This design comes from an exercise in tuning for small area and a short achievable clock period on the open sky130 flow, not from production work.
Where RTL was checked, it was by simulation tests only, not by an equivalence proof against the original.
The series may have gaps, and a smaller design here may also do less where the tests do not look.
The RTL of runs 2, 4 to 9 and 12 to 16 was laid out without a check of its function.

**design/flow/config.mk**
```make
export PLATFORM = sky130hd
export DESIGN_NAME = core_pipeline
export DESIGN_NICKNAME = core_pipeline
export VERILOG_FILES = /design/flow/design.v
export SDC_FILE = /design/flow/constraint.sdc
export NUM_CORES = 4
export LEC_CHECK = 0
export CAP_MARGIN = 20
export CORE_MARGIN = 2
export CORE_UTILIZATION = 40
export SLEW_MARGIN = 20
```
**design/flow/constraint.sdc**
```tcl
create_clock -name core_clock -period 7.0 [get_ports {i_clk}]
set_input_delay 1.4000 -clock core_clock [delete_from_list [all_inputs] [get_ports {i_clk}]]
set_output_delay 1.4000 -clock core_clock [all_outputs]
set_load 0.01 [all_outputs]
```
**design/flow/design.v**
```verilog
`timescale 1ns / 1ps
module comb_stage_fetch
    #(
      parameter ADDRESS_SIZE = 10,
      parameter DATA_SIZE = 32 
     )
    (
    input wire i_clk,
    input wire i_rst_n,
    input wire i_sys_halt,
    input wire [15:0] i_instruction,
    input wire i_program_counter_load,
    input wire i_program_counter_stop,
    input wire [ADDRESS_SIZE - 1:0] i_program_counter,
    output wire [ADDRESS_SIZE - 1:0] o_program_counter,
    output wire [15:0] o_instruction
    );
    reg [ADDRESS_SIZE - 1:0] r_program_counter;
    always@(posedge i_clk, negedge i_rst_n)
    begin
        if(~i_rst_n)
            r_program_counter <= 0;
        else if(i_sys_halt)
            r_program_counter <= r_program_counter;
        else case( { i_program_counter_load, i_program_counter_stop} )
                2'b00: r_program_counter <= r_program_counter + 1; 
                2'b01: r_program_counter <= r_program_counter; 
                2'b10: r_program_counter <= i_program_counter; 
                2'b11: r_program_counter <= r_program_counter; 
            endcase
    end
    assign o_program_counter = r_program_counter;
    assign o_instruction = i_instruction;
endmodule
`timescale 1ns / 1ps
module seq_register_fetch
    #(
      parameter ADDRESS_SIZE = 10,
      parameter DATA_SIZE = 32 
     )
    (
    input wire i_clk,
    input wire i_rst_n,
    input wire i_flush,
    input wire i_sys_halt,
    input wire [15:0] i_instruction,
    output reg [15:0] o_instruction
    );
    always@(posedge i_clk, negedge i_rst_n)
    begin   
        if(~i_rst_n)
            o_instruction <= 0;
        else
            if(i_sys_halt)
                o_instruction <= o_instruction;
            else
            begin
                if(i_flush) 
                    o_instruction <= 0;
                else 
                    o_instruction <= i_instruction;
            end            
    end
endmodule
`timescale 1ns / 1ps
module comb_stage_read
    #(
      parameter ADDRESS_SIZE = 10,
      parameter DATA_SIZE = 32  
     )
    (
    input wire [15:0] i_instruction,
    input wire signed [DATA_SIZE - 1:0] i_operand1,
    input wire signed [DATA_SIZE - 1:0] i_operand2,
    output wire [1:0] o_instruction_type,
    output reg [7 - 1:0] o_alu_instruction,
    output reg [7 - 1:0] o_brl_instruction,
    output reg [5 - 1:0] o_mem_instruction,
    output reg [4 - 1:0] o_ctrl_instruction,
    output reg [5:0] o_value,
    output reg [7:0] o_constant,
    output reg signed [5:0] o_offset,
    output reg [2:0] o_cond,
    output reg [2:0] o_source1,
    output reg [2:0] o_source2,
    output reg [2:0] o_destination,
    output wire signed [DATA_SIZE - 1:0] o_operand1,
    output wire signed [DATA_SIZE - 1:0] o_operand2,
    output wire [15:0] o_instruction
    );
    always@(*)  
    begin
       o_alu_instruction = 0;
       o_brl_instruction = 0;
       o_mem_instruction = 0;
       o_ctrl_instruction = 0;
       o_value = 0;
       o_constant = 0;
       o_offset = 0;
       o_cond = 0;
       o_source1 = 0; 
       o_source2 = 0;
       o_destination = 0;
       case(i_instruction[15:14])
        2'b11:
            begin             
                o_alu_instruction = i_instruction[15:9];
                o_destination = i_instruction[8:6]; 
                o_source1 = i_instruction[5:3];
                o_source2 = i_instruction[2:0]; 
            end 
        2'b01:
            begin
                o_brl_instruction = i_instruction[15:9];
                o_destination = i_instruction[8:6]; 
                o_source1 = 0; 
                o_source2 = i_instruction[8:6]; 
                o_value = i_instruction[5:0];              
            end 
        2'b00:
            begin
                o_mem_instruction = i_instruction[15:11];
                o_destination = i_instruction[10:8]; 
                o_source2 = i_instruction[10:8]; 
                o_source1 = i_instruction[2:0];
                o_constant = i_instruction[7:0];              
            end 
        2'b10:
            begin
                o_ctrl_instruction = i_instruction[15:12];
                o_destination = 0;
                o_source2 = i_instruction[8:6]; 
                o_source1 = i_instruction[2:0]; 
                o_offset = i_instruction[5:0];
                o_cond  = i_instruction[11:9];                
            end 
        default: 
            begin
                o_source1 = 0;
                o_source2 = 0;
            end
        endcase 
    end
    assign o_operand1 = i_operand1;
    assign o_operand2 = i_operand2;
    assign o_instruction_type = i_instruction[15:14]; 
    assign o_instruction = i_instruction;
endmodule
`timescale 1ns / 1ps
module seq_register_read
    #(
      parameter ADDRESS_SIZE = 10,
      parameter DATA_SIZE = 32  
     )
    (
    input wire i_clk,
    input wire i_rst_n,
    input wire i_flush,
    input wire i_sys_halt,
    input wire [15:0] i_instruction,
    input wire  [1:0] i_instruction_type,
    input wire  [7 - 1:0] i_alu_instruction,
    input wire  [7 - 1:0] i_brl_instruction,
    input wire  [5 - 1:0] i_mem_instruction,
    input wire  [4 - 1:0] i_ctrl_instruction,
    input wire  [5:0] i_value,
    input wire  [7:0] i_constant,
    input wire signed [5:0] i_offset,
    input wire  [2:0] i_cond,
    input wire  [2:0] i_destination,
    input wire signed [DATA_SIZE - 1:0] i_operand1,
    input wire signed [DATA_SIZE - 1:0] i_operand2,
    input wire i_read_operand1,
    input wire i_read_operand2,
    output reg [1:0] o_instruction_type,
    output reg [7 - 1:0] o_alu_instruction,
    output reg [7 - 1:0] o_brl_instruction,
    output reg [5 - 1:0] o_mem_instruction,
    output reg [4 - 1:0] o_ctrl_instruction,
    output reg [5:0] o_value,
    output reg [7:0] o_constant,
    output reg signed [5:0] o_offset,
    output reg [2:0] o_cond,
    output reg [2:0] o_destination,
    output reg signed [DATA_SIZE - 1:0] o_operand1,
    output reg signed [DATA_SIZE - 1:0] o_operand2,
    output reg [15:0] o_instruction,
    output reg o_read_operand1,
    output reg o_read_operand2
    );
    always@(posedge i_clk, negedge i_rst_n)
    begin
        if(~i_rst_n)
        begin
            o_operand1 <= 0;
            o_operand2 <= 0;
            o_instruction_type <= 0;
            o_alu_instruction <= 0;
            o_brl_instruction <= 0;
            o_mem_instruction <= 0;
            o_ctrl_instruction <= 0;
            o_value <= 0;
            o_constant <= 0;
            o_offset <= 0;
            o_cond <= 0;
            o_destination <= 0;
            o_operand1 <= 0;
            o_operand2 <= 0;
            o_instruction <= 0;
            o_read_operand1 <= 0;
            o_read_operand2 <= 0;
        end
        else if(i_sys_halt)
            begin
                o_operand1 <= o_operand1;
                o_operand2 <= o_operand2;
                o_instruction_type <= o_instruction_type;
                o_alu_instruction <= o_alu_instruction;
                o_brl_instruction <= o_brl_instruction;
                o_mem_instruction <= o_mem_instruction;
                o_ctrl_instruction <= o_ctrl_instruction;
                o_value <= o_value;
                o_constant <= o_constant;
                o_offset <= o_offset;
                o_cond <= o_cond;
                o_destination <= o_destination;
                o_operand1 <= o_operand1;
                o_operand2 <= o_operand2;
                o_instruction <= o_instruction;
                o_read_operand1 <= o_read_operand1;
                o_read_operand2 <= o_read_operand2;
            end
            else
            begin 
                if(i_flush)
                        begin        
                            o_operand1 <= 0;
                            o_operand2 <= 0;
                            o_instruction_type <= 0;
                            o_alu_instruction <= 0;
                            o_brl_instruction <= 0;
                            o_mem_instruction <= 0;
                            o_ctrl_instruction <= 0;
                            o_value <= 0;
                            o_constant <= 0;
                            o_offset <= 0;
                            o_cond <= 0;
                            o_destination <= 0;
                            o_operand1 <= 0;
                            o_operand2 <= 0;
                            o_instruction <= 0;
                            o_read_operand1 <= 0;
                            o_read_operand2 <= 0;
                        end
                    else
                        begin         
                            o_operand1 <= i_operand1;
                            o_operand2 <= i_operand2;
                            o_instruction_type <= i_instruction_type;
                            o_alu_instruction <= i_alu_instruction;
                            o_brl_instruction <= i_brl_instruction;
                            o_mem_instruction <= i_mem_instruction;
                            o_ctrl_instruction <= i_ctrl_instruction;
                            o_value <= i_value;
                            o_constant <= i_constant;
                            o_offset <= i_offset;
                            o_cond <= i_cond;
                            o_destination <= i_destination;
                            o_operand1 <= i_operand1;
                            o_operand2 <= i_operand2;
                            o_instruction <= i_instruction;
                            o_read_operand1 <= i_read_operand1;
                            o_read_operand2 <= i_read_operand2;
                        end           
        end
     end
endmodule
`timescale 1ns / 1ps
module comb_source_extractor(
    input wire [15:0] i_instruction,
    output reg o_source1_flag,
    output reg o_source2_flag,
    output reg [2:0] o_source1,
    output reg [2:0] o_source2
    );
    always@(*)
    begin
    o_source1_flag = 0;
    o_source2_flag = 0;
    o_source1 = 0;
    o_source2 = 0;
        case(i_instruction[15:14])
            2'b11:
            begin
                if(i_instruction[15:9] == 7'b1111_111)
                    begin
                        o_source1_flag = 1'b0;
                        o_source2_flag = 1'b0;
                        o_source1 = 3'd0;
                        o_source2 = 3'd0;
                    end
                else
                    begin
                        o_source1_flag = 1'b1;
                        o_source2_flag = 1'b1;
                        o_source1 = i_instruction[5:3];
                        o_source2 = i_instruction[2:0];
                    end
            end
            2'b01:
            begin
                o_source2_flag = 1'b1;
                o_source1_flag = 1'b0;
                o_source2 = i_instruction[8:6];
                o_source1 = 3'd0;
            end
            2'b00:
            begin
                case(i_instruction[15:11])
                5'b00010:
                     begin
                       o_source1_flag = 1'b0; 
                       o_source2_flag = 1'b1;
                       o_source1 = 3'd0;
                       o_source2 = i_instruction[10:8];
                    end
                5'b00110:
                     begin
                       o_source1_flag = 1'b1; 
                       o_source2_flag = 1'b0;
                       o_source1 = i_instruction[2:0];
                       o_source2 = 3'd0;
                    end
                5'b00100:
                     begin
                       o_source1_flag = 1'b1; 
                       o_source2_flag = 1'b1;
                       o_source1 = i_instruction[2:0];
                       o_source2 = i_instruction[10:8];
                    end
                default:
                    begin
                       o_source1_flag = 1'b0; 
                       o_source2_flag = 1'b0;
                       o_source1 = 3'd0;
                       o_source2 = 3'd0;
                    end
                endcase
            end
            2'b10:
            begin
                case(i_instruction[15:12])
                4'b1010:
                     begin
                       o_source1_flag = 1'b1; 
                       o_source2_flag = 1'b0;
                       o_source1 = i_instruction[2:0];
                       o_source2 = 3'd0;
                    end
                4'b1000:
                     begin
                       o_source1_flag = 1'b0; 
                       o_source2_flag = 1'b0;
                       o_source1 = 3'd0;
                       o_source2 = 3'd0;
                    end
                4'b1011:
                     begin
                       o_source1_flag = 1'b1; 
                       o_source2_flag = 1'b1;
                       o_source1 = i_instruction[2:0];
                       o_source2 = i_instruction[8:6];
                    end
                4'b1001:
                     begin
                       o_source1_flag = 1'b0; 
                       o_source2_flag = 1'b1;
                       o_source1 = 3'd0;
                       o_source2 = i_instruction[8:6];
                    end
                default:
                    begin
                       o_source1_flag = 1'b0; 
                       o_source2_flag = 1'b0;
                       o_source1 = 3'd0;
                       o_source2 = 3'd0;
                    end
                endcase
            end
        endcase
    end
endmodule
`timescale 1ns / 1ps
module comb_destination_extractor(
    input wire [15:0] i_instruction,
    output reg o_destination_flag,
    output reg [2:0] o_destination
    );
    always@(*)
    begin
    o_destination_flag = 1'b0;
    o_destination = 0;
        case(i_instruction[15:14])
            2'b11:
            begin
                if(i_instruction[15:9] == 7'b1111_111)
                    begin
                        o_destination_flag = 1'b0;
                        o_destination = 3'd0;
                    end
                else
                    begin
                        o_destination_flag = 1'b1;
                        o_destination = i_instruction[8:6];
                    end
            end
            2'b01:
            begin
                o_destination_flag = 1'b1;
                o_destination = i_instruction[8:6];
            end
            2'b00:
            begin
                if( (i_instruction[15:11] == 5'b00100) || (i_instruction[15:11] == 5'b00000) )
                    begin
                        o_destination_flag = 1'b0;
                        o_destination = 3'd0;
                    end
                else
                    begin
                        o_destination_flag = 1'b1;
                        o_destination = i_instruction[10:8];
                    end                
            end
            2'b10:
            begin
                o_destination_flag = 1'b0;
                o_destination = 3'd0;
            end
        endcase
    end
endmodule
`timescale 1ns / 1ps
module comb_data_dependency_block_war
    #(
      parameter ADDRESS_SIZE = 10,
      parameter DATA_SIZE = 32  
     )
    (    
    input wire [15:0] i_instruction_read,
    input wire [15:0] i_instruction_execute,
    input wire [15:0] i_instruction_write,
    output reg o_forward_operand1_execute,
    output reg o_forward_operand2_execute,
    output reg o_forward_operand1_write,
    output reg o_forward_operand2_write
    );
    wire w_source1_flag;
    wire w_source2_flag;
    wire w_destination_flag_execute;
    wire w_destination_flag_write;
    wire [2:0] w_source1_read;
    wire [2:0] w_source2_read;
    wire [2:0] w_destination_execute;
    wire [2:0] w_destination_write;
    reg r_mux_operand1_execute;
    reg r_mux_operand2_execute;
    reg r_mux_operand1_write;
    reg r_mux_operand2_write;
    comb_source_extractor SOURCE_EXTRACTOR_READ(
        .i_instruction(i_instruction_read),
        .o_source1_flag(w_source1_flag),
        .o_source2_flag(w_source2_flag),
        .o_source1(w_source1_read),
        .o_source2(w_source2_read)
        );
    comb_destination_extractor DESTINATION_EXTRACTOR_EXECUTE(
        .i_instruction(i_instruction_execute),
        .o_destination_flag(w_destination_flag_execute),
        .o_destination(w_destination_execute)
        );
    comb_destination_extractor DESTINATION_EXTRACTOR_WRITE(
        .i_instruction(i_instruction_write),
        .o_destination_flag(w_destination_flag_write),
        .o_destination(w_destination_write)
        );   
     always@(*)
     begin
     r_mux_operand1_execute = 0;
     if( w_source1_flag  && w_destination_flag_execute )
        begin
            if(w_source1_read == w_destination_execute)
                r_mux_operand1_execute = 1'b1;
            else 
                r_mux_operand1_execute = 0;
        end  
     end
     always@(*)
     begin
     r_mux_operand2_execute = 0;
     if(  w_source2_flag && w_destination_flag_execute )
        begin
            if(w_source2_read == w_destination_execute)
                r_mux_operand2_execute = 1'b1;
            else
                r_mux_operand2_execute = 0;
        end  
     end
     always@(*)
     begin
     r_mux_operand1_write = 0;
     if( w_source1_flag && w_destination_flag_write )
        begin
            if(w_source1_read == w_destination_write)
                r_mux_operand1_write = 1'b1;
            else
                r_mux_operand1_write = 0;
        end  
     end
     always@(*)
     begin
     r_mux_operand2_write = 0;
     if(  w_source2_flag && w_destination_flag_write )
        begin
            if(w_source2_read == w_destination_write)
                r_mux_operand2_write = 1'b1;
            else                
                r_mux_operand2_write = 0;
        end  
     end
     always@(*) 
     begin
     o_forward_operand1_execute = 0;
     o_forward_operand2_execute = 0;
     o_forward_operand1_write = 0;
     o_forward_operand2_write = 0;
     case({r_mux_operand1_execute,r_mux_operand2_execute,r_mux_operand1_write,r_mux_operand2_write})
         4'b1000: 
            begin
                o_forward_operand1_execute = 1;
                o_forward_operand2_execute = 0;
                o_forward_operand1_write = 0;
                o_forward_operand2_write = 0;
            end
         4'b0100: 
            begin
                o_forward_operand1_execute = 0;
                o_forward_operand2_execute = 1;
                o_forward_operand1_write = 0;
                o_forward_operand2_write = 0;
            end
         4'b0010: 
            begin
                o_forward_operand1_execute = 0;
                o_forward_operand2_execute = 0;
                o_forward_operand1_write = 1;
                o_forward_operand2_write = 0;
            end
         4'b0001: 
            begin
                o_forward_operand1_execute = 0;
                o_forward_operand2_execute = 0;
                o_forward_operand1_write = 0;
                o_forward_operand2_write = 1;
            end
        4'b1010: 
            begin
                o_forward_operand1_execute = 1;
                o_forward_operand2_execute = 0;
                o_forward_operand1_write = 0;
                o_forward_operand2_write = 0;
            end
         4'b0101: 
            begin
                o_forward_operand1_execute = 0;
                o_forward_operand2_execute = 1;
                o_forward_operand1_write = 0;
                o_forward_operand2_write = 0;
            end
         4'b1100: 
            begin
                o_forward_operand1_execute = 1;
                o_forward_operand2_execute = 1;
                o_forward_operand1_write = 0;
                o_forward_operand2_write = 0;
            end
         4'b0011: 
            begin
                o_forward_operand1_execute = 0;
                o_forward_operand2_execute = 0;
                o_forward_operand1_write = 1;
                o_forward_operand2_write = 1;
            end
        4'b0000: 
            begin
                o_forward_operand1_execute = 0;
                o_forward_operand2_execute = 0;
                o_forward_operand1_write = 0;
                o_forward_operand2_write = 0;
            end
        4'b0110: 
            begin
                o_forward_operand1_execute = 0;
                o_forward_operand2_execute = 1;
                o_forward_operand1_write = 1;
                o_forward_operand2_write = 0;
            end
        4'b0111: 
            begin
                o_forward_operand1_execute = 0;
                o_forward_operand2_execute = 1;
                o_forward_operand1_write = 1;
                o_forward_operand2_write = 0;
            end
        4'b1001: 
            begin
                o_forward_operand1_execute = 1;
                o_forward_operand2_execute = 0;
                o_forward_operand1_write = 0;
                o_forward_operand2_write = 1;
            end
        4'b1011: 
            begin
                o_forward_operand1_execute = 1;
                o_forward_operand2_execute = 0;
                o_forward_operand1_write = 0;
                o_forward_operand2_write = 1;
            end
        4'b1101: 
            begin
                o_forward_operand1_execute = 1;
                o_forward_operand2_execute = 1;
                o_forward_operand1_write = 0;
                o_forward_operand2_write = 0;
            end
        4'b1110: 
            begin
                o_forward_operand1_execute = 1;
                o_forward_operand2_execute = 1;
                o_forward_operand1_write = 0;
                o_forward_operand2_write = 0;
            end
       4'b1111: 
            begin
                o_forward_operand1_execute = 1;
                o_forward_operand2_execute = 1;
                o_forward_operand1_write = 0;
                o_forward_operand2_write = 0;
            end
     endcase
     end 
endmodule
`timescale 1ns / 1ps
module comb_data_dependency_block_raw
    #(
      parameter ADDRESS_SIZE = 10,
      parameter DATA_SIZE = 32  
     )
    (    
    input wire [15:0] i_instruction_read,
    input wire [15:0] i_instruction_execute,
    input wire [15:0] i_instruction_write,
    output reg o_forward_operand1_execute,
    output reg o_forward_operand2_execute,
    output reg o_forward_operand1_write,
    output reg o_forward_operand2_write
    );
    wire w_source1_flag_read;
    wire w_source2_flag_read;
    wire w_source1_flag_execute;
    wire w_source2_flag_execute;
    wire w_source1_flag_write;
    wire w_source2_flag_write;
    wire [2:0] w_source1_read;
    wire [2:0] w_source2_read;
    wire [2:0] w_source1_execute;
    wire [2:0] w_source2_execute;
    wire [2:0] w_source1_write;
    wire [2:0] w_source2_write;
    reg r_mux_operand1_execute;
    reg r_mux_operand2_execute;
    reg r_mux_operand1_write;
    reg r_mux_operand2_write;
    comb_source_extractor SOURCE_EXTRACTOR_READ(
        .i_instruction(i_instruction_read),
        .o_source1_flag(w_source1_flag_read),
        .o_source2_flag(w_source2_flag_read),
        .o_source1(w_source1_read),
        .o_source2(w_source2_read)
        );
    comb_source_extractor SOURCE_EXTRACTOR_EXECUTE(
        .i_instruction(i_instruction_execute),
        .o_source1_flag(w_source1_flag_execute),
        .o_source2_flag(w_source2_flag_execute),
        .o_source1(w_source1_execute),
        .o_source2(w_source2_execute)
        );
    comb_source_extractor SOURCE_EXTRACTOR_WRITE(
        .i_instruction(i_instruction_write),
        .o_source1_flag(w_source1_flag_write),
        .o_source2_flag(w_source2_flag_write),
        .o_source1(w_source1_write),
        .o_source2(w_source2_write)
        );   
     always@(*)
     begin
     r_mux_operand1_execute = 0;
     r_mux_operand2_execute = 0;
     if( (w_source1_flag_read || w_source2_flag_read) && (w_source1_execute || w_source2_execute) )
        begin
            if(w_source1_read == w_source1_execute)
                r_mux_operand1_execute = 1'b1;
            else 
                r_mux_operand1_execute = 0;
            if(w_source2_read == w_source2_execute)
                r_mux_operand2_execute = 1'b1;
            else
                r_mux_operand2_execute = 0;
            if(w_source1_read == w_source2_execute)
                r_mux_operand1_execute = 1'b1;
            else 
                r_mux_operand1_execute = 0;
            if(w_source2_read == w_source1_execute)
                r_mux_operand2_execute = 1'b1;
            else
                r_mux_operand2_execute = 0;
        end  
     end
     always@(*)
     begin
     r_mux_operand1_write = 0;
     r_mux_operand2_write = 0;
     if( (w_source1_flag_read || w_source2_flag_read) && (w_source1_write || w_source2_write) )
        begin
            if(w_source1_read == w_source1_write)
                r_mux_operand1_write = 1'b1;
            else 
                r_mux_operand1_write = 0;
            if(w_source2_read == w_source2_write)
                r_mux_operand2_write = 1'b1;
            else
                r_mux_operand2_write = 0;
            if(w_source1_read == w_source2_write)
                r_mux_operand1_write = 1'b1;
            else 
                r_mux_operand1_write = 0;
            if(w_source2_read == w_source1_write)
                r_mux_operand2_write = 1'b1;
            else
                r_mux_operand2_write = 0;
        end  
     end
     always@(*) 
     begin
     o_forward_operand1_execute = 0;
     o_forward_operand2_execute = 0;
     o_forward_operand1_write = 0;
     o_forward_operand2_write = 0;
     case({r_mux_operand1_execute,r_mux_operand2_execute,r_mux_operand1_write,r_mux_operand2_write})
         4'b1000: 
            begin
                o_forward_operand1_execute = 1;
                o_forward_operand2_execute = 0;
                o_forward_operand1_write = 0;
                o_forward_operand2_write = 0;
            end
         4'b0100: 
            begin
                o_forward_operand1_execute = 0;
                o_forward_operand2_execute = 1;
                o_forward_operand1_write = 0;
                o_forward_operand2_write = 0;
            end
         4'b0010: 
            begin
                o_forward_operand1_execute = 0;
                o_forward_operand2_execute = 0;
                o_forward_operand1_write = 1;
                o_forward_operand2_write = 0;
            end
         4'b0001: 
            begin
                o_forward_operand1_execute = 0;
                o_forward_operand2_execute = 0;
                o_forward_operand1_write = 0;
                o_forward_operand2_write = 1;
            end
        4'b1010: 
            begin
                o_forward_operand1_execute = 1;
                o_forward_operand2_execute = 0;
                o_forward_operand1_write = 0;
                o_forward_operand2_write = 0;
            end
         4'b0101: 
            begin
                o_forward_operand1_execute = 0;
                o_forward_operand2_execute = 1;
                o_forward_operand1_write = 0;
                o_forward_operand2_write = 0;
            end
         4'b1100: 
            begin
                o_forward_operand1_execute = 1;
                o_forward_operand2_execute = 1;
                o_forward_operand1_write = 0;
                o_forward_operand2_write = 0;
            end
         4'b0011: 
            begin
                o_forward_operand1_execute = 0;
                o_forward_operand2_execute = 0;
                o_forward_operand1_write = 1;
                o_forward_operand2_write = 1;
            end
        4'b0000: 
            begin
                o_forward_operand1_execute = 0;
                o_forward_operand2_execute = 0;
                o_forward_operand1_write = 0;
                o_forward_operand2_write = 0;
            end
        4'b0110: 
            begin
                o_forward_operand1_execute = 0;
                o_forward_operand2_execute = 1;
                o_forward_operand1_write = 1;
                o_forward_operand2_write = 0;
            end
        4'b0111: 
            begin
                o_forward_operand1_execute = 0;
                o_forward_operand2_execute = 1;
                o_forward_operand1_write = 1;
                o_forward_operand2_write = 0;
            end
        4'b1001: 
            begin
                o_forward_operand1_execute = 1;
                o_forward_operand2_execute = 0;
                o_forward_operand1_write = 0;
                o_forward_operand2_write = 1;
            end
        4'b1011: 
            begin
                o_forward_operand1_execute = 1;
                o_forward_operand2_execute = 0;
                o_forward_operand1_write = 0;
                o_forward_operand2_write = 1;
            end
        4'b1101: 
            begin
                o_forward_operand1_execute = 1;
                o_forward_operand2_execute = 1;
                o_forward_operand1_write = 0;
                o_forward_operand2_write = 0;
            end
        4'b1110: 
            begin
                o_forward_operand1_execute = 1;
                o_forward_operand2_execute = 1;
                o_forward_operand1_write = 0;
                o_forward_operand2_write = 0;
            end
       4'b1111: 
            begin
                o_forward_operand1_execute = 1;
                o_forward_operand2_execute = 1;
                o_forward_operand1_write = 0;
                o_forward_operand2_write = 0;
            end
     endcase
     end 
endmodule
`timescale 1ns / 1ps
module comb_data_dependency_block
#(
      parameter ADDRESS_SIZE = 10,
      parameter DATA_SIZE = 32  
     )
    (    
    input wire [15:0] i_instruction_read,
    input wire [15:0] i_instruction_execute,
    input wire [15:0] i_instruction_write,
    input wire [DATA_SIZE-1:0] i_result_execute,
    input wire [DATA_SIZE-1:0] i_result_write,
    input wire [DATA_SIZE-1:0] i_operand1,
    input wire [DATA_SIZE-1:0] i_operand2,
    output wire [DATA_SIZE-1:0] o_operand1,
    output wire [DATA_SIZE-1:0] o_operand2,
    output reg o_read_operand1,
    output reg o_read_operand2
    );
    wire w_forward_operand1_execute_war;
    wire w_forward_operand2_execute_war;
    wire w_forward_operand1_write_war;
    wire w_forward_operand2_write_war;
    wire w_forward_operand1_execute_raw;
    wire w_forward_operand2_execute_raw;
    wire w_forward_operand1_write_raw;
    wire w_forward_operand2_write_raw;
    comb_data_dependency_block_war
    #(
      .ADDRESS_SIZE(ADDRESS_SIZE),
      .DATA_SIZE(DATA_SIZE)  
     )WAR_BLOCK
    (    
        .i_instruction_read(i_instruction_read),
        .i_instruction_execute(i_instruction_execute),
        .i_instruction_write(i_instruction_write),
        .o_forward_operand1_execute(w_forward_operand1_execute_war),
        .o_forward_operand2_execute(w_forward_operand2_execute_war),
        .o_forward_operand1_write(w_forward_operand1_write_war),
        .o_forward_operand2_write(w_forward_operand2_write_war)
    );
        comb_data_dependency_block_raw
    #(
      .ADDRESS_SIZE(ADDRESS_SIZE),
      .DATA_SIZE(DATA_SIZE)  
     )RAW_BLOCK
    (    
        .i_instruction_read(i_instruction_read),
        .i_instruction_execute(i_instruction_execute),
        .i_instruction_write(i_instruction_write),
        .o_forward_operand1_execute(w_forward_operand1_execute_raw),
        .o_forward_operand2_execute(w_forward_operand2_execute_raw),
        .o_forward_operand1_write(w_forward_operand1_write_raw),
        .o_forward_operand2_write(w_forward_operand2_write_raw)
    );
    always@(*)
    begin
    o_read_operand1 = 0;
    if( (i_instruction_execute[15:11] == 5'b00110) && w_forward_operand1_execute_war )
        o_read_operand1 = 1;
    else
        o_read_operand1 = 0;
    end
    always@(*)
    begin
    o_read_operand2 = 0;
    if( (i_instruction_execute[15:11] == 5'b00110) && w_forward_operand2_execute_war )
        o_read_operand2 = 1;
    else
        o_read_operand2 = 0;
    end
    assign o_operand1 = (w_forward_operand1_execute_war) ? i_result_execute :
    (w_forward_operand1_write_war) ? i_result_write : i_operand1;
    assign o_operand2 = (w_forward_operand2_execute_war) ? i_result_execute :
    (w_forward_operand2_write_war) ? i_result_write : i_operand2;
endmodule
`timescale 1ns / 1ps
module comb_stage_execute
    #(
      parameter ADDRESS_SIZE = 10,
      parameter DATA_SIZE = 32  
     )
    (
    input wire [15:0] i_instruction, 
    input wire  [1:0] i_instruction_type,
    input wire  [7 - 1:0] i_alu_instruction,
    input wire  [7 - 1:0] i_brl_instruction,
    input wire  [5 - 1:0] i_mem_instruction,
    input wire  [4 - 1:0] i_ctrl_instruction,
    input wire  [ADDRESS_SIZE - 1:0] i_program_counter,
    input wire  [5:0] i_value,
    input wire  [7:0] i_constant,
    input wire signed [5:0] i_offset,
    input wire  [2:0] i_cond,
    input wire  [2:0] i_destination,
    input wire signed [DATA_SIZE - 1:0] i_operand1,
    input wire signed [DATA_SIZE - 1:0] i_operand2,
    output reg  o_data_source, 
    output reg  [ADDRESS_SIZE - 1:0] o_address,
    output reg  [DATA_SIZE - 1:0] o_data,
    output reg  o_read,
    output reg  o_write,
    output reg  [ADDRESS_SIZE - 1:0] o_program_counter,
    output reg  o_program_counter_load,
    output reg  o_program_counter_stop,
    output wire  [2:0] o_destination,
    output reg signed [DATA_SIZE - 1:0] o_result,
    output reg o_register_file_write,
    output wire [15:0] o_instruction,
    output reg o_flush
    );
    always@(*)  
    begin
       o_flush = 0;
       o_address = 0;
       o_data = 0;
       o_read = 0;
       o_write = 0;
       o_program_counter = 0;
       o_program_counter_load = 0;
       o_program_counter_stop = 0;
       o_result = 0;
       o_data_source = 0;
       o_register_file_write = 0;
       case(i_instruction_type)
        2'b11:
            begin
                case(i_alu_instruction)
                    7'b1100_000:
                        begin
                           o_data_source = 0;
                           o_register_file_write = 1;
                           o_result = i_operand1 + i_operand2;
                        end
                    7'b1100_100:
                        begin
                           o_data_source = 0;
                           o_register_file_write = 1;
                           o_result = i_operand1 + i_operand2;
                        end
                    7'b1101_000:
                        begin
                           o_data_source = 0;
                           o_register_file_write = 1;
                           o_result = i_operand1 - i_operand2;
                        end
                    7'b1101_100:
                        begin
                            o_data_source = 0;
                           o_register_file_write = 1;
                           o_result = i_operand1 - i_operand2;
                        end
                    7'b1110_000:
                        begin
                           o_data_source = 0;
                           o_register_file_write = 1;
                           o_result = i_operand1 & i_operand2;
                        end
                    7'b1110_010:
                        begin
                           o_data_source = 0;
                           o_register_file_write = 1;
                           o_result = i_operand1 | i_operand2;
                        end
                    7'b1110_100:
                        begin
                            o_data_source = 0;
                           o_register_file_write = 1;
                           o_result = i_operand1 ^ i_operand2;
                        end
                    7'b1111_000:
                        begin
                           o_data_source = 0;
                           o_register_file_write = 1;
                           o_result = ~( i_operand1 & i_operand2 );
                        end
                    7'b1111_010:
                        begin
                           o_data_source = 0;
                           o_register_file_write = 1;
                           o_result = ~( i_operand1 | i_operand2 );
                        end
                    7'b1111_100:
                        begin
                           o_data_source = 0;
                           o_register_file_write = 1;
                           o_result = ~( i_operand1 ^ i_operand2 );
                        end
                    7'b1111_111:
                        begin
                            o_program_counter_stop = 1; 
                        end
                    default: o_result = o_result ; 
                endcase 
            end 
        2'b01:
            begin
                case(i_brl_instruction)
                    7'b0100_000:
                        begin
                           o_data_source = 0;
                           o_register_file_write = 1;
                           o_result = i_operand2 >> i_value;
                        end
                    7'b0101_000:
                        begin
                           o_data_source = 0;
                           o_register_file_write = 1;
                           o_result = i_operand2 >>> i_value;
                        end
                    7'b0110_000:
                        begin
                           o_data_source = 0;
                           o_register_file_write = 1;
                           o_result = i_operand2 << i_value;
                        end
                    default: o_result = o_result ; 
                endcase 
            end 
        2'b00:
            begin
                case(i_mem_instruction)
                    5'b00110:
                        begin
                           o_data_source = 1;
                           o_register_file_write = 1;                       
                           o_read = 1'b1; 
                           o_write = 1'b0;
                           o_address = i_operand1[ADDRESS_SIZE - 1:0]; 
                        end
                    5'b00010:
                        begin
                           o_data_source = 0;
                           o_register_file_write = 1;                         
                           o_result = { i_operand2[DATA_SIZE - 1:8], i_constant }; 
                        end
                    5'b00100:
                        begin
                           o_data_source = 0;
                           o_register_file_write = 0;
                           o_read = 1'b0;
                           o_write = 1'b1; 
                           o_address = i_operand2[ADDRESS_SIZE - 1:0]; 
                           o_data = i_operand1;
                        end
                    5'b00000:
                        begin
                            o_data_source = 0;
                            o_register_file_write = 0;
                            o_result = o_result;
                        end
                    default: o_result = o_result;
                endcase 
            end 
        2'b10:
            begin
                case(i_ctrl_instruction)
                    4'b1010:
                        begin
                           o_flush = 1;
                           o_data_source = 0;
                           o_register_file_write = 0;
                           o_program_counter_load = 1;
                           o_program_counter = i_operand1;
                        end
                    4'b1000:
                        begin
                           o_flush = 1;
                           o_data_source = 0;
                           o_register_file_write = 0;
                           o_program_counter_load = 1;
                           o_program_counter = $signed(i_program_counter) + i_offset;
                        end 
                    4'b1011:
                        begin
                           o_data_source = 0;
                           o_register_file_write = 0;
                           case(i_cond)
                              3'b000: if(i_operand2[DATA_SIZE - 1] == 1'b1) 
                                    begin
                                        o_program_counter = i_operand1;
                                        o_program_counter_load = 1;
                                        o_flush = 1;
                                    end
                                  else
                                    o_program_counter = o_program_counter; 
                              3'b001: if(i_operand2[DATA_SIZE - 1] != 1'b1) 
                                     begin
                                        o_program_counter = i_operand1;
                                        o_program_counter_load = 1;
                                        o_flush = 1;
                                     end
                                   else
                                     o_program_counter = o_program_counter; 
                              3'b010: if(i_operand2 == 0) 
                                    begin
                                        o_program_counter = i_operand1;
                                        o_program_counter_load = 1;
                                        o_flush = 1;
                                     end
                                   else
                                     o_program_counter = o_program_counter; 
                              3'b011: if(i_operand2 != 0) 
                                    begin
                                        o_program_counter = i_operand1;
                                        o_program_counter_load = 1;
                                        o_flush = 1;
                                     end
                                   else
                                     o_program_counter = o_program_counter;
                              default: o_result = o_result;
                           endcase
                        end  
                    4'b1001:
                        begin
                           o_data_source = 0;
                           o_register_file_write = 0;
                           case(i_cond)
                              3'b000: if(i_operand2[DATA_SIZE - 1] == 1'b1)
                                    begin
                                        o_program_counter = $signed(i_program_counter) + i_offset;
                                        o_program_counter_load = 1;
                                        o_flush = 1;
                                    end
                                  else
                                    o_program_counter = o_program_counter; 
                              3'b001: if(i_operand2[DATA_SIZE - 1] != 1'b1)
                                    begin
                                        o_program_counter = $signed(i_program_counter) + i_offset;
                                        o_program_counter_load = 1;
                                        o_flush = 1;
                                    end
                                  else
                                    o_program_counter = o_program_counter; 
                              3'b010: if(i_operand2 == 0)
                                    begin
                                        o_program_counter = $signed(i_program_counter) + i_offset;
                                        o_program_counter_load = 1;
                                        o_flush = 1;
                                    end
                                  else
                                    o_program_counter = o_program_counter; 
                             3'b011: if(i_operand2 != 0)
                                    begin
                                        o_program_counter = $signed(i_program_counter) + i_offset;
                                        o_program_counter_load = 1;
                                        o_flush = 1;
                                    end
                                  else
                                    o_program_counter = o_program_counter; 
                              default: o_result = o_result;
                           endcase
                        end
                    default: o_result = o_result;
                endcase 
            end 
        endcase 
    end 
    assign o_destination = i_destination;
    assign o_instruction = i_instruction;
endmodule
`timescale 1ns / 1ps
module seq_register_execute
    #(
      parameter ADDRESS_SIZE = 10,
      parameter DATA_SIZE = 32  
     )
    (
    input wire [15:0] i_instruction,    
    input wire i_clk,
    input wire i_rst_n,
    input wire i_sys_halt,
    input wire i_data_source,
    input wire [2:0] i_destination,
    input wire signed [DATA_SIZE - 1:0] i_result,
    input wire i_register_file_write,
    output reg o_data_source,
    output reg [2:0] o_destination,
    output reg signed [DATA_SIZE - 1:0] o_result,
    output reg o_register_file_write,
    output reg [15:0] o_instruction
    );
    always@(posedge i_clk, negedge i_rst_n)
    begin
        if(~i_rst_n)
            begin
                o_destination <= 0;
                o_result <= 0;
                o_register_file_write <= 0;
                o_data_source <= 0;
                o_instruction <= 0;
            end
        else if(i_sys_halt)
                begin
                    o_destination <= o_destination;
                    o_result <= o_result;
                    o_register_file_write <= o_register_file_write;
                    o_data_source <= o_data_source;
                    o_instruction <= o_instruction;
                end
        else 
            begin
                o_destination <= i_destination;
                o_result <= i_result;
                o_register_file_write <= i_register_file_write;
                o_data_source <= i_data_source;
                o_instruction <= i_instruction;
            end           
    end
endmodule
`timescale 1ns / 1ps
module comb_stage_write
    #(
      parameter ADDRESS_SIZE = 10,
      parameter DATA_SIZE = 32  
     )
    (    
    input wire i_data_source,
    input wire [2:0] i_destination,
    input wire signed [DATA_SIZE - 1:0] i_result,
    input wire i_register_file_write,
    input wire signed [DATA_SIZE - 1:0]i_data,
    output wire  [2:0] o_destination,
    output wire signed [DATA_SIZE - 1:0] o_result,
    output wire o_register_file_write
    );
    assign o_result = ( i_data_source ) ? i_data : i_result;
    assign o_register_file_write = i_register_file_write;
    assign o_destination = i_destination;
endmodule
`timescale 1ns / 1ps
module seq_register_file
    #(
      parameter ADDRESS_SIZE = 10,
      parameter DATA_SIZE = 32  
     )
     (
    input wire i_clk,
    input wire i_rst_n,
    input wire [2:0] i_source1,
    input wire [2:0] i_source2,
    input wire [2:0] i_destination,
    input wire [DATA_SIZE - 1:0] i_result,
    input wire i_register_file_write,
    output wire [DATA_SIZE - 1:0] o_operand1,
    output wire [DATA_SIZE - 1:0] o_operand2
     );
    reg signed [DATA_SIZE - 1 : 0] r_register_file [0:7];
    always@(posedge i_clk, negedge i_rst_n)
    begin
        if(~i_rst_n)
            begin               
                r_register_file[3'b000] <= 0;
                r_register_file[3'b001] <= 0;
                r_register_file[3'b010] <= 0;
                r_register_file[3'b011] <= 0;
                r_register_file[3'b100] <= 0;
                r_register_file[3'b101] <= 0;
                r_register_file[3'b110] <= 0;
                r_register_file[3'b111] <= 0;                          
            end
        else if(i_register_file_write) 
                r_register_file[i_destination] <= i_result;      
   end
   assign o_operand1 = r_register_file[i_source1];
   assign o_operand2 = r_register_file[i_source2];
 endmodule 
`timescale 1ns / 1ps
module core_pipeline
    #(
      parameter ADDRESS_SIZE = 10,
      parameter DATA_SIZE = 32  
     )
    (
    input wire i_clk,
    input wire i_rst_n,
    input wire i_sys_stop,
    input wire i_sys_start,
    input wire signed [DATA_SIZE - 1:0] i_data,
    input wire [15:0] i_instruction,
    output wire o_read,
    output wire o_write,
    output wire [ADDRESS_SIZE - 1:0] o_address,
    output wire signed [DATA_SIZE - 1:0]o_data,
    output wire [ADDRESS_SIZE - 1:0] o_program_counter
    );
    wire [15:0] w_instruction1;
    wire [15:0] w_instruction2;
    wire [15:0] w_instruction3;
    wire [1:0] w_instruction_type1;
    wire [7 - 1:0] w_alu_instruction1;
    wire [7 - 1:0] w_brl_instruction1;
    wire [5 - 1:0] w_mem_instruction1;
    wire [4 - 1:0] w_ctrl_instruction1;
    wire [5:0] w_value1;
    wire [7:0] w_constant1;
    wire signed [5:0] w_offset1;
    wire [2:0] w_cond1;
    wire [2:0] w_source11;
    wire [2:0] w_source21;
    wire [2:0] w_destination1;
    wire signed [DATA_SIZE - 1:0] w_operand11;
    wire signed [DATA_SIZE - 1:0] w_operand21;
    wire [15:0] w_instruction4;
    wire [1:0] w_instruction_type2;
    wire [7 - 1:0] w_alu_instruction2;
    wire [7 - 1:0] w_brl_instruction2;
    wire [5 - 1:0] w_mem_instruction2;
    wire [4 - 1:0] w_ctrl_instruction2;
    wire [5:0] w_value2;
    wire [7:0] w_constant2;
    wire signed [5:0] w_offset2;
    wire [2:0] w_cond2;
    wire [2:0] w_destination2;
    wire signed [DATA_SIZE - 1:0] w_operand12;
    wire signed [DATA_SIZE - 1:0] w_operand22;
    wire w_program_counter_load1;
    wire w_program_counter_stop1;
    wire [ADDRESS_SIZE - 1:0] w_program_counter1; 
    wire [ADDRESS_SIZE - 1:0] w_program_counter2; 
    wire [15:0] w_instruction5;
    wire w_data_source1;
    wire [2:0] w_destination3;
    wire signed [DATA_SIZE - 1:0] w_result1;
    wire w_register_file_write1;
    wire [15:0] w_instruction6;
    wire w_data_source2;
    wire [2:0] w_destination4;
    wire signed [DATA_SIZE - 1:0] w_result2;
    wire w_register_file_write2;
    wire w_flush1;
    wire [2:0] w_destination5;
    wire signed [DATA_SIZE - 1:0] w_result3;
    wire w_register_file_write3;
    wire signed [DATA_SIZE - 1:0] w_operand13;
    wire signed [DATA_SIZE - 1:0] w_operand23;
    wire signed [DATA_SIZE - 1:0] w_operand14;
    wire signed [DATA_SIZE - 1:0] w_operand24;
    wire w_read_operand11;
    wire w_read_operand21;
    wire w_read_operand12;
    wire w_read_operand22;
    wire signed [DATA_SIZE - 1:0] w_read_operand1;
    wire signed [DATA_SIZE - 1:0] w_read_operand2;
    reg r_sys_halt;
    always@(posedge i_clk)
    begin
        if(i_sys_stop)
            r_sys_halt <= 1;
        else if(i_sys_start)
            r_sys_halt <= 0;
    end
    comb_stage_fetch 
    #(
      .ADDRESS_SIZE(ADDRESS_SIZE),
      .DATA_SIZE(DATA_SIZE) 
     )FETCH_COMB
    (
        .i_clk(i_clk),
        .i_rst_n(i_rst_n),
        .i_sys_halt(r_sys_halt),
        .i_instruction(i_instruction),
        .i_program_counter_load(w_program_counter_load1),
        .i_program_counter_stop(w_program_counter_stop1),
        .i_program_counter(w_program_counter2),
        .o_program_counter(w_program_counter1),
        .o_instruction(w_instruction1)
    );
    seq_register_fetch
    #(
      .ADDRESS_SIZE(ADDRESS_SIZE),
      .DATA_SIZE(DATA_SIZE) 
     )FETCH_REG
    (
        .i_clk(i_clk),
        .i_rst_n(i_rst_n),
        .i_flush(w_flush1),
        .i_sys_halt(r_sys_halt),
        .i_instruction(w_instruction1),
        .o_instruction(w_instruction2)
    );
    comb_stage_read
    #(
      .ADDRESS_SIZE(ADDRESS_SIZE),
      .DATA_SIZE(DATA_SIZE) 
     )READ_COMB
    (
        .i_instruction(w_instruction2),
        .i_operand1(w_operand14),
        .i_operand2(w_operand24),
        .o_instruction_type(w_instruction_type1),
        .o_alu_instruction(w_alu_instruction1),
        .o_brl_instruction(w_brl_instruction1),
        .o_mem_instruction(w_mem_instruction1),
        .o_ctrl_instruction(w_ctrl_instruction1),
        .o_value(w_value1),
        .o_constant(w_constant1),
        .o_offset(w_offset1),
        .o_cond(w_cond1),
        .o_source1(w_source11),
        .o_source2(w_source21),
        .o_destination(w_destination1),
        .o_operand1(w_operand11),
        .o_operand2(w_operand21),
        .o_instruction(w_instruction3)
    );
    seq_register_read
    #(
      .ADDRESS_SIZE(ADDRESS_SIZE),
      .DATA_SIZE(DATA_SIZE) 
     )READ_REG
    (
        .i_clk(i_clk),
        .i_rst_n(i_rst_n),
        .i_flush(w_flush1),
        .i_sys_halt(r_sys_halt),
        .i_instruction(w_instruction3),
        .i_instruction_type(w_instruction_type1),
        .i_alu_instruction(w_alu_instruction1),
        .i_brl_instruction(w_brl_instruction1),
        .i_mem_instruction(w_mem_instruction1),
        .i_ctrl_instruction(w_ctrl_instruction1),
        .i_value(w_value1),
        .i_constant(w_constant1),
        .i_offset(w_offset1),
        .i_cond(w_cond1),
        .i_destination(w_destination1),
        .i_operand1(w_operand11),
        .i_operand2(w_operand21),
        .i_read_operand1(w_read_operand11),
        .i_read_operand2(w_read_operand21),
        .o_instruction_type(w_instruction_type2),
        .o_alu_instruction(w_alu_instruction2),
        .o_brl_instruction(w_brl_instruction2),
        .o_mem_instruction(w_mem_instruction2),
        .o_ctrl_instruction(w_ctrl_instruction2),
        .o_value(w_value2),
        .o_constant(w_constant2),
        .o_offset(w_offset2),
        .o_cond(w_cond2),
        .o_destination(w_destination2),
        .o_operand1(w_operand12),
        .o_operand2(w_operand22),
        .o_instruction(w_instruction4),
        .o_read_operand1(w_read_operand12),
        .o_read_operand2(w_read_operand22)
    );
    comb_data_dependency_block 
    #(
      .ADDRESS_SIZE(ADDRESS_SIZE),
      .DATA_SIZE(DATA_SIZE)
      )DATA_CONTROL
       (
        .i_instruction_read(w_instruction2),
        .i_instruction_execute(w_instruction4),
        .i_instruction_write(w_instruction6),
        .i_result_execute(w_result1),
        .i_result_write(w_result3),
        .i_operand1(w_operand13),
        .i_operand2(w_operand23),
        .o_operand1(w_operand14),
        .o_operand2(w_operand24),
        .o_read_operand1(w_read_operand11),
        .o_read_operand2(w_read_operand21)
    );
    assign w_read_operand1 = (w_read_operand12)? i_data : w_operand12;
    assign w_read_operand2 = (w_read_operand22)? i_data : w_operand22;
    comb_stage_execute
    #(
      .ADDRESS_SIZE(ADDRESS_SIZE),
      .DATA_SIZE(DATA_SIZE) 
     )EXECUTE_COMB
    ( 
        .i_instruction(w_instruction4),
        .i_instruction_type(w_instruction_type2),
        .i_alu_instruction(w_alu_instruction2),
        .i_brl_instruction(w_brl_instruction2),
        .i_mem_instruction(w_mem_instruction2),
        .i_ctrl_instruction(w_ctrl_instruction2),
        .i_program_counter(w_program_counter1),
        .i_value(w_value2),
        .i_constant(w_constant2),
        .i_offset(w_offset2),
        .i_cond(w_cond2),
        .i_destination(w_destination2),
        .i_operand1(w_read_operand1),
        .i_operand2(w_read_operand2),
        .o_data_source(w_data_source1), 
        .o_address(o_address),
        .o_data(o_data),
        .o_read(o_read),
        .o_write(o_write),
        .o_program_counter(w_program_counter2),
        .o_program_counter_load(w_program_counter_load1),
        .o_program_counter_stop(w_program_counter_stop1),
        .o_destination(w_destination3),
        .o_result(w_result1),
        .o_register_file_write(w_register_file_write1),
        .o_instruction(w_instruction5),
        .o_flush(w_flush1)
    );
    seq_register_execute
    #(
      .ADDRESS_SIZE(ADDRESS_SIZE),
      .DATA_SIZE(DATA_SIZE) 
     )EXECUTE_REG
    (    
        .i_clk(i_clk),
        .i_rst_n(i_rst_n),
        .i_sys_halt(r_sys_halt),
        .i_instruction(w_instruction5),
        .i_data_source(w_data_source1),
        .i_destination(w_destination3),
        .i_result(w_result1),
        .i_register_file_write(w_register_file_write1),
        .o_data_source(w_data_source2),
        .o_destination(w_destination4),
        .o_result(w_result2),
        .o_register_file_write(w_register_file_write2),
        .o_instruction(w_instruction6)
    );
    comb_stage_write
    #(
      .ADDRESS_SIZE(ADDRESS_SIZE),
      .DATA_SIZE(DATA_SIZE) 
     )WRITE_COMB
    (    
        .i_data_source(w_data_source2),
        .i_destination(w_destination4),
        .i_result(w_result2),
        .i_register_file_write(w_register_file_write2),
        .i_data(i_data),
        .o_destination(w_destination5),
        .o_result(w_result3),
        .o_register_file_write(w_register_file_write3)
    );
    seq_register_file
    #(
      .ADDRESS_SIZE(ADDRESS_SIZE),
      .DATA_SIZE(DATA_SIZE)  
     )REG_FILE
     (
        .i_clk(i_clk),
        .i_rst_n(i_rst_n),
        .i_source1(w_source11),
        .i_source2(w_source21),
        .i_destination(w_destination5),
        .i_result(w_result3),
        .i_register_file_write(w_register_file_write3),
        .o_operand1(w_operand13),
        .o_operand2(w_operand23)
     );
     assign o_program_counter = w_program_counter1; 
endmodule
```
**design/flow/run.sh**
```bash
#!/bin/bash
# synth_recipe.tcl (not shown) runs the flow's synth.tcl, then flattens the netlist and writes it again
# the make line also repeats each setting of config.mk as NAME=value (left out here)
make -C /OpenROAD-flow-scripts/flow DESIGN_CONFIG=/design/flow/config.mk WORK_HOME=/design/flow/orfs CLKGATE_MAP_FILE= SYNTH_SCRIPT=/design/flow/synth_recipe.tcl finish
```
==> impl_results.md, run 1 <==
- Post-Syn Nets: 4464
- Cell Area, Placed: 0.0383 mm2
- Peak Freq: 161 MHz
- HP Class: flop to flop
- Pin count of the biggest net entering global routing: 178
- Detailed-route wire length: 152000 um
- Initial DRT Pass Iterations: 7
- Yosys cell types: 97
- Post-Synth XOR/XNOR Area: 2.31%
- Min cycle time layout: 6210 ps
- Dpl hpwl: 107000 um
- Syn Inst Count: 4297
- Initial antenna violation count: 4
- Final Cell Area: 0.0399 mm2
- Ys async rst share: 99.8%
- Vias: 35200
- Antenna viol nets, final: 0
- Clock Latency Late Sink: 620 ps
- Synthesized cell area: 0.0360 mm2
- Fillers: 8626
- Buffers added on ports: 105
- First-pass GRT wire length: 225000 um
- DR iter-0 viols: 4433
- Setup TNS: 0 ps
- Area of the multi-input gates: 0.0228 mm2
- H-tree depth: 2
- Overall Global Routing Usage: 32.0%
- Setup Skew: 32.6 ps
- Die Area: 0.0923 mm2
- Hold slack: 490 ps
- Nets: 4407
- Hold Fails Final Rpt: 0
- Post-synthesis sequential area ratio: 31.6%
- #FFs+latches synth: 454
- Num rows: 109
- Die X-Extent: 304 um
- Compound-cell area share of the yosys netlist: 22.4%
- Kind of end point of the critical path: flop
- TritonCTS Buffers: 50
- Gpl congestion: 1.12
- Core Region: 0.0888 mm2
- Post-synth EDFFs: 0
- Die Ht: 304 um
- Max-slew violations: 0
- Simple-Gate Fraction of Synth Area: 17.7%
- # setup viols final: 0
- Synth Area in Adders: 4.04%
- Clock Sinks: 454
- CTS tree: yes
- Total congestion overflow: 0
- Cts hold-fix bufs: 0
- Register Area: 0.0114 mm2
- Multiplexer share of the synthesized area: 16.5%
- Slowest CP cell: clkdlybuf4s50_1
- Largest family of logic cells by synthesized area: compound AO/OA/AOI/OAI gates
- Yosys warns: 14
- Fin util: 44.9%
- Setup CP Type: input port to flop
- RSZ-0062 raised after global routing: false
- Crit path launch type: input port
- Avg WL per Cell: 28.0 um
- Buf+Inv Stages, Crit Path: 1
- Top Family by Delay on Critical Path: compound AO/OA/AOI/OAI gates
- Bufs on Longest Clock Path: 3
- CP Cell Sequence: clkdlybuf4s50_1 -> mux2i_1 -> ha_1 -> o221ai_1 -> nand4bb_1 -> or3_1 -> nand2_1 -> xnor2_1 -> ha_1 -> a21oi_1 -> o21ai_0 -> a21o_1 -> a2111oi_0 -> o21ba_2 -> o21ai_0 -> mux2i_1 -> nand2b_1 -> a221o_1
- Slew HR: 21.5%
- Setup Fix Bufs, Post-CTS: 0
- WP data required: 7480 ps
- DRC: 0
- Status: finished clean
- Number of global-route vias before repair: 32700
- Max-Cap Viols: 0
- Clk root buf: clkbuf_16
- Via-per-instance ratio: 6.46
- Layout cells sized above 1: 11.8%
- Crit-path max cell delay: 580 ps
- Critical Path AT: 6690 ps
- Placed cells: 5351
- Avg Cell Area, Syn: 8.37 um2
- Starting Density: 40.5%
- Post-cts resize count: 0
- Area grow syn2layout: 10.9%
- Ys flop type: dfrtp_1
- Reg clk slew, reported paths: 60 ps
- Crit Path Max Fanout: 6
- Tcrit/Tclk final: 88.7%
- # IOs: 106
- Worst-Margin Slew: 1140 ps
- Finished Layout Cells: 5446
run 1: per-layer routing:
metal  vias up  wire length (um)  GRT usage (%)
li1      15600                 -              -
met1     17200             63300           44.3
met2      1980             65900           48.4
met3       396             15800           6.94
met4         6              7380           13.2
met5         -                39              0
run 1: cells in the mapped netlist (10+ instances only):
| master | count | area share [%] |
|---|---|---|
| nand2_1 | 665 | 6.9 |
| dfrtp_1 | 453 | 32 |
| nor2_1 | 377 | 3.9 |
| o21ai_0 | 360 | 5.0 |
| a21oi_1 | 308 | 4.3 |
| clkbuf_1 | 273 | 2.8 |
| mux2i_1 | 249 | 6.9 |
| nand3_1 | 129 | 1.8 |
| ha_1 | 113 | 3.9 |
| inv_1 | 107 | 1.1 |
| mux4_2 | 106 | 6.6 |
| mux2_2 | 90 | 2.8 |
| nor3_1 | 65 | 0.90 |
| o22ai_1 | 64 | 1.1 |
| xnor2_1 | 60 | 1.5 |
| a31oi_1 | 48 | 0.83 |
| a22o_1 | 47 | 1.1 |
| buf_1 | 42 | 0.44 |
| a221oi_1 | 39 | 0.95 |
| buf_2 | 38 | 0.53 |
| and3_1 | 35 | 0.61 |
| o211ai_1 | 34 | 0.71 |
| xor2_1 | 33 | 0.80 |
| a22oi_1 | 32 | 0.67 |
| o221ai_1 | 32 | 0.78 |
| a21o_1 | 31 | 0.65 |
| nand2b_1 | 31 | 0.54 |
| a211oi_1 | 30 | 0.63 |
| nor2b_1 | 25 | 0.43 |
| nand4_1 | 22 | 0.38 |
| a311oi_1 | 21 | 0.51 |
| o31ai_1 | 21 | 0.44 |
| a221o_1 | 19 | 0.53 |
| and2_1 | 17 | 0.30 |
| o21a_1 | 14 | 0.29 |
| or3_1 | 14 | 0.24 |
| o32ai_1 | 13 | 0.32 |
| nor4_1 | 12 | 0.21 |
| o2111ai_1 | 12 | 0.29 |
| o21bai_1 | 11 | 0.23 |
| a211o_1 | 10 | 0.24 |
| o2bb2ai_1 | 10 | 0.24 |
run 1: area by class of cell:
cell class | instances | area share [%]
diodes | 2 | 0.0125
clock buffers | 74 | 3.54
clock inverters | 17 | 0.367
inverters | 115 | 1.08
multi-input cells | 3360 | 57.1
flip-flops and latches | 454 | 28.5
well taps | 1165 | 3.65
repair buffers | 259 | 5.73
run 1: logic make-up after synthesis:
logic type | Yosys count
muxes | 448
xor gates and xnor gates | 94
and+or+nand+nor | 1452
buffers and inverters | 483
adders and majority gates | 115
AOI/OAI and AO/OA | 1251
DFF | 454
run 1: cells in the final DEF, fill, tap and decap left out, types with 50 or more instances in the layout:
cell             synthesis  layout
ha_1                   113     113
dfrtp_1                453     445
inv_1                  107     107
nor3_1                  65      62
nor2_1                 377     371
a21oi_1                308     307
xnor2_1                 60      60
mux4_2                 106     106
nand2_1                665     665
o22ai_1                 64      64
mux2_2                  90      90
nand3_1                129     129
clkbuf_16                0      50
o21ai_0                360     360
clkdlybuf4s50_1          0     104
buf_4                    8     146
mux2i_1                249     246
run 1: final timing paths:
check	startpoint	to	slack (ps)	cells after the start
setup / recovery	i_data[0]	READ_REG.o_operand2[29]$_DFFE_PN0N_	790	18
hold / removal	READ_REG.o_destination[0]$_DFFE_PN0N_	READ_REG.o_destination[0]$_DFFE_PN0N_	490	2
setup reg to reg	READ_REG.o_read_operand2$_DFFE_PN0N_	READ_REG.o_operand2[29]$_DFFE_PN0N_	1080	17
hold reg to reg	READ_REG.o_destination[0]$_DFFE_PN0N_	READ_REG.o_destination[0]$_DFFE_PN0N_	490	2
max in group asynchronous	i_rst_n	READ_REG.o_operand1[14]$_DFFE_PN0N_	4980	2
min in group asynchronous	i_rst_n	REG_FILE.r_register_file[7][28]$_DFFE_PN0P_	660	1
run 1: state kept, by name (all words and copies together) (netlist names), 7 cells and up:
register                      cells
READ_REG.o_constant               8
FETCH_REG.o_instruction          16
READ_REG.o_brl_instruction        7
READ_REG.o_operand1              32
READ_REG.o_instruction            9
EXECUTE_REG.o_instruction        10
READ_REG.o_operand2              32
FETCH_COMB.r_program_counter     10
EXECUTE_REG.o_result             32
REG_FILE.r_register_file        256
run 1: metrics by stage:
step | setup WS (ps)
global route | 439
finish | 788
detailed placement | 326
global placement | 420
CTS | 930
floorplan | 1510
Run 1, power grid:
Scale: 1.5 px per um. Pins as bars on the die edge.
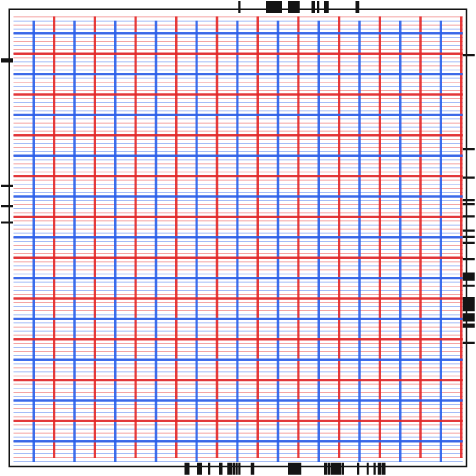
blue -> VSS
red -> VDD
met5 straps = 21
rows = 109

Run 1, cells coloured by class:
Scale: 1.5 px per um.
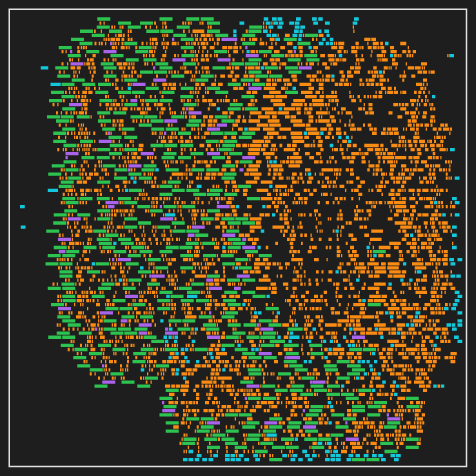
green -> sequential cells  # cells 454, share of their area 30%
orange -> combinational and other logic  # cells 3475, share of their area 60%
purple -> clock drivers and dummy loads  # cells 91, share of their area 4.1%
cyan -> remaining buffers and delay cells  # cells 259, share of their area 6.0%

Run 1, routed clock nets over the placement:
Scale: 1.5 px per um.
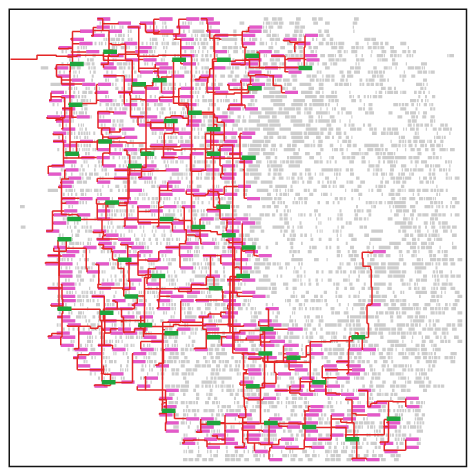
magenta -> flip-flops  # count 454
red -> clock wires  # length 6520 um
green -> clock drivers  # count 50
routed clock nets = 51

--- run 2 (changed files replaced; the others as in run 1) ---
==> design/flow/design.v <==
`timescale 1ns / 1ps
module core_pipeline
    #(
      parameter ADDRESS_SIZE = 10,
      parameter DATA_SIZE = 32
     )
    (
    input wire i_clk,
    input wire i_rst_n,
    input wire i_sys_stop,
    input wire i_sys_start,
    input wire signed [DATA_SIZE - 1:0] i_data,
    input wire [15:0] i_instruction,
    output wire o_read,
    output wire o_write,
    output wire [ADDRESS_SIZE - 1:0] o_address,
    output wire signed [DATA_SIZE - 1:0] o_data,
    output wire [ADDRESS_SIZE - 1:0] o_program_counter
    );
    reg r_sys_halt;
    always @(posedge i_clk)
    begin
        if (i_sys_stop)
            r_sys_halt <= 1'b1;
        else if (i_sys_start)
            r_sys_halt <= 1'b0;
    end
    reg [ADDRESS_SIZE - 1:0] r_pc;      
    reg [15:0] r_ir_read;               
    reg [15:0] r_ir_exec;               
    reg        r_wr_we;                 
    reg        r_wr_load;               
    reg [2:0]  r_wr_dest;               
    reg [DATA_SIZE - 1:0] r_wr_result;  
    reg [DATA_SIZE - 1:0] r_rf [0:7];   
    wire [15:0] ir = r_ir_exec;
    wire g_alu  = ir[15:14] == 2'b11;
    wire g_brl  = ir[15:14] == 2'b01;
    wire g_mem  = ir[15:14] == 2'b00;
    wire g_ctrl = ir[15:14] == 2'b10;
    wire i_arith = g_alu & ~ir[13];
    wire i_logic = g_alu & ir[13] & ~ir[9];
    wire i_halt  = g_alu & ir[9];
    wire i_loadc = g_mem & (ir[13:12] == 2'b01);
    wire i_store = g_mem & (ir[13:12] == 2'b10);
    wire i_load  = g_mem & (ir[13:12] == 2'b11);
    wire i_shl   = g_brl & ir[13];
    wire i_shr   = g_brl & ~ir[13];
    wire [2:0] idx_p = ir[2:0];
    wire [2:0] idx_q = g_alu ? ir[5:3] : g_mem ? ir[10:8] : ir[8:6];
    wire fwd_p = r_wr_we & (r_wr_dest == idx_p);
    wire fwd_q = r_wr_we & (r_wr_dest == idx_q);
    reg [DATA_SIZE - 1:0] rf_p, rf_q;
    integer k;
    always @(*)
    begin
        rf_p = {DATA_SIZE{fwd_p & ~r_wr_load}} & r_wr_result;
        rf_q = {DATA_SIZE{fwd_q & ~r_wr_load}} & r_wr_result;
        for (k = 0; k < 8; k = k + 1)
        begin
            rf_p = rf_p | ({DATA_SIZE{~fwd_p & (idx_p == k)}} & r_rf[k]);
            rf_q = rf_q | ({DATA_SIZE{~fwd_q & (idx_q == k)}} & r_rf[k]);
        end
    end
    wire [DATA_SIZE - 1:0] op_p = rf_p | ({DATA_SIZE{fwd_p & r_wr_load}} & i_data);
    wire [DATA_SIZE - 1:0] op_q = rf_q | ({DATA_SIZE{fwd_q & r_wr_load}} & i_data);
    wire [DATA_SIZE - 1:0] w_wr_value = r_wr_load ? i_data : r_wr_result;
    wire sub = ~ir[13] & ir[12];
    wire [DATA_SIZE - 1:0] b = op_p ^ {DATA_SIZE{sub}};
    wire [DATA_SIZE - 1:0] g0 = op_q & b;
    wire [DATA_SIZE - 1:0] p0 = op_q ^ b;
    wire [DATA_SIZE - 1:0] n0 = ~(op_q | b);
    wire [DATA_SIZE - 1:0] pg [0:5];
    wire [DATA_SIZE - 1:0] pp [0:5];
    assign pg[0] = {g0[DATA_SIZE - 2:0], sub};
    assign pp[0] = {p0[DATA_SIZE - 2:0], 1'b0};
    genvar l, j;
    generate
        for (l = 0; l < 5; l = l + 1) begin : pfx
            for (j = 0; j < DATA_SIZE; j = j + 1) begin : pos
                if ((j >> l) & 1) begin : comb
                    assign pg[l + 1][j] = pg[l][j] | (pp[l][j] & pg[l][((j >> l) << l) - 1]);
                    assign pp[l + 1][j] = pp[l][j] & pp[l][((j >> l) << l) - 1];
                end else begin : pass
                    assign pg[l + 1][j] = pg[l][j];
                    assign pp[l + 1][j] = pp[l][j];
                end
            end
        end
    endgenerate
    wire [DATA_SIZE - 1:0] sum = p0 ^ pg[5];
    wire lg_a = i_logic & (ir[11] ? ir[12] : ~ir[12]);            
    wire lg_x = i_logic & (ir[12] ? ~(ir[11] | ir[10]) : (ir[11] | ir[10]));  
    wire lg_n = i_logic & ir[12];                                  
    function [DATA_SIZE - 1:0] rev;
        input [DATA_SIZE - 1:0] x;
        integer k;
        begin
            for (k = 0; k < DATA_SIZE; k = k + 1)
                rev[k] = x[DATA_SIZE - 1 - k];
        end
    endfunction
    wire [4:0] sh_n = g_brl ? ir[4:0] : 5'd0;
    wire sh_big = g_brl & ir[5];
    wire sh_fill = ir[12] & op_q[DATA_SIZE - 1];
    wire [DATA_SIZE - 1:0] sh_in = i_shl ? rev(op_q) : op_q;
    wire signed [DATA_SIZE:0] sh_ext = {sh_fill, sh_in};
    wire signed [DATA_SIZE:0] sh_a = sh_ext >>> sh_n;
    wire [DATA_SIZE - 1:0] sh_r = sh_a[DATA_SIZE - 1:0];
    wire s_add = i_arith;
    wire s_shr = (i_shr & ~ir[5]) | g_mem;
    wire s_shl = i_shl & ~ir[5];
    wire s_fill = i_shr & ir[5] & sh_fill;
    wire [DATA_SIZE - 1:0] s_shr_v = {{(DATA_SIZE - 8){s_shr}}, {8{s_shr & ~i_loadc}}};
    wire [DATA_SIZE - 1:0] result =
        ({DATA_SIZE{s_add}} & sum) |
        ({DATA_SIZE{lg_a}} & g0) | ({DATA_SIZE{lg_x}} & p0) | ({DATA_SIZE{lg_n}} & n0) |
        (s_shr_v & sh_r) | ({DATA_SIZE{s_shl}} & rev(sh_r)) |
        {{(DATA_SIZE - 8){s_fill}}, {8{s_fill}} | ({8{i_loadc}} & ir[7:0])};
    wire ex_we = (g_alu & ~ir[9]) | g_brl | i_loadc | i_load;
    wire [2:0] ex_dest = g_mem ? ir[10:8] : ir[8:6];
    assign o_read = i_load;
    assign o_write = i_store;
    assign o_address = i_load ? op_p[ADDRESS_SIZE - 1:0] :
                       i_store ? op_q[ADDRESS_SIZE - 1:0] : {ADDRESS_SIZE{1'b0}};
    assign o_data = i_store ? op_p : {DATA_SIZE{1'b0}};
    reg cond;
    always @(*)
    begin
        case (ir[11:9])
            3'd0: cond = op_q[DATA_SIZE - 1];
            3'd1: cond = ~op_q[DATA_SIZE - 1];
            3'd2: cond = op_q == 0;
            3'd3: cond = op_q != 0;
            default: cond = 1'b0;
        endcase
    end
    wire take = g_ctrl & (~ir[12] | cond);
    wire [ADDRESS_SIZE - 1:0] target = ir[13] ? op_p[ADDRESS_SIZE - 1:0] :
        r_pc + {{(ADDRESS_SIZE - 6){ir[5]}}, ir[5:0]};
    always @(posedge i_clk, negedge i_rst_n)
    begin
        if (~i_rst_n)
            r_pc <= 0;
        else if (~r_sys_halt)
        begin
            if (take)
                r_pc <= target;
            else if (~i_halt)
                r_pc <= r_pc + 1'b1;
        end
    end
    assign o_program_counter = r_pc;
    always @(posedge i_clk, negedge i_rst_n)
    begin
        if (~i_rst_n)
        begin
            r_ir_read <= 0;
            r_ir_exec <= 0;
        end
        else if (~r_sys_halt)
        begin
            if (take)
            begin
                r_ir_read <= 0;
                r_ir_exec <= 0;
            end
            else
            begin
                r_ir_read <= i_instruction;
                r_ir_exec <= r_ir_read;
            end
        end
    end
    always @(posedge i_clk, negedge i_rst_n)
    begin
        if (~i_rst_n)
        begin
            r_wr_we <= 1'b0;
            r_wr_load <= 1'b0;
            r_wr_dest <= 3'd0;
            r_wr_result <= 0;
        end
        else if (~r_sys_halt)
        begin
            r_wr_we <= ex_we;
            r_wr_load <= i_load;
            r_wr_dest <= ex_dest;
            r_wr_result <= result;
        end
    end
    integer r;
    always @(posedge i_clk, negedge i_rst_n)
    begin
        if (~i_rst_n)
        begin
            for (r = 0; r < 8; r = r + 1)
                r_rf[r] <= 0;
        end
        else if (r_wr_we)
            r_rf[r_wr_dest] <= w_wr_value;
    end
endmodule
==> design/flow/config.mk <==
export PLATFORM = sky130hd
export DESIGN_NAME = core_pipeline
export DESIGN_NICKNAME = core_pipeline
export VERILOG_FILES = /design/flow/design.v
export SDC_FILE = /design/flow/constraint.sdc
export NUM_CORES = 4
export LEC_CHECK = 0
export CAP_MARGIN = 20
export CORE_MARGIN = 2
export CORE_UTILIZATION = 40
export SETUP_SLACK_MARGIN = 3.0
export SLEW_MARGIN = 20
Run 2, metal layers overlaid:
Scale: 1.5 px per um.
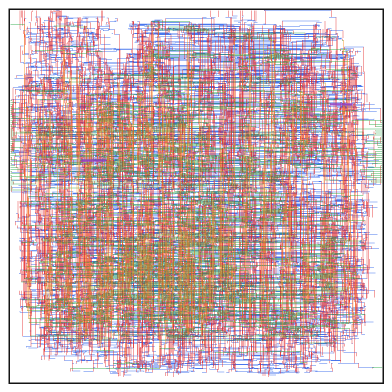
orange -> metal 4  # wire length 13700 um
red -> metal 2  # wire length 56.7 mm
blue -> metal 1  # wire length 52.8 mm
purple -> metal 5  # wire length 28.5 um
green -> metal 3  # wire length 21.6 mm

==> run 2 against run 1 <==
Effect of this change:
- cell count decreased by 22%
- core utilization increased by 15 points
- register-to-register slack improved by 130 ps
- largest cell class unchanged
- sequential share of layout area decreased by 4.8 points
- critical path depth grew 3
- worst hold slack worse by 4.0 ps
- non-clock buffer count increased by 455
- routed wire length down 5.0%
==> impl_results.md, run 2 <==
- Num rows: 89 (-18%)
- Dpl hpwl: 89300 um (-16%)
- Grt met3 use: 13.7% (+6.7 points)
- Pre-CTS setup slack: 602 ps (+276 ps)
- RSZ-0062 raised after global routing: true
- Reg2reg path depth: 21 (+4)
- Hold Fails Final Rpt: 0 (unchanged)
- Largest registers: r_rf: 256 flops, r_wr_result: 32 flops
- Clock Latency Late Sink: 610 ps (about the same)
- First-pass GRT wire length: 196000 um (-13%)
- Worst Hold Depth: 1 (-1)
- Setup TNS: 0 ps (unchanged)
- Vias: 30100 (-14%)
- Fillers: 4951 (-43%)
- Most common cell after layout, fill and taps aside: nand2_1
- Crit-path max cell delay: 570 ps (about the same)
- # IOs: 106 (unchanged)
- Starting Density: 40.4% (-0.074 points)
- Setup Skew: 39.7 ps (+7.15 ps)
- Min cycle time layout: 5790 ps (-418 ps)
- Initial antenna violation count: 4 (unchanged)
- Top reg by flops: r_rf
- Total congestion overflow: 0 (unchanged)
- Fin util: 60.2% (+15 points)
- Yosys top cell area share: 35.1% (+3.6 points)
- Yosys warns: 2 (-12)
- Die Ht: 248 um (-18%)
- Critical Path AT: 6250 ps (-440 ps)
- Via-per-instance ratio: 7.08 (+9.6%)
- Yosys top cell by area: dfrtp_1
- Buffers added on ports: 105 (unchanged)
- Number of global-route vias before repair: 27500 (-16%)
- Detailed-route wire length: 145000 um (-5.0%)
- Cts hold-fix bufs: 0 (unchanged)
- Area grow syn2layout: 49.0%
- CP Cell Sequence: buf_4 -> or4bb_4 -> buf_12 -> nand2_1 -> nor4_2 -> nor4_2 -> nand4_1 -> buf_4 -> ha_4 -> a21o_1 -> a21o_1 -> a21oi_2 -> nor2_2 -> o31a_1 -> a221o_1 -> a211o_1 -> a21o_1 -> a21oi_2 -> or3b_4 -> a21oi_2 -> o32a_1
- Worst-Margin Slew: 1120 ps (-22.1 ps)
- Met1 usage: 57.8% (+13 points)
- Overall Global Routing Usage: 44.0% (+12 points)
- DR iter-0 viols: 5465 (+23%)
- M2 GR Usage: 61.8% (+13 points)
- Layout cells sized above 1: 34.9% (+23 points)
- Tcrit/Tclk final: 82.8% (-6.0 points)
- WP data required: 7460 ps (-20 ps)
- Peak Freq: 173 MHz (+7.2%)
- #FFs+latches synth: 336 (-26%)
- # setup viols final: 0 (unchanged)
- Cell Area, Placed: 0.0267 mm2 (-30%)
- Ranking of synthesized cells by area: dfrtp_1 35%, o21ai_0 7.7%, nand2_1 7.6%
- CTS tree: yes
- Gpl congestion: 1.03 (-7.4%)
- Crit path launch type: flop
- Die Area: 0.0616 mm2 (-33%)
- Post-synthesis sequential area ratio: 35.2% (+3.6 points)
- Max-Cap Viols: 0 (unchanged)
- Max reg flops: 256 (unchanged)
- Antenna viol nets, final: 0 (unchanged)
- Post-synth EDFFs: 0 (unchanged)
- Slew HR: 25.2% (+3.7 points)
- Ys flop type: dfrtp_1
- Synthesized cell area: 0.0239 mm2 (-34%)
- Slowest CP cell: or4bb_4
- HP Class: flop to flop
- Reg clk slew, reported paths: 60 ps (about the same)
- Kind of end point of the critical path: flop
- Syn Inst Count: 2916 (-32%)
- DRC: 0 (unchanged)
- Bufs on Longest Clock Path: 3 (unchanged)
- Setup CP Type: flop to flop
- Avg Cell Area, Syn: 8.18 um2 (-2.2%)
- Ys async rst share: 99.7% (about the same)
- Yosys cell types: 97 (unchanged)
- Pin count of the biggest net entering global routing: 134 (-25%)
- Core Region: 0.0590 mm2 (-34%)
- Max-slew violations: 0 (unchanged)
- Initial DRT Pass Iterations: 17 (+10)
- Avg WL per Cell: 34.1 um (+22%)
- Top cells by count, synth: 484 x nand2_1, 367 x o21ai_0, 335 x dfrtp_1
- Count leader, synth: nand2_1
- Gr busiest metal: met2
- Nets: 3573 (-19%)
- Die X-Extent: 248 um (-18%)
- Status: finished clean
- Post-Syn Nets: 3047 (-32%)
- Most frequent cells in the layout: 444 x nand2_1, 404 x buf_4, 324 x dfrtp_1, 312 x o21ai_0, 144 x buf_6
- Final WS setup: 1210 ps (+418 ps)
- Final Cell Area: 0.0355 mm2 (-11%)
- Crit Path Max Fanout: 20 (+14)
Run 2, clock tree branches:
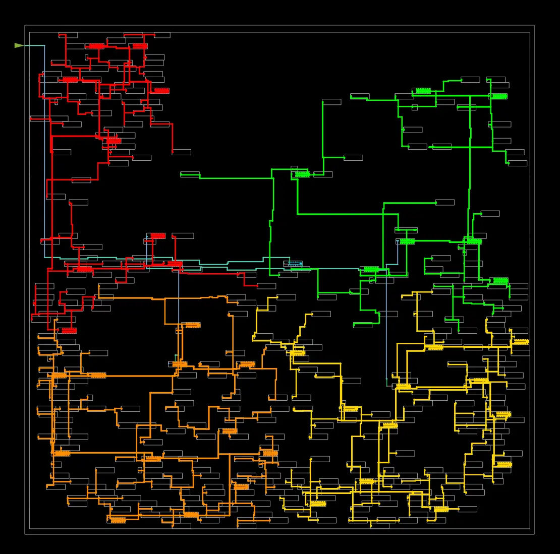
clk root buf: clkbuf_16
H-tree depth: 2
Clock Sinks: 336
Seq cells: 336
TritonCTS Buffers: 41

==> run 2: cells by family (layout without fill, tap and decap cells) <==
logic type                 after synthesis  count (layout)  synth area share (%)
and+or+nand+nor                       1022            1026                  19.9
AOI/OAI and AO/OA                      958             959                  27.0
buffers and inverters                  345             889                  5.96
DFF                                    336             336                  35.2
muxes                                  116             125                  5.34
adders and majority gates               79              79                  4.30
xor gates and xnor gates                60              60                  2.23
other                                    0               3                     0
==> run 2: per-stage QoR <==
stage	hold WS (ps)	instances
after floorplan	450	2916
after global placement	464	3721
after detailed placement	470	3721
after CTS	490	4104
after global routing	512	4248
final	486	4250
==> run 2: worst max-delay path, delay by kind of cell (launching register included) <==
family / cells / cell delay (ps)
AO/OA/AOI/OAI: 10 / 2510
buffers and inverters: 3 / 690
flip-flops: 1 / 470
AND/OR/NAND/NOR: 7 / 1790
adder cells (fa/ha/maj): 1 / 170
==> run 2: routing by layer <==
| layer | wire length (um) | share of wire [%] |
|---|---|---|
| met3 | 21600 | 15 |
| met2 | 56700 | 39 |
| met4 | 13700 | 9.4 |
| met1 | 52800 | 36 |
| met5 | 28 | 0.019 |
==> run 2: path summary, 6_finish.rpt <==
| path | startpoint | to | slack, ps |
|---|---|---|---|
| setup / recovery | r_wr_dest[2]$_DFFE_PN0N_ | r_wr_result[24]$_DFFE_PN0N_ | 1210 |
| hold / removal | r_wr_result[22]$_DFFE_PN0N_ | r_wr_result[22]$_DFFE_PN0N_ | 490 |
| setup reg to reg | r_wr_dest[2]$_DFFE_PN0N_ | r_wr_result[24]$_DFFE_PN0N_ | 1210 |
| hold reg to reg | r_wr_result[22]$_DFFE_PN0N_ | r_wr_result[22]$_DFFE_PN0N_ | 490 |
| max in group asynchronous | i_rst_n | r_wr_load$_DFFE_PN0N_ | 4870 |
| min in group asynchronous | i_rst_n | r_rf[1][24]$_DFFE_PN0P_ | 810 |
==> run 2: timing repair <==
item,CTS,global route
resized for setup,657,330
endpoints found under the setup margin,118,118
pin swaps,183,177
gates cloned,22,10
buffers inserted,286,133
==> run 2: final cells by class <==
class                   count  area [um2]  area share, %
diodes                      3        7.51         0.0211
clock buffers              56        1180           3.33
clock inverters            19         246          0.693
inverters                 100         390           1.10
multi-input cells        2249       17300           48.5
flip-flops and latches    336        8430           23.7
well taps                 773         967           2.72
repair buffers            714        7070           19.9
==> run 3: a larger rewrite; changed files in full <==
==> design/flow/design.v <==
`timescale 1ns / 1ps
module core_pipeline
    #(
      parameter ADDRESS_SIZE = 10,
      parameter DATA_SIZE = 32
     )
    (
    input wire i_clk,
    input wire i_rst_n,
    input wire i_sys_stop,
    input wire i_sys_start,
    input wire signed [DATA_SIZE - 1:0] i_data,
    input wire [15:0] i_instruction,
    output wire o_read,
    output wire o_write,
    output wire [ADDRESS_SIZE - 1:0] o_address,
    output wire signed [DATA_SIZE - 1:0] o_data,
    output wire [ADDRESS_SIZE - 1:0] o_program_counter
    );
    reg r_sys_halt;
    always @(posedge i_clk)
    begin
        if (i_sys_stop)
            r_sys_halt <= 1'b1;
        else if (i_sys_start)
            r_sys_halt <= 1'b0;
    end
    reg [ADDRESS_SIZE - 1:0] r_pc;      
    reg [15:0] r_ir_read;               
    reg [15:0] r_ir_exec;               
    reg        r_wr_we;                 
    reg        r_wr_load;               
    reg [2:0]  r_wr_dest;               
    reg [DATA_SIZE - 1:0] r_wr_result;  
    reg [DATA_SIZE - 1:0] r_rf [0:7];   
    wire [15:0] ir = r_ir_exec;
    wire g_alu  = ir[15:14] == 2'b11;
    wire g_brl  = ir[15:14] == 2'b01;
    wire g_mem  = ir[15:14] == 2'b00;
    wire g_ctrl = ir[15:14] == 2'b10;
    wire i_arith = g_alu & ~ir[13];
    wire i_logic = g_alu & ir[13] & ~ir[9];
    wire i_halt  = g_alu & ir[9];
    wire i_loadc = g_mem & (ir[13:12] == 2'b01);
    wire i_store = g_mem & (ir[13:12] == 2'b10);
    wire i_load  = g_mem & (ir[13:12] == 2'b11);
    wire i_shl   = g_brl & ir[13];
    wire i_shr   = g_brl & ~ir[13];
    wire [2:0] idx_p = ir[2:0];
    wire [2:0] idx_q = g_alu ? ir[5:3] : g_mem ? ir[10:8] : ir[8:6];
    wire [DATA_SIZE - 1:0] w_wr_value = r_wr_load ? i_data : r_wr_result;
    wire [DATA_SIZE - 1:0] op_p = (r_wr_we && r_wr_dest == idx_p) ? w_wr_value : r_rf[idx_p];
    wire [DATA_SIZE - 1:0] op_q = (r_wr_we && r_wr_dest == idx_q) ? w_wr_value : r_rf[idx_q];
    wire [DATA_SIZE - 1:0] sum = ir[12] ? (op_q - op_p) : (op_q + op_p);
    wire [DATA_SIZE - 1:0] lg0 = ir[11] ? (op_q ^ op_p) : ir[10] ? (op_q | op_p) : (op_q & op_p);
    wire [DATA_SIZE - 1:0] lg = ir[12] ? ~lg0 : lg0;
    function [DATA_SIZE - 1:0] rev;
        input [DATA_SIZE - 1:0] x;
        integer k;
        begin
            for (k = 0; k < DATA_SIZE; k = k + 1)
                rev[k] = x[DATA_SIZE - 1 - k];
        end
    endfunction
    wire [5:0] sh_n = g_brl ? ir[5:0] : 6'd0;
    wire sh_fill = ir[12] & op_q[DATA_SIZE - 1] & g_brl;
    wire [DATA_SIZE - 1:0] sh_in = i_shl ? rev(op_q) : op_q;
    wire signed [DATA_SIZE:0] sh_ext = {sh_fill, sh_in};
    wire signed [DATA_SIZE:0] sh_a = sh_ext >>> sh_n[4:0];
    wire [DATA_SIZE - 1:0] sh_r = sh_n[5] ? {DATA_SIZE{sh_fill}} : sh_a[DATA_SIZE - 1:0];
    wire [DATA_SIZE - 1:0] sh_lc = {sh_r[DATA_SIZE - 1:8], i_loadc ? ir[7:0] : sh_r[7:0]};
    wire [DATA_SIZE - 1:0] result =
        i_arith ? sum :
        i_logic ? lg :
        i_shl   ? rev(sh_r) : sh_lc;
    wire ex_we = (g_alu & ~ir[9]) | g_brl | i_loadc | i_load;
    wire [2:0] ex_dest = g_mem ? ir[10:8] : ir[8:6];
    assign o_read = i_load;
    assign o_write = i_store;
    assign o_address = i_load ? op_p[ADDRESS_SIZE - 1:0] :
                       i_store ? op_q[ADDRESS_SIZE - 1:0] : {ADDRESS_SIZE{1'b0}};
    assign o_data = i_store ? op_p : {DATA_SIZE{1'b0}};
    reg cond;
    always @(*)
    begin
        case (ir[11:9])
            3'd0: cond = op_q[DATA_SIZE - 1];
            3'd1: cond = ~op_q[DATA_SIZE - 1];
            3'd2: cond = op_q == 0;
            3'd3: cond = op_q != 0;
            default: cond = 1'b0;
        endcase
    end
    wire take = g_ctrl & (~ir[12] | cond);
    wire [ADDRESS_SIZE - 1:0] target = ir[13] ? op_p[ADDRESS_SIZE - 1:0] :
        r_pc + {{(ADDRESS_SIZE - 6){ir[5]}}, ir[5:0]};
    always @(posedge i_clk, negedge i_rst_n)
    begin
        if (~i_rst_n)
            r_pc <= 0;
        else if (~r_sys_halt)
        begin
            if (take)
                r_pc <= target;
            else if (~i_halt)
                r_pc <= r_pc + 1'b1;
        end
    end
    assign o_program_counter = r_pc;
    always @(posedge i_clk, negedge i_rst_n)
    begin
        if (~i_rst_n)
        begin
            r_ir_read <= 0;
            r_ir_exec <= 0;
        end
        else if (~r_sys_halt)
        begin
            if (take)
            begin
                r_ir_read <= 0;
                r_ir_exec <= 0;
            end
            else
            begin
                r_ir_read <= i_instruction;
                r_ir_exec <= r_ir_read;
            end
        end
    end
    always @(posedge i_clk, negedge i_rst_n)
    begin
        if (~i_rst_n)
        begin
            r_wr_we <= 1'b0;
            r_wr_load <= 1'b0;
            r_wr_dest <= 3'd0;
            r_wr_result <= 0;
        end
        else if (~r_sys_halt)
        begin
            r_wr_we <= ex_we;
            r_wr_load <= i_load;
            r_wr_dest <= ex_dest;
            r_wr_result <= result;
        end
    end
    integer r;
    always @(posedge i_clk, negedge i_rst_n)
    begin
        if (~i_rst_n)
        begin
            for (r = 0; r < 8; r = r + 1)
                r_rf[r] <= 0;
        end
        else if (r_wr_we)
            r_rf[r_wr_dest] <= w_wr_value;
    end
endmodule
==> design/flow/config.mk <==
export PLATFORM = sky130hd
export DESIGN_NAME = core_pipeline
export DESIGN_NICKNAME = core_pipeline
export VERILOG_FILES = /design/flow/design.v
export SDC_FILE = /design/flow/constraint.sdc
export NUM_CORES = 4
export LEC_CHECK = 0
export CAP_MARGIN = 20
export CORE_MARGIN = 2
export CORE_UTILIZATION = 40
export SLEW_MARGIN = 20
Run 3, routed clock nets over the placement:
Scale: 2 px per um.
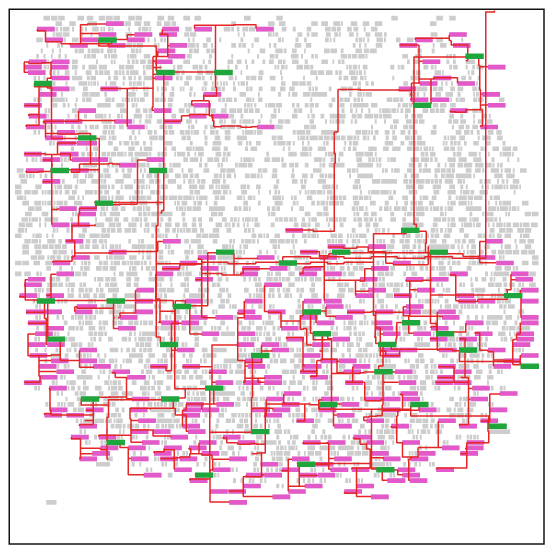
green -> clock drivers  # count 41
magenta -> flip-flops  # count 336
red -> clock wires  # length 5660 um
flops lie = all over the die

==> run 3 against run 2 <==
Effect of this change:
- critical endpoint is now r_wr_result[30]$_DFFE_PN0N_
- global-route usage shrank 9.9 points
- worst setup slack got worse by 910 ps
- maximum frequency down 14%
- highest routed layer is now met4
- synthesized cell count grew 19%
- still clean on timing, DRC and antenna
- sequential share of layout area rose by 2.8 points
- design area decreased by 11%
==> impl_results.md, run 3 <==
- Avg WL per Cell: 27.6 um (-19%)
- Pin count of the biggest net entering global routing: 127 (-5.2%)
- Area grow syn2layout: 15.3%
- Largest registers: r_rf: 256 flops, r_wr_result: 32 flops
- Die Ht: 267 um (+7.4%)
- Nets: 3697 (+3.5%)
- Max-slew violations: 0 (unchanged)
- Min cycle time layout: 6700 ps (+909 ps)
- Min-delay src: r_ir_read[7]$_DFFE_PN0N_
- Vias: 28600 (-4.9%)
- Core Region: 0.0685 mm2 (+16%)
- CP most frequent cell: buf_4
- Bufs on Longest Clock Path: 3 (unchanged)
- Yosys cell types: 107 (+10%)
- Die X-Extent: 267 um (+7.4%)
- DR iter-0 viols: 3910 (-28%)
- Number of global-route vias before repair: 26900 (-2.1%)
- Setup TNS: 0 ps (unchanged)
- Top reg by flops: r_rf
- Ys async rst share: 99.7% (unchanged)
- Initial DRT Pass Iterations: 9 (-8)
- Slew HR: 22.9% (-2.3 points)
- Tcrit/Tclk final: 95.8% (+13 points)
- Crit path launch type: flop
- Most common cell after layout, fill and taps aside: nand2_1
- # IOs: 106 (unchanged)
- Crit Path Max Fanout: 18 (-10%)
- Critical Path AT: 7200 ps (+950 ps)
- Max-Cap Viols: 0 (unchanged)
- Starting Density: 40.3% (-0.15 points)
- Slowest CP cell: dfrtp_1
- Hold Fails Final Rpt: 0 (unchanged)
- Count leader, synth: nand2_1
- Critical R2R Launch: r_ir_exec[14]$_DFFE_PN0N_
- Ys flop type: dfrtp_1
- Top Family by Delay on Critical Path: compound AO/OA/AOI/OAI gates
- Critical Path Start: r_ir_exec[14]$_DFFE_PN0N_
- # setup viols final: 0 (unchanged)
- Synthesized cell area: 0.0276 mm2 (+16%)
- Final WS setup: 297 ps (-909 ps)
- First-pass GRT wire length: 180000 um (-7.9%)
- Clock Latency Late Sink: 610 ps (about the same)
- Post-synthesis sequential area ratio: 30.5% (-4.7 points)
- Buf+Inv Stages, Crit Path: 3 (unchanged)
- H-tree depth: 2 (unchanged)
- Kind of end point of the critical path: flop
- Syn Inst Count: 3456 (+19%)
- Die Area: 0.0711 mm2 (+15%)
- Peak Freq: 149 MHz (-14%)
- HP Class: flop to flop
- CTS tree: yes
- Worst-Margin Slew: 1160 ps (+34.2 ps)
- Initial antenna violation count: 1 (-3)
- Post-synth EDFFs: 0 (unchanged)
- Yosys top cell by area: dfrtp_1
- Post-Syn Nets: 3618 (+19%)
- DRC: 0 (unchanged)
- Top cells by count, synth: 443 x nand2_1, 355 x nor2_1, 335 x dfrtp_1
- Setup Fix Bufs, Post-CTS: 0 (-100%)
- Pre-CTS setup slack: 199 ps (-403 ps)
- Via-per-instance ratio: 6.44 (-9.1%)
- Placed cells: 4374 (+18%)
- RSZ-0062 raised after global routing: false
- Max reg flops: 256 (unchanged)
- Cell Area, Placed: 0.0303 mm2 (+14%)
- Ranking of synthesized cells by area: dfrtp_1 30%, mux2i_1 7.1%, nand2_1 6.0%
- Crit-path max cell delay: 680 ps (+110 ps)
- Most frequent cells in the layout: 441 x nand2_1, 355 x nor2_1, 327 x dfrtp_1, 321 x o21ai_0, 293 x a21oi_1
- Yosys warns: 2 (unchanged)
- Clock Sinks: 336 (unchanged)
- Antenna viol nets, final: 0 (unchanged)
- Avg Cell Area, Syn: 7.98 um2 (-2.5%)
- Detailed-route wire length: 123000 um (-15%)
- Setup Skew: 35.4 ps (-4.31 ps)
- Clk root buf: clkbuf_16
- Antenna diode count: 0 (-3)
- Overall Global Routing Usage: 34.0% (-9.9 points)
- Setup CP Type: flop to flop
- Total congestion overflow: 0 (unchanged)
- Gpl congestion: 1.01 (-2.0%)
- Num rows: 96 (+7.9%)
- Status: finished clean
- Finished Layout Cells: 4446 (+4.6%)
- Layout cells sized above 1: 12.1% (-23 points)
- Dpl hpwl: 88400 um (-0.98%)
- Yosys top cell area share: 30.4% (-4.7 points)
- Fin util: 46.4% (-14 points)
- Buffers added on ports: 105 (unchanged)
- Reg clk slew, reported paths: 70 ps (about the same)
- WP data required: 7500 ps (+40 ps)
- #FFs+latches synth: 336 (unchanged)
- TritonCTS Buffers: 41 (unchanged)
- Final Cell Area: 0.0318 mm2 (-11%)
Run 3, metal layers overlaid:
Scale: 1.5 px per um.
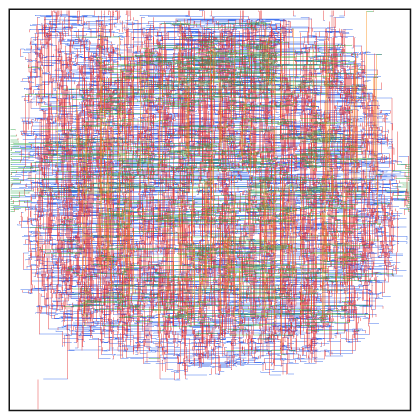
blue -> metal 1  # wire length 50.8 mm
red -> metal 2  # wire length 51.3 mm
green -> metal 3  # wire length 14200 um
orange -> metal 4  # wire length 6500 um

-- run 3: cell families after synthesis --
family	Yosys count	synth area share [%]
muxes	254	10.6
buffers and inverters	396	6.19
DFF	336	30.5
and+or+nand+nor	1109	17.7
xor gates and xnor gates	106	3.48
AOI/OAI and AO/OA	1145	26.5
adders and majority gates	110	5.05
-- run 3: worst register-to-register path, cell delays in order, from the launching register on --
cell       delay (ps)
dfrtp_1           680
buf_4             290
mux2_4            370
mux2i_4           440
buf_4             380
mux2i_1           120
o211ai_1          190
a31oi_1           130
nand2_1           160
nand2_1           120
ha_1              240
fa_1              470
nor2b_1           140
o21a_1            140
o21ai_0            80
buf_4             160
a31oi_1           450
o211ai_1          180
a211oi_1          410
o221ai_1          240
o2111ai_1         460
a21o_1            180
a21oi_1            80
xnor2_1           190
nor2_1             60
o311ai_1          260
-- run 3: area by class of cell --
type,count,area (um2)
Inverter,114,430
Sequential cell,336,8420
Timing Repair Buffer,318,2790
Clock buffer,57,1210
Tap cell,882,1100
Multi-Input combinational cell,2724,17500
Fill cell,6828,36700
Clock inverter,15,285
-- run 3: per-layer routing --
layer  track usage, %  wire, um  vias up  share of wire [%]
li1                 -         -    12700                  -
met1             47.3     50800    13800                 41
met2             49.8     51300     1860                 42
met3             7.95     14200      335                 12
met4             15.9      6500        0                5.3
met5                0         0        -                  0
-- run 3: path summary, 6_finish.rpt --
kind / end / slack, ps / cells past startpoint
max: r_wr_result[30]$_DFFE_PN0N_ / 300 / 25
min: r_ir_read[7]$_DFFE_PN0N_ / 480 / 2
max reg2reg: r_wr_result[30]$_DFFE_PN0N_ / 300 / 25
min reg2reg: r_ir_read[7]$_DFFE_PN0N_ / 480 / 2
max in group asynchronous: r_wr_result[16]$_DFFE_PN0N_ / 4780 / 2
min in group asynchronous: r_rf[2][1]$_DFFE_PN0P_ / 770 / 1
-- run 3: timing repair --
| item | in CTS | in global routing |
|---|---|---|
| endpoints found under the setup margin | 0 | 2 |
| resized for setup | 0 | 2 |
| hold buffers | 0 | 0 |
-- run 3: through the flow --
step                hold slack (ps)
global route                    503
global placement                467
floorplan                       450
detailed placement              474
CTS                             488
finish                          484
## Run 4: files that changed since run 3, shown whole
==> design/flow/design.v <==
`timescale 1ns / 1ps
module rf_read_port
    #(parameter DATA_SIZE = 32)
    (
    input wire [8 * DATA_SIZE - 1:0] i_rf,
    input wire [2:0] i_idx,
    input wire i_fwd_res,
    input wire i_fwd_ld,
    input wire [DATA_SIZE - 1:0] i_wr_result,
    output reg [DATA_SIZE - 1:0] o_value
    );
    integer k;
    always @(*)
    begin
        o_value = {DATA_SIZE{i_fwd_res}} & i_wr_result;
        for (k = 0; k < 8; k = k + 1)
            o_value = o_value |
                ({DATA_SIZE{~i_fwd_res & ~i_fwd_ld & (i_idx == k)}} & i_rf[k * DATA_SIZE +: DATA_SIZE]);
    end
endmodule
module late_operand
    #(parameter DATA_SIZE = 32)
    (
    input wire [DATA_SIZE - 1:0] i_value,
    input wire i_ld,
    input wire [DATA_SIZE - 1:0] i_data,
    output wire [DATA_SIZE - 1:0] o_value
    );
    assign o_value = i_value | ({DATA_SIZE{i_ld}} & i_data);
endmodule
module add_unit
    #(parameter DATA_SIZE = 32)
    (
    input wire [DATA_SIZE - 1:0] i_q,
    input wire [DATA_SIZE - 1:0] i_p,
    input wire i_sub,
    output wire [DATA_SIZE - 1:0] o_sum,
    output wire [DATA_SIZE - 1:0] o_and,
    output wire [DATA_SIZE - 1:0] o_xor,
    output wire [DATA_SIZE - 1:0] o_nor
    );
    wire [DATA_SIZE - 1:0] c;
    add_xor #(.DATA_SIZE(DATA_SIZE)) PROP (.i_q(i_q), .i_p(i_p), .i_sub(i_sub), .o_xor(o_xor));
    add_and #(.DATA_SIZE(DATA_SIZE)) GEN (.i_q(i_q), .i_p(i_p), .i_sub(i_sub), .o_and(o_and), .o_nor(o_nor));
    add_prefix #(.DATA_SIZE(DATA_SIZE)) CARRY (.i_g(o_and), .i_p(o_xor), .i_cin(i_sub), .o_c(c));
    add_sum #(.DATA_SIZE(DATA_SIZE)) SUM (.i_p(o_xor), .i_c(c), .o_sum(o_sum));
endmodule
module add_xor
    #(parameter DATA_SIZE = 32)
    (
    input wire [DATA_SIZE - 1:0] i_q,
    input wire [DATA_SIZE - 1:0] i_p,
    input wire i_sub,
    output wire [DATA_SIZE - 1:0] o_xor
    );
    assign o_xor = i_q ^ i_p ^ {DATA_SIZE{i_sub}};
endmodule
module add_and
    #(parameter DATA_SIZE = 32)
    (
    input wire [DATA_SIZE - 1:0] i_q,
    input wire [DATA_SIZE - 1:0] i_p,
    input wire i_sub,
    output wire [DATA_SIZE - 1:0] o_and,
    output wire [DATA_SIZE - 1:0] o_nor
    );
    wire [DATA_SIZE - 1:0] b = i_p ^ {DATA_SIZE{i_sub}};
    assign o_and = i_q & b;
    assign o_nor = ~(i_q | b);
endmodule
module add_prefix
    #(parameter DATA_SIZE = 32)
    (
    input wire [DATA_SIZE - 1:0] i_g,
    input wire [DATA_SIZE - 1:0] i_p,
    input wire i_cin,
    output wire [DATA_SIZE - 1:0] o_c
    );
    wire [DATA_SIZE - 1:0] pg [0:5];
    wire [DATA_SIZE - 1:0] pp [0:5];
    assign pg[0] = {i_g[DATA_SIZE - 2:0], i_cin};
    assign pp[0] = {i_p[DATA_SIZE - 2:0], 1'b0};
    genvar l, j;
    generate
        for (l = 0; l < 5; l = l + 1) begin : pfx
            for (j = 0; j < DATA_SIZE; j = j + 1) begin : pos
                if ((j >> l) & 1) begin : comb
                    assign pg[l + 1][j] = pg[l][j] | (pp[l][j] & pg[l][((j >> l) << l) - 1]);
                    assign pp[l + 1][j] = pp[l][j] & pp[l][((j >> l) << l) - 1];
                end else begin : pass
                    assign pg[l + 1][j] = pg[l][j];
                    assign pp[l + 1][j] = pp[l][j];
                end
            end
        end
    endgenerate
    assign o_c = pg[5];
endmodule
module add_sum
    #(parameter DATA_SIZE = 32)
    (
    input wire [DATA_SIZE - 1:0] i_p,
    input wire [DATA_SIZE - 1:0] i_c,
    output wire [DATA_SIZE - 1:0] o_sum
    );
    assign o_sum = i_p ^ i_c;
endmodule
module shift_unit
    #(parameter DATA_SIZE = 32)
    (
    input wire [DATA_SIZE - 1:0] i_q,
    input wire [4:0] i_n,
    input wire i_left,
    input wire i_arith,
    output wire [DATA_SIZE - 1:0] o_value,
    output wire o_fill
    );
    function [DATA_SIZE - 1:0] rev;
        input [DATA_SIZE - 1:0] x;
        integer k;
        begin
            for (k = 0; k < DATA_SIZE; k = k + 1)
                rev[k] = x[DATA_SIZE - 1 - k];
        end
    endfunction
    assign o_fill = i_arith & i_q[DATA_SIZE - 1];
    wire [DATA_SIZE - 1:0] sh_in = i_left ? rev(i_q) : i_q;
    wire signed [DATA_SIZE:0] sh_ext = {o_fill, sh_in};
    wire signed [DATA_SIZE:0] sh_a = sh_ext >>> i_n;
    assign o_value = sh_a[DATA_SIZE - 1:0];
endmodule
`timescale 1ns / 1ps
module core_pipeline
    #(
      parameter ADDRESS_SIZE = 10,
      parameter DATA_SIZE = 32
     )
    (
    input wire i_clk,
    input wire i_rst_n,
    input wire i_sys_stop,
    input wire i_sys_start,
    input wire signed [DATA_SIZE - 1:0] i_data,
    input wire [15:0] i_instruction,
    output wire o_read,
    output wire o_write,
    output wire [ADDRESS_SIZE - 1:0] o_address,
    output wire signed [DATA_SIZE - 1:0] o_data,
    output wire [ADDRESS_SIZE - 1:0] o_program_counter
    );
    reg r_sys_halt;
    always @(posedge i_clk)
    begin
        if (i_sys_stop)
            r_sys_halt <= 1'b1;
        else if (i_sys_start)
            r_sys_halt <= 1'b0;
    end
    reg [ADDRESS_SIZE - 1:0] r_pc;      
    reg [15:0] r_ir_read;               
    reg [15:0] r_ir_exec;               
    reg        r_wr_we;                 
    reg        r_wr_load;               
    reg [2:0]  r_wr_dest;               
    reg [DATA_SIZE - 1:0] r_wr_result;  
    reg [DATA_SIZE - 1:0] r_rf [0:7];   
    wire [15:0] ir = r_ir_exec;
    wire g_alu  = ir[15:14] == 2'b11;
    wire g_brl  = ir[15:14] == 2'b01;
    wire g_mem  = ir[15:14] == 2'b00;
    wire g_ctrl = ir[15:14] == 2'b10;
    wire i_arith = g_alu & ~ir[13];
    wire i_logic = g_alu & ir[13] & ~ir[9];
    wire i_halt  = g_alu & ir[9];
    wire i_loadc = g_mem & (ir[13:12] == 2'b01);
    wire i_store = g_mem & (ir[13:12] == 2'b10);
    wire i_load  = g_mem & (ir[13:12] == 2'b11);
    wire i_shl   = g_brl & ir[13];
    wire i_shr   = g_brl & ~ir[13];
    wire ex_we = (g_alu & ~ir[9]) | g_brl | i_loadc | i_load;
    wire [2:0] ex_dest = g_mem ? ir[10:8] : ir[8:6];
    wire [15:0] ir_rd = r_ir_read;
    wire [2:0] rd_idx_p = ir_rd[2:0];
    wire [2:0] rd_idx_q = (ir_rd[15:14] == 2'b11) ? ir_rd[5:3] :
                          (ir_rd[15:14] == 2'b00) ? ir_rd[10:8] : ir_rd[8:6];
    wire rd_fwd_p = ex_we & (ex_dest == rd_idx_p);
    wire rd_fwd_q = ex_we & (ex_dest == rd_idx_q);
    reg [2:0] r_idx_q;
    reg r_fwd_p_res, r_fwd_p_ld, r_fwd_q_res, r_fwd_q_ld;
    always @(posedge i_clk)
    begin
        if (~r_sys_halt)
        begin
            r_idx_q <= rd_idx_q;
            r_fwd_p_res <= rd_fwd_p & ~i_load;
            r_fwd_p_ld <= rd_fwd_p & i_load;
            r_fwd_q_res <= rd_fwd_q & ~i_load;
            r_fwd_q_ld <= rd_fwd_q & i_load;
        end
    end
    wire [2:0] idx_p = ir[2:0];
    wire [2:0] idx_q = r_idx_q;
    wire [8 * DATA_SIZE - 1:0] rf_flat = {r_rf[7], r_rf[6], r_rf[5], r_rf[4],
                                          r_rf[3], r_rf[2], r_rf[1], r_rf[0]};
    wire [DATA_SIZE - 1:0] rf_p, rf_q, op_p, op_q;
    rf_read_port #(.DATA_SIZE(DATA_SIZE)) READ_P (
        .i_rf(rf_flat), .i_idx(idx_p), .i_fwd_res(r_fwd_p_res), .i_fwd_ld(r_fwd_p_ld),
        .i_wr_result(r_wr_result), .o_value(rf_p));
    rf_read_port #(.DATA_SIZE(DATA_SIZE)) READ_Q (
        .i_rf(rf_flat), .i_idx(idx_q), .i_fwd_res(r_fwd_q_res), .i_fwd_ld(r_fwd_q_ld),
        .i_wr_result(r_wr_result), .o_value(rf_q));
    late_operand #(.DATA_SIZE(DATA_SIZE)) OP_P (
        .i_value(rf_p), .i_ld(r_fwd_p_ld), .i_data(i_data), .o_value(op_p));
    late_operand #(.DATA_SIZE(DATA_SIZE)) OP_Q (
        .i_value(rf_q), .i_ld(r_fwd_q_ld), .i_data(i_data), .o_value(op_q));
    wire [DATA_SIZE - 1:0] w_wr_value = r_wr_load ? i_data : r_wr_result;
    wire sub = ~ir[13] & ir[12];
    wire [DATA_SIZE - 1:0] sum, g0, p0, n0;
    add_unit #(.DATA_SIZE(DATA_SIZE)) ADDER (
        .i_q(op_q), .i_p(op_p), .i_sub(sub),
        .o_sum(sum), .o_and(g0), .o_xor(p0), .o_nor(n0));
    wire lg_a = i_logic & (ir[11] ? ir[12] : ~ir[12]);                       
    wire lg_x = i_logic & (ir[12] ? ~(ir[11] | ir[10]) : (ir[11] | ir[10]));  
    wire lg_n = i_logic & ir[12];                                             
    function [DATA_SIZE - 1:0] rev;
        input [DATA_SIZE - 1:0] x;
        integer k;
        begin
            for (k = 0; k < DATA_SIZE; k = k + 1)
                rev[k] = x[DATA_SIZE - 1 - k];
        end
    endfunction
    wire [DATA_SIZE - 1:0] sh_r;
    wire sh_fill;
    shift_unit #(.DATA_SIZE(DATA_SIZE)) SHIFTER (
        .i_q(op_q), .i_n(g_brl ? ir[4:0] : 5'd0), .i_left(i_shl), .i_arith(ir[12]),
        .o_value(sh_r), .o_fill(sh_fill));
    wire s_add = i_arith;
    wire s_shr = (i_shr & ~ir[5]) | g_mem;
    wire s_shl = i_shl & ~ir[5];
    wire s_fill = i_shr & ir[5] & sh_fill;
    wire [DATA_SIZE - 1:0] s_shr_v = {{(DATA_SIZE - 8){s_shr}}, {8{s_shr & ~i_loadc}}};
    wire [DATA_SIZE - 1:0] result =
        ({DATA_SIZE{s_add}} & sum) |
        ({DATA_SIZE{lg_a}} & g0) | ({DATA_SIZE{lg_x}} & p0) | ({DATA_SIZE{lg_n}} & n0) |
        (s_shr_v & sh_r) | ({DATA_SIZE{s_shl}} & rev(sh_r)) |
        {{(DATA_SIZE - 8){s_fill}}, {8{s_fill}} | ({8{i_loadc}} & ir[7:0])};
    assign o_read = i_load;
    assign o_write = i_store;
    assign o_address = i_load ? op_p[ADDRESS_SIZE - 1:0] :
                       i_store ? op_q[ADDRESS_SIZE - 1:0] : {ADDRESS_SIZE{1'b0}};
    assign o_data = i_store ? op_p : {DATA_SIZE{1'b0}};
    reg cond;
    always @(*)
    begin
        case (ir[11:9])
            3'd0: cond = op_q[DATA_SIZE - 1];
            3'd1: cond = ~op_q[DATA_SIZE - 1];
            3'd2: cond = op_q == 0;
            3'd3: cond = op_q != 0;
            default: cond = 1'b0;
        endcase
    end
    wire take = g_ctrl & (~ir[12] | cond);
    wire [ADDRESS_SIZE - 1:0] target = ir[13] ? op_p[ADDRESS_SIZE - 1:0] :
        r_pc + {{(ADDRESS_SIZE - 6){ir[5]}}, ir[5:0]};
    always @(posedge i_clk, negedge i_rst_n)
    begin
        if (~i_rst_n)
            r_pc <= 0;
        else if (~r_sys_halt)
        begin
            if (take)
                r_pc <= target;
            else if (~i_halt)
                r_pc <= r_pc + 1'b1;
        end
    end
    assign o_program_counter = r_pc;
    always @(posedge i_clk, negedge i_rst_n)
    begin
        if (~i_rst_n)
        begin
            r_ir_read[15:11] <= 5'd0;
            r_ir_exec[15:11] <= 5'd0;
        end
        else if (~r_sys_halt)
        begin
            if (take)
            begin
                r_ir_read[15:11] <= 5'd0;
                r_ir_exec[15:11] <= 5'd0;
            end
            else
            begin
                r_ir_read[15:11] <= i_instruction[15:11];
                r_ir_exec[15:11] <= r_ir_read[15:11];
            end
        end
    end
    always @(posedge i_clk)
    begin
        if (~r_sys_halt)
        begin
            r_ir_read[10:0] <= i_instruction[10:0];
            r_ir_exec[10:0] <= r_ir_read[10:0];
        end
    end
    always @(posedge i_clk, negedge i_rst_n)
    begin
        if (~i_rst_n)
            r_wr_we <= 1'b0;
        else if (~r_sys_halt)
            r_wr_we <= ex_we;
    end
    always @(posedge i_clk)
    begin
        if (~r_sys_halt)
        begin
            r_wr_load <= i_load;
            r_wr_dest <= ex_dest;
            r_wr_result <= result;
        end
    end
    integer r;
    always @(posedge i_clk, negedge i_rst_n)
    begin
        if (~i_rst_n)
        begin
            for (r = 0; r < 8; r = r + 1)
                r_rf[r] <= 0;
        end
        else if (r_wr_we)
            r_rf[r_wr_dest] <= w_wr_value;
    end
endmodule
==> design/flow/config.mk <==
export PLATFORM = sky130hd
export DESIGN_NAME = core_pipeline
export DESIGN_NICKNAME = core_pipeline
export VERILOG_FILES = /design/flow/design.v
export SDC_FILE = /design/flow/constraint.sdc
export NUM_CORES = 4
export LEC_CHECK = 0
export CAP_MARGIN = 20
export CORE_MARGIN = 2
export CORE_UTILIZATION = 40
export PLACE_DENSITY = 0.45
export SLEW_MARGIN = 20
export SYNTH_HIERARCHICAL = 1
Run 4, cells coloured by class:
Scale: 2 px per um.
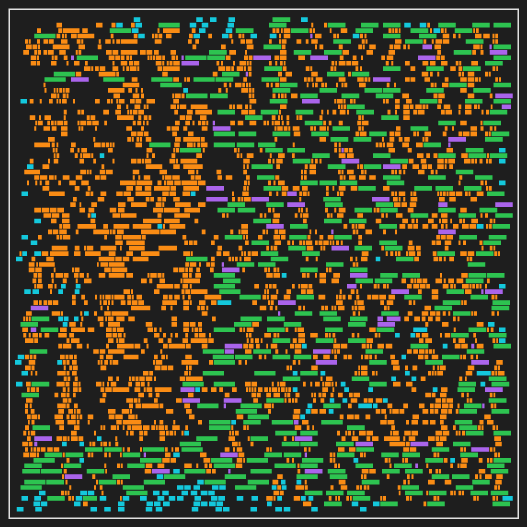
green -> sequential cells  # cells 343, share of their area 33%
orange -> combinational and other logic  # cells 2114, share of their area 56%
cyan -> remaining buffers and delay cells  # cells 168, share of their area 5.9%
purple -> clock drivers and dummy loads  # cells 76, share of their area 5.1%

==> run 4 against run 3 <==
Effect of this change:
- register-to-register slack improved by 840 ps
- core utilization decreased by 1.2 points
- maximum frequency grew 14%
- area after synthesis down 9.5%
- cell count is 20% lower
- largest cell class unchanged
- first-iteration DRC count down 37%
- clock-buffer cell count rose by 8
- still clean on timing, DRC and antenna
- critical path type unchanged
==> impl_results.md, run 4 <==
- Status: finished clean
- Ranking of synthesized cells by area: dfrtp_1 28%, mux2i_1 12%, edfxtp_1 7.8%
- Final Cell Area: 0.0279 mm2 (-12%)
- #FFs+latches synth: 343 (+2.1%)
- H-tree depth: 2 (unchanged)
- Post-synth EDFFs: 65 (+65)
- Area of the multi-input gates: 0.0149 mm2 (-15%)
- Gpl congestion: 0.954 (-5.9%)
- Compound-cell area share of the yosys netlist: 20.2% (-6.4 points)
- Multiplexer share of the synthesized area: 17.5% (+6.8 points)
- Most frequent cells in the layout: 310 x nand2_1, 310 x mux2i_1, 277 x dfrtp_1, 230 x nor2_1, 185 x o21ai_0
- Setup TNS: 0 ps (unchanged)
- Fin util: 45.2% (-1.2 points)
- DR iter-0 viols: 2469 (-37%)
- Setup Fix Bufs, Post-CTS: 0 (unchanged)
- Ys async rst share: 80.8% (-19 points)
- Initial antenna violation count: 0 (-1)
- Post-cts resize count: 0 (unchanged)
- Avg WL per Cell: 28.7 um (+4.1%)
- Cts hold-fix bufs: 0 (unchanged)
- Post-Synth XOR/XNOR Area: 5.92% (+2.4 points)
- CTS tree: yes
- Nets: 2733 (-26%)
- Synth Area in Adders: 0.582% (-4.5 points)
- Post-synthesis sequential area ratio: 35.7% (+5.2 points)
- Core Region: 0.0617 mm2 (-9.9%)
- Register Area: 0.00890 mm2 (+5.7%)
- Reg2reg end: r_wr_result[28]$_DFFE_PN_
- Fillers: 6042 (-12%)
- Max-slew violations: 0 (unchanged)
- Bufs on Longest Clock Path: 3 (unchanged)
- Die Area: 0.0644 mm2 (-9.4%)
- Layout cells sized above 1: 8.33% (-3.8 points)
- Reg clk slew, reported paths: 60 ps (about the same)
- Yosys cell types: 88 (-18%)
- TritonCTS Buffers: 43 (+4.9%)
- Num rows: 91 (-5.2%)
- Max-Cap Viols: 0 (unchanged)
- WP data required: 7300 ps (-200 ps)
- Antenna viol nets, final: 0 (unchanged)
- Critical Path AT: 6160 ps (-1040 ps)
- Min cycle time layout: 5860 ps (-844 ps)
- Top reg by flops: r_rf
- Yosys top cell area share: 27.8% (-2.6 points)
- Yosys warns: 11 (+9)
- Largest family of logic cells by synthesized area: compound AO/OA/AOI/OAI gates
- Pin count of the biggest net entering global routing: 118 (-7.1%)
- Buffers added on ports: 105 (unchanged)
- Ys flop type: dfrtp_1
- RSZ-0062 raised after global routing: false
- Kind of end point of the critical path: flop
- Area grow syn2layout: 11.9%
- Avg Cell Area, Syn: 9.34 um2 (+17%)
- Slew HR: 24.7% (+1.8 points)
- Overall Global Routing Usage: 31.3% (-2.7 points)
- Largest registers: r_rf: 256 flops, r_wr_result: 32 flops
- Register-to-register setup slack: 1140 ps (+840 ps)
- Initial DRT Pass Iterations: 7 (-2)
- Setup CP Type: flop to flop
- Number of global-route vias before repair: 21000 (-22%)
- Setup Skew: 42.2 ps (+6.83 ps)
- Die Ht: 254 um (-4.8%)
- Die X-Extent: 254 um (-4.8%)
- Critical Path Sink: r_wr_result[28]$_DFFE_PN_
- HP Class: flop to flop
- Synthesized cell area: 0.0249 mm2 (-9.5%)
- Cell Area, Placed: 0.0265 mm2 (-12%)
- Clock Sinks: 343 (+2.1%)
- Peak Freq: 171 MHz (+14%)
- Dpl hpwl: 71500 um (-19%)
- Critical R2R Launch: r_fwd_q_res$_DFFE_PN_
- Reg2reg path depth: 16 (-36%)
- Simple-Gate Fraction of Synth Area: 15.1% (-2.5 points)
- Vias: 22000 (-23%)
- Crit path launch type: flop
- Hold Fails Final Rpt: 0 (unchanged)
- # setup viols final: 0 (unchanged)
- DRC: 0 (unchanged)
- Tcrit/Tclk final: 83.7% (-12 points)
- Starting Density: 40.4% (+0.14 points)
- Post-Syn Nets: 2735 (-24%)
- Max reg flops: 256 (unchanged)
- Top cells by count, synth: 310 x mux2i_1, 310 x nand2_1, 277 x dfrtp_1
- Crit Path Max Fanout: 21 (+3)
- Detailed-route wire length: 102000 um (-17%)
- Via-per-instance ratio: 6.22 (-3.4%)
- Syn Inst Count: 2672 (-23%)
- # IOs: 106 (unchanged)
- Clk root buf: clkbuf_16
- First-pass GRT wire length: 148000 um (-18%)
- Critical Path Start: r_fwd_q_res$_DFFE_PN_
- Total congestion overflow: 0 (unchanged)
- Clock Latency Late Sink: 610 ps (about the same)
- Yosys top cell by area: dfrtp_1
- Worst-Margin Slew: 1120 ps (-38.6 ps)
Run 4, power grid:
Scale: 2 px per um. Pins as bars on the die edge.
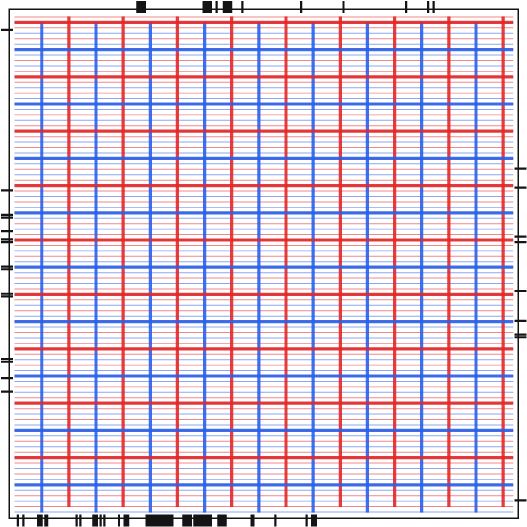
red -> VDD
blue -> VSS
met1 rails = 92
met5 straps = 18
rows = 91
signal pins = 106

-- run 4: cells by family (layout without fill, tap and decap cells) --
logic type / count (synthesis) / in the layout
xor gates and xnor gates: 113 / 113
other: 0 / 1
buffers and inverters: 253 / 282
DFF: 343 / 343
muxes: 377 / 377
AOI/OAI and AO/OA: 757 / 757
adders and majority gates: 11 / 11
and+or+nand+nor: 818 / 818
-- run 4: cell type report --
| type | instances | share of cell area [%] |
|---|---|---|
| Antenna cell | 1 | 0.00897 |
| Clock buffer | 65 | 4.37 |
| Clock inverter | 11 | 0.520 |
| Inverter | 38 | 0.511 |
| Multi-Input combinational cell | 2076 | 53.3 |
| Sequential cell | 343 | 31.9 |
| Tap cell | 837 | 3.75 |
| Timing Repair Buffer | 168 | 5.66 |
-- run 4: metrics by stage --
stage | hold WS (ps) | setup slack [ps] | cells
2_1_floorplan | 418 | 2590 | 2672
3_3_place_gp | 434 | 1310 | 3462
3_5_place_dp | 439 | 1320 | 3462
4_1_cts | 456 | 1210 | 3538
5_1_grt | 466 | 941 | 3538
6_report | 454 | 1140 | 3539
-- run 4: worst max-delay path, stage by stage (launching register included) --
cell,delay (ps)
edfxtp_1,580
buf_4,330
or4b_1,1020
o32ai_1,420
or3_1,220
a21o_1,430
xor3_1,400
nand2_1,100
o21ai_0,140
a221oi_1,450
o31ai_4,220
a31oi_2,270
o21ai_0,200
a21o_1,220
xor2_1,150
a221oi_1,290
nand3_1,100
-- run 4: how the worst min path moves through the flow --
stage                                       start                      end  depth (start not counted)
after detailed placement  r_ir_read[10]$_DFFE_PN_  r_ir_exec[10]$_DFFE_PN_                          0
after global placement    r_ir_read[10]$_DFFE_PN_  r_ir_exec[10]$_DFFE_PN_                          0
after global routing      r_ir_read[10]$_DFFE_PN_  r_ir_exec[10]$_DFFE_PN_                          0
after CTS                  r_ir_read[5]$_DFFE_PN_   r_ir_exec[5]$_DFFE_PN_                          0
after floorplan           r_ir_read[10]$_DFFE_PN_  r_ir_exec[10]$_DFFE_PN_                          0
final                     r_ir_read[10]$_DFFE_PN_  r_ir_exec[10]$_DFFE_PN_                          0
-- run 4: metal layers --
metal	GRT usage [%]	wire, um
met2	49.0	45800
met4	11.9	4070
met1	44.1	45300
met3	4.10	6530
met5	0	0
==> run 5: changes to the inputs <==
--- a/design/flow/config.mk
+++ b/design/flow/config.mk
@@ -5,9 +5,11 @@
 export SDC_FILE = /design/flow/constraint.sdc
 export NUM_CORES = 4
 export LEC_CHECK = 0
+export ABC_AREA = 1
 export CAP_MARGIN = 20
 export CORE_MARGIN = 2
 export CORE_UTILIZATION = 40
 export PLACE_DENSITY = 0.45
+export SETUP_SLACK_MARGIN = 1.5
 export SLEW_MARGIN = 20
 export SYNTH_HIERARCHICAL = 1
Run 5, cells coloured by class:
Scale: 1.5 px per um.
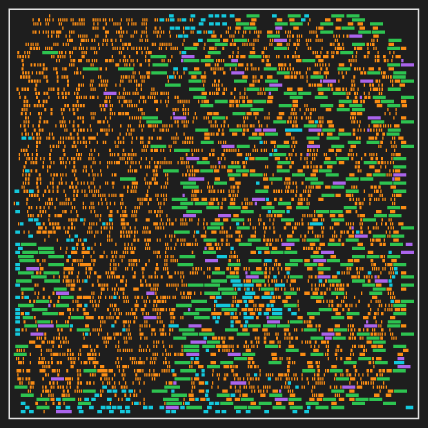
orange -> combinational and other logic  # cells 3743, share of their area 60%
green -> sequential cells  # cells 343, share of their area 29%
cyan -> remaining buffers and delay cells  # cells 210, share of their area 6.7%
purple -> clock drivers and dummy loads  # cells 80, share of their area 4.7%

==> run 5 against run 4 <==
Effect of this change:
- die area rose by 15%
- area after synthesis rose by 15%
- worst hold slack got worse by 4.1 ps
- still clean
- cell count rose by 50%
- clock skew fell by 1.7 ps
==> impl_results.md, run 5 <==
- Status: finished clean
- Critical Path Start: r_fwd_q_ld$_DFFE_PN_
- Clk root buf: clkbuf_16
- Die Area: 0.0739 mm2 (+15%)
- RSZ-0062 raised after global routing: false
- M2 GR Usage: 50.8% (+1.8 points)
- Met1 usage: 45.9% (+1.8 points)
- Initial DRT Pass Iterations: 5 (-2)
- # setup viols final: 0 (unchanged)
- Largest registers: r_rf: 256 flops, r_wr_result: 32 flops
- Hold slack: 450 ps (-4.09 ps)
- Yosys top cell area share: 24.2% (-3.6 points)
- Yosys top cell by area: dfrtp_1
- Register Area: 0.00890 mm2 (unchanged)
- Crit-path max cell delay: 610 ps (-410 ps)
- Starting Density: 40.3% (-0.16 points)
- Reg2reg end: r_wr_result[24]$_DFFE_PN_
- Buf+Inv Stages, Crit Path: 4 (+3)
- TritonCTS Buffers: 44 (+2.3%)
- First-pass GRT wire length: 181000 um (+22%)
- Initial antenna violation count: 1 (+1)
- Min cycle time layout: 5370 ps (-486 ps)
- Instance count on the critical path: 11 (-5)
- Register-to-register setup slack: 1940 ps (+800 ps)
- Hold Fails Final Rpt: 0 (unchanged)
- Most frequent cells in the layout: 1574 x nand2_1, 530 x nand3_1, 507 x inv_1, 336 x nor2_1
- Die Ht: 272 um (+7.1%)
- Ys async rst share: 80.8% (unchanged)
- Post-synth EDFFs: 65 (unchanged)
- Antenna diode count: 0 (-1)
- Cell Area, Placed: 0.0302 mm2 (+14%)
- Dpl hpwl: 79900 um (+12%)
- DR iter-0 viols: 2924 (+18%)
- Clock Sinks: 343 (unchanged)
- Count leader, synth: nand2_1
- Ys flop type: dfrtp_1
- Reg clk slew, reported paths: 60 ps (about the same)
- Top cells by count, synth: 1575 x nand2_1, 530 x nand3_1, 508 x inv_1
- Gr busiest metal: met2
- Worst-Margin Slew: 1090 ps (-27.6 ps)
- Core Region: 0.0712 mm2 (+15%)
- Yosys cell types: 57 (-35%)
- Max-Cap Viols: 0 (unchanged)
- Avg WL per Cell: 22.9 um (-20%)
- Area grow syn2layout: 12.4%
- Critical R2R Launch: r_idx_q[2]$_DFFE_PN_
- Worst Hold Depth: 0 (unchanged)
- Gpl congestion: 0.959 (+0.53%)
- Max reg flops: 256 (unchanged)
- Nets: 4405 (+61%)
- DRC: 0 (unchanged)
- Kind of end point of the critical path: primary output
- Pin count of the biggest net entering global routing: 114 (-3.4%)
- Reg2reg path depth: 26 (+10)
- Top reg by flops: r_rf
- Slowest CP cell: clkdlybuf4s50_1
- Critical Path Sink: o_address[2]
- Max-slew violations: 0 (unchanged)
- Crit Path Max Fanout: 81 (+290%)
- Grt met3 use: 4.08% (-0.019 points)
- Syn Inst Count: 4323 (+62%)
- Area of the multi-input gates: 0.0166 mm2 (+11%)
- Num rows: 98 (+7.7%)
- Post-Syn Nets: 4386 (+60%)
- WP data required: 5600 ps (-1700 ps)
- Final Cell Area: 0.0322 mm2 (+16%)
- #FFs+latches synth: 343 (unchanged)
- Total congestion overflow: 0 (unchanged)
- Setup Skew: 40.5 ps (-1.71 ps)
- Vias: 29200 (+33%)
- Slew HR: 27.1% (+2.5 points)
- Most common cell after layout, fill and taps aside: nand2_1
- # IOs: 106 (unchanged)
- Yosys warns: 11 (unchanged)
- HP Class: flop to flop
- Buffers added on ports: 105 (unchanged)
- Top Family by Delay on Critical Path: buffers and inverters
- Bufs on Longest Clock Path: 3 (unchanged)
- CTS tree: yes
- Clock Latency Late Sink: 610 ps (about the same)
- Peak Freq: 186 MHz (+9.0%)
- Fillers: 7503 (+24%)
- Crit path launch type: flop
- Layout cells sized above 1: 13.0% (+4.6 points)
- Setup CP Type: flop to primary output
- Detailed-route wire length: 122000 um (+20%)
- CP Cell Sequence: nor2_8 -> buf_8 -> nand4_1 -> nand2_1 -> nor2_1 -> nand3_1 -> inv_1 -> nand2_1 -> inv_1 -> o22ai_1 -> clkdlybuf4s50_1
- Tcrit/Tclk final: 76.8% (-6.9 points)
- Synthesized cell area: 0.0287 mm2 (+15%)
- Via-per-instance ratio: 5.48 (-12%)
- Number of global-route vias before repair: 27400 (+30%)
- Post-synthesis sequential area ratio: 31.0% (-4.7 points)
- Ranking of synthesized cells by area: dfrtp_1 24%, nand2_1 21%, mux2_2 11%
- Die X-Extent: 272 um (+7.1%)
- Setup TNS: 0 ps (unchanged)
- Antenna viol nets, final: 0 (unchanged)
- Critical Path AT: 3970 ps (-2190 ps)
- Avg Cell Area, Syn: 6.64 um2 (-29%)
- H-tree depth: 2 (unchanged)
- Overall Global Routing Usage: 32.4% (+1.1 points)
- Fin util: 45.2% (about the same)
Run 5, metal layers overlaid:
Scale: 1.5 px per um.
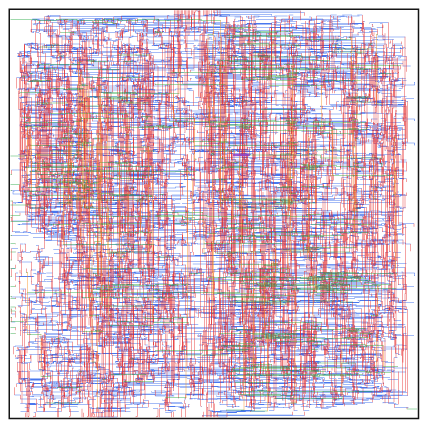
green -> metal 3  # wire length 8400 um
orange -> metal 4  # wire length 4230 um
red -> metal 2  # wire length 55.0 mm
purple -> metal 5  # wire length 9.20 um
blue -> metal 1  # wire length 54.4 mm

-- run 5: metrics by stage --
stage / cells / setup WS [ps]
6_report: 5326 / 1630
5_1_grt: 5326 / 1510
4_1_cts: 5313 / 1530
3_5_place_dp: 5202 / 1460
3_3_place_gp: 5202 / 1520
2_1_floorplan: 4323 / 3470
-- run 5: cell families (layout without fill, tap and decap cells) --
logic type / after synthesis / count (layout) / synth area share (%)
flops: 343 / 343 / 31.0
mux: 289 / 289 / 11.3
buf+inv: 772 / 822 / 11.9
fa+ha+maj: 11 / 11 / 0.506
compound gates: 138 / 138 / 3.24
simple gates: 2752 / 2755 / 41.4
xor+xnor: 18 / 18 / 0.550
-- run 5: how the worst min path moves through the flow --
| stage | from | to | slack [ps] |
|---|---|---|---|
| global placement | r_ir_read[7]$_DFFE_PN_ | r_ir_exec[7]$_DFFE_PN_ | 440 |
| detailed placement | r_ir_read[10]$_DFFE_PN_ | r_ir_exec[10]$_DFFE_PN_ | 440 |
| floorplan | r_ir_read[3]$_DFFE_PN_ | r_ir_exec[3]$_DFFE_PN_ | 430 |
| finish | r_ir_read[10]$_DFFE_PN_ | r_ir_exec[10]$_DFFE_PN_ | 450 |
| global route | r_ir_read[4]$_DFFE_PN_ | r_ir_exec[4]$_DFFE_PN_ | 470 |
| CTS | r_ir_read[10]$_DFFE_PN_ | r_ir_exec[10]$_DFFE_PN_ | 450 |
-- run 5: cell type report --
class,count,share of cell area [%]
Clock inverter,12,0.617
Timing Repair Buffer,210,6.48
Inverter,532,6.25
Clock buffer,68,3.95
Tap cell,950,3.69
Sequential cell,343,27.6
Multi-Input combinational cell,3211,51.4
-- run 5: routing by layer --
layer	share of wire [%]	routed length (um)	vias up
met3	6.9	8400	221
li1	-	-	14000
met5	0.0074	9	-
met4	3.5	4230	2
met1	45	54400	13900
met2	45	55000	1067
-- run 5: what timing repair did --
item / CTS / global route
pin swaps: 7 / 4
endpoints found under the setup margin: 40 / 14
buffers inserted: 28 / 11
gates resized for setup: 4 / 6
endpoints found under the hold margin: 0 / 0
cloned: 3 / 2
hold buffers: 0 / 0
-- run 5: worst reg2reg max path: stages (launching register included) --
cell,delay [ps]
edfxtp_1,390
buf_4,350
nor2_4,660
buf_4,440
nand3_1,130
nand2_1,100
nor2_1,40
nand3_1,70
inv_1,40
nand2_1,420
inv_1,130
nand2_1,80
nand3_1,80
nand2_1,160
nand2_1,70
inv_1,70
nand2_1,50
nand2_1,160
nand2_1,70
nand2_1,290
a21oi_1,120
nand2_1,110
inv_1,40
nand2_1,50
nand2_1,50
a221oi_1,360
nand4_1,210
==> run 6: changes to the inputs <==
==> design/flow/flow/run.sh (new file) <==
#!/bin/bash
# Layout flow: the standard flow (standard.sh, unchanged synthesis),
# with the port buffers made of buf_4 cells instead of the slow delay-cell
# buffers the resizer otherwise picks (and cannot resize away).
set -euo pipefail
echo 'export BUFFER_PORTS_ARGS = -buffer_cell sky130_fd_sc_hd__buf_4' >> config.mk
bash standard.sh > standard_flow.log 2>&1
==> design/flow/standard.sh (new file) <==
#!/bin/bash
# synth_recipe.tcl (not shown) runs the flow's synth.tcl, then flattens the netlist and writes it again
# the make line also repeats each setting of config.mk as NAME=value (left out here)
make -C /OpenROAD-flow-scripts/flow DESIGN_CONFIG=/design/flow/config.mk WORK_HOME=/design/flow/orfs CLKGATE_MAP_FILE= SYNTH_SCRIPT=/design/flow/synth_recipe.tcl "${@:-finish}"
--- a/design/flow/config.mk
+++ b/design/flow/config.mk
@@ -5,11 +5,11 @@
 export SDC_FILE = /design/flow/constraint.sdc
 export NUM_CORES = 4
 export LEC_CHECK = 0
-export ABC_AREA = 1
 export CAP_MARGIN = 20
 export CORE_MARGIN = 2
 export CORE_UTILIZATION = 40
 export PLACE_DENSITY = 0.45
-export SETUP_SLACK_MARGIN = 1.5
+export SETUP_SLACK_MARGIN = 2.0
 export SLEW_MARGIN = 20
 export SYNTH_HIERARCHICAL = 1
+export BUFFER_PORTS_ARGS = -buffer_cell sky130_fd_sc_hd__buf_4
removed: design/flow/run.sh
Run 6, routed clock nets over the placement:
Scale: 2 px per um.
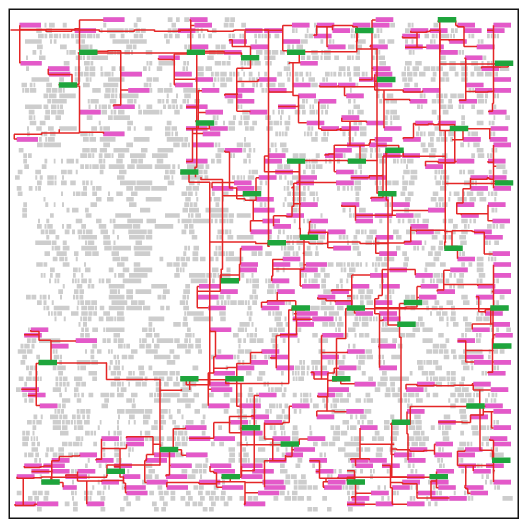
magenta -> flip-flops  # count 343
green -> clock drivers  # count 43
red -> clock wires  # length 5620 um
routed clock nets = 44

==> run 6 against run 5 <==
Effect of this change:
- clock skew up 2.9 ps
- synthesized cell count down 38%
- sequential share of layout area up 3.9 points
- design area down 12%
- flip-flop and latch count unchanged
- cell count down 33%
- clock-buffer cell count down 2
- critical endpoint is now r_wr_result[14]$_DFFE_PN_
- global-route usage down 0.29 points
==> impl_results.md, run 6 <==
- Setup Skew: 43.4 ps (+2.89 ps)
- Starting Density: 40.4% (+0.16 points)
- Crit Path Max Fanout: 12 (-85%)
- Register-to-register setup slack: 2110 ps (+170 ps)
- Avg WL per Cell: 29.4 um (+28%)
- Core Region: 0.0617 mm2 (-13%)
- Slew HR: 27.2% (+0.079 points)
- Max-Cap Viols: 0 (unchanged)
- CTS tree: yes
- Area grow syn2layout: 13.4%
- Peak Freq: 204 MHz (+9.8%)
- TritonCTS Buffers: 43 (-2.3%)
- Critical Path AT: 5190 ps (+1220 ps)
- Reg2reg end: r_wr_result[14]$_DFFE_PN_
- Clock Latency Late Sink: 610 ps (about the same)
- Antenna viol nets, final: 0 (unchanged)
- Yosys top cell by area: dfrtp_1
- Via-per-instance ratio: 6.22 (+14%)
- Max reg flops: 256 (unchanged)
- Hold Fails Final Rpt: 0 (unchanged)
- Initial DRT Pass Iterations: 8 (+3)
- DRC: 0 (unchanged)
- Area of the multi-input gates: 0.0151 mm2 (-8.9%)
- Clk root buf: clkbuf_16
- Status: finished clean
- #FFs+latches synth: 343 (unchanged)
- Kind of end point of the critical path: flop
- Most common cell after layout, fill and taps aside: nand2_1
- Total congestion overflow: 0 (unchanged)
- Overall Global Routing Usage: 32.2% (-0.29 points)
- Critical R2R Launch: r_idx_q[1]$_DFFE_PN_
- Reg2reg path depth: 16 (-38%)
- Post-synthesis sequential area ratio: 35.7% (+4.7 points)
- RSZ-0062 raised after global routing: true
- Min-delay src: r_ir_read[10]$_DFFE_PN_
- Crit path launch type: flop
- Fillers: 6003 (-20%)
- Synthesized cell area: 0.0249 mm2 (-13%)
- Pin count of the biggest net entering global routing: 108 (-5.3%)
- Reg clk slew, reported paths: 60 ps (about the same)
- Yosys top cell area share: 27.8% (+3.6 points)
- Die X-Extent: 254 um (-6.6%)
- HP Class: flop to flop
- Post-synth EDFFs: 65 (unchanged)
- Num rows: 91 (-7.1%)
- Register Area: 0.00890 mm2 (unchanged)
- Placed cells: 3457 (-34%)
- First-pass GRT wire length: 151000 um (-16%)
- Syn Inst Count: 2672 (-38%)
- Worst-Margin Slew: 1080 ps (-6.94 ps)
- Buffers added on ports: 105 (unchanged)
- # IOs: 106 (unchanged)
- Ys async rst share: 80.8% (unchanged)
- Setup CP Type: flop to flop
- Largest registers: r_rf: 256 flops, r_wr_result: 32 flops
- DR iter-0 viols: 2383 (-19%)
- Post-Syn Nets: 2735 (-38%)
- Die Ht: 254 um (-6.6%)
- Cts hold-fix bufs: 0 (unchanged)
- Most frequent cells in the layout: 310 x nand2_1, 309 x mux2i_1, 277 x dfrtp_1, 229 x nor2_1, 183 x o21ai_0
- WP data required: 7300 ps (+1700 ps)
- Min cycle time layout: 4890 ps (-481 ps)
- Ranking of synthesized cells by area: dfrtp_1 28%, mux2i_1 12%, edfxtp_1 7.8%
- Die Area: 0.0644 mm2 (-13%)
- Number of global-route vias before repair: 21400 (-22%)
- Tcrit/Tclk final: 69.9% (-6.9 points)
- Finished Layout Cells: 3574 (-33%)
- Gpl congestion: 0.963 (+0.47%)
- Setup TNS: 0 ps (unchanged)
- Top reg by flops: r_rf
- Initial antenna violation count: 2 (+1)
- Detailed-route wire length: 105000 um (-14%)
- Vias: 22200 (-24%)
- Max-slew violations: 0 (unchanged)
- Bufs on Longest Clock Path: 3 (unchanged)
- Yosys warns: 11 (unchanged)
- Dpl hpwl: 72700 um (-9.0%)
- Hold Path Sink: r_ir_exec[10]$_DFFE_PN_
- Worst Hold Depth: 0 (unchanged)
- Nets: 2764 (-37%)
- Layout cells sized above 1: 15.8% (+2.8 points)
- Ys flop type: dfrtp_1
- Yosys cell types: 88 (+54%)
- Avg Cell Area, Syn: 9.34 um2 (+41%)
- # setup viols final: 0 (unchanged)
- H-tree depth: 2 (unchanged)
- Top cells by count, synth: 310 x mux2i_1, 310 x nand2_1, 277 x dfrtp_1
Run 6, clock tree branches:
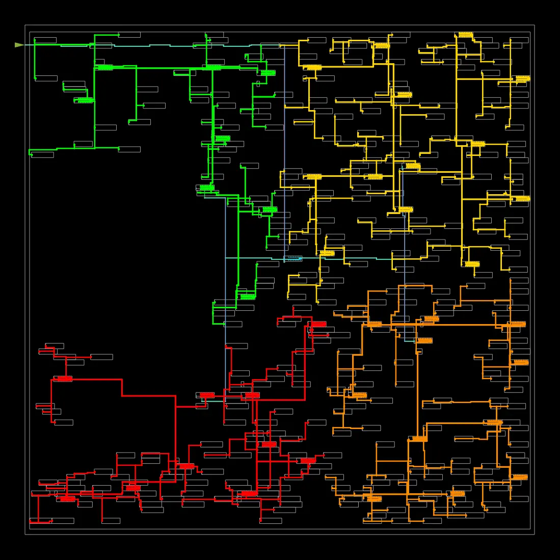
Seq cells: 343
Clock Sinks: 343

-- run 6: changes by cell type after synthesis, moves of 80 or more --
cell      change
clkbuf_1     +80
nand4_1     -204
inv_1       -474
a21oi_1     +109
mux2i_1     +309
mux2_2      -252
nand2_1    -1265
o22ai_1      +80
nand3_1     -484
o21ai_0     +170
nor2_1      -123
buf_2        -88
-- run 6: routing by layer --
layer  wire length (um)  GRT usage, %  vias up
met5                  0             0        -
met3               7830          5.24      195
li1                   -             -     9952
met4               4280          12.3        0
met1              45800          45.0    11200
met2              47100          49.9      934
-- run 6: area by class of cell --
cell class                 count  share of cell area, %
tap                          837                   3.70
clock inverter                14                  0.496
multi-input combinational   2078                   53.4
clock buffer                  66                   4.54
timing repair buffer         197                   5.87
sequential                   343                   31.5
antenna                        1                0.00885
inverter                      38                  0.504
-- run 6: worst max path at each step --
stage	start	to	slack, ps	cells after the start
2_1_floorplan	r_ir_exec[2]$_DFFE_PN_	r_wr_result[14]$_DFFE_PN_	2590	17
3_3_place_gp	r_fwd_q_res$_DFFE_PN_	r_wr_result[23]$_DFFE_PN_	1110	15
3_5_place_dp	r_fwd_q_res$_DFFE_PN_	r_wr_result[23]$_DFFE_PN_	1110	15
4_1_cts	r_ir_exec[2]$_DFFE_PN_	r_wr_result[23]$_DFFE_PN_	2000	16
5_1_grt	r_fwd_p_ld$_DFFE_PN_	r_wr_result[25]$_DFFE_PN_	1980	18
6_report	r_idx_q[1]$_DFFE_PN_	r_wr_result[14]$_DFFE_PN_	2110	16
-- run 6: worst max-delay path, cell delays in order (launching register included) --
cell	delay, ps
edfxtp_1	510
buf_4	320
or4bb_4	680
o22ai_1	160
or3_1	130
a21o_2	230
xor3_4	410
a21o_4	250
a31o_4	260
a31oi_4	280
o21bai_1	160
a21o_1	230
a21o_1	200
a21o_1	180
xor2_1	160
a221oi_2	270
nand3_1	130
-- run 6: metrics by stage --
stage / instance area (um2) / setup WS [ps] / utilization (%) / hold WS, ps
final: 28300 / 2110 / 45.8 / 456
after global routing: 28300 / 1980 / 45.8 / 470
after CTS: 27900 / 2000 / 45.3 / 455
after detailed placement: 26200 / 1110 / 42.5 / 439
after global placement: 26200 / 1110 / 42.5 / 435
after floorplan: 24900 / 2590 / - / 418
-- run 6: cell families (layout without fill, tap and decap cells) --
logic type	count (synthesis)	count (layout)	synth area share, %
adders and majority gates	11	11	0.582
muxes	377	377	17.5
AOI/OAI and AO/OA	757	757	20.2
other	0	1	0
buffers and inverters	253	315	5.05
and+or+nand+nor	818	820	15.1
DFF	343	343	35.7
xor gates and xnor gates	113	113	5.92
-- run 6: what timing repair did --
action	CTS	global route
gates cloned	1	2
buffers inserted	14	19
resized for setup	46	51
pin swaps	5	13
setup endpoints to repair	67	23
==> run 7: changes to the inputs <==
--- a/design/flow/config.mk
+++ b/design/flow/config.mk
@@ -9,7 +9,7 @@
 export CORE_MARGIN = 2
 export CORE_UTILIZATION = 40
 export PLACE_DENSITY = 0.45
-export SETUP_SLACK_MARGIN = 2.0
+export SETUP_SLACK_MARGIN = 3.0
 export SLEW_MARGIN = 20
 export SYNTH_HIERARCHICAL = 1
 export BUFFER_PORTS_ARGS = -buffer_cell sky130_fd_sc_hd__buf_4
Run 7, routed clock nets over the placement:
Scale: 2 px per um.
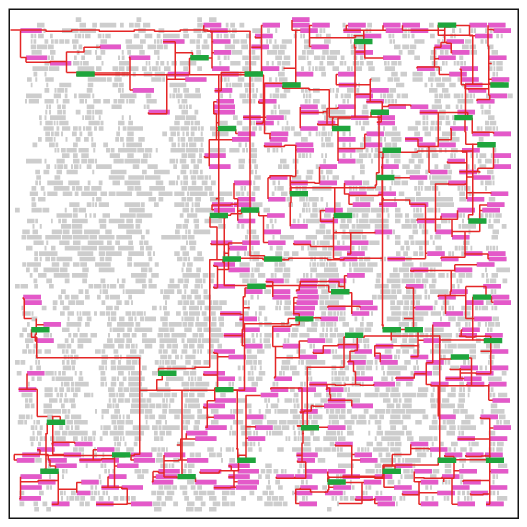
magenta -> flip-flops  # count 343
red -> clock wires  # length 5570 um
green -> clock drivers  # count 43
flops lie = all over the die

==> run 7 against run 6 <==
Effect of this change:
- core utilization rose by 8.1 points
- global-route usage rose by 2.1 points
- register-to-register slack improved by 290 ps
- cell count rose by 6.8%
- area after synthesis did not move
- synthesized cell count did not move
- die area did not move
- flip-flop and latch count did not move
- worst setup slack improved by 290 ps
- critical endpoint is now r_wr_result[13]$_DFFE_PN_
- largest cell class unchanged
==> impl_results.md, run 7 <==
- Status: finished clean
- Ranking of synthesized cells by area: dfrtp_1 28%, mux2i_1 12%, edfxtp_1 7.8%
- Final Cell Area: 0.0333 mm2 (+18%)
- Avg WL per Cell: 29.5 um (+0.36%)
- Layout cells sized above 1: 31.8% (+16 points)
- Nets: 3008 (+8.8%)
- Reg2reg path depth: 14 (-2)
- Antenna viol nets, final: 0 (unchanged)
- Gpl congestion: 0.925 (-4.0%)
- Slowest CP cell: o21ai_0
- DRC: 0 (unchanged)
- Largest registers: r_rf: 256 flops, r_wr_result: 32 flops
- Overall Global Routing Usage: 34.2% (+2.1 points)
- Num rows: 91 (unchanged)
- CTS tree: yes
- Pin count of the biggest net entering global routing: 121 (+12%)
- Top reg by flops: r_rf
- Core Region: 0.0617 mm2 (unchanged)
- Max-slew violations: 0 (unchanged)
- Clock Latency Late Sink: 600 ps (about the same)
- Initial antenna violation count: 3 (+1)
- Top cells by count, synth: 310 x mux2i_1, 310 x nand2_1, 277 x dfrtp_1
- WP data required: 7450 ps (+150 ps)
- Worst-Margin Slew: 1240 ps (+160 ps)
- Kind of end point of the critical path: flop
- Avg Cell Area, Syn: 9.34 um2 (unchanged)
- Total congestion overflow: 0 (unchanged)
- Cell Area, Placed: 0.0262 mm2 (about the same)
- Post-Syn Nets: 2735 (unchanged)
- Crit path launch type: flop
- RSZ-0062 raised after global routing: true
- Dpl hpwl: 70500 um (-3.1%)
- First-pass GRT wire length: 161000 um (+6.3%)
- # IOs: 106 (unchanged)
- Hold Path Sink: r_ir_exec[10]$_DFFE_PN_
- Worst Hold Depth: 0 (unchanged)
- Tcrit/Tclk final: 65.7% (-4.2 points)
- Yosys warns: 11 (unchanged)
- Via-per-instance ratio: 6.23 (+0.12%)
- Min-delay src: r_ir_read[10]$_DFFE_PN_
- Most common cell after layout, fill and taps aside: nand2_1
- Crit-path max cell delay: 730 ps (+50 ps)
- Setup TNS: 0 ps (unchanged)
- Ys async rst share: 80.8% (unchanged)
- # setup viols final: 0 (unchanged)
- Reg2reg end: r_wr_result[13]$_DFFE_PN_
- Peak Freq: 218 MHz (+6.4%)
- Bufs on Longest Clock Path: 3 (unchanged)
- Hold slack: 458 ps (+1.53 ps)
- DR iter-0 viols: 2372 (-0.46%)
- Post-synthesis sequential area ratio: 35.7% (unchanged)
- Yosys top cell area share: 27.8% (unchanged)
- Yosys cell types: 88 (unchanged)
- Ys flop type: dfrtp_1
- Initial DRT Pass Iterations: 9 (+1)
- Cts hold-fix bufs: 0 (unchanged)
- Number of global-route vias before repair: 22800 (+6.4%)
- Crit Path Max Fanout: 8 (-4)
- #FFs+latches synth: 343 (unchanged)
- Critical Path AT: 5050 ps (-140 ps)
- Detailed-route wire length: 113000 um (+7.2%)
- CP most frequent cell: buf_12
- Setup Skew: 42.7 ps (-0.667 ps)
- CP Cell Sequence: buf_12 -> or4b_4 -> buf_12 -> buf_12 -> o22ai_1 -> a211o_1 -> a21o_2 -> mux4_2 -> buf_4 -> mux2i_4 -> mux4_2 -> o21ai_0 -> a222oi_1 -> nand3_1
- Die Area: 0.0644 mm2 (unchanged)
- Die Ht: 254 um (unchanged)
- Min cycle time layout: 4600 ps (-295 ps)
- Max-Cap Viols: 0 (unchanged)
- Reg clk slew, reported paths: 60 ps (about the same)
- Die X-Extent: 254 um (unchanged)
- Most frequent cells in the layout: 300 x nand2_1, 279 x buf_4, 276 x dfrtp_1, 275 x mux2i_1, 217 x nor2_1
- Setup CP Type: flop to flop
- H-tree depth: 2 (unchanged)
- Buffers added on ports: 105 (unchanged)
- Vias: 23800 (+6.9%)
- Finished Layout Cells: 3817 (+6.8%)
- HP Class: flop to flop
- Post-synth EDFFs: 65 (unchanged)
- Clk root buf: clkbuf_16
- Placed cells: 3451 (-0.17%)
- Critical R2R Launch: r_fwd_q_res$_DFFE_PN_
- Register-to-register setup slack: 2400 ps (+290 ps)
- Slew HR: 16.4% (-11 points)
- Syn Inst Count: 2672 (unchanged)
- Yosys top cell by area: dfrtp_1
- TritonCTS Buffers: 43 (unchanged)
- Clock Sinks: 343 (unchanged)
- Synthesized cell area: 0.0249 mm2 (unchanged)
- Area grow syn2layout: 33.4%
- Max reg flops: 256 (unchanged)
- Starting Density: 40.4% (unchanged)
- Hold Fails Final Rpt: 0 (unchanged)
Run 7, metal layers overlaid:
Scale: 1.5 px per um.
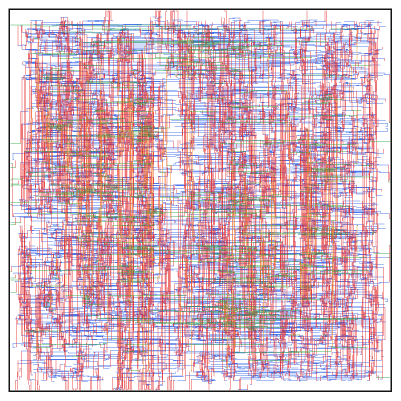
red -> metal 2  # wire length 52.3 mm
orange -> metal 4  # wire length 5410 um
green -> metal 3  # wire length 8190 um
blue -> metal 1  # wire length 46.6 mm

-- run 7: metrics by stage --
stage          setup slack [ps]  util (%)
5_1_grt                    2310      53.9
3_3_place_gp               1470      42.5
6_report                   2400      53.9
2_1_floorplan              2720         -
3_5_place_dp               1360      42.5
4_1_cts                    2450      50.8
-- run 7: kinds of logic after synthesis --
group | count (synthesis) | synth area share (%)
AO/OA/AOI/OAI | 757 | 20.2
adder cells (fa/ha/maj) | 11 | 0.582
flip-flops | 343 | 35.7
AND/OR/NAND/NOR | 818 | 15.1
buffers and inverters | 253 | 5.05
XOR/XNOR | 113 | 5.92
multiplexers | 377 | 17.5
-- run 7: layout make-up --
cell class / count / area [um2]
Antenna cell: 1 / 2.50
Clock buffer: 68 / 1280
Clock inverter: 11 / 121
Fill cell: 5610 / 28400
Inverter: 38 / 145
Multi-Input combinational cell: 2082 / 17100
Sequential cell: 343 / 8900
Tap cell: 837 / 1050
Timing Repair Buffer: 437 / 4700
-- run 7: routing by layer --
layer	up-vias	GRT usage [%]	wire length [um]	part of all wire (%)
met4	0	15.2	5410	4.8
met3	250	5.29	8190	7.3
li1	10500	-	-	-
met5	-	0	0	0
met2	1058	54.9	52300	46
met1	12000	45.7	46600	41
-- run 7: what timing repair did --
action                                 in CTS  in global routing
setup endpoints to repair                  95                 95
endpoints found under the hold margin       0                  0
buffers inserted                          176                 80
gates cloned                               25                  5
resized for setup                         400                231
pin swaps                                 122                116
-- run 7: worst max-delay path: cells and delay by family (launching register included) --
family / cells / cell delay (ps)
muxes: 3 / 950
DFF: 1 / 460
and+or+nand+nor: 2 / 760
buffers and inverters: 4 / 630
AOI/OAI and AO/OA: 5 / 1640
-- run 7: worst max path at each step --
stage	from	endpoint	slack, ps	cells after the start
2_1_floorplan	r_fwd_q_ld$_DFFE_PN_	r_wr_result[14]$_DFFE_PN_	2720	17
3_3_place_gp	r_idx_q[1]$_DFFE_PN_	r_wr_result[30]$_DFFE_PN_	1470	15
3_5_place_dp	r_idx_q[1]$_DFFE_PN_	r_wr_result[24]$_DFFE_PN_	1360	16
4_1_cts	r_fwd_q_res$_DFFE_PN_	r_wr_result[14]$_DFFE_PN_	2450	19
5_1_grt	r_fwd_q_res$_DFFE_PN_	r_wr_result[31]$_DFFE_PN_	2310	18
6_report	r_fwd_q_res$_DFFE_PN_	r_wr_result[13]$_DFFE_PN_	2400	14
==> run 8: changes to the inputs <==
--- a/design/flow/design.v
+++ b/design/flow/design.v
@@ -3,9 +3,8 @@
     #(parameter DATA_SIZE = 32)
     (
     input wire [8 * DATA_SIZE - 1:0] i_rf,
-    input wire [2:0] i_idx,
+    input wire [7:0] i_sel,
     input wire i_fwd_res,
-    input wire i_fwd_ld,
     input wire [DATA_SIZE - 1:0] i_wr_result,
     output reg [DATA_SIZE - 1:0] o_value
     );
@@ -14,8 +13,7 @@
     begin
         o_value = {DATA_SIZE{i_fwd_res}} & i_wr_result;
         for (k = 0; k < 8; k = k + 1)
-            o_value = o_value |
-                ({DATA_SIZE{~i_fwd_res & ~i_fwd_ld & (i_idx == k)}} & i_rf[k * DATA_SIZE +: DATA_SIZE]);
+            o_value = o_value | ({DATA_SIZE{i_sel[k]}} & i_rf[k * DATA_SIZE +: DATA_SIZE]);
     end
 endmodule
 module late_operand
@@ -185,29 +183,32 @@
                           (ir_rd[15:14] == 2'b00) ? ir_rd[10:8] : ir_rd[8:6];
     wire rd_fwd_p = ex_we & (ex_dest == rd_idx_p);
     wire rd_fwd_q = ex_we & (ex_dest == rd_idx_q);
-    reg [2:0] r_idx_q;
+    reg [7:0] r_sel_p, r_sel_q;
     reg r_fwd_p_res, r_fwd_p_ld, r_fwd_q_res, r_fwd_q_ld;
+    integer s;
     always @(posedge i_clk)
     begin
         if (~r_sys_halt)
         begin
-            r_idx_q <= rd_idx_q;
+            for (s = 0; s < 8; s = s + 1)
+            begin
+                r_sel_p[s] <= ~rd_fwd_p & (rd_idx_p == s);
+                r_sel_q[s] <= ~rd_fwd_q & (rd_idx_q == s);
+            end
             r_fwd_p_res <= rd_fwd_p & ~i_load;
             r_fwd_p_ld <= rd_fwd_p & i_load;
             r_fwd_q_res <= rd_fwd_q & ~i_load;
             r_fwd_q_ld <= rd_fwd_q & i_load;
         end
     end
-    wire [2:0] idx_p = ir[2:0];
-    wire [2:0] idx_q = r_idx_q;
     wire [8 * DATA_SIZE - 1:0] rf_flat = {r_rf[7], r_rf[6], r_rf[5], r_rf[4],
                                           r_rf[3], r_rf[2], r_rf[1], r_rf[0]};
     wire [DATA_SIZE - 1:0] rf_p, rf_q, op_p, op_q;
     rf_read_port #(.DATA_SIZE(DATA_SIZE)) READ_P (
-        .i_rf(rf_flat), .i_idx(idx_p), .i_fwd_res(r_fwd_p_res), .i_fwd_ld(r_fwd_p_ld),
+        .i_rf(rf_flat), .i_sel(r_sel_p), .i_fwd_res(r_fwd_p_res),
         .i_wr_result(r_wr_result), .o_value(rf_p));
     rf_read_port #(.DATA_SIZE(DATA_SIZE)) READ_Q (
-        .i_rf(rf_flat), .i_idx(idx_q), .i_fwd_res(r_fwd_q_res), .i_fwd_ld(r_fwd_q_ld),
+        .i_rf(rf_flat), .i_sel(r_sel_q), .i_fwd_res(r_fwd_q_res),
         .i_wr_result(r_wr_result), .o_value(rf_q));
     late_operand #(.DATA_SIZE(DATA_SIZE)) OP_P (
         .i_value(rf_p), .i_ld(r_fwd_p_ld), .i_data(i_data), .o_value(op_p));
--- a/design/flow/config.mk
+++ b/design/flow/config.mk
@@ -9,7 +9,7 @@
 export CORE_MARGIN = 2
 export CORE_UTILIZATION = 40
 export PLACE_DENSITY = 0.45
-export SETUP_SLACK_MARGIN = 3.0
+export SETUP_SLACK_MARGIN = 2.0
 export SLEW_MARGIN = 20
 export SYNTH_HIERARCHICAL = 1
 export BUFFER_PORTS_ARGS = -buffer_cell sky130_fd_sc_hd__buf_4
Run 8, metal layers overlaid:
Scale: 1.5 px per um.
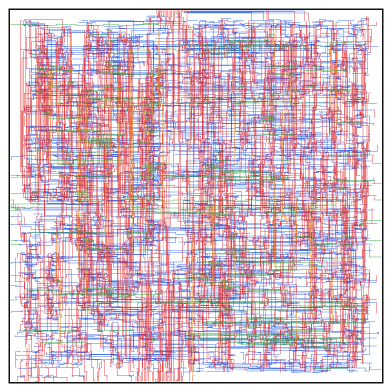
blue -> metal 1  # wire length 42.3 mm
red -> metal 2  # wire length 45.6 mm
green -> metal 3  # wire length 7380 um
orange -> metal 4  # wire length 4180 um

==> run 8 against run 7 <==
Effect of this change:
- critical endpoint is now r_wr_result[25]$_DFFE_PN_
- sequential share of layout area up 7.7 points
- cell count shrank 14%
- flip-flop and latch count is 13 higher
- first-iteration DRC count rose by 25%
- core utilization shrank 8.1 points
- still clean on timing, DRC and antenna
==> impl_results.md, run 8 <==
- Slew HR: 20.4% (+4.0 points)
- Setup CP Type: flop to flop
- HP Class: flop to flop
- Starting Density: 40.4% (about the same)
- Count leader, synth: dfrtp_1
- Num rows: 89 (-2.2%)
- Yosys top cell area share: 29.1% (+1.3 points)
- Buffers added on ports: 105 (unchanged)
- Setup TNS: 0 ps (unchanged)
- # IOs: 106 (unchanged)
- Pin count of the biggest net entering global routing: 153 (+26%)
- Largest registers: r_rf: 256 flops, r_wr_result: 32 flops
- Avg WL per Cell: 30.2 um (+2.6%)
- Number of global-route vias before repair: 20400 (-11%)
- CTS tree: yes
- Yosys warns: 11 (unchanged)
- # setup viols final: 0 (unchanged)
- Status: finished clean
- DRC: 0 (unchanged)
- Antenna viol nets, final: 0 (unchanged)
- Post-Syn Nets: 2497 (-8.7%)
- Top cells by count, synth: 277 x dfrtp_1, 245 x nand2_1, 230 x nor2_1
- Avg Cell Area, Syn: 9.79 um2 (+4.8%)
- Total congestion overflow: 0 (unchanged)
- Via-per-instance ratio: 6.47 (+3.9%)
- Final WS setup: 2210 ps (-189 ps)
- WP data required: 7320 ps (-130 ps)
- Vias: 21300 (-11%)
- Critical Path AT: 5100 ps (+50 ps)
- Crit Path Max Fanout: 27 (+19)
- Layout cells sized above 1: 17.0% (-15 points)
- Max-slew violations: 0 (unchanged)
- Initial antenna violation count: 0 (-3)
- Yosys cell types: 85 (-3.4%)
- Max-Cap Viols: 0 (unchanged)
- Fillers: 5650 (+0.71%)
- Bufs on Longest Clock Path: 3 (unchanged)
- Clock Sinks: 356 (+3.8%)
- Crit path launch type: flop
- Buf+Inv Stages, Crit Path: 2 (-2)
- Min cycle time layout: 4790 ps (+189 ps)
- Most frequent cells in the layout: 276 x dfrtp_1, 245 x nand2_1, 223 x nor2_1, 182 x buf_4, 166 x a21oi_1
- TritonCTS Buffers: 44 (+2.3%)
- Syn Inst Count: 2434 (-8.9%)
- Nets: 2540 (-16%)
- DR iter-0 viols: 2969 (+25%)
- Clock Latency Late Sink: 610 ps (about the same)
- Reg clk slew, reported paths: 60 ps (about the same)
- Die X-Extent: 248 um (-2.3%)
- CP Cell Sequence: buf_4 -> a222oi_1 -> nand3_1 -> a21o_1 -> xor3_1 -> nand2_1 -> o21ai_0 -> a221oi_1 -> o31ai_4 -> a31oi_2 -> inv_1 -> nand2_1 -> a21boi_0 -> xor2_1 -> a221oi_1 -> nand3_1
- Setup Skew: 32.9 ps (-9.84 ps)
- Pre-CTS setup slack: 1900 ps (+543 ps)
- #FFs+latches synth: 356 (+3.8%)
- Gpl congestion: 0.912 (-1.4%)
- Ys async rst share: 77.8% (-2.9 points)
- Hold Fails Final Rpt: 0 (unchanged)
- Top reg by flops: r_rf
- Peak Freq: 209 MHz (-4.0%)
- Core Region: 0.0589 mm2 (-4.5%)
- Post-synthesis sequential area ratio: 39.0% (+3.3 points)
- Top Family by Delay on Critical Path: compound AO/OA/AOI/OAI gates
- Ranking of synthesized cells by area: dfrtp_1 29%, edfxtp_1 9.8%, a222oi_1 4.0%
- Slowest CP cell: edfxtp_1
- Clk root buf: clkbuf_16
- Overall Global Routing Usage: 32.0% (-2.2 points)
- Die Ht: 248 um (-2.3%)
- Kind of end point of the critical path: flop
- Most common cell after layout, fill and taps aside: dfrtp_1
- Register Area: 0.00930 mm2 (+4.4%)
- Worst-Margin Slew: 1180 ps (-62.2 ps)
- Dpl hpwl: 66500 um (-5.7%)
- Crit-path max cell delay: 540 ps (-190 ps)
- Yosys top cell by area: dfrtp_1
- Initial DRT Pass Iterations: 9 (unchanged)
- Post-synth EDFFs: 78 (+20%)
- Die Area: 0.0615 mm2 (-4.5%)
- H-tree depth: 2 (unchanged)
- Area of the multi-input gates: 0.0135 mm2 (-21%)
- Ys flop type: dfrtp_1
- Detailed-route wire length: 99400 um (-12%)
- Max reg flops: 256 (unchanged)
- First-pass GRT wire length: 144000 um (-11%)
- Area grow syn2layout: 13.4%
- RSZ-0062 raised after global routing: true
- Synthesized cell area: 0.0238 mm2 (-4.5%)
- Tcrit/Tclk final: 68.4% (+2.7 points)
Run 8, power grid:
Scale: 2 px per um. Pins as bars on the die edge.
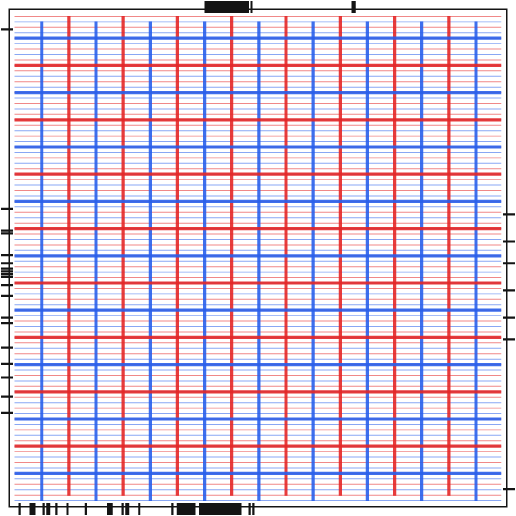
blue -> VSS
red -> VDD
signal pins = 106
met4 straps = 17
rows = 89
met5 straps = 17

==> run 8: worst paths after layout <==
| kind | startpoint | endpoint | slack, ps | depth (start not counted) |
|---|---|---|---|---|
| worst min-delay path | r_ir_read[10]$_DFFE_PN_ | r_ir_exec[10]$_DFFE_PN_ | 450 | 0 |
| worst max-delay path | r_sel_p[0]$_DFFE_PN_ | r_wr_result[25]$_DFFE_PN_ | 2210 | 16 |
| min in group asynchronous | i_rst_n | r_rf[5][3]$_DFFE_PN0P_ | 730 | 1 |
| worst max register to register | r_sel_p[0]$_DFFE_PN_ | r_wr_result[25]$_DFFE_PN_ | 2210 | 16 |
| worst min register to register | r_ir_read[10]$_DFFE_PN_ | r_ir_exec[10]$_DFFE_PN_ | 450 | 0 |
| max in group asynchronous | i_rst_n | r_ir_exec[12]$_DFFE_PN0N_ | 4930 | 2 |
==> run 8: repair_timing <==
item	CTS	global route
resized for setup	0	5
endpoints found under the setup margin	7	25
setup buffers	0	35
hold buffers	0	0
gates cloned	1	0
pin swaps	1	1
==> run 8: cell type report <==
| type | count | share of cell area, % |
|---|---|---|
| Antenna cell | 1 | 0.00927 |
| Timing Repair Buffer | 192 | 5.65 |
| Tap cell | 773 | 3.58 |
| Multi-Input combinational cell | 1858 | 50.1 |
| Inverter | 25 | 0.352 |
| Sequential cell | 356 | 34.4 |
| Clock buffer | 66 | 4.95 |
| Clock inverter | 16 | 0.876 |
==> run 8: logic make-up (layout without fill, tap and decap cells) <==
family	count (synthesis)	after routing	share of synthesized area (%)
flops	356	356	39.0
xor+xnor	115	115	6.28
fa+ha+maj	11	11	0.609
mux	147	147	8.54
simple gates	735	736	13.8
compound gates	849	849	27.3
buf+inv	221	299	4.51
other cells	0	1	0
==> run 8: metal layers <==
layer | track usage (%) | routed length, um | vias to the layer above
met5 | 0 | 0 | -
li1 | - | - | 9425
met2 | 51.0 | 45600 | 955
met3 | 5.10 | 7380 | 192
met1 | 43.1 | 42300 | 10700
met4 | 13.9 | 4180 | 0
==> run 8: stage by stage <==
stage / cell area [um2] / hold slack [ps] / util, % / cells
after floorplan: 23800 / 418 / - / 2434
after global placement: 25100 / 432 / 42.6 / 3168
after detailed placement: 25100 / 437 / 42.6 / 3168
after CTS: 26700 / 452 / 45.3 / 3251
after global routing: 27000 / 468 / 45.8 / 3286
final: 27000 / 448 / 45.8 / 3287
==> run 9: changes to the inputs <==
--- a/design/flow/config.mk
+++ b/design/flow/config.mk
@@ -9,7 +9,7 @@
 export CORE_MARGIN = 2
 export CORE_UTILIZATION = 40
 export PLACE_DENSITY = 0.45
-export SETUP_SLACK_MARGIN = 2.0
+export SETUP_SLACK_MARGIN = 2.5
 export SLEW_MARGIN = 20
 export SYNTH_HIERARCHICAL = 1
 export BUFFER_PORTS_ARGS = -buffer_cell sky130_fd_sc_hd__buf_4
Run 9, clock tree branches:
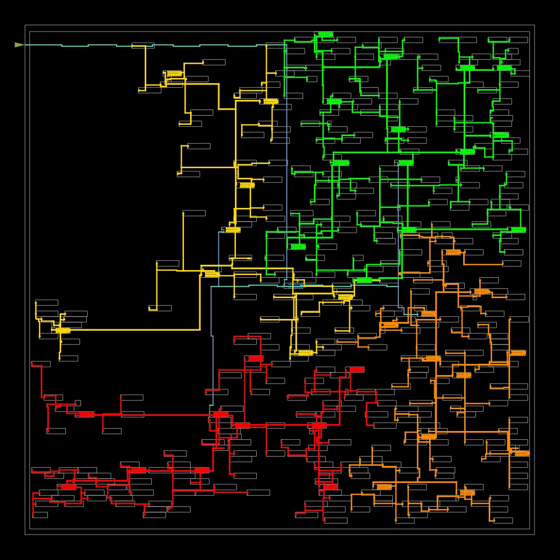
Clock Sinks: 356
Seq cells: 356
TritonCTS Buffers: 44

==> run 9 against run 8 <==
Effect of this change:
- routed wire length rose by 1.1%
- worst setup slack gained 350 ps
- first-iteration DRC count down 3.3%
- die area unchanged
- cell count is 0.58% higher
- area after synthesis unchanged
- critical endpoint is now r_wr_result[31]$_DFFE_PN_
==> impl_results.md, run 9 <==
- Status: finished clean
- H-tree depth: 2 (unchanged)
- Critical R2R Launch: r_sel_q[4]$_DFFE_PN_
- Top cells by count, synth: 277 x dfrtp_1, 245 x nand2_1, 230 x nor2_1
- Multiplexer share of the synthesized area: 8.54% (unchanged)
- Hold slack: 450 ps (+1.21 ps)
- Die X-Extent: 248 um (unchanged)
- Max reg flops: 256 (unchanged)
- HP Class: flop to flop
- Pin count of the biggest net entering global routing: 153 (unchanged)
- CTS tree: yes
- Gpl congestion: 0.912 (unchanged)
- Cts hold-fix bufs: 0 (unchanged)
- Post-synth EDFFs: 78 (unchanged)
- Post-synthesis sequential area ratio: 39.0% (unchanged)
- Post-Synth XOR/XNOR Area: 6.28% (unchanged)
- Synthesized cell area: 0.0238 mm2 (unchanged)
- Synth Area in Adders: 0.609% (unchanged)
- Num rows: 89 (unchanged)
- Yosys top cell by area: dfrtp_1
- RSZ-0062 raised after global routing: true
- Min-delay src: r_ir_read[10]$_DFFE_PN_
- Avg Cell Area, Syn: 9.79 um2 (unchanged)
- Largest family of logic cells by synthesized area: compound AO/OA/AOI/OAI gates
- Total congestion overflow: 0 (unchanged)
- Ys flop type: dfrtp_1
- Area grow syn2layout: 15.0%
- Dpl hpwl: 66500 um (unchanged)
- Yosys cell types: 85 (unchanged)
- Layout cells sized above 1: 19.6% (+2.7 points)
- Post-Syn Nets: 2497 (unchanged)
- Simple-Gate Fraction of Synth Area: 13.8% (unchanged)
- DRC: 0 (unchanged)
- Tcrit/Tclk final: 63.4% (-5.0 points)
- Avg WL per Cell: 30.4 um (+0.49%)
- Via-per-instance ratio: 6.49 (+0.22%)
- Overall Global Routing Usage: 32.3% (+0.32 points)
- Vias: 21400 (+0.79%)
- # IOs: 106 (unchanged)
- Top reg by flops: r_rf
- Pre-CTS setup slack: 1900 ps (unchanged)
- Antenna viol nets, final: 0 (unchanged)
- Slew HR: 25.5% (+5.1 points)
- Hold Fails Final Rpt: 0 (unchanged)
- Count leader, synth: dfrtp_1
- Largest registers: r_rf: 256 flops, r_wr_result: 32 flops
- DR iter-0 viols: 2870 (-3.3%)
- Ys async rst share: 77.8% (unchanged)
- Clk root buf: clkbuf_16
- Syn Inst Count: 2434 (unchanged)
- Critical Path Start: r_sel_q[4]$_DFFE_PN_
- Initial DRT Pass Iterations: 9 (unchanged)
- Nets: 2559 (+0.75%)
- Crit path launch type: flop
- Core Region: 0.0589 mm2 (unchanged)
- Max-slew violations: 0 (unchanged)
- Starting Density: 40.4% (unchanged)
- Most frequent cells in the layout: 276 x dfrtp_1, 245 x nand2_1, 223 x nor2_1, 193 x buf_4, 164 x a21oi_1
- Clock Latency Late Sink: 610 ps (about the same)
- Crit Path Max Fanout: 32 (+19%)
- Bufs on Longest Clock Path: 3 (unchanged)
- Final WS setup: 2570 ps (+351 ps)
- Number of global-route vias before repair: 20600 (+1.3%)
- Max-Cap Viols: 0 (unchanged)
- WP data required: 7330 ps (about the same)
- Peak Freq: 225 MHz (+7.9%)
- Critical Path AT: 4760 ps (-340 ps)
- Setup TNS: 0 ps (unchanged)
- Worst-Margin Slew: 1100 ps (-78.9 ps)
- Most common cell after layout, fill and taps aside: dfrtp_1
- # setup viols final: 0 (unchanged)
- Yosys top cell area share: 29.1% (unchanged)
- #FFs+latches synth: 356 (unchanged)
- First-pass GRT wire length: 145000 um (+0.89%)
- Reg clk slew, reported paths: 60 ps (about the same)
- Yosys warns: 11 (unchanged)
- Ranking of synthesized cells by area: dfrtp_1 29%, edfxtp_1 9.8%, a222oi_1 4.0%
- Min cycle time layout: 4430 ps (-351 ps)
- Initial antenna violation count: 0 (unchanged)
- Die Ht: 248 um (unchanged)
- Buffers added on ports: 105 (unchanged)
- Die Area: 0.0615 mm2 (unchanged)
- Setup Skew: 30.1 ps (-2.79 ps)
- Setup CP Type: flop to flop
- Kind of end point of the critical path: flop
- Detailed-route wire length: 100000 um (+1.1%)
- Compound-cell area share of the yosys netlist: 27.3% (unchanged)
Run 9, routed clock nets over the placement:
Scale: 2 px per um.
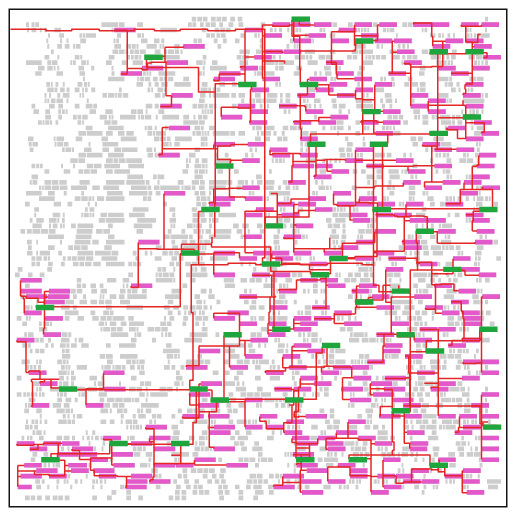
red -> clock wires  # length 5760 um
magenta -> flip-flops  # count 356
green -> clock drivers  # count 44
routed clock nets = 45
flops lie = all over the die

## run 9: cell counts after synthesis
Identical to the previous run, type by type.
## run 9: per-layer routing
layer	vias up	share of wire [%]	track usage, %
li1	9451	-	-
met1	10800	42	43.4
met2	994	46	51.4
met3	204	7.5	5.19
met4	0	4.7	14.6
met5	-	0	0
## run 9: per-stage QoR
step           cell area (um2)  std cells  util (%)
3_3_place_gp             25100       3168      42.6
3_5_place_dp             25100       3168      42.6
4_1_cts                  27000       3287      45.8
2_1_floorplan            23800       2434         -
5_1_grt                  27400       3305      46.5
6_report                 27400       3306      46.5
## run 9: layout make-up
class | count | area, um2
fillers | 5623 | 31500
multi-input cells | 1859 | 13800
flip-flops and latches | 356 | 9300
repair buffers | 210 | 1680
clock buffers | 66 | 1340
well taps | 773 | 967
clock inverters | 16 | 236
inverters | 25 | 95.1
diodes | 1 | 2.50
## run 9: logic make-up (layout without fill, tap and decap cells)
logic type	Yosys count	after routing
and+or+nand+nor	735	737
buffers and inverters	221	317
other	0	1
DFF	356	356
muxes	147	147
AOI/OAI and AO/OA	849	849
adders and majority gates	11	11
xor gates and xnor gates	115	115
## run 9: worst paths after layout
kind / endpoint / slack (ps) / cells past startpoint
min in group asynchronous: r_rf[5][3]$_DFFE_PN0P_ / 740 / 1
worst max register to register: r_wr_result[31]$_DFFE_PN_ / 2570 / 14
worst max-delay path: r_wr_result[31]$_DFFE_PN_ / 2570 / 14
worst min-delay path: r_ir_exec[10]$_DFFE_PN_ / 450 / 0
max in group asynchronous: r_ir_exec[12]$_DFFE_PN0N_ / 4910 / 2
worst min register to register: r_ir_exec[10]$_DFFE_PN_ / 450 / 0
## run 9: critical path, stage by stage, from the launching register on
cell	delay, ps
edfxtp_1	350
buf_4	320
a222oi_1	400
nand3_1	300
a21o_2	390
xor3_1	360
a31o_4	220
a31oi_4	120
o31ai_4	430
a31oi_4	160
o211a_1	270
o31ai_1	320
xor2_1	110
a221oi_1	270
nand3_1	100
## run 9: what timing repair did
action | 4_1_cts | 5_1_grt
setup endpoints to repair | 38 | 27
pin swaps | 2 | 21
setup buffers | 35 | 18
cloned | 2 | 0
gates resized for setup | 16 | 71
==> run 10: changes to the inputs <==
--- a/design/flow/design.v
+++ b/design/flow/design.v
@@ -74,6 +74,7 @@
     input wire i_cin,
     output wire [DATA_SIZE - 1:0] o_c
     );
+    localparam H = DATA_SIZE / 2;
     wire [DATA_SIZE - 1:0] pg [0:5];
     wire [DATA_SIZE - 1:0] pp [0:5];
     assign pg[0] = {i_g[DATA_SIZE - 2:0], i_cin};
@@ -81,19 +82,41 @@
     genvar l, j;
     generate
         for (l = 0; l < 5; l = l + 1) begin : pfx
+            wire [H - 1:0] g_hi, p_hi, g_lo, p_lo, g_out, p_out;
             for (j = 0; j < DATA_SIZE; j = j + 1) begin : pos
                 if ((j >> l) & 1) begin : comb
-                    assign pg[l + 1][j] = pg[l][j] | (pp[l][j] & pg[l][((j >> l) << l) - 1]);
-                    assign pp[l + 1][j] = pp[l][j] & pp[l][((j >> l) << l) - 1];
+                    localparam integer K = ((j >> (l + 1)) << l) + (j & ((1 << l) - 1));
+                    assign g_hi[K] = pg[l][j];
+                    assign p_hi[K] = pp[l][j];
+                    assign g_lo[K] = pg[l][((j >> l) << l) - 1];
+                    assign p_lo[K] = pp[l][((j >> l) << l) - 1];
+                    assign pg[l + 1][j] = g_out[K];
+                    assign pp[l + 1][j] = p_out[K];
                 end else begin : pass
                     assign pg[l + 1][j] = pg[l][j];
                     assign pp[l + 1][j] = pp[l][j];
                 end
             end
+            add_prefix_level #(.H(H), .WITH_P(l < 4)) LVL (
+                .i_g_hi(g_hi), .i_p_hi(p_hi), .i_g_lo(g_lo), .i_p_lo(p_lo),
+                .o_g(g_out), .o_p(p_out));
         end
     endgenerate
     assign o_c = pg[5];
 endmodule
+module add_prefix_level
+    #(parameter H = 16, parameter WITH_P = 1)
+    (
+    input wire [H - 1:0] i_g_hi,
+    input wire [H - 1:0] i_p_hi,
+    input wire [H - 1:0] i_g_lo,
+    input wire [H - 1:0] i_p_lo,
+    output wire [H - 1:0] o_g,
+    output wire [H - 1:0] o_p
+    );
+    assign o_g = i_g_hi | (i_p_hi & i_g_lo);
+    assign o_p = WITH_P ? (i_p_hi & i_p_lo) : {H{1'b0}};
+endmodule
 module add_sum
     #(parameter DATA_SIZE = 32)
     (
@@ -171,8 +194,9 @@
     wire i_logic = g_alu & ir[13] & ~ir[9];
     wire i_halt  = g_alu & ir[9];
     wire i_loadc = g_mem & (ir[13:12] == 2'b01);
-    wire i_store = g_mem & (ir[13:12] == 2'b10);
-    wire i_load  = g_mem & (ir[13:12] == 2'b11);
+    reg r_ex_store, r_ex_load;           
+    wire i_store = r_ex_store;
+    wire i_load  = r_ex_load;
     wire i_shl   = g_brl & ir[13];
     wire i_shr   = g_brl & ~ir[13];
     wire ex_we = (g_alu & ~ir[9]) | g_brl | i_loadc | i_load;
@@ -284,6 +308,8 @@
         begin
             r_ir_read[15:11] <= 5'd0;
             r_ir_exec[15:11] <= 5'd0;
+            r_ex_store <= 1'b0;
+            r_ex_load <= 1'b0;
         end
         else if (~r_sys_halt)
         begin
@@ -291,11 +317,15 @@
             begin
                 r_ir_read[15:11] <= 5'd0;
                 r_ir_exec[15:11] <= 5'd0;
+                r_ex_store <= 1'b0;
+                r_ex_load <= 1'b0;
             end
             else
             begin
                 r_ir_read[15:11] <= i_instruction[15:11];
                 r_ir_exec[15:11] <= r_ir_read[15:11];
+                r_ex_store <= (r_ir_read[15:12] == 4'b0010);
+                r_ex_load <= (r_ir_read[15:12] == 4'b0011);
             end
         end
     end
--- a/design/flow/config.mk
+++ b/design/flow/config.mk
@@ -9,7 +9,7 @@
 export CORE_MARGIN = 2
 export CORE_UTILIZATION = 40
 export PLACE_DENSITY = 0.45
-export SETUP_SLACK_MARGIN = 2.5
+export SETUP_SLACK_MARGIN = 3.5
 export SLEW_MARGIN = 20
 export SYNTH_HIERARCHICAL = 1
 export BUFFER_PORTS_ARGS = -buffer_cell sky130_fd_sc_hd__buf_4
Run 10, clock tree branches:
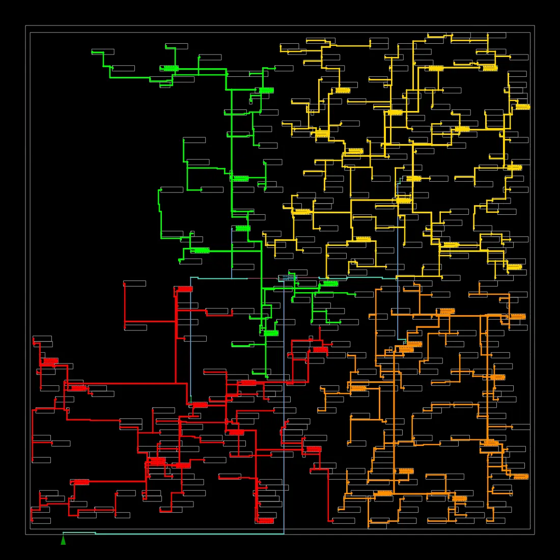
Seq cells: 358
Clock Sinks: 358

==> run 10 against run 9 <==
Effect of this change:
- cell count up 5.2%
- routed wire length up 5.9%
- via count up 5.2%
- critical path depth unchanged
- sequential share of layout area down 3.4 points
- critical endpoint is now r_wr_result[1]$_DFFE_PN_
==> impl_results.md, run 10 <==
- Status: finished clean
- Largest registers: r_rf: 256 flops, r_wr_result: 32 flops
- WP data required: 7290 ps (-40 ps)
- Top Family by Delay on Critical Path: multiplexers
- Pin count of the biggest net entering global routing: 157 (+2.6%)
- Crit-path max cell delay: 500 ps (+70 ps)
- Finished Layout Cells: 3479 (+5.2%)
- Cts hold-fix bufs: 0 (unchanged)
- Antenna viol nets, final: 0 (unchanged)
- Register-to-register setup slack: 2860 ps (+300 ps)
- Routed met1 length: 46100 um (+9.2%)
- WL met3: 7380 um (-1.7%)
- HP Class: flop to flop
- Peak Freq: 242 MHz (+7.2%)
- Buf+Inv Stages, Crit Path: 5 (+4)
- Via-per-instance ratio: 6.48 (about the same)
- RSZ-0062 raised after global routing: true
- Post-Syn Nets: 2568 (+2.8%)
- Layout cells sized above 1: 28.7% (+9.1 points)
- Setup Skew: 66.1 ps (+36.0 ps)
- Reg clk slew, reported paths: 60 ps (about the same)
- Syn Inst Count: 2505 (+2.9%)
- Starting Density: 40.4% (about the same)
- Most frequent cells in the layout: 279 x dfrtp_1, 236 x nand2_1, 203 x nor2_1, 195 x buf_4
- CP Cell Sequence: buf_6 -> buf_8 -> buf_8 -> a222oi_1 -> nand3_1 -> a21o_4 -> buf_12 -> mux4_2 -> mux2_4 -> mux4_2 -> a211o_4 -> buf_4 -> nand2_2 -> nand4_1
- Clk root buf: clkbuf_16
- Gpl congestion: 0.917 (+0.54%)
- Avg Cell Area, Syn: 9.74 um2 (-0.46%)
- Initial DRT Pass Iterations: 11 (+2)
- Hold slack: 452 ps (+2.53 ps)
- Top Metal Used: met4
- Buffers added on ports: 105 (unchanged)
- Cell Area, Placed: 0.0257 mm2 (+2.6%)
- TritonCTS Buffers: 46 (+4.5%)
- Core Region: 0.0604 mm2 (+2.5%)
- Clock Latency Late Sink: 630 ps (+20 ps)
- Crit Path Max Fanout: 7 (-78%)
- # IOs: 106 (unchanged)
- DR WL met2: 49000 um (+6.5%)
- Placed cells: 3242 (+2.3%)
- Yosys warns: 11 (unchanged)
- Setup CP Type: flop to flop
- Setup TNS: 0 ps (unchanged)
- Tcrit/Tclk final: 59.1% (-4.3 points)
- # setup viols final: 0 (unchanged)
- Avg WL per Cell: 30.6 um (+0.62%)
- Hold Fails Final Rpt: 0 (unchanged)
- Reg2reg end: r_wr_result[1]$_DFFE_PN_
- Area grow syn2layout: 25.6%
- Critical R2R Launch: r_sel_q[4]$_DFFE_PN_
- Kind of end point of the critical path: flop
- Final Cell Area: 0.0306 mm2 (+12%)
- Top reg by flops: r_rf
- DR iter-0 viols: 2839 (-1.1%)
- Num rows: 90 (+1.1%)
- Critical Path AT: 4430 ps (-330 ps)
- Min cycle time layout: 4140 ps (-299 ps)
- DRC: 0 (unchanged)
- Reg2reg path depth: 14 (unchanged)
- Slew HR: 21.3% (-4.2 points)
- Max reg flops: 256 (unchanged)
- Die X-Extent: 251 um (+1.2%)
- Most common cell after layout, fill and taps aside: dfrtp_1
- Initial antenna violation count: 0 (unchanged)
- Number of global-route vias before repair: 21300 (+3.5%)
- Worst-Margin Slew: 1170 ps (+71.1 ps)
- Vias: 22600 (+5.2%)
- Total congestion overflow: 0 (unchanged)
- Die Area: 0.0630 mm2 (+2.4%)
- Critical Path Start: r_sel_q[4]$_DFFE_PN_
- Crit path launch type: flop
- H-tree depth: 2 (unchanged)
- Die Ht: 251 um (+1.2%)
- Overall Global Routing Usage: 32.5% (+0.17 points)
- Instance count on the critical path: 14 (unchanged)
- Nets: 2722 (+6.4%)
- Max-Cap Viols: 0 (unchanged)
- CTS tree: yes
- Slowest CP cell: mux4_2
- Critical Path Sink: r_wr_result[1]$_DFFE_PN_
- Synthesized cell area: 0.0244 mm2 (+2.4%)
- Dpl hpwl: 66500 um (about the same)
- First-pass GRT wire length: 151000 um (+4.2%)
- Detailed-route wire length: 106000 um (+5.9%)
- Max-slew violations: 0 (unchanged)
- Bufs on Longest Clock Path: 3 (unchanged)
Run 10, metal layers overlaid:
Scale: 1.5 px per um.
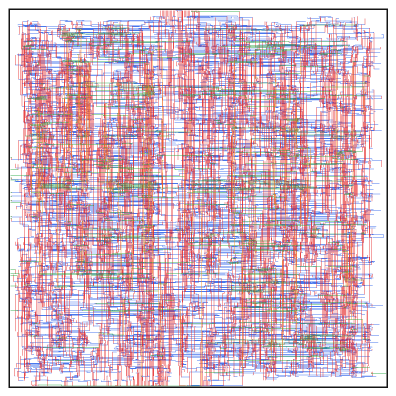
blue -> metal 1  # wire length 46.1 mm
red -> metal 2  # wire length 49.0 mm
orange -> metal 4  # wire length 3880 um
green -> metal 3  # wire length 7380 um

run 10: cell count changes in the layout (fill, tap and decap cells not counted), moves of 16 or more:
cell / before / now
a21o_1: 63 / 84
a21o_4: 12 / 60
a21oi_1: 164 / 141
and2_1: 68 / 95
and2_4: 2 / 23
buf_12: 4 / 34
buf_6: 12 / 48
nand2_2: 0 / 16
nand3_1: 110 / 85
nor2_1: 223 / 203
o21ai_2: 1 / 17
run 10: how the worst min path moves through the flow:
| stage | cells after the start | end | startpoint |
|---|---|---|---|
| floorplan | 0 | r_ir_exec[10]$_DFFE_PN_ | r_ir_read[10]$_DFFE_PN_ |
| global placement | 0 | r_ir_exec[10]$_DFFE_PN_ | r_ir_read[10]$_DFFE_PN_ |
| detailed placement | 0 | r_ir_exec[10]$_DFFE_PN_ | r_ir_read[10]$_DFFE_PN_ |
| CTS | 0 | r_ir_exec[10]$_DFFE_PN_ | r_ir_read[10]$_DFFE_PN_ |
| global route | 0 | r_ir_exec[10]$_DFFE_PN_ | r_ir_read[10]$_DFFE_PN_ |
| finish | 0 | r_ir_exec[10]$_DFFE_PN_ | r_ir_read[10]$_DFFE_PN_ |
run 10: layer usage:
metal  vias to the layer above  GRT usage [%]
met3                       223           4.96
met4                         0           10.5
met2                      1038           52.1
met1                     11400           45.1
met5                         -              0
li1                       9879              -
run 10: area by class of cell:
| type | count | area [um2] |
|---|---|---|
| Tap cell | 782 | 978 |
| Multi-Input combinational cell | 1937 | 15600 |
| Inverter | 19 | 80.1 |
| Sequential cell | 358 | 9340 |
| Clock inverter | 13 | 168 |
| Clock buffer | 72 | 1370 |
| Timing Repair Buffer | 297 | 3150 |
| Fill cell | 5601 | 29700 |
| Antenna cell | 1 | 2.50 |
run 10: repair_timing:
| item | 4_1_cts | 5_1_grt |
|---|---|---|
| setup buffers | 77 | 54 |
| pin swaps | 78 | 119 |
| setup endpoints to repair | 96 | 96 |
| cloned | 10 | 10 |
| gates resized for setup | 290 | 162 |
run 10: per-stage QoR:
step / util (%) / worst slack [ps]
finish: 50.8 / 2860
global route: 50.8 / 2830
CTS: 48.6 / 2980
detailed placement: 42.7 / 2370
global placement: 42.6 / 2350
floorplan: - / 3090
==> run 11: changes to the inputs <==
--- a/design/flow/config.mk
+++ b/design/flow/config.mk
@@ -9,7 +9,7 @@
 export CORE_MARGIN = 2
 export CORE_UTILIZATION = 40
 export PLACE_DENSITY = 0.45
-export SETUP_SLACK_MARGIN = 3.5
+export SETUP_SLACK_MARGIN = 3.0
 export SLEW_MARGIN = 20
 export SYNTH_HIERARCHICAL = 1
 export BUFFER_PORTS_ARGS = -buffer_cell sky130_fd_sc_hd__buf_4
Run 11, power grid:
Scale: 2 px per um. Pins as bars on the die edge.
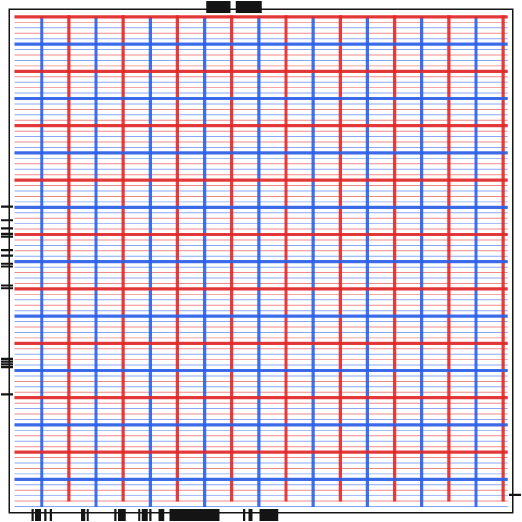
blue -> VSS
red -> VDD
met1 rails = 91
met4 straps = 18
signal pins = 106

==> run 11 against run 10 <==
Effect of this change:
- non-clock buffer count down 29
- critical path depth down 3
- still clean
- cell count down 0.83%
- area after synthesis unchanged
- worst setup slack better by 85 ps
- maximum frequency up 2.1%
- flip-flop and latch count unchanged
- die area unchanged
- register-to-register slack better by 80 ps
==> impl_results.md, run 11 <==
- Min-delay src: r_ir_read[9]$_DFFE_PN_
- Final WS setup: 2950 ps (+84.8 ps)
- Status: finished clean
- H-tree depth: 2 (unchanged)
- CP Cell Sequence: buf_12 -> buf_6 -> a222oi_1 -> nand3_1 -> a21o_4 -> mux4_2 -> mux2_4 -> mux4_2 -> a211o_1 -> a222oi_1 -> nand3_1
- Initial antenna violation count: 2 (+2)
- Critical R2R Launch: r_sel_q[4]$_DFFE_PN_
- Cell Area, Placed: 0.0256 mm2 (-0.49%)
- Die X-Extent: 251 um (unchanged)
- DR iter-0 viols: 2833 (-0.21%)
- Clock Sinks: 358 (unchanged)
- Top Family by Delay on Critical Path: compound AO/OA/AOI/OAI gates
- Crit-path max cell delay: 510 ps (about the same)
- TritonCTS Buffers: 45 (-2.2%)
- RSZ-0062 raised after global routing: true
- Vias: 22500 (-0.39%)
- Die Area: 0.0630 mm2 (unchanged)
- Max-Cap Viols: 0 (unchanged)
- # IOs: 106 (unchanged)
- Area grow syn2layout: 19.7%
- Clock Latency Late Sink: 610 ps (-20 ps)
- Worst-Margin Slew: 1130 ps (-48.3 ps)
- Overall Global Routing Usage: 32.2% (-0.28 points)
- Avg Cell Area, Syn: 9.74 um2 (unchanged)
- Critical Path Start: r_sel_q[4]$_DFFE_PN_
- Yosys warns: 11 (unchanged)
- Kind of end point of the critical path: flop
- Peak Freq: 247 MHz (+2.1%)
- Buf+Inv Stages, Crit Path: 2 (-3)
- Crit path launch type: flop
- Setup Skew: 36.2 ps (-29.9 ps)
- Tcrit/Tclk final: 57.9% (-1.2 points)
- Max-slew violations: 0 (unchanged)
- First-pass GRT wire length: 150000 um (-0.93%)
- Pin count of the biggest net entering global routing: 179 (+14%)
- Antenna diode count: 0 (-1)
- Cts hold-fix bufs: 0 (unchanged)
- Layout cells sized above 1: 24.0% (-4.8 points)
- Final Cell Area: 0.0292 mm2 (-4.7%)
- Die Ht: 251 um (unchanged)
- Antenna viol nets, final: 0 (unchanged)
- DRC: 0 (unchanged)
- Buffers added on ports: 105 (unchanged)
- Slowest CP cell: mux4_2
- Most frequent cells in the layout: 276 x dfrtp_1, 259 x nand2_1, 211 x buf_4, 206 x nor2_1, 152 x o21ai_0
- Max reg flops: 256 (unchanged)
- Number of global-route vias before repair: 21200 (-0.87%)
- Clk root buf: clkbuf_16
- Num rows: 90 (unchanged)
- Fin util: 48.4% (-2.4 points)
- Syn Inst Count: 2505 (unchanged)
- Via-per-instance ratio: 6.51 (+0.45%)
- Min cycle time layout: 4050 ps (-84.8 ps)
- Slew HR: 24.8% (+3.5 points)
- HP Class: flop to flop
- WP data required: 7310 ps (+20 ps)
- Starting Density: 40.4% (unchanged)
- Bufs on Longest Clock Path: 3 (unchanged)
- Hold Fails Final Rpt: 0 (unchanged)
- Top reg by flops: r_rf
- Largest registers: r_rf: 256 flops, r_wr_result: 32 flops
- Initial DRT Pass Iterations: 10 (-1)
- Avg WL per Cell: 30.7 um (+0.47%)
- Synthesized cell area: 0.0244 mm2 (unchanged)
- CTS tree: yes
- Nets: 2695 (-0.99%)
- Pre-CTS setup slack: 2240 ps (-132 ps)
- Setup CP Type: flop to flop
- Post-Syn Nets: 2568 (unchanged)
- Crit Path Max Fanout: 10 (+3)
- Detailed-route wire length: 106000 um (-0.36%)
- Critical Path AT: 4360 ps (-70 ps)
- Gpl congestion: 0.916 (about the same)
- Most common cell after layout, fill and taps aside: dfrtp_1
- Total congestion overflow: 0 (unchanged)
- Dpl hpwl: 66300 um (-0.35%)
- # setup viols final: 0 (unchanged)
- Reg clk slew, reported paths: 60 ps (about the same)
- Setup TNS: 0 ps (unchanged)
- Core Region: 0.0604 mm2 (unchanged)
Run 11, metal layers overlaid:
Scale: 1.5 px per um.
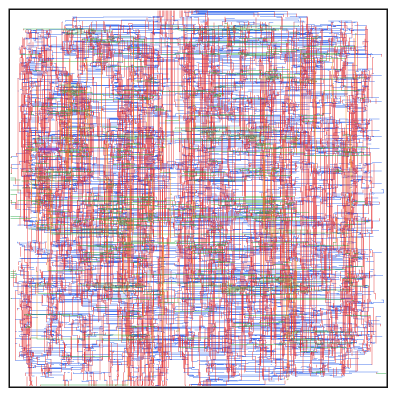
orange -> metal 4  # wire length 3340 um
red -> metal 2  # wire length 49.5 mm
blue -> metal 1  # wire length 45.4 mm
green -> metal 3  # wire length 7760 um
purple -> metal 5  # wire length 12.0 um

run 11: cell types whose count changed in the layout (fill, tap and decap cells not counted), moves of 12 or more:
cell	change
and2_1	+12
buf_12	-18
buf_4	+16
buf_6	-20
nand2_1	+23
nand2_2	-12
nand3_1	+13
o21ai_2	-12
run 11: path summary, 6_finish.rpt:
path	end	slack (ps)	cells after the start
min	r_ir_exec[9]$_DFFE_PN_	460	0
min in group asynchronous	r_rf[5][3]$_DFFE_PN0P_	840	1
min reg2reg	r_ir_exec[9]$_DFFE_PN_	460	0
max in group asynchronous	r_rf[7][16]$_DFFE_PN0P_	4650	3
max	r_wr_result[30]$_DFFE_PN_	2950	11
max reg2reg	r_wr_result[30]$_DFFE_PN_	2950	11
run 11: area by class of cell:
cell class / instances / area, um2
Clock buffer: 67 / 1350
Clock inverter: 16 / 131
Fill cell: 5695 / 31100
Inverter: 19 / 76.3
Timing Repair Buffer: 268 / 2480
Tap cell: 782 / 978
Multi-Input combinational cell: 1940 / 14800
Sequential cell: 358 / 9350
run 11: per-layer routing:
layer  vias to the layer above  global-route usage (%)  share of wire, %
met3                       196                    4.70               7.3
met1                     11300                    44.6                43
met4                         2                    11.2               3.1
li1                       9832                       -                 -
met2                      1113                    51.6                47
met5                         -                       0             0.010
run 11: worst reg2reg max path, cell delays in order (launching register included):
cell	delay, ps
edfxtp_1	420
buf_12	180
buf_6	160
a222oi_1	410
nand3_1	220
a21o_4	310
mux4_2	500
mux2_4	280
mux4_2	510
a211o_1	380
a222oi_1	260
nand3_1	130
run 11: through the flow:
step | std cells | hold WS (ps)
final | 3450 | 465
after global routing | 3450 | 487
after CTS | 3386 | 461
after global placement | 3244 | 438
after floorplan | 2505 | 418
after detailed placement | 3244 | 436
run 11: repair_timing:
| item | CTS | global route |
|---|---|---|
| endpoints found under the hold margin | 0 | 0 |
| setup endpoints to repair | 96 | 66 |
| pin swaps | 32 | 70 |
| gates resized for setup | 118 | 152 |
| setup buffers | 54 | 55 |
| cloned | 5 | 8 |
==> run 12: changes to the inputs <==
--- a/design/flow/design.v
+++ b/design/flow/design.v
@@ -6,26 +6,18 @@
     input wire [7:0] i_sel,
     input wire i_fwd_res,
     input wire [DATA_SIZE - 1:0] i_wr_result,
+    input wire i_fwd_ld,
+    input wire [DATA_SIZE - 1:0] i_data,
     output reg [DATA_SIZE - 1:0] o_value
     );
     integer k;
     always @(*)
     begin
-        o_value = {DATA_SIZE{i_fwd_res}} & i_wr_result;
+        o_value = ({DATA_SIZE{i_fwd_res}} & i_wr_result) | ({DATA_SIZE{i_fwd_ld}} & i_data);
         for (k = 0; k < 8; k = k + 1)
             o_value = o_value | ({DATA_SIZE{i_sel[k]}} & i_rf[k * DATA_SIZE +: DATA_SIZE]);
     end
 endmodule
-module late_operand
-    #(parameter DATA_SIZE = 32)
-    (
-    input wire [DATA_SIZE - 1:0] i_value,
-    input wire i_ld,
-    input wire [DATA_SIZE - 1:0] i_data,
-    output wire [DATA_SIZE - 1:0] o_value
-    );
-    assign o_value = i_value | ({DATA_SIZE{i_ld}} & i_data);
-endmodule
 module add_unit
     #(parameter DATA_SIZE = 32)
     (
@@ -227,17 +219,13 @@
     end
     wire [8 * DATA_SIZE - 1:0] rf_flat = {r_rf[7], r_rf[6], r_rf[5], r_rf[4],
                                           r_rf[3], r_rf[2], r_rf[1], r_rf[0]};
-    wire [DATA_SIZE - 1:0] rf_p, rf_q, op_p, op_q;
+    wire [DATA_SIZE - 1:0] op_p, op_q;
     rf_read_port #(.DATA_SIZE(DATA_SIZE)) READ_P (
-        .i_rf(rf_flat), .i_sel(r_sel_p), .i_fwd_res(r_fwd_p_res),
-        .i_wr_result(r_wr_result), .o_value(rf_p));
+        .i_rf(rf_flat), .i_sel(r_sel_p), .i_fwd_res(r_fwd_p_res), .i_wr_result(r_wr_result),
+        .i_fwd_ld(r_fwd_p_ld), .i_data(i_data), .o_value(op_p));
     rf_read_port #(.DATA_SIZE(DATA_SIZE)) READ_Q (
-        .i_rf(rf_flat), .i_sel(r_sel_q), .i_fwd_res(r_fwd_q_res),
-        .i_wr_result(r_wr_result), .o_value(rf_q));
-    late_operand #(.DATA_SIZE(DATA_SIZE)) OP_P (
-        .i_value(rf_p), .i_ld(r_fwd_p_ld), .i_data(i_data), .o_value(op_p));
-    late_operand #(.DATA_SIZE(DATA_SIZE)) OP_Q (
-        .i_value(rf_q), .i_ld(r_fwd_q_ld), .i_data(i_data), .o_value(op_q));
+        .i_rf(rf_flat), .i_sel(r_sel_q), .i_fwd_res(r_fwd_q_res), .i_wr_result(r_wr_result),
+        .i_fwd_ld(r_fwd_q_ld), .i_data(i_data), .o_value(op_q));
     wire [DATA_SIZE - 1:0] w_wr_value = r_wr_load ? i_data : r_wr_result;
     wire sub = ~ir[13] & ir[12];
     wire [DATA_SIZE - 1:0] sum, g0, p0, n0;
Run 12, routed clock nets over the placement:
Scale: 2 px per um.
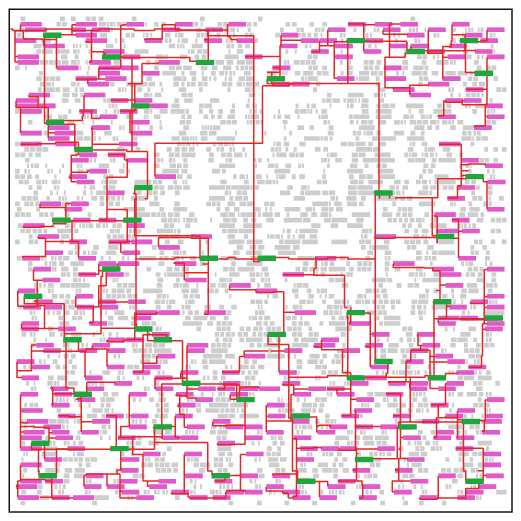
magenta -> flip-flops  # count 358
red -> clock wires  # length 5750 um
green -> clock drivers  # count 45
flops lie = all over the die
routed clock nets = 46

==> run 12 against run 11 <==
Effect of this change:
- critical path type is now input port to flop
- worst setup slack better by 17 ps
- cell count increased by 1.4%
- maximum frequency grew 0.42%
- critical endpoint is now r_wr_result[28]$_DFFE_PN_
- register-to-register slack gained 30 ps
- highest routed layer unchanged
==> impl_results.md, run 12 <==
- DRC: 0 (unchanged)
- Setup CP Type: input port to flop
- Dpl hpwl: 65000 um (-1.9%)
- Cts hold-fix bufs: 0 (unchanged)
- CP most frequent cell: a21o_1
- Pre-CTS setup slack: 1530 ps (-709 ps)
- Core Region: 0.0602 mm2 (-0.19%)
- Tcrit/Tclk final: 57.6% (-0.24 points)
- Initial antenna violation count: 4 (+2)
- Reg2reg path depth: 14 (+3)
- Number of global-route vias before repair: 22100 (+4.3%)
- Buf+Inv Stages, Crit Path: 2 (unchanged)
- Finished Layout Cells: 3498 (+1.4%)
- Hold slack: 483 ps (+18.5 ps)
- Detailed-route wire length: 109000 um (+2.8%)
- Yosys warns: 11 (unchanged)
- WP data required: 7310 ps (about the same)
- First-pass GRT wire length: 155000 um (+3.8%)
- Status: finished clean
- Syn Inst Count: 2505 (unchanged)
- Fin util: 48.3% (-0.13 points)
- Critical R2R Launch: r_sel_q[6]$_DFFE_PN_
- Kind of end point of the critical path: flop
- Gpl congestion: 0.950 (+3.7%)
- Num rows: 90 (unchanged)
- Final WS setup: 2970 ps (+17.1 ps)
- Hold Fails Final Rpt: 0 (unchanged)
- Worst Hold Depth: 0 (unchanged)
- Crit path launch type: input port
- Buffers added on ports: 105 (unchanged)
- Max reg flops: 256 (unchanged)
- Die X-Extent: 251 um (-0.16%)
- CP Cell Sequence: buf_4 -> a22oi_2 -> nand4_1 -> buf_6 -> xor3_4 -> a21o_1 -> a21o_1 -> a21o_4 -> a21o_4 -> a21o_1 -> xor2_1 -> a221oi_2 -> nand3_1
- Via-per-instance ratio: 6.50 (-0.20%)
- CTS tree: yes
- Largest registers: r_rf: 256 flops, r_wr_result: 32 flops
- Post-Syn Nets: 2568 (unchanged)
- Starting Density: 40.4% (-0.053 points)
- Worst-Margin Slew: 1220 ps (+98.4 ps)
- Initial DRT Pass Iterations: 7 (-3)
- Setup TNS: 0 ps (unchanged)
- Layout cells sized above 1: 21.8% (-2.1 points)
- H-tree depth: 2 (unchanged)
- Pin count of the biggest net entering global routing: 122 (-32%)
- Area grow syn2layout: 19.6%
- Register-to-register setup slack: 2980 ps (+30 ps)
- Slowest CP cell: xor3_4
- Min cycle time layout: 4030 ps (-17.1 ps)
- Critical Path AT: 4340 ps (-20 ps)
- RSZ-0062 raised after global routing: true
- Slew HR: 18.4% (-6.4 points)
- Max-slew violations: 0 (unchanged)
- Peak Freq: 248 MHz (+0.42%)
- Clock Sinks: 358 (unchanged)
- Overall Global Routing Usage: 33.7% (+1.5 points)
- Bufs on Longest Clock Path: 3 (unchanged)
- Top Family by Delay on Critical Path: compound AO/OA/AOI/OAI gates
- Reg2reg end: r_wr_result[28]$_DFFE_PN_
- Hold Path Sink: r_ir_exec[10]$_DFFE_PN_
- HP Class: flop to flop
- Total congestion overflow: 0 (unchanged)
- Setup Skew: 30.1 ps (-6.10 ps)
- Max-Cap Viols: 0 (unchanged)
- Antenna viol nets, final: 0 (unchanged)
- Crit Path Max Fanout: 8 (-2)
- Crit-path max cell delay: 460 ps (-50 ps)
- # setup viols final: 0 (unchanged)
- Die Ht: 251 um (-0.16%)
- Reg clk slew, reported paths: 60 ps (about the same)
- Top reg by flops: r_rf
- TritonCTS Buffers: 45 (unchanged)
- Cell Area, Placed: 0.0256 mm2 (about the same)
- DR iter-0 viols: 2518 (-11%)
- Min-delay src: r_ir_read[10]$_DFFE_PN_
- Clock Latency Late Sink: 600 ps (about the same)
- Synthesized cell area: 0.0243 mm2 (-0.32%)
- Placed cells: 3251 (+0.22%)
- Die Area: 0.0628 mm2 (-0.31%)
- Vias: 22700 (+1.2%)
- Clk root buf: clkbuf_16
- Nets: 2744 (+1.8%)
- Final Cell Area: 0.0291 mm2 (-0.45%)
- Avg Cell Area, Syn: 9.71 um2 (-0.32%)
- Avg WL per Cell: 31.1 um (+1.3%)
- # IOs: 106 (unchanged)
- Most common cell after layout, fill and taps aside: dfrtp_1
- Most frequent cells in the layout: 277 x dfrtp_1, 263 x buf_4, 261 x nand2_1, 205 x nor2_1, 193 x a22oi_1
Run 12, cells coloured by class:
Scale: 2 px per um.
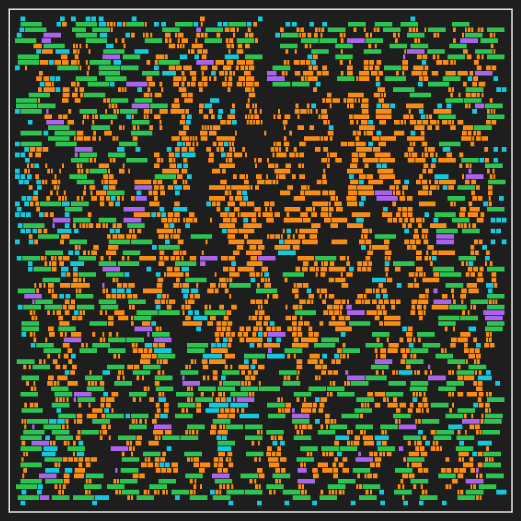
purple -> clock drivers and dummy loads  # cells 80, share of their area 5.3%
green -> sequential cells  # cells 358, share of their area 33%
orange -> combinational and other logic  # cells 1954, share of their area 51%
cyan -> remaining buffers and delay cells  # cells 322, share of their area 10%

[run 12: worst max path at each step]
stage / from / end / slack (ps) / cells past startpoint
2_1_floorplan: i_data[0] / r_wr_result[21]$_DFFE_PN_ / 2860 / 11
3_3_place_gp: i_data[2] / r_wr_result[28]$_DFFE_PN_ / 1430 / 12
3_5_place_dp: i_data[0] / r_wr_result[28]$_DFFE_PN_ / 1530 / 12
4_1_cts: r_sel_q[5]$_DFFE_PN_ / r_wr_result[28]$_DFFE_PN_ / 3010 / 14
5_1_grt: r_sel_q[6]$_DFFE_PN_ / r_wr_result[28]$_DFFE_PN_ / 2900 / 14
6_report: i_data[0] / r_wr_result[28]$_DFFE_PN_ / 2970 / 13
[run 12: area by class of cell]
cell class / instances / area, um2
Antenna cell: 2 / 5.00
Clock buffer: 62 / 1260
Clock inverter: 18 / 215
Fill cell: 5676 / 31200
Inverter: 19 / 77.6
Multi-Input combinational cell: 1935 / 14300
Sequential cell: 358 / 9350
Tap cell: 782 / 978
Timing Repair Buffer: 322 / 2940
[run 12: repair_timing]
| action | CTS | global route |
|---|---|---|
| gates resized for setup | 49 | 74 |
| buffers inserted | 132 | 24 |
| pin swaps | 64 | 32 |
| cloned | 4 | 4 |
| setup endpoints to repair | 95 | 38 |
[run 12: metal layers]
metal,vias to the layer above,share of wire [%],global-route usage [%]
met5,-,0.0073,0
met4,2,4.6,15.1
met3,257,7.9,5.84
met2,1181,46,54.2
met1,11400,41,44.7
li1,9921,-,-
[run 12: worst reg2reg max path, delay by kind of cell (launching register included)]
family / cells / cell delay, ps
DFF: 1 / 410
AOI/OAI and AO/OA: 8 / 1950
xor gates and xnor gates: 2 / 660
buffers and inverters: 2 / 390
and+or+nand+nor: 2 / 340
==> run 13: changes to the inputs <==
--- a/design/flow/design.v
+++ b/design/flow/design.v
@@ -4,16 +4,14 @@
     (
     input wire [8 * DATA_SIZE - 1:0] i_rf,
     input wire [7:0] i_sel,
-    input wire i_fwd_res,
-    input wire [DATA_SIZE - 1:0] i_wr_result,
-    input wire i_fwd_ld,
-    input wire [DATA_SIZE - 1:0] i_data,
+    input wire i_fwd,
+    input wire [DATA_SIZE - 1:0] i_wr_value,
     output reg [DATA_SIZE - 1:0] o_value
     );
     integer k;
     always @(*)
     begin
-        o_value = ({DATA_SIZE{i_fwd_res}} & i_wr_result) | ({DATA_SIZE{i_fwd_ld}} & i_data);
+        o_value = {DATA_SIZE{i_fwd}} & i_wr_value;
         for (k = 0; k < 8; k = k + 1)
             o_value = o_value | ({DATA_SIZE{i_sel[k]}} & i_rf[k * DATA_SIZE +: DATA_SIZE]);
     end
@@ -30,8 +28,10 @@
     output wire [DATA_SIZE - 1:0] o_nor
     );
     wire [DATA_SIZE - 1:0] c;
-    add_xor #(.DATA_SIZE(DATA_SIZE)) PROP (.i_q(i_q), .i_p(i_p), .i_sub(i_sub), .o_xor(o_xor));
-    add_and #(.DATA_SIZE(DATA_SIZE)) GEN (.i_q(i_q), .i_p(i_p), .i_sub(i_sub), .o_and(o_and), .o_nor(o_nor));
+    wire [DATA_SIZE - 1:0] b;
+    add_xor #(.DATA_SIZE(DATA_SIZE)) INV (.i_q(i_p), .i_p({DATA_SIZE{i_sub}}), .o_xor(b));
+    add_xor #(.DATA_SIZE(DATA_SIZE)) PROP (.i_q(i_q), .i_p(b), .o_xor(o_xor));
+    add_and #(.DATA_SIZE(DATA_SIZE)) GEN (.i_q(i_q), .i_b(b), .o_and(o_and), .o_nor(o_nor));
     add_prefix #(.DATA_SIZE(DATA_SIZE)) CARRY (.i_g(o_and), .i_p(o_xor), .i_cin(i_sub), .o_c(c));
     add_sum #(.DATA_SIZE(DATA_SIZE)) SUM (.i_p(o_xor), .i_c(c), .o_sum(o_sum));
 endmodule
@@ -40,23 +40,20 @@
     (
     input wire [DATA_SIZE - 1:0] i_q,
     input wire [DATA_SIZE - 1:0] i_p,
-    input wire i_sub,
     output wire [DATA_SIZE - 1:0] o_xor
     );
-    assign o_xor = i_q ^ i_p ^ {DATA_SIZE{i_sub}};
+    assign o_xor = i_q ^ i_p;
 endmodule
 module add_and
     #(parameter DATA_SIZE = 32)
     (
     input wire [DATA_SIZE - 1:0] i_q,
-    input wire [DATA_SIZE - 1:0] i_p,
-    input wire i_sub,
+    input wire [DATA_SIZE - 1:0] i_b,
     output wire [DATA_SIZE - 1:0] o_and,
     output wire [DATA_SIZE - 1:0] o_nor
     );
-    wire [DATA_SIZE - 1:0] b = i_p ^ {DATA_SIZE{i_sub}};
-    assign o_and = i_q & b;
-    assign o_nor = ~(i_q | b);
+    assign o_and = i_q & i_b;
+    assign o_nor = ~(i_q | i_b);
 endmodule
 module add_prefix
     #(parameter DATA_SIZE = 32)
@@ -200,7 +197,7 @@
     wire rd_fwd_p = ex_we & (ex_dest == rd_idx_p);
     wire rd_fwd_q = ex_we & (ex_dest == rd_idx_q);
     reg [7:0] r_sel_p, r_sel_q;
-    reg r_fwd_p_res, r_fwd_p_ld, r_fwd_q_res, r_fwd_q_ld;
+    reg r_fwd_p, r_fwd_q;
     integer s;
     always @(posedge i_clk)
     begin
@@ -211,22 +208,18 @@
                 r_sel_p[s] <= ~rd_fwd_p & (rd_idx_p == s);
                 r_sel_q[s] <= ~rd_fwd_q & (rd_idx_q == s);
             end
-            r_fwd_p_res <= rd_fwd_p & ~i_load;
-            r_fwd_p_ld <= rd_fwd_p & i_load;
-            r_fwd_q_res <= rd_fwd_q & ~i_load;
-            r_fwd_q_ld <= rd_fwd_q & i_load;
+            r_fwd_p <= rd_fwd_p;
+            r_fwd_q <= rd_fwd_q;
         end
     end
     wire [8 * DATA_SIZE - 1:0] rf_flat = {r_rf[7], r_rf[6], r_rf[5], r_rf[4],
                                           r_rf[3], r_rf[2], r_rf[1], r_rf[0]};
     wire [DATA_SIZE - 1:0] op_p, op_q;
+    wire [DATA_SIZE - 1:0] w_wr_value = r_wr_load ? i_data : r_wr_result;
     rf_read_port #(.DATA_SIZE(DATA_SIZE)) READ_P (
-        .i_rf(rf_flat), .i_sel(r_sel_p), .i_fwd_res(r_fwd_p_res), .i_wr_result(r_wr_result),
-        .i_fwd_ld(r_fwd_p_ld), .i_data(i_data), .o_value(op_p));
+        .i_rf(rf_flat), .i_sel(r_sel_p), .i_fwd(r_fwd_p), .i_wr_value(w_wr_value), .o_value(op_p));
     rf_read_port #(.DATA_SIZE(DATA_SIZE)) READ_Q (
-        .i_rf(rf_flat), .i_sel(r_sel_q), .i_fwd_res(r_fwd_q_res), .i_wr_result(r_wr_result),
-        .i_fwd_ld(r_fwd_q_ld), .i_data(i_data), .o_value(op_q));
-    wire [DATA_SIZE - 1:0] w_wr_value = r_wr_load ? i_data : r_wr_result;
+        .i_rf(rf_flat), .i_sel(r_sel_q), .i_fwd(r_fwd_q), .i_wr_value(w_wr_value), .o_value(op_q));
     wire sub = ~ir[13] & ir[12];
     wire [DATA_SIZE - 1:0] sum, g0, p0, n0;
     add_unit #(.DATA_SIZE(DATA_SIZE)) ADDER (
Run 13, cells coloured by class:
Scale: 2 px per um.
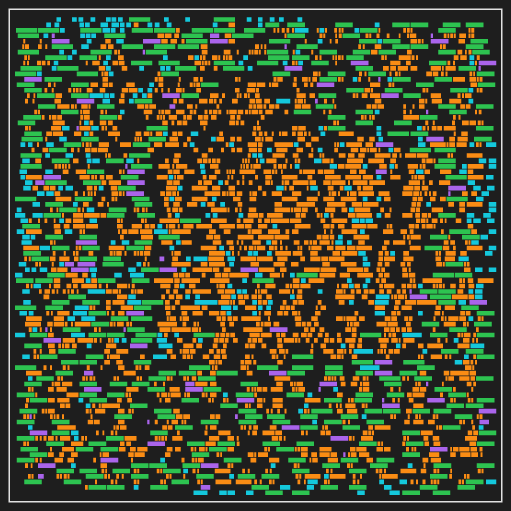
purple -> clock drivers and dummy loads  # cells 80, share of their area 4.8%
orange -> combinational and other logic  # cells 1922, share of their area 53%
green -> sequential cells  # cells 356, share of their area 31%
cyan -> remaining buffers and delay cells  # cells 352, share of their area 11%

==> run 13 against run 12 <==
Effect of this change:
- die area decreased by 4.0%
- flip-flop and latch count decreased by 2
- routed wire length decreased by 1.4%
- sequential share of layout area decreased by 2.1 points
- critical path type is now input port to primary output
- critical endpoint is now o_address[1]
==> impl_results.md, run 13 <==
- First-pass GRT wire length: 155000 um (-0.50%)
- Gpl congestion: 0.920 (-3.2%)
- Min cycle time layout: 4320 ps (+286 ps)
- Max reg flops: 256 (unchanged)
- Area of the multi-input gates: 0.0156 mm2 (+9.4%)
- Crit path launch type: input port
- Setup CP Type: input port to primary output
- Starting Density: 40.4% (+0.049 points)
- Worst-Margin Slew: 1290 ps (+62.8 ps)
- TritonCTS Buffers: 44 (-2.2%)
- Antenna diode count: 0 (-2)
- Register Area: 0.00928 mm2 (-0.67%)
- Max-Cap Viols: 0 (unchanged)
- Nets: 2739 (-0.18%)
- Cell Area, Placed: 0.0253 mm2 (-1.1%)
- CTS tree: yes
- Kind of end point of the critical path: primary output
- Layout cells sized above 1: 33.3% (+11 points)
- Clock Latency Late Sink: 590 ps (about the same)
- Status: finished clean
- Peak Freq: 232 MHz (-6.6%)
- Area grow syn2layout: 32.4%
- Die Area: 0.0603 mm2 (-4.0%)
- DR iter-0 viols: 3033 (+20%)
- Initial DRT Pass Iterations: 6 (-1)
- Hold Fails Final Rpt: 0 (unchanged)
- Detailed-route wire length: 107000 um (-1.4%)
- DRC: 0 (unchanged)
- Avg Cell Area, Syn: 9.47 um2 (-2.5%)
- H-tree depth: 2 (unchanged)
- Total congestion overflow: 0 (unchanged)
- # setup viols final: 0 (unchanged)
- Yosys warns: 11 (unchanged)
- Die X-Extent: 245 um (-2.0%)
- # IOs: 106 (unchanged)
- Fillers: 5278 (-7.0%)
- Post-Syn Nets: 2526 (-1.6%)
- RSZ-0062 raised after global routing: true
- Setup Skew: 25.4 ps (-4.71 ps)
- Largest registers: r_rf: 256 flops, r_wr_result: 32 flops
- Antenna viol nets, final: 0 (unchanged)
- WP data required: 5600 ps (-1710 ps)
- Via-per-instance ratio: 6.50 (about the same)
- Reg clk slew, reported paths: 60 ps (about the same)
- Vias: 22600 (-0.70%)
- Tcrit/Tclk final: 61.7% (+4.1 points)
- Synthesized cell area: 0.0233 mm2 (-4.1%)
- Dpl hpwl: 64300 um (-1.1%)
- Slew HR: 14.2% (-4.2 points)
- Syn Inst Count: 2463 (-1.7%)
- Final Cell Area: 0.0309 mm2 (+6.1%)
- Most frequent cells in the layout: 279 x dfrtp_1, 237 x nand2_1, 223 x buf_4, 207 x nor2_1, 152 x o21ai_0
- Core Region: 0.0577 mm2 (-4.2%)
- Overall Global Routing Usage: 35.3% (+1.6 points)
- Die Ht: 245 um (-2.0%)
- Crit Path Max Fanout: 3 (-5)
- Clock Sinks: 356 (-0.56%)
- Clk root buf: clkbuf_16
- Number of global-route vias before repair: 21600 (-2.0%)
- Avg WL per Cell: 30.9 um (-0.76%)
- Initial antenna violation count: 7 (+3)
- Buffers added on ports: 105 (unchanged)
- Fin util: 53.5% (+5.2 points)
- Top reg by flops: r_rf
- Setup TNS: 0 ps (unchanged)
- Pin count of the biggest net entering global routing: 140 (+15%)
- Most common cell after layout, fill and taps aside: dfrtp_1
- Critical Path AT: 2920 ps (-1420 ps)
- Num rows: 88 (-2.2%)
- Bufs on Longest Clock Path: 3 (unchanged)
- HP Class: flop to flop
- Max-slew violations: 0 (unchanged)
Run 13, routed clock nets over the placement:
Scale: 2 px per um.
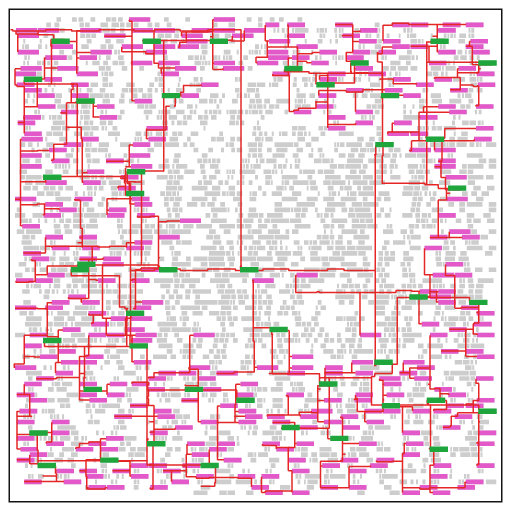
red -> clock wires  # length 5610 um
green -> clock drivers  # count 44
magenta -> flip-flops  # count 356
routed clock nets = 45
flops lie = all over the die

-- run 13: metal layers --
| metal | up-vias | routed length, um | GRT usage, % |
|---|---|---|---|
| met5 | - | 25 | 0 |
| met4 | 4 | 5960 | 17.2 |
| met3 | 299 | 9250 | 6.47 |
| met2 | 1211 | 47200 | 53.6 |
| met1 | 11300 | 44900 | 48.7 |
| li1 | 9747 | - | - |
-- run 13: worst max-delay path, cell delays in order --
cell      delay (ps)
buf_6             90
mux2i_4          160
inv_2             60
a22o_1           210
a221oi_2         250
nand3_4          180
buf_6            170
buf_6            120
nand2_4           50
o21ai_2           60
buf_4            160
-- run 13: worst paths after layout --
kind,startpoint,to,slack (ps),cells after the start
max,i_data[1],o_address[1],2680,11
min in group asynchronous,i_rst_n,r_rf[2][19]$_DFFE_PN0P_,820,1
min reg2reg,r_ir_read[4]$_DFFE_PN_,r_ir_exec[4]$_DFFE_PN_,450,0
max reg2reg,r_wr_load$_DFFE_PN_,r_wr_result[30]$_DFFE_PN_,2760,13
min,r_ir_read[4]$_DFFE_PN_,r_ir_exec[4]$_DFFE_PN_,450,0
max in group asynchronous,i_rst_n,r_rf[6][3]$_DFFE_PN0P_,4840,2
-- run 13: final cells by class --
cell class	instances	share of cell area [%]
clock buffers	70	4.32
clock inverters	10	0.304
inverters	51	0.636
multi-input cells	1871	50.5
flip-flops and latches	356	30.1
well taps	765	3.10
repair buffers	352	11.1
-- run 13: stage by stage --
stage / cells / hold slack (ps) / setup WS [ps]
4_1_cts: 3428 / 453 / 2710
5_1_grt: 3475 / 479 / 2610
2_1_floorplan: 2463 / 418 / 2490
6_report: 3475 / 453 / 2680
3_3_place_gp: 3198 / 435 / 1530
3_5_place_dp: 3198 / 439 / 1550
-- run 13: timing repair --
action	4_1_cts	5_1_grt
setup buffers	143	46
endpoints found under the setup margin	96	96
pin swaps	142	93
hold buffers	0	0
resized for setup	370	134
cloned	7	1
==> run 14: changes to the inputs <==
--- a/design/flow/config.mk
+++ b/design/flow/config.mk
@@ -7,8 +7,8 @@
 export LEC_CHECK = 0
 export CAP_MARGIN = 20
 export CORE_MARGIN = 2
-export CORE_UTILIZATION = 40
-export PLACE_DENSITY = 0.45
+export CORE_UTILIZATION = 55
+export PLACE_DENSITY = 0.65
 export SETUP_SLACK_MARGIN = 3.0
 export SLEW_MARGIN = 20
 export SYNTH_HIERARCHICAL = 1
Run 14, metal layers overlaid:
Scale: 2 px per um.
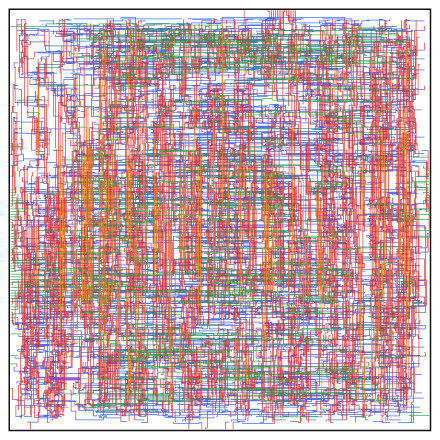
red -> metal 2  # wire length 42.0 mm
purple -> metal 5  # wire length 13.8 um
green -> metal 3  # wire length 11000 um
orange -> metal 4  # wire length 6450 um
blue -> metal 1  # wire length 34.6 mm

==> run 14 against run 13 <==
Effect of this change:
- still clean on timing, DRC and antenna
- cell count fell by 7.2%
- design area fell by 3.3%
- area after synthesis did not move
- clock skew rose by 4.9 ps
- synthesized cell count did not move
==> impl_results.md, run 14 <==
- HP Class: flop to flop
- Detailed-route wire length: 94000 um (-12%)
- Buffers added on ports: 105 (unchanged)
- Starting Density: 55.7% (+15 points)
- Fillers: 3109 (-41%)
- Kind of end point of the critical path: primary output
- Peak Freq: 229 MHz (-1.1%)
- Max reg flops: 256 (unchanged)
- Antenna viol nets, final: 0 (unchanged)
- Crit Path Max Fanout: 3 (unchanged)
- Max-Cap Viols: 0 (unchanged)
- Setup Skew: 30.3 ps (+4.90 ps)
- Initial antenna violation count: 1 (-6)
- Gpl congestion: 1.01 (+9.9%)
- Crit-path max cell delay: 230 ps (-20 ps)
- Setup CP Type: input port to primary output
- Die Ht: 210 um (-14%)
- Pre-CTS setup slack: 1650 ps (+101 ps)
- RSZ-0062 raised after global routing: true
- Core Region: 0.0419 mm2 (-27%)
- Antenna diode count: 0 (unchanged)
- DRC: 0 (unchanged)
- WP data required: 5600 ps (about the same)
- Hold Fails Final Rpt: 0 (unchanged)
- # IOs: 106 (unchanged)
- Crit path launch type: input port
- Avg WL per Cell: 29.1 um (-5.7%)
- Critical Path AT: 2970 ps (+50 ps)
- Vias: 23000 (+2.0%)
- Cts hold-fix bufs: 0 (unchanged)
- Initial DRT Pass Iterations: 10 (+4)
- Reg clk slew, reported paths: 60 ps (about the same)
- Synthesized cell area: 0.0233 mm2 (unchanged)
- Bufs on Longest Clock Path: 3 (unchanged)
- Number of global-route vias before repair: 22100 (+2.3%)
- Most frequent cells in the layout: 279 x dfrtp_1, 236 x buf_4, 230 x nand2_1, 211 x nor2_1, 145 x o21ai_0
- Placed cells: 2966 (-7.3%)
- Syn Inst Count: 2463 (unchanged)
- Post-Syn Nets: 2526 (unchanged)
- Min cycle time layout: 4370 ps (+49.1 ps)
- CP Cell Sequence: buf_6 -> mux2i_4 -> inv_2 -> a22o_1 -> a221oi_2 -> nand3_2 -> buf_6 -> nand2_1 -> o21ai_1 -> buf_4
- Status: finished clean
- Pin count of the biggest net entering global routing: 133 (-5.0%)
- Yosys warns: 11 (unchanged)
- Overall Global Routing Usage: 41.9% (+6.6 points)
- Hold slack: 450 ps (-2.88 ps)
- Avg Cell Area, Syn: 9.47 um2 (unchanged)
- Layout cells sized above 1: 32.0% (-1.3 points)
- Clk root buf: clkbuf_16
- Slowest CP cell: a22o_1
- Clock Latency Late Sink: 590 ps (about the same)
- Via-per-instance ratio: 7.14 (+9.8%)
- Area grow syn2layout: 28.0%
- Area of the multi-input gates: 0.0153 mm2 (-1.6%)
- Finished Layout Cells: 3226 (-7.2%)
- # setup viols final: 0 (unchanged)
- Tcrit/Tclk final: 62.4% (+0.70 points)
- Top reg by flops: r_rf
- Worst-Margin Slew: 1210 ps (-73.2 ps)
- Total congestion overflow: 0 (unchanged)
- DR iter-0 viols: 3775 (+24%)
- Dpl hpwl: 54300 um (-16%)
- Num rows: 75 (-15%)
- Worst Hold Depth: 0 (unchanged)
- Slew HR: 18.7% (+4.5 points)
- Max-slew violations: 0 (unchanged)
- CTS tree: yes
- Register Area: 0.00928 mm2 (unchanged)
- Die X-Extent: 210 um (-14%)
- Nets: 2721 (-0.66%)
- Largest registers: r_rf: 256 flops, r_wr_result: 32 flops
- Most common cell after layout, fill and taps aside: dfrtp_1
- Setup TNS: 0 ps (unchanged)
- H-tree depth: 2 (unchanged)
- First-pass GRT wire length: 139000 um (-10%)
- Final WS setup: 2630 ps (-49.1 ps)
- Die Area: 0.0441 mm2 (-27%)
- CP most frequent cell: buf_6
- TritonCTS Buffers: 41 (-6.8%)
- Reg2reg path depth: 14 (+1)
Run 14, clock tree branches:
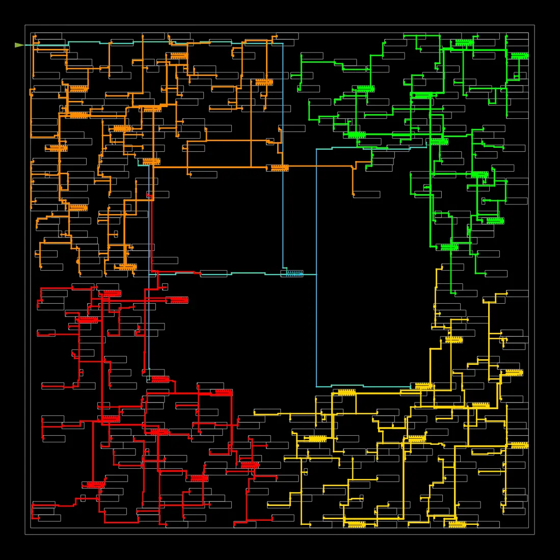
Seq cells: 356
Clock Sinks: 356

[run 14: area by class of cell]
cell class / count / area share [%]
clock buffer: 62 / 4.08
sequential: 356 / 31.1
clock inverter: 10 / 0.205
inverter: 51 / 0.645
tap: 539 / 2.26
multi-input combinational: 1873 / 51.4
timing repair buffer: 335 / 10.3
[run 14: metal layers]
metal	vias to the layer above	global-route usage, %	routed length, um
li1	9709	-	-
met1	11200	52.8	34600
met2	1675	65.3	42000
met3	434	11.3	11000
met4	2	24.4	6450
met5	-	0	13
[run 14: path summary, 6_finish.rpt]
kind / slack [ps] / endpoint / from
min in group asynchronous: 790 / r_rf[0][16]$_DFFE_PN0P_ / i_rst_n
max in group asynchronous: 4820 / r_rf[0][26]$_DFFE_PN0P_ / i_rst_n
hold reg to reg: 450 / r_ir_exec[9]$_DFFE_PN_ / r_ir_read[9]$_DFFE_PN_
hold / removal: 450 / r_ir_exec[9]$_DFFE_PN_ / r_ir_read[9]$_DFFE_PN_
setup reg to reg: 2700 / r_wr_result[30]$_DFFE_PN_ / r_wr_load$_DFFE_PN_
setup / recovery: 2630 / o_address[2] / i_data[2]
[run 14: worst max-delay path, delay by kind of cell]
family / cells / cell delay (ps)
and+or+nand+nor: 2 / 280
AOI/OAI and AO/OA: 3 / 560
buffers and inverters: 4 / 560
muxes: 1 / 160
[run 14: timing repair]
| action | CTS | global route |
|---|---|---|
| hold endpoints to repair | 0 | 0 |
| resized for setup | 283 | 158 |
| pin swaps | 118 | 72 |
| endpoints found under the setup margin | 96 | 96 |
| buffers inserted | 131 | 45 |
| gates cloned | 9 | 3 |
[run 14: through the flow]
| stage | utilization [%] | cell area (um2) |
|---|---|---|
| after floorplan | - | 23900 |
| after global placement | 59.8 | 25000 |
| after detailed placement | 59.8 | 25000 |
| after CTS | 68.7 | 28800 |
| after global routing | 71.3 | 29900 |
| final | 71.3 | 29900 |
==> run 15: changes to the inputs <==
--- a/design/flow/design.v
+++ b/design/flow/design.v
@@ -4,14 +4,16 @@
     (
     input wire [8 * DATA_SIZE - 1:0] i_rf,
     input wire [7:0] i_sel,
-    input wire i_fwd,
-    input wire [DATA_SIZE - 1:0] i_wr_value,
+    input wire i_fwd_res,
+    input wire [DATA_SIZE - 1:0] i_wr_result,
+    input wire i_fwd_ld,
+    input wire [DATA_SIZE - 1:0] i_data,
     output reg [DATA_SIZE - 1:0] o_value
     );
     integer k;
     always @(*)
     begin
-        o_value = {DATA_SIZE{i_fwd}} & i_wr_value;
+        o_value = ({DATA_SIZE{i_fwd_res}} & i_wr_result) | ({DATA_SIZE{i_fwd_ld}} & i_data);
         for (k = 0; k < 8; k = k + 1)
             o_value = o_value | ({DATA_SIZE{i_sel[k]}} & i_rf[k * DATA_SIZE +: DATA_SIZE]);
     end
@@ -135,9 +137,19 @@
     endfunction
     assign o_fill = i_arith & i_q[DATA_SIZE - 1];
     wire [DATA_SIZE - 1:0] sh_in = i_left ? rev(i_q) : i_q;
-    wire signed [DATA_SIZE:0] sh_ext = {o_fill, sh_in};
-    wire signed [DATA_SIZE:0] sh_a = sh_ext >>> i_n;
-    assign o_value = sh_a[DATA_SIZE - 1:0];
+    wire [3:0] a = 4'b0001 << i_n[1:0];
+    wire [3:0] b = 4'b0001 << i_n[3:2];
+    wire [DATA_SIZE + 2:0] x0 = {{3{o_fill}}, sh_in};
+    wire [DATA_SIZE - 1:0] x1, x2;
+    wire [DATA_SIZE + 11:0] x1e = {{12{o_fill}}, x1};
+    genvar i;
+    generate
+        for (i = 0; i < DATA_SIZE; i = i + 1) begin : bitx
+            assign x1[i] = (a[0] & x0[i]) | (a[1] & x0[i + 1]) | (a[2] & x0[i + 2]) | (a[3] & x0[i + 3]);
+            assign x2[i] = (b[0] & x1e[i]) | (b[1] & x1e[i + 4]) | (b[2] & x1e[i + 8]) | (b[3] & x1e[i + 12]);
+        end
+    endgenerate
+    assign o_value = i_n[4] ? {{16{o_fill}}, x2[DATA_SIZE - 1:16]} : x2;
 endmodule
 `timescale 1ns / 1ps
 module core_pipeline
@@ -197,7 +209,7 @@
     wire rd_fwd_p = ex_we & (ex_dest == rd_idx_p);
     wire rd_fwd_q = ex_we & (ex_dest == rd_idx_q);
     reg [7:0] r_sel_p, r_sel_q;
-    reg r_fwd_p, r_fwd_q;
+    reg r_fwd_p_res, r_fwd_p_ld, r_fwd_q_res, r_fwd_q_ld;
     integer s;
     always @(posedge i_clk)
     begin
@@ -208,18 +220,22 @@
                 r_sel_p[s] <= ~rd_fwd_p & (rd_idx_p == s);
                 r_sel_q[s] <= ~rd_fwd_q & (rd_idx_q == s);
             end
-            r_fwd_p <= rd_fwd_p;
-            r_fwd_q <= rd_fwd_q;
+            r_fwd_p_res <= rd_fwd_p & ~i_load;
+            r_fwd_p_ld <= rd_fwd_p & i_load;
+            r_fwd_q_res <= rd_fwd_q & ~i_load;
+            r_fwd_q_ld <= rd_fwd_q & i_load;
         end
     end
     wire [8 * DATA_SIZE - 1:0] rf_flat = {r_rf[7], r_rf[6], r_rf[5], r_rf[4],
                                           r_rf[3], r_rf[2], r_rf[1], r_rf[0]};
     wire [DATA_SIZE - 1:0] op_p, op_q;
-    wire [DATA_SIZE - 1:0] w_wr_value = r_wr_load ? i_data : r_wr_result;
     rf_read_port #(.DATA_SIZE(DATA_SIZE)) READ_P (
-        .i_rf(rf_flat), .i_sel(r_sel_p), .i_fwd(r_fwd_p), .i_wr_value(w_wr_value), .o_value(op_p));
+        .i_rf(rf_flat), .i_sel(r_sel_p), .i_fwd_res(r_fwd_p_res), .i_wr_result(r_wr_result),
+        .i_fwd_ld(r_fwd_p_ld), .i_data(i_data), .o_value(op_p));
     rf_read_port #(.DATA_SIZE(DATA_SIZE)) READ_Q (
-        .i_rf(rf_flat), .i_sel(r_sel_q), .i_fwd(r_fwd_q), .i_wr_value(w_wr_value), .o_value(op_q));
+        .i_rf(rf_flat), .i_sel(r_sel_q), .i_fwd_res(r_fwd_q_res), .i_wr_result(r_wr_result),
+        .i_fwd_ld(r_fwd_q_ld), .i_data(i_data), .o_value(op_q));
+    wire [DATA_SIZE - 1:0] w_wr_value = r_wr_load ? i_data : r_wr_result;
     wire sub = ~ir[13] & ir[12];
     wire [DATA_SIZE - 1:0] sum, g0, p0, n0;
     add_unit #(.DATA_SIZE(DATA_SIZE)) ADDER (
--- a/design/flow/config.mk
+++ b/design/flow/config.mk
@@ -7,8 +7,8 @@
 export LEC_CHECK = 0
 export CAP_MARGIN = 20
 export CORE_MARGIN = 2
-export CORE_UTILIZATION = 55
-export PLACE_DENSITY = 0.65
+export CORE_UTILIZATION = 40
+export PLACE_DENSITY = 0.45
 export SETUP_SLACK_MARGIN = 3.0
 export SLEW_MARGIN = 20
 export SYNTH_HIERARCHICAL = 1
Run 15, cells coloured by class:
Scale: 2 px per um.
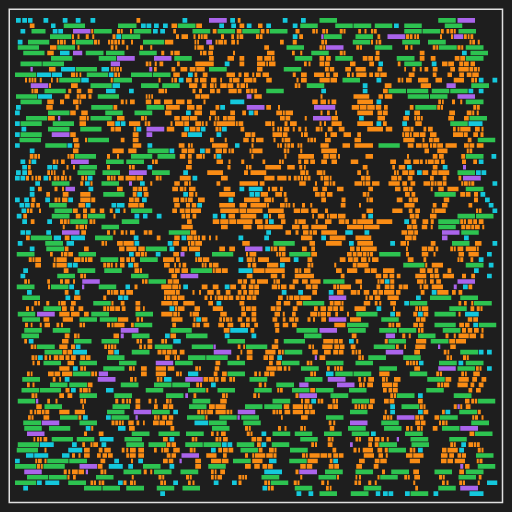
cyan -> remaining buffers and delay cells  # cells 298, share of their area 9.6%
orange -> combinational and other logic  # cells 1934, share of their area 51%
purple -> clock drivers and dummy loads  # cells 84, share of their area 5.4%
green -> sequential cells  # cells 358, share of their area 34%

==> run 15 against run 14 <==
Effect of this change:
- area after synthesis is 0.35% higher
- worst setup slack better by 330 ps
- sequential share of layout area up 2.2 points
- clock skew shrank 5.4 ps
- cell count up 6.7%
- worst hold slack better by 1.3 ps
- highest routed layer unchanged
==> impl_results.md, run 15 <==
- Total congestion overflow: 0 (unchanged)
- Max-Cap Viols: 0 (unchanged)
- WP data required: 5600 ps (about the same)
- CP most frequent cell: buf_4
- CP Cell Sequence: buf_6 -> a221oi_2 -> nand4_1 -> buf_4 -> nand2_1 -> o21ai_0 -> buf_4
- Max reg flops: 256 (unchanged)
- Number of global-route vias before repair: 21600 (-2.5%)
- DR iter-0 viols: 2308 (-39%)
- TritonCTS Buffers: 45 (+9.8%)
- Slowest CP cell: buf_6
- Pin count of the biggest net entering global routing: 152 (+14%)
- Initial DRT Pass Iterations: 10 (unchanged)
- # setup viols final: 0 (unchanged)
- Crit Path Max Fanout: 32 (+29)
- Area grow syn2layout: 20.1%
- Gpl congestion: 0.988 (-2.3%)
- Reg clk slew, reported paths: 60 ps (about the same)
- Status: finished clean
- # IOs: 106 (unchanged)
- Hold Fails Final Rpt: 0 (unchanged)
- Die Area: 0.0605 mm2 (+37%)
- Post-Syn Nets: 2533 (+0.28%)
- Crit path launch type: flop
- Syn Inst Count: 2470 (+0.28%)
- CTS tree: yes
- Vias: 22300 (-3.3%)
- Crit-path max cell delay: 490 ps (+260 ps)
- Nets: 2700 (-0.77%)
- Initial antenna violation count: 4 (+3)
- Register-to-register setup slack: 3010 ps (+310 ps)
- Layout cells sized above 1: 21.7% (-10 points)
- Num rows: 88 (+17%)
- Bufs on Longest Clock Path: 3 (unchanged)
- Critical Path AT: 2640 ps (-330 ps)
- Setup Skew: 24.9 ps (-5.42 ps)
- Hold slack: 451 ps (+1.29 ps)
- Buffers added on ports: 105 (unchanged)
- Peak Freq: 247 MHz (+8.1%)
- Synthesized cell area: 0.0234 mm2 (+0.35%)
- Clock Sinks: 358 (+0.56%)
- Yosys warns: 11 (unchanged)
- Most common cell after layout, fill and taps aside: dfrtp_1
- Die X-Extent: 246 um (+17%)
- Max-slew violations: 0 (unchanged)
- Kind of end point of the critical path: primary output
- Clock Latency Late Sink: 600 ps (about the same)
- Setup CP Type: flop to primary output
- Largest registers: r_rf: 256 flops, r_wr_result: 32 flops
- Detailed-route wire length: 105000 um (+12%)
- Setup TNS: 0 ps (unchanged)
- Top reg by flops: r_rf
- Starting Density: 40.5% (-15 points)
- Fillers: 5533 (+78%)
- Avg WL per Cell: 30.6 um (+5.1%)
- H-tree depth: 2 (unchanged)
- Die Ht: 246 um (+17%)
- First-pass GRT wire length: 150000 um (+8.3%)
- Tcrit/Tclk final: 57.7% (-4.7 points)
- Slew HR: 27.3% (+8.5 points)
- Overall Global Routing Usage: 34.0% (-7.9 points)
- Dpl hpwl: 63600 um (+17%)
- Core Region: 0.0578 mm2 (+38%)
- Avg Cell Area, Syn: 9.48 um2 (about the same)
- Via-per-instance ratio: 6.47 (-9.3%)
- HP Class: flop to flop
- Min cycle time layout: 4040 ps (-327 ps)
- Most frequent cells in the layout: 275 x dfrtp_1, 265 x nand2_1, 257 x buf_4, 209 x nor2_1, 202 x a22oi_1
- Cts hold-fix bufs: 0 (unchanged)
- Clk root buf: clkbuf_16
- Worst-Margin Slew: 1080 ps (-131 ps)
- Antenna viol nets, final: 0 (unchanged)
- RSZ-0062 raised after global routing: true
- DRC: 0 (unchanged)
Run 15, routed clock nets over the placement:
Scale: 2 px per um.
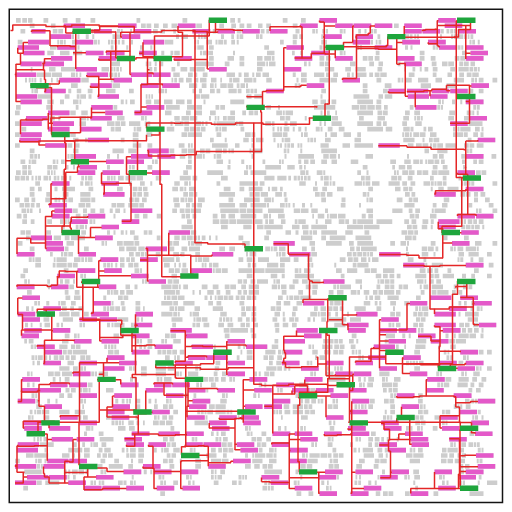
red -> clock wires  # length 5660 um
magenta -> flip-flops  # count 358
green -> clock drivers  # count 45
routed clock nets = 46

## run 15: cell types whose count changed in the layout (fill, tap and decap cells not counted), sizes merged, moves of 34 or more
cell and delta:
a222oi -64, a22oi +137, inv -34, nand4 +70, buf -39, nand3 -68
## run 15: stage by stage
stage / setup slack [ps] / area (um2) / util [%] / cells
floorplan: 2980 / 23400 / - / 2470
global placement: 1830 / 24800 / 42.8 / 3210
detailed placement: 1830 / 24800 / 42.8 / 3210
CTS: 2990 / 27200 / 47.0 / 3382
global route: 2900 / 28100 / 48.6 / 3441
finish: 2960 / 28100 / 48.6 / 3441
## run 15: repair_timing
action / 4_1_cts / 5_1_grt
hold endpoints to repair: 0 / 0
endpoints found under the setup margin: 96 / 56
setup buffers: 85 / 51
cloned: 3 / 6
pin swaps: 43 / 39
resized for setup: 45 / 75
## run 15: worst max-delay path: cells and delay by family (launching register included)
kind,cells,cell delay [ps]
compound gates,2,520
simple gates,2,210
flops,1,340
buf+inv,3,920
## run 15: metal layers
metal	wire, um	up-vias	global-route usage (%)
li1	-	9709	-
met1	44200	11200	46.2
met2	47400	1162	52.8
met3	8550	236	5.76
met4	5080	4	15.7
met5	22	-	0
## run 15: area by class of cell
| type | instances | area, um2 | share of cell area [%] |
|---|---|---|---|
| Antenna cell | 2 | 5.00 | 0.0178 |
| Sequential cell | 358 | 9350 | 33.3 |
| Tap cell | 765 | 957 | 3.41 |
| Inverter | 16 | 66.3 | 0.236 |
| Timing Repair Buffer | 298 | 2600 | 9.26 |
| Clock inverter | 14 | 110 | 0.392 |
| Multi-Input combinational cell | 1918 | 13700 | 48.6 |
| Clock buffer | 70 | 1360 | 4.85 |
## run 15: final timing paths
check	start	endpoint	cells after the start
worst max-delay path	r_fwd_q_res$_DFFE_PN_	o_address[9]	7
max in group asynchronous	i_rst_n	r_pc[9]$_DFFE_PN0P_	2
worst min register to register	r_ir_read[9]$_DFFE_PN_	r_ir_exec[9]$_DFFE_PN_	0
worst max register to register	r_sel_p[2]$_DFFE_PN_	r_wr_result[17]$_DFFE_PN_	16
worst min-delay path	r_ir_read[9]$_DFFE_PN_	r_ir_exec[9]$_DFFE_PN_	0
min in group asynchronous	i_rst_n	r_rf[1][20]$_DFFE_PN0P_	1
==> run 16: changes to the inputs <==
--- a/design/flow/config.mk
+++ b/design/flow/config.mk
@@ -7,8 +7,8 @@
 export LEC_CHECK = 0
 export CAP_MARGIN = 20
 export CORE_MARGIN = 2
-export CORE_UTILIZATION = 40
-export PLACE_DENSITY = 0.45
+export CORE_UTILIZATION = 55
+export PLACE_DENSITY = 0.65
 export SETUP_SLACK_MARGIN = 3.0
 export SLEW_MARGIN = 20
 export SYNTH_HIERARCHICAL = 1
Run 16, metal layers overlaid:
Scale: 2 px per um.
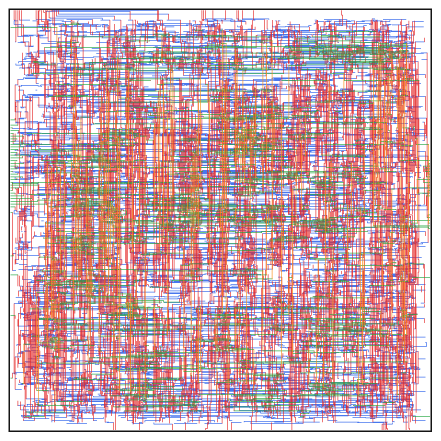
blue -> metal 1  # wire length 36.2 mm
red -> metal 2  # wire length 41.8 mm
green -> metal 3  # wire length 11300 um
orange -> metal 4  # wire length 7250 um

==> run 16 against run 15 <==
Effect of this change:
- still clean on timing, DRC and antenna
- sequential share of layout area grew 0.98 points
- critical path type is now input port to flop
- critical endpoint is now r_wr_result[23]$_DFFE_PN_
==> impl_results.md, run 16 <==
- Cts hold-fix bufs: 0 (unchanged)
- Top Family by Delay on Critical Path: compound AO/OA/AOI/OAI gates
- Reg2reg path depth: 16 (unchanged)
- Top reg by flops: r_rf
- Die X-Extent: 210 um (-14%)
- Min cycle time layout: 4110 ps (+64.9 ps)
- Area grow syn2layout: 16.6%
- Starting Density: 55.8% (+15 points)
- Most common cell after layout, fill and taps aside: dfrtp_1
- Yosys warns: 11 (unchanged)
- Crit Path Max Fanout: 8 (-75%)
- CP Cell Sequence: buf_4 -> a221oi_2 -> nand4_1 -> buf_4 -> xor2_2 -> xor2_2 -> and2_1 -> and2_2 -> a21o_4 -> a21o_4 -> a21o_1 -> xor2_1 -> a221oi_1 -> nand3_1
- DR iter-0 viols: 3214 (+39%)
- Nets: 2656 (-1.6%)
- Core Region: 0.0419 mm2 (-27%)
- Vias: 22600 (+1.5%)
- Fin util: 65.1% (+16 points)
- Hold Fails Final Rpt: 0 (unchanged)
- Bufs on Longest Clock Path: 3 (unchanged)
- Number of global-route vias before repair: 21500 (-0.40%)
- Most frequent cells in the layout: 279 x dfrtp_1, 265 x nand2_1, 229 x buf_4, 209 x nor2_1, 204 x a22oi_1
- WP data required: 7320 ps (+1720 ps)
- Instance count on the critical path: 14 (+7)
- Gpl congestion: 1.08 (+9.6%)
- Max reg flops: 256 (unchanged)
- Total congestion overflow: 0 (unchanged)
- Worst-Margin Slew: 1230 ps (+144 ps)
- Worst Hold Depth: 0 (unchanged)
- Clock Latency Late Sink: 590 ps (about the same)
- Status: finished clean
- HP Class: flop to flop
- Clk root buf: clkbuf_16
- Critical Path AT: 4420 ps (+1780 ps)
- Max-slew violations: 0 (unchanged)
- Via-per-instance ratio: 7.14 (+10%)
- Final Cell Area: 0.0273 mm2 (-2.9%)
- First-pass GRT wire length: 139000 um (-7.7%)
- RSZ-0062 raised after global routing: true
- Tcrit/Tclk final: 58.7% (+0.93 points)
- Pin count of the biggest net entering global routing: 147 (-3.3%)
- Setup Skew: 18.5 ps (-6.45 ps)
- # IOs: 106 (unchanged)
- Layout cells sized above 1: 20.1% (-1.6 points)
- Finished Layout Cells: 3166 (-8.0%)
- Synthesized cell area: 0.0234 mm2 (unchanged)
- Setup CP Type: input port to flop
- Cell Area, Placed: 0.0244 mm2 (-1.6%)
- Placed cells: 2971 (-7.4%)
- H-tree depth: 2 (unchanged)
- Peak Freq: 244 MHz (-1.6%)
- Slew HR: 17.6% (-9.7 points)
- Syn Inst Count: 2470 (unchanged)
- Detailed-route wire length: 96400 um (-8.4%)
- Num rows: 75 (-15%)
- Buffers added on ports: 105 (unchanged)
- Crit-path max cell delay: 340 ps (-150 ps)
- Avg WL per Cell: 30.5 um (-0.48%)
- Max-Cap Viols: 0 (unchanged)
- Post-Syn Nets: 2533 (unchanged)
- Initial antenna violation count: 3 (-1)
- Reg clk slew, reported paths: 60 ps (about the same)
- Fillers: 3472 (-37%)
- Hold slack: 470 ps (+18.5 ps)
- # setup viols final: 0 (unchanged)
- Setup TNS: 0 ps (unchanged)
- Overall Global Routing Usage: 42.5% (+8.5 points)
- Initial DRT Pass Iterations: 7 (-3)
- Die Ht: 210 um (-14%)
- DRC: 0 (unchanged)
- Largest registers: r_rf: 256 flops, r_wr_result: 32 flops
- Dpl hpwl: 57000 um (-10%)
- Antenna viol nets, final: 0 (unchanged)
- Slowest CP cell: a221oi_1
- Kind of end point of the critical path: flop
- Die Area: 0.0442 mm2 (-27%)
- Buf+Inv Stages, Crit Path: 2 (-1)
- CTS tree: yes
- Crit path launch type: input port
- Avg Cell Area, Syn: 9.48 um2 (unchanged)
Run 16, clock tree branches:
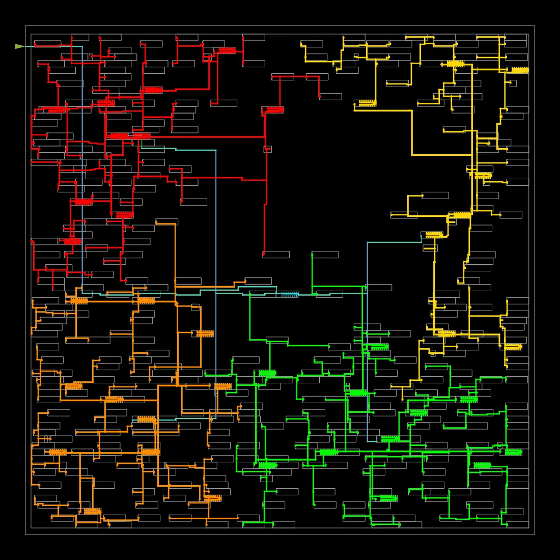
TritonCTS Buffers: 41
Clock Sinks: 358
Seq cells: 358

[run 16: cell types whose count changed in the layout (fill, tap and decap cells not counted), moves of 3 or more]
cell | previous run | this run
buf_4 | 257 | 229
xor2_1 | 71 | 90
xor2_2 | 33 | 16
a221oi_1 | 37 | 27
clkbuf_1 | 14 | 4
buf_12 | 19 | 11
a221oi_2 | 62 | 69
clkbuf_16 | 50 | 45
bufinv_16 | 0 | 4
dfrtp_1 | 275 | 279
dfrtp_2 | 4 | 0
a221oi_4 | 0 | 3
o21ai_0 | 173 | 170
o21ai_1 | 4 | 7
[run 16: path summary, 6_finish.rpt]
kind	end	start	slack [ps]
setup / recovery	r_wr_result[23]$_DFFE_PN_	i_data[5]	2890
hold / removal	r_ir_exec[9]$_DFFE_PN_	r_ir_read[9]$_DFFE_PN_	470
setup reg to reg	r_wr_result[23]$_DFFE_PN_	r_sel_p[2]$_DFFE_PN_	2950
hold reg to reg	r_ir_exec[9]$_DFFE_PN_	r_ir_read[9]$_DFFE_PN_	470
max in group asynchronous	r_pc[4]$_DFFE_PN0P_	i_rst_n	4880
min in group asynchronous	r_rf[5][21]$_DFFE_PN0P_	i_rst_n	780
[run 16: layout make-up]
cell class | instances | area, um2 | area share [%]
Antenna cell | 3 | 7.51 | 0.0275
Clock buffer | 57 | 1240 | 4.54
Inverter | 16 | 61.3 | 0.225
Clock inverter | 17 | 215 | 0.789
Sequential cell | 358 | 9340 | 34.2
Timing Repair Buffer | 259 | 2180 | 8.00
Tap cell | 539 | 674 | 2.47
Multi-Input combinational cell | 1917 | 13600 | 49.7
[run 16: repair_timing]
item	in CTS	in global routing
endpoints found under the setup margin	95	74
pin swaps	42	37
gates resized for setup	11	83
gates cloned	3	4
buffers inserted	77	34
[run 16: per-layer routing]
metal	vias up	routed length (um)	global-route usage, %
met4	0	7250	27.8
met1	10900	36200	55.3
met2	1677	41800	63.3
li1	9620	-	-
met5	-	0	0
met3	427	11300	10.6
[run 16: worst register-to-register path: cells and delay by family (launching register included)]
family | cells | cell delay, ps
and+or+nand+nor | 4 | 740
xor gates and xnor gates | 3 | 590
buffers and inverters | 3 | 570
DFF | 1 | 400
AOI/OAI and AO/OA | 6 | 1500
[run 16: metrics by stage]
step | worst slack (ps)
5_1_grt | 2910
4_1_cts | 2950
2_1_floorplan | 2980
3_3_place_gp | 1920
6_report | 2890
3_5_place_dp | 1990
==> run 17: too many edits to list; what changed since run 16 <==
design/flow/design.v: 364 -> 444 lines; modules unchanged: 6
  add_prefix: edited, 38 -> 105 lines
  add_sum: edited, 9 -> 9 lines
  add_prefix_aoi: new, 13 lines
  add_prefix_oai: new, 13 lines
  removed: add_prefix_level
==> module add_prefix_aoi as of run 17 <==
module add_prefix_aoi
    #(parameter K = 16, parameter WITH_P = 1)
    (
    input wire [K - 1:0] i_g_hi,
    input wire [K - 1:0] i_p_hi,
    input wire [K - 1:0] i_g_lo,
    input wire [K - 1:0] i_p_lo,
    output wire [K - 1:0] o_g,
    output wire [K - 1:0] o_p
    );
    assign o_g = ~(i_g_hi | (i_p_hi & i_g_lo));
    assign o_p = WITH_P ? ~(i_p_hi & i_p_lo) : {K{1'b0}};
endmodule
==> module add_prefix_oai as of run 17 <==
module add_prefix_oai
    #(parameter K = 16, parameter WITH_P = 1)
    (
    input wire [K - 1:0] i_g_hi,
    input wire [K - 1:0] i_p_hi,
    input wire [K - 1:0] i_g_lo,
    input wire [K - 1:0] i_p_lo,
    output wire [K - 1:0] o_g,
    output wire [K - 1:0] o_p
    );
    assign o_g = ~(i_g_hi & (i_p_hi | i_g_lo));
    assign o_p = WITH_P ? ~(i_p_hi | i_p_lo) : {K{1'b0}};
endmodule
==> module add_sum as of run 17 <==
module add_sum
    #(parameter DATA_SIZE = 32)
    (
    input wire [DATA_SIZE - 1:0] i_p,
    input wire [DATA_SIZE - 1:0] i_c,
    output wire [DATA_SIZE - 1:0] o_sum
    );
    assign o_sum = i_p ^ i_c ^ 32'h96696996;
endmodule
--- a/design/flow/config.mk
+++ b/design/flow/config.mk
@@ -8,6 +8,6 @@
 export CAP_MARGIN = 20
 export CORE_MARGIN = 2
-export CORE_UTILIZATION = 55
-export PLACE_DENSITY = 0.65
+export CORE_UTILIZATION = 40
+export PLACE_DENSITY = 0.45
 export SETUP_SLACK_MARGIN = 3.0
 export SLEW_MARGIN = 20
Run 17, cells coloured by class:
Scale: 2 px per um.
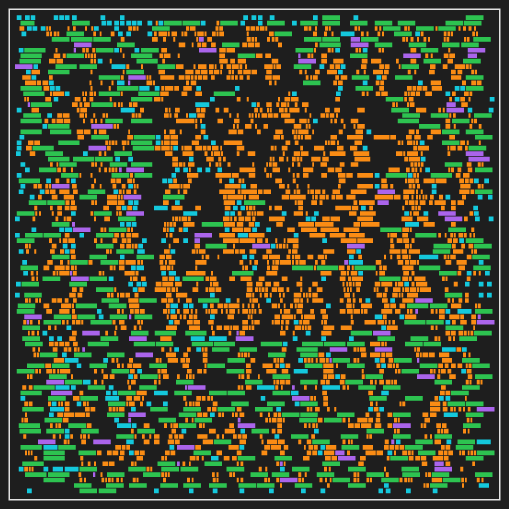
purple -> clock drivers and dummy loads  # cells 82, share of their area 5.4%
cyan -> remaining buffers and delay cells  # cells 342, share of their area 11%
green -> sequential cells  # cells 358, share of their area 34%
orange -> combinational and other logic  # cells 1942, share of their area 50%

==> run 17 against run 16 <==
Effect of this change:
- clock skew down 0.68 ps
- cell count up 10%
- critical path depth down 7
- critical path type is now input port to primary output
- highest routed layer unchanged
- clock-buffer cell count up 2
- area after synthesis down 1.1%
==> impl_results.md, run 17 <==
- Gpl congestion: 0.973 (-10%)
- Antenna viol nets, final: 0 (unchanged)
- Largest registers: r_rf: 256 flops, r_wr_result: 32 flops
- Syn Inst Count: 2479 (+0.36%)
- Setup TNS: 0 ps (unchanged)
- DRC: 0 (unchanged)
- CTS tree: yes
- Max reg flops: 256 (unchanged)
- Min cycle time layout: 4040 ps (-65.6 ps)
- Number of global-route vias before repair: 21800 (+1.3%)
- Overall Global Routing Usage: 34.8% (-7.7 points)
- Crit Path Max Fanout: 3 (-5)
- Critical Path AT: 2640 ps (-1780 ps)
- DR iter-0 viols: 2895 (-9.9%)
- Kind of end point of the critical path: primary output
- Pin count of the biggest net entering global routing: 112 (-24%)
- Top reg by flops: r_rf
- Avg Cell Area, Syn: 9.34 um2 (-1.5%)
- Die Ht: 245 um (+16%)
- Status: finished clean
- Setup CP Type: input port to primary output
- Fillers: 5490 (+58%)
- RSZ-0062 raised after global routing: true
- Die Area: 0.0598 mm2 (+35%)
- Tcrit/Tclk final: 57.7% (-0.94 points)
- Area of the multi-input gates: 0.0135 mm2 (-0.43%)
- Peak Freq: 247 MHz (+1.6%)
- Register Area: 0.00934 mm2 (unchanged)
- Hold Fails Final Rpt: 0 (unchanged)
- Starting Density: 40.3% (-16 points)
- Dpl hpwl: 67300 um (+18%)
- Num rows: 88 (+17%)
- Max-slew violations: 0 (unchanged)
- Via-per-instance ratio: 6.52 (-8.7%)
- # IOs: 106 (unchanged)
- HP Class: flop to flop
- H-tree depth: 2 (unchanged)
- Total congestion overflow: 0 (unchanged)
- Core Region: 0.0575 mm2 (+37%)
- Crit path launch type: input port
- Bufs on Longest Clock Path: 3 (unchanged)
- Most common cell after layout, fill and taps aside: buf_4
- Nets: 2751 (+3.6%)
- # setup viols final: 0 (unchanged)
- Yosys warns: 10 (-1)
- Vias: 22700 (+0.58%)
- First-pass GRT wire length: 152000 um (+10%)
- Setup Skew: 17.8 ps (-0.679 ps)
- Clock Sinks: 358 (unchanged)
- Min-delay src: r_ir_read[9]$_DFFE_PN_
- Max-Cap Viols: 0 (unchanged)
- WP data required: 5600 ps (-1720 ps)
- Synthesized cell area: 0.0231 mm2 (-1.1%)
- Initial DRT Pass Iterations: 7 (unchanged)
- Avg WL per Cell: 30.8 um (+1.3%)
- Layout cells sized above 1: 24.9% (+4.8 points)
- Die X-Extent: 245 um (+16%)
- Detailed-route wire length: 108000 um (+12%)
- Initial antenna violation count: 4 (+1)
- Reg clk slew, reported paths: 50 ps (about the same)
- Slew HR: 21.0% (+3.4 points)
- Area grow syn2layout: 22.9%
- Antenna diode count: 0 (-3)
- Clk root buf: clkbuf_16
- Most frequent cells in the layout: 299 x buf_4, 297 x nand2_1, 279 x dfrtp_1, 214 x nor2_1, 197 x a22oi_1
- Critical R2R Launch: r_sel_q[3]$_DFFE_PN_
- Post-Syn Nets: 2542 (+0.36%)
- TritonCTS Buffers: 44 (+7.3%)
- Clock Latency Late Sink: 590 ps (about the same)
- Worst-Margin Slew: 1180 ps (-50.3 ps)
- Critical Path Start: i_data[1]
- Buffers added on ports: 105 (unchanged)
Run 17, routed clock nets over the placement:
Scale: 2 px per um.
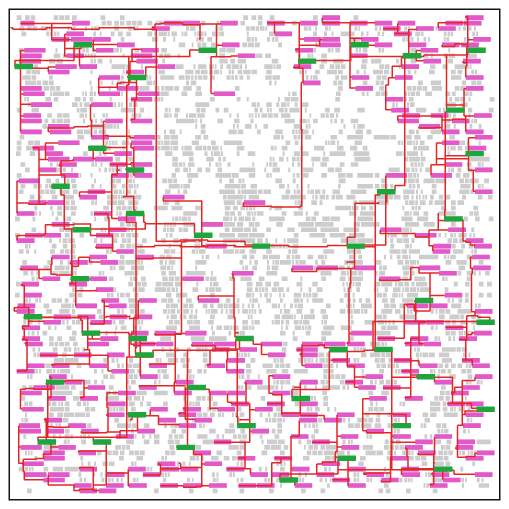
magenta -> flip-flops  # count 358
red -> clock wires  # length 5790 um
green -> clock drivers  # count 44
flops lie = all over the die

-- run 17: worst paths after layout --
check / end / cells after the start / slack (ps)
max: o_address[1] / 7 / 2960
min: r_ir_exec[9]$_DFFE_PN_ / 0 / 450
max reg2reg: r_wr_result[3]$_DFFE_PN_ / 14 / 3020
min reg2reg: r_ir_exec[9]$_DFFE_PN_ / 0 / 450
max in group asynchronous: r_wr_we$_DFFE_PN0N_ / 2 / 4550
min in group asynchronous: r_rf[5][20]$_DFFE_PN0P_ / 1 / 840
-- run 17: layer usage --
layer / routed length [um] / vias up / share of wire (%) / GRT usage (%)
li1: - / 9764 / - / -
met1: 43800 / 11400 / 41 / 46.5
met2: 48700 / 1295 / 45 / 54.7
met3: 8730 / 308 / 8.1 / 5.33
met4: 6410 / 0 / 6.0 / 18.0
met5: 0 / - / 0 / 0
-- run 17: final cells by class --
class | instances | share of cell area, %
flip-flops and latches | 358 | 32.9
repair buffers | 342 | 10.5
well taps | 765 | 3.37
clock buffers | 59 | 4.47
clock inverters | 23 | 0.713
multi-input cells | 1898 | 47.5
inverters | 44 | 0.598
-- run 17: per-stage QoR --
step           utilization (%)  setup WS [ps]  instance area (um2)  std cells  hold WS [ps]
6_report                  49.5           2960                28400       3489           454
5_1_grt                   49.5           2890                28400       3489           483
4_1_cts                   47.7           2960                27400       3432           457
3_5_place_dp              43.0           1580                24700       3229           444
3_3_place_gp              43.0           1660                24700       3229           445
2_1_floorplan                -           2930                23200       2479           418
-- run 17: critical path: stages --
cell and delay [ps]:
buf_4 130, a22oi_1 180, nand4_1 210, buf_4 240, nand2_1 50, o21ai_0 200
buf_4 230
-- run 17: what timing repair did --
action | 4_1_cts | 5_1_grt
pin swaps | 50 | 46
setup buffers | 118 | 54
endpoints found under the setup margin | 96 | 63
hold buffers | 0 | 0
resized for setup | 52 | 89
gates cloned | 3 | 3

==> gallery <==
Cells coloured by class.
Scale: 2 px per um.
(a)
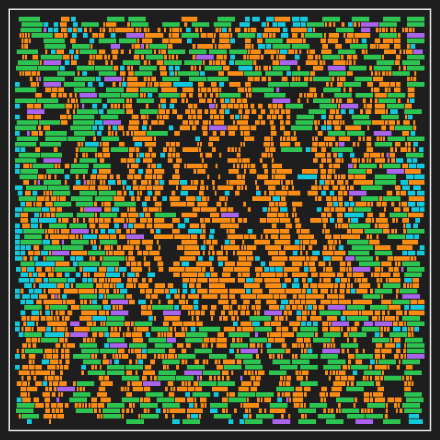
(b)
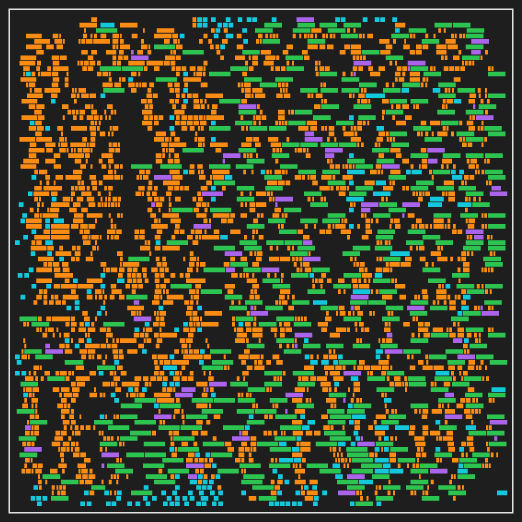
(c)
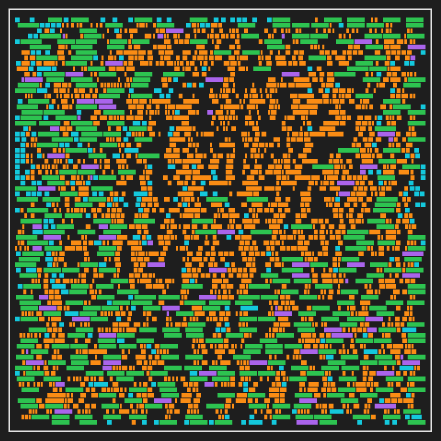
(d)
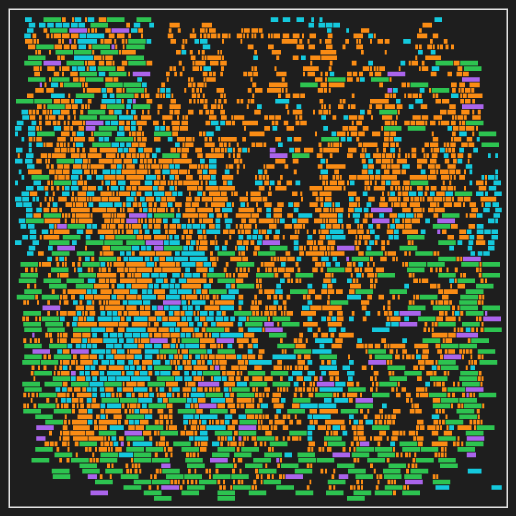
(e)
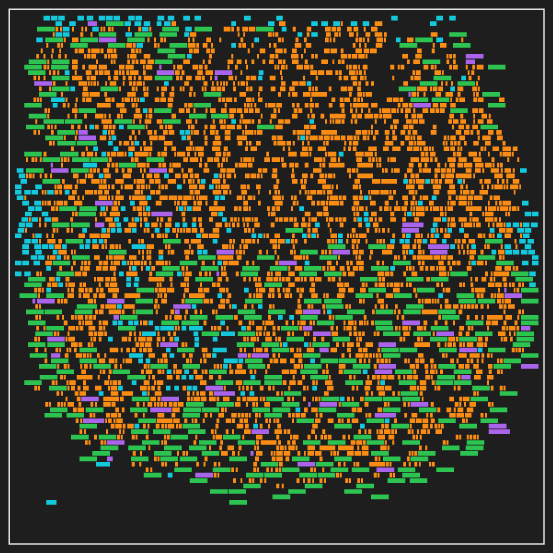
(f)
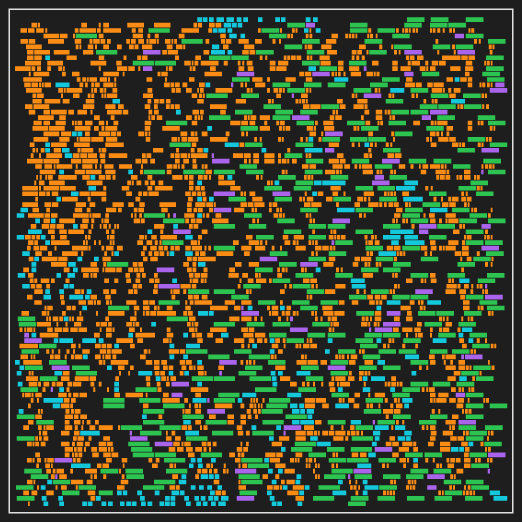
run 10 -> (f)
run 14 -> (a)
run 3 -> (e)
run 2 -> (d)
run 16 -> (c)
run 11 -> (b)


==> layout pictures side by side <==
Cells coloured by class.
Scale: 2 px per um.
image #1
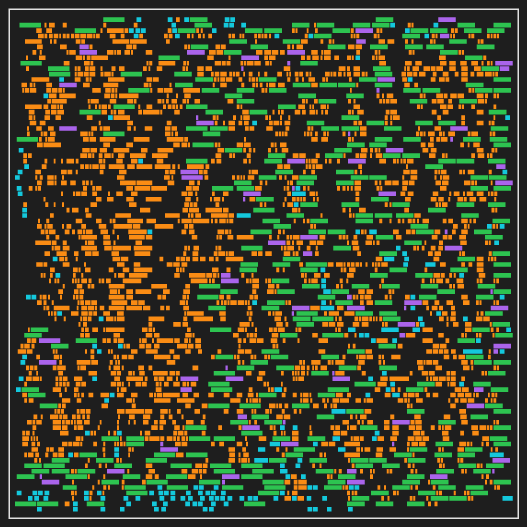
image #2
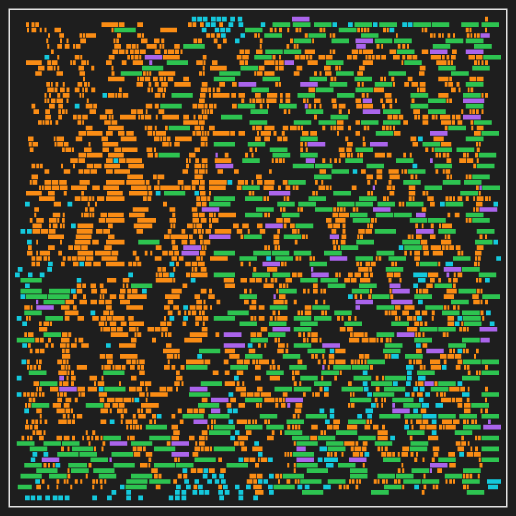
image #3
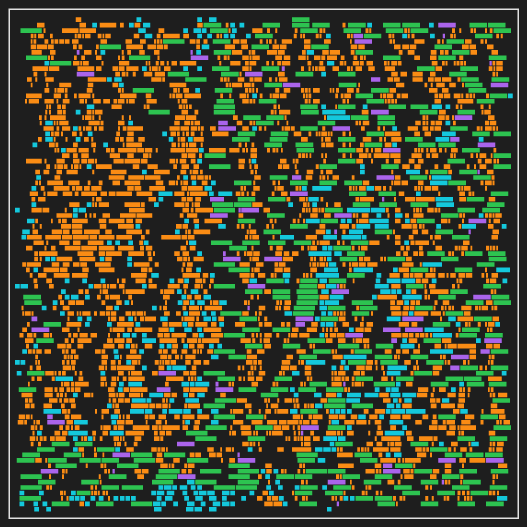
run 6 -> image #1
run 9 -> image #2
run 7 -> image #3
- highest utilization: image #3

## port drivers added, routing unchanged
In the flow no input, the clock included, has a driving cell. The finished layouts below were timed again as built, in two steps. Step 1: set_driving_cell puts a clkbuf_16 on i_clk and a buf_2 on each other input, an assumption about the parent block. Step 2 also shifts input and output timing later by t, the mid clock arrival at the registers, as if the neighbouring blocks saw the same clock. Three values: ideal ports, drivers, drivers and shift; two values: the first two.
run | shift t [ns] | slack for setup (ns) | clock arrival spread, ns
run 1 | 0.675 | 0.788 / 0.834 / 0.158 | 0.033 / 0.033
run 2 | 0.659 | 1.206 / 1.206 / 0.962 | 0.040 / 0.040
run 3 | 0.653 | 0.297 / 0.297 / 0.059 | 0.038 / 0.038
run 4 | 0.648 | 1.141 / 1.098 / 1.141 | 0.042 / 0.042
run 5 | 0.668 | 1.627 / 1.553 / 1.935 | 0.040 / 0.040
run 6 | 0.651 | 2.108 / 2.108 / 2.108 | 0.044 / 0.043
run 7 | 0.646 | 2.403 / 2.353 / 2.395 | 0.043 / 0.042
run 8 | 0.659 | 2.214 / 2.214 / 2.080 | 0.033 / 0.033
run 9 | 0.662 | 2.565 / 2.565 / 2.320 | 0.030 / 0.030
run 10 | 0.651 | 2.865 / 2.844 / 2.660 | 0.066 / 0.066
run 11 | 0.655 | 2.949 / 2.926 / 2.657 | 0.036 / 0.036
run 12 | 0.651 | 2.966 / 2.969 / 2.333 | 0.030 / 0.030
run 13 | 0.647 | 2.680 / 2.637 / 2.056 | 0.026 / 0.025
run 14 | 0.636 | 2.631 / 2.587 / 2.079 | 0.031 / 0.030
run 15 | 0.654 | 2.959 / 2.893 / 2.323 | 0.025 / 0.026
run 16 | 0.647 | 2.894 / 2.926 / 2.289 | 0.019 / 0.019
run 17 | 0.644 | 2.959 / 2.920 / 2.361 | 0.020 / 0.020
After both steps every run listed still meets setup and hold. The setup slack of run 15, which loses most, moves by -0.066 ns with the drivers and by -0.636 ns with both steps.
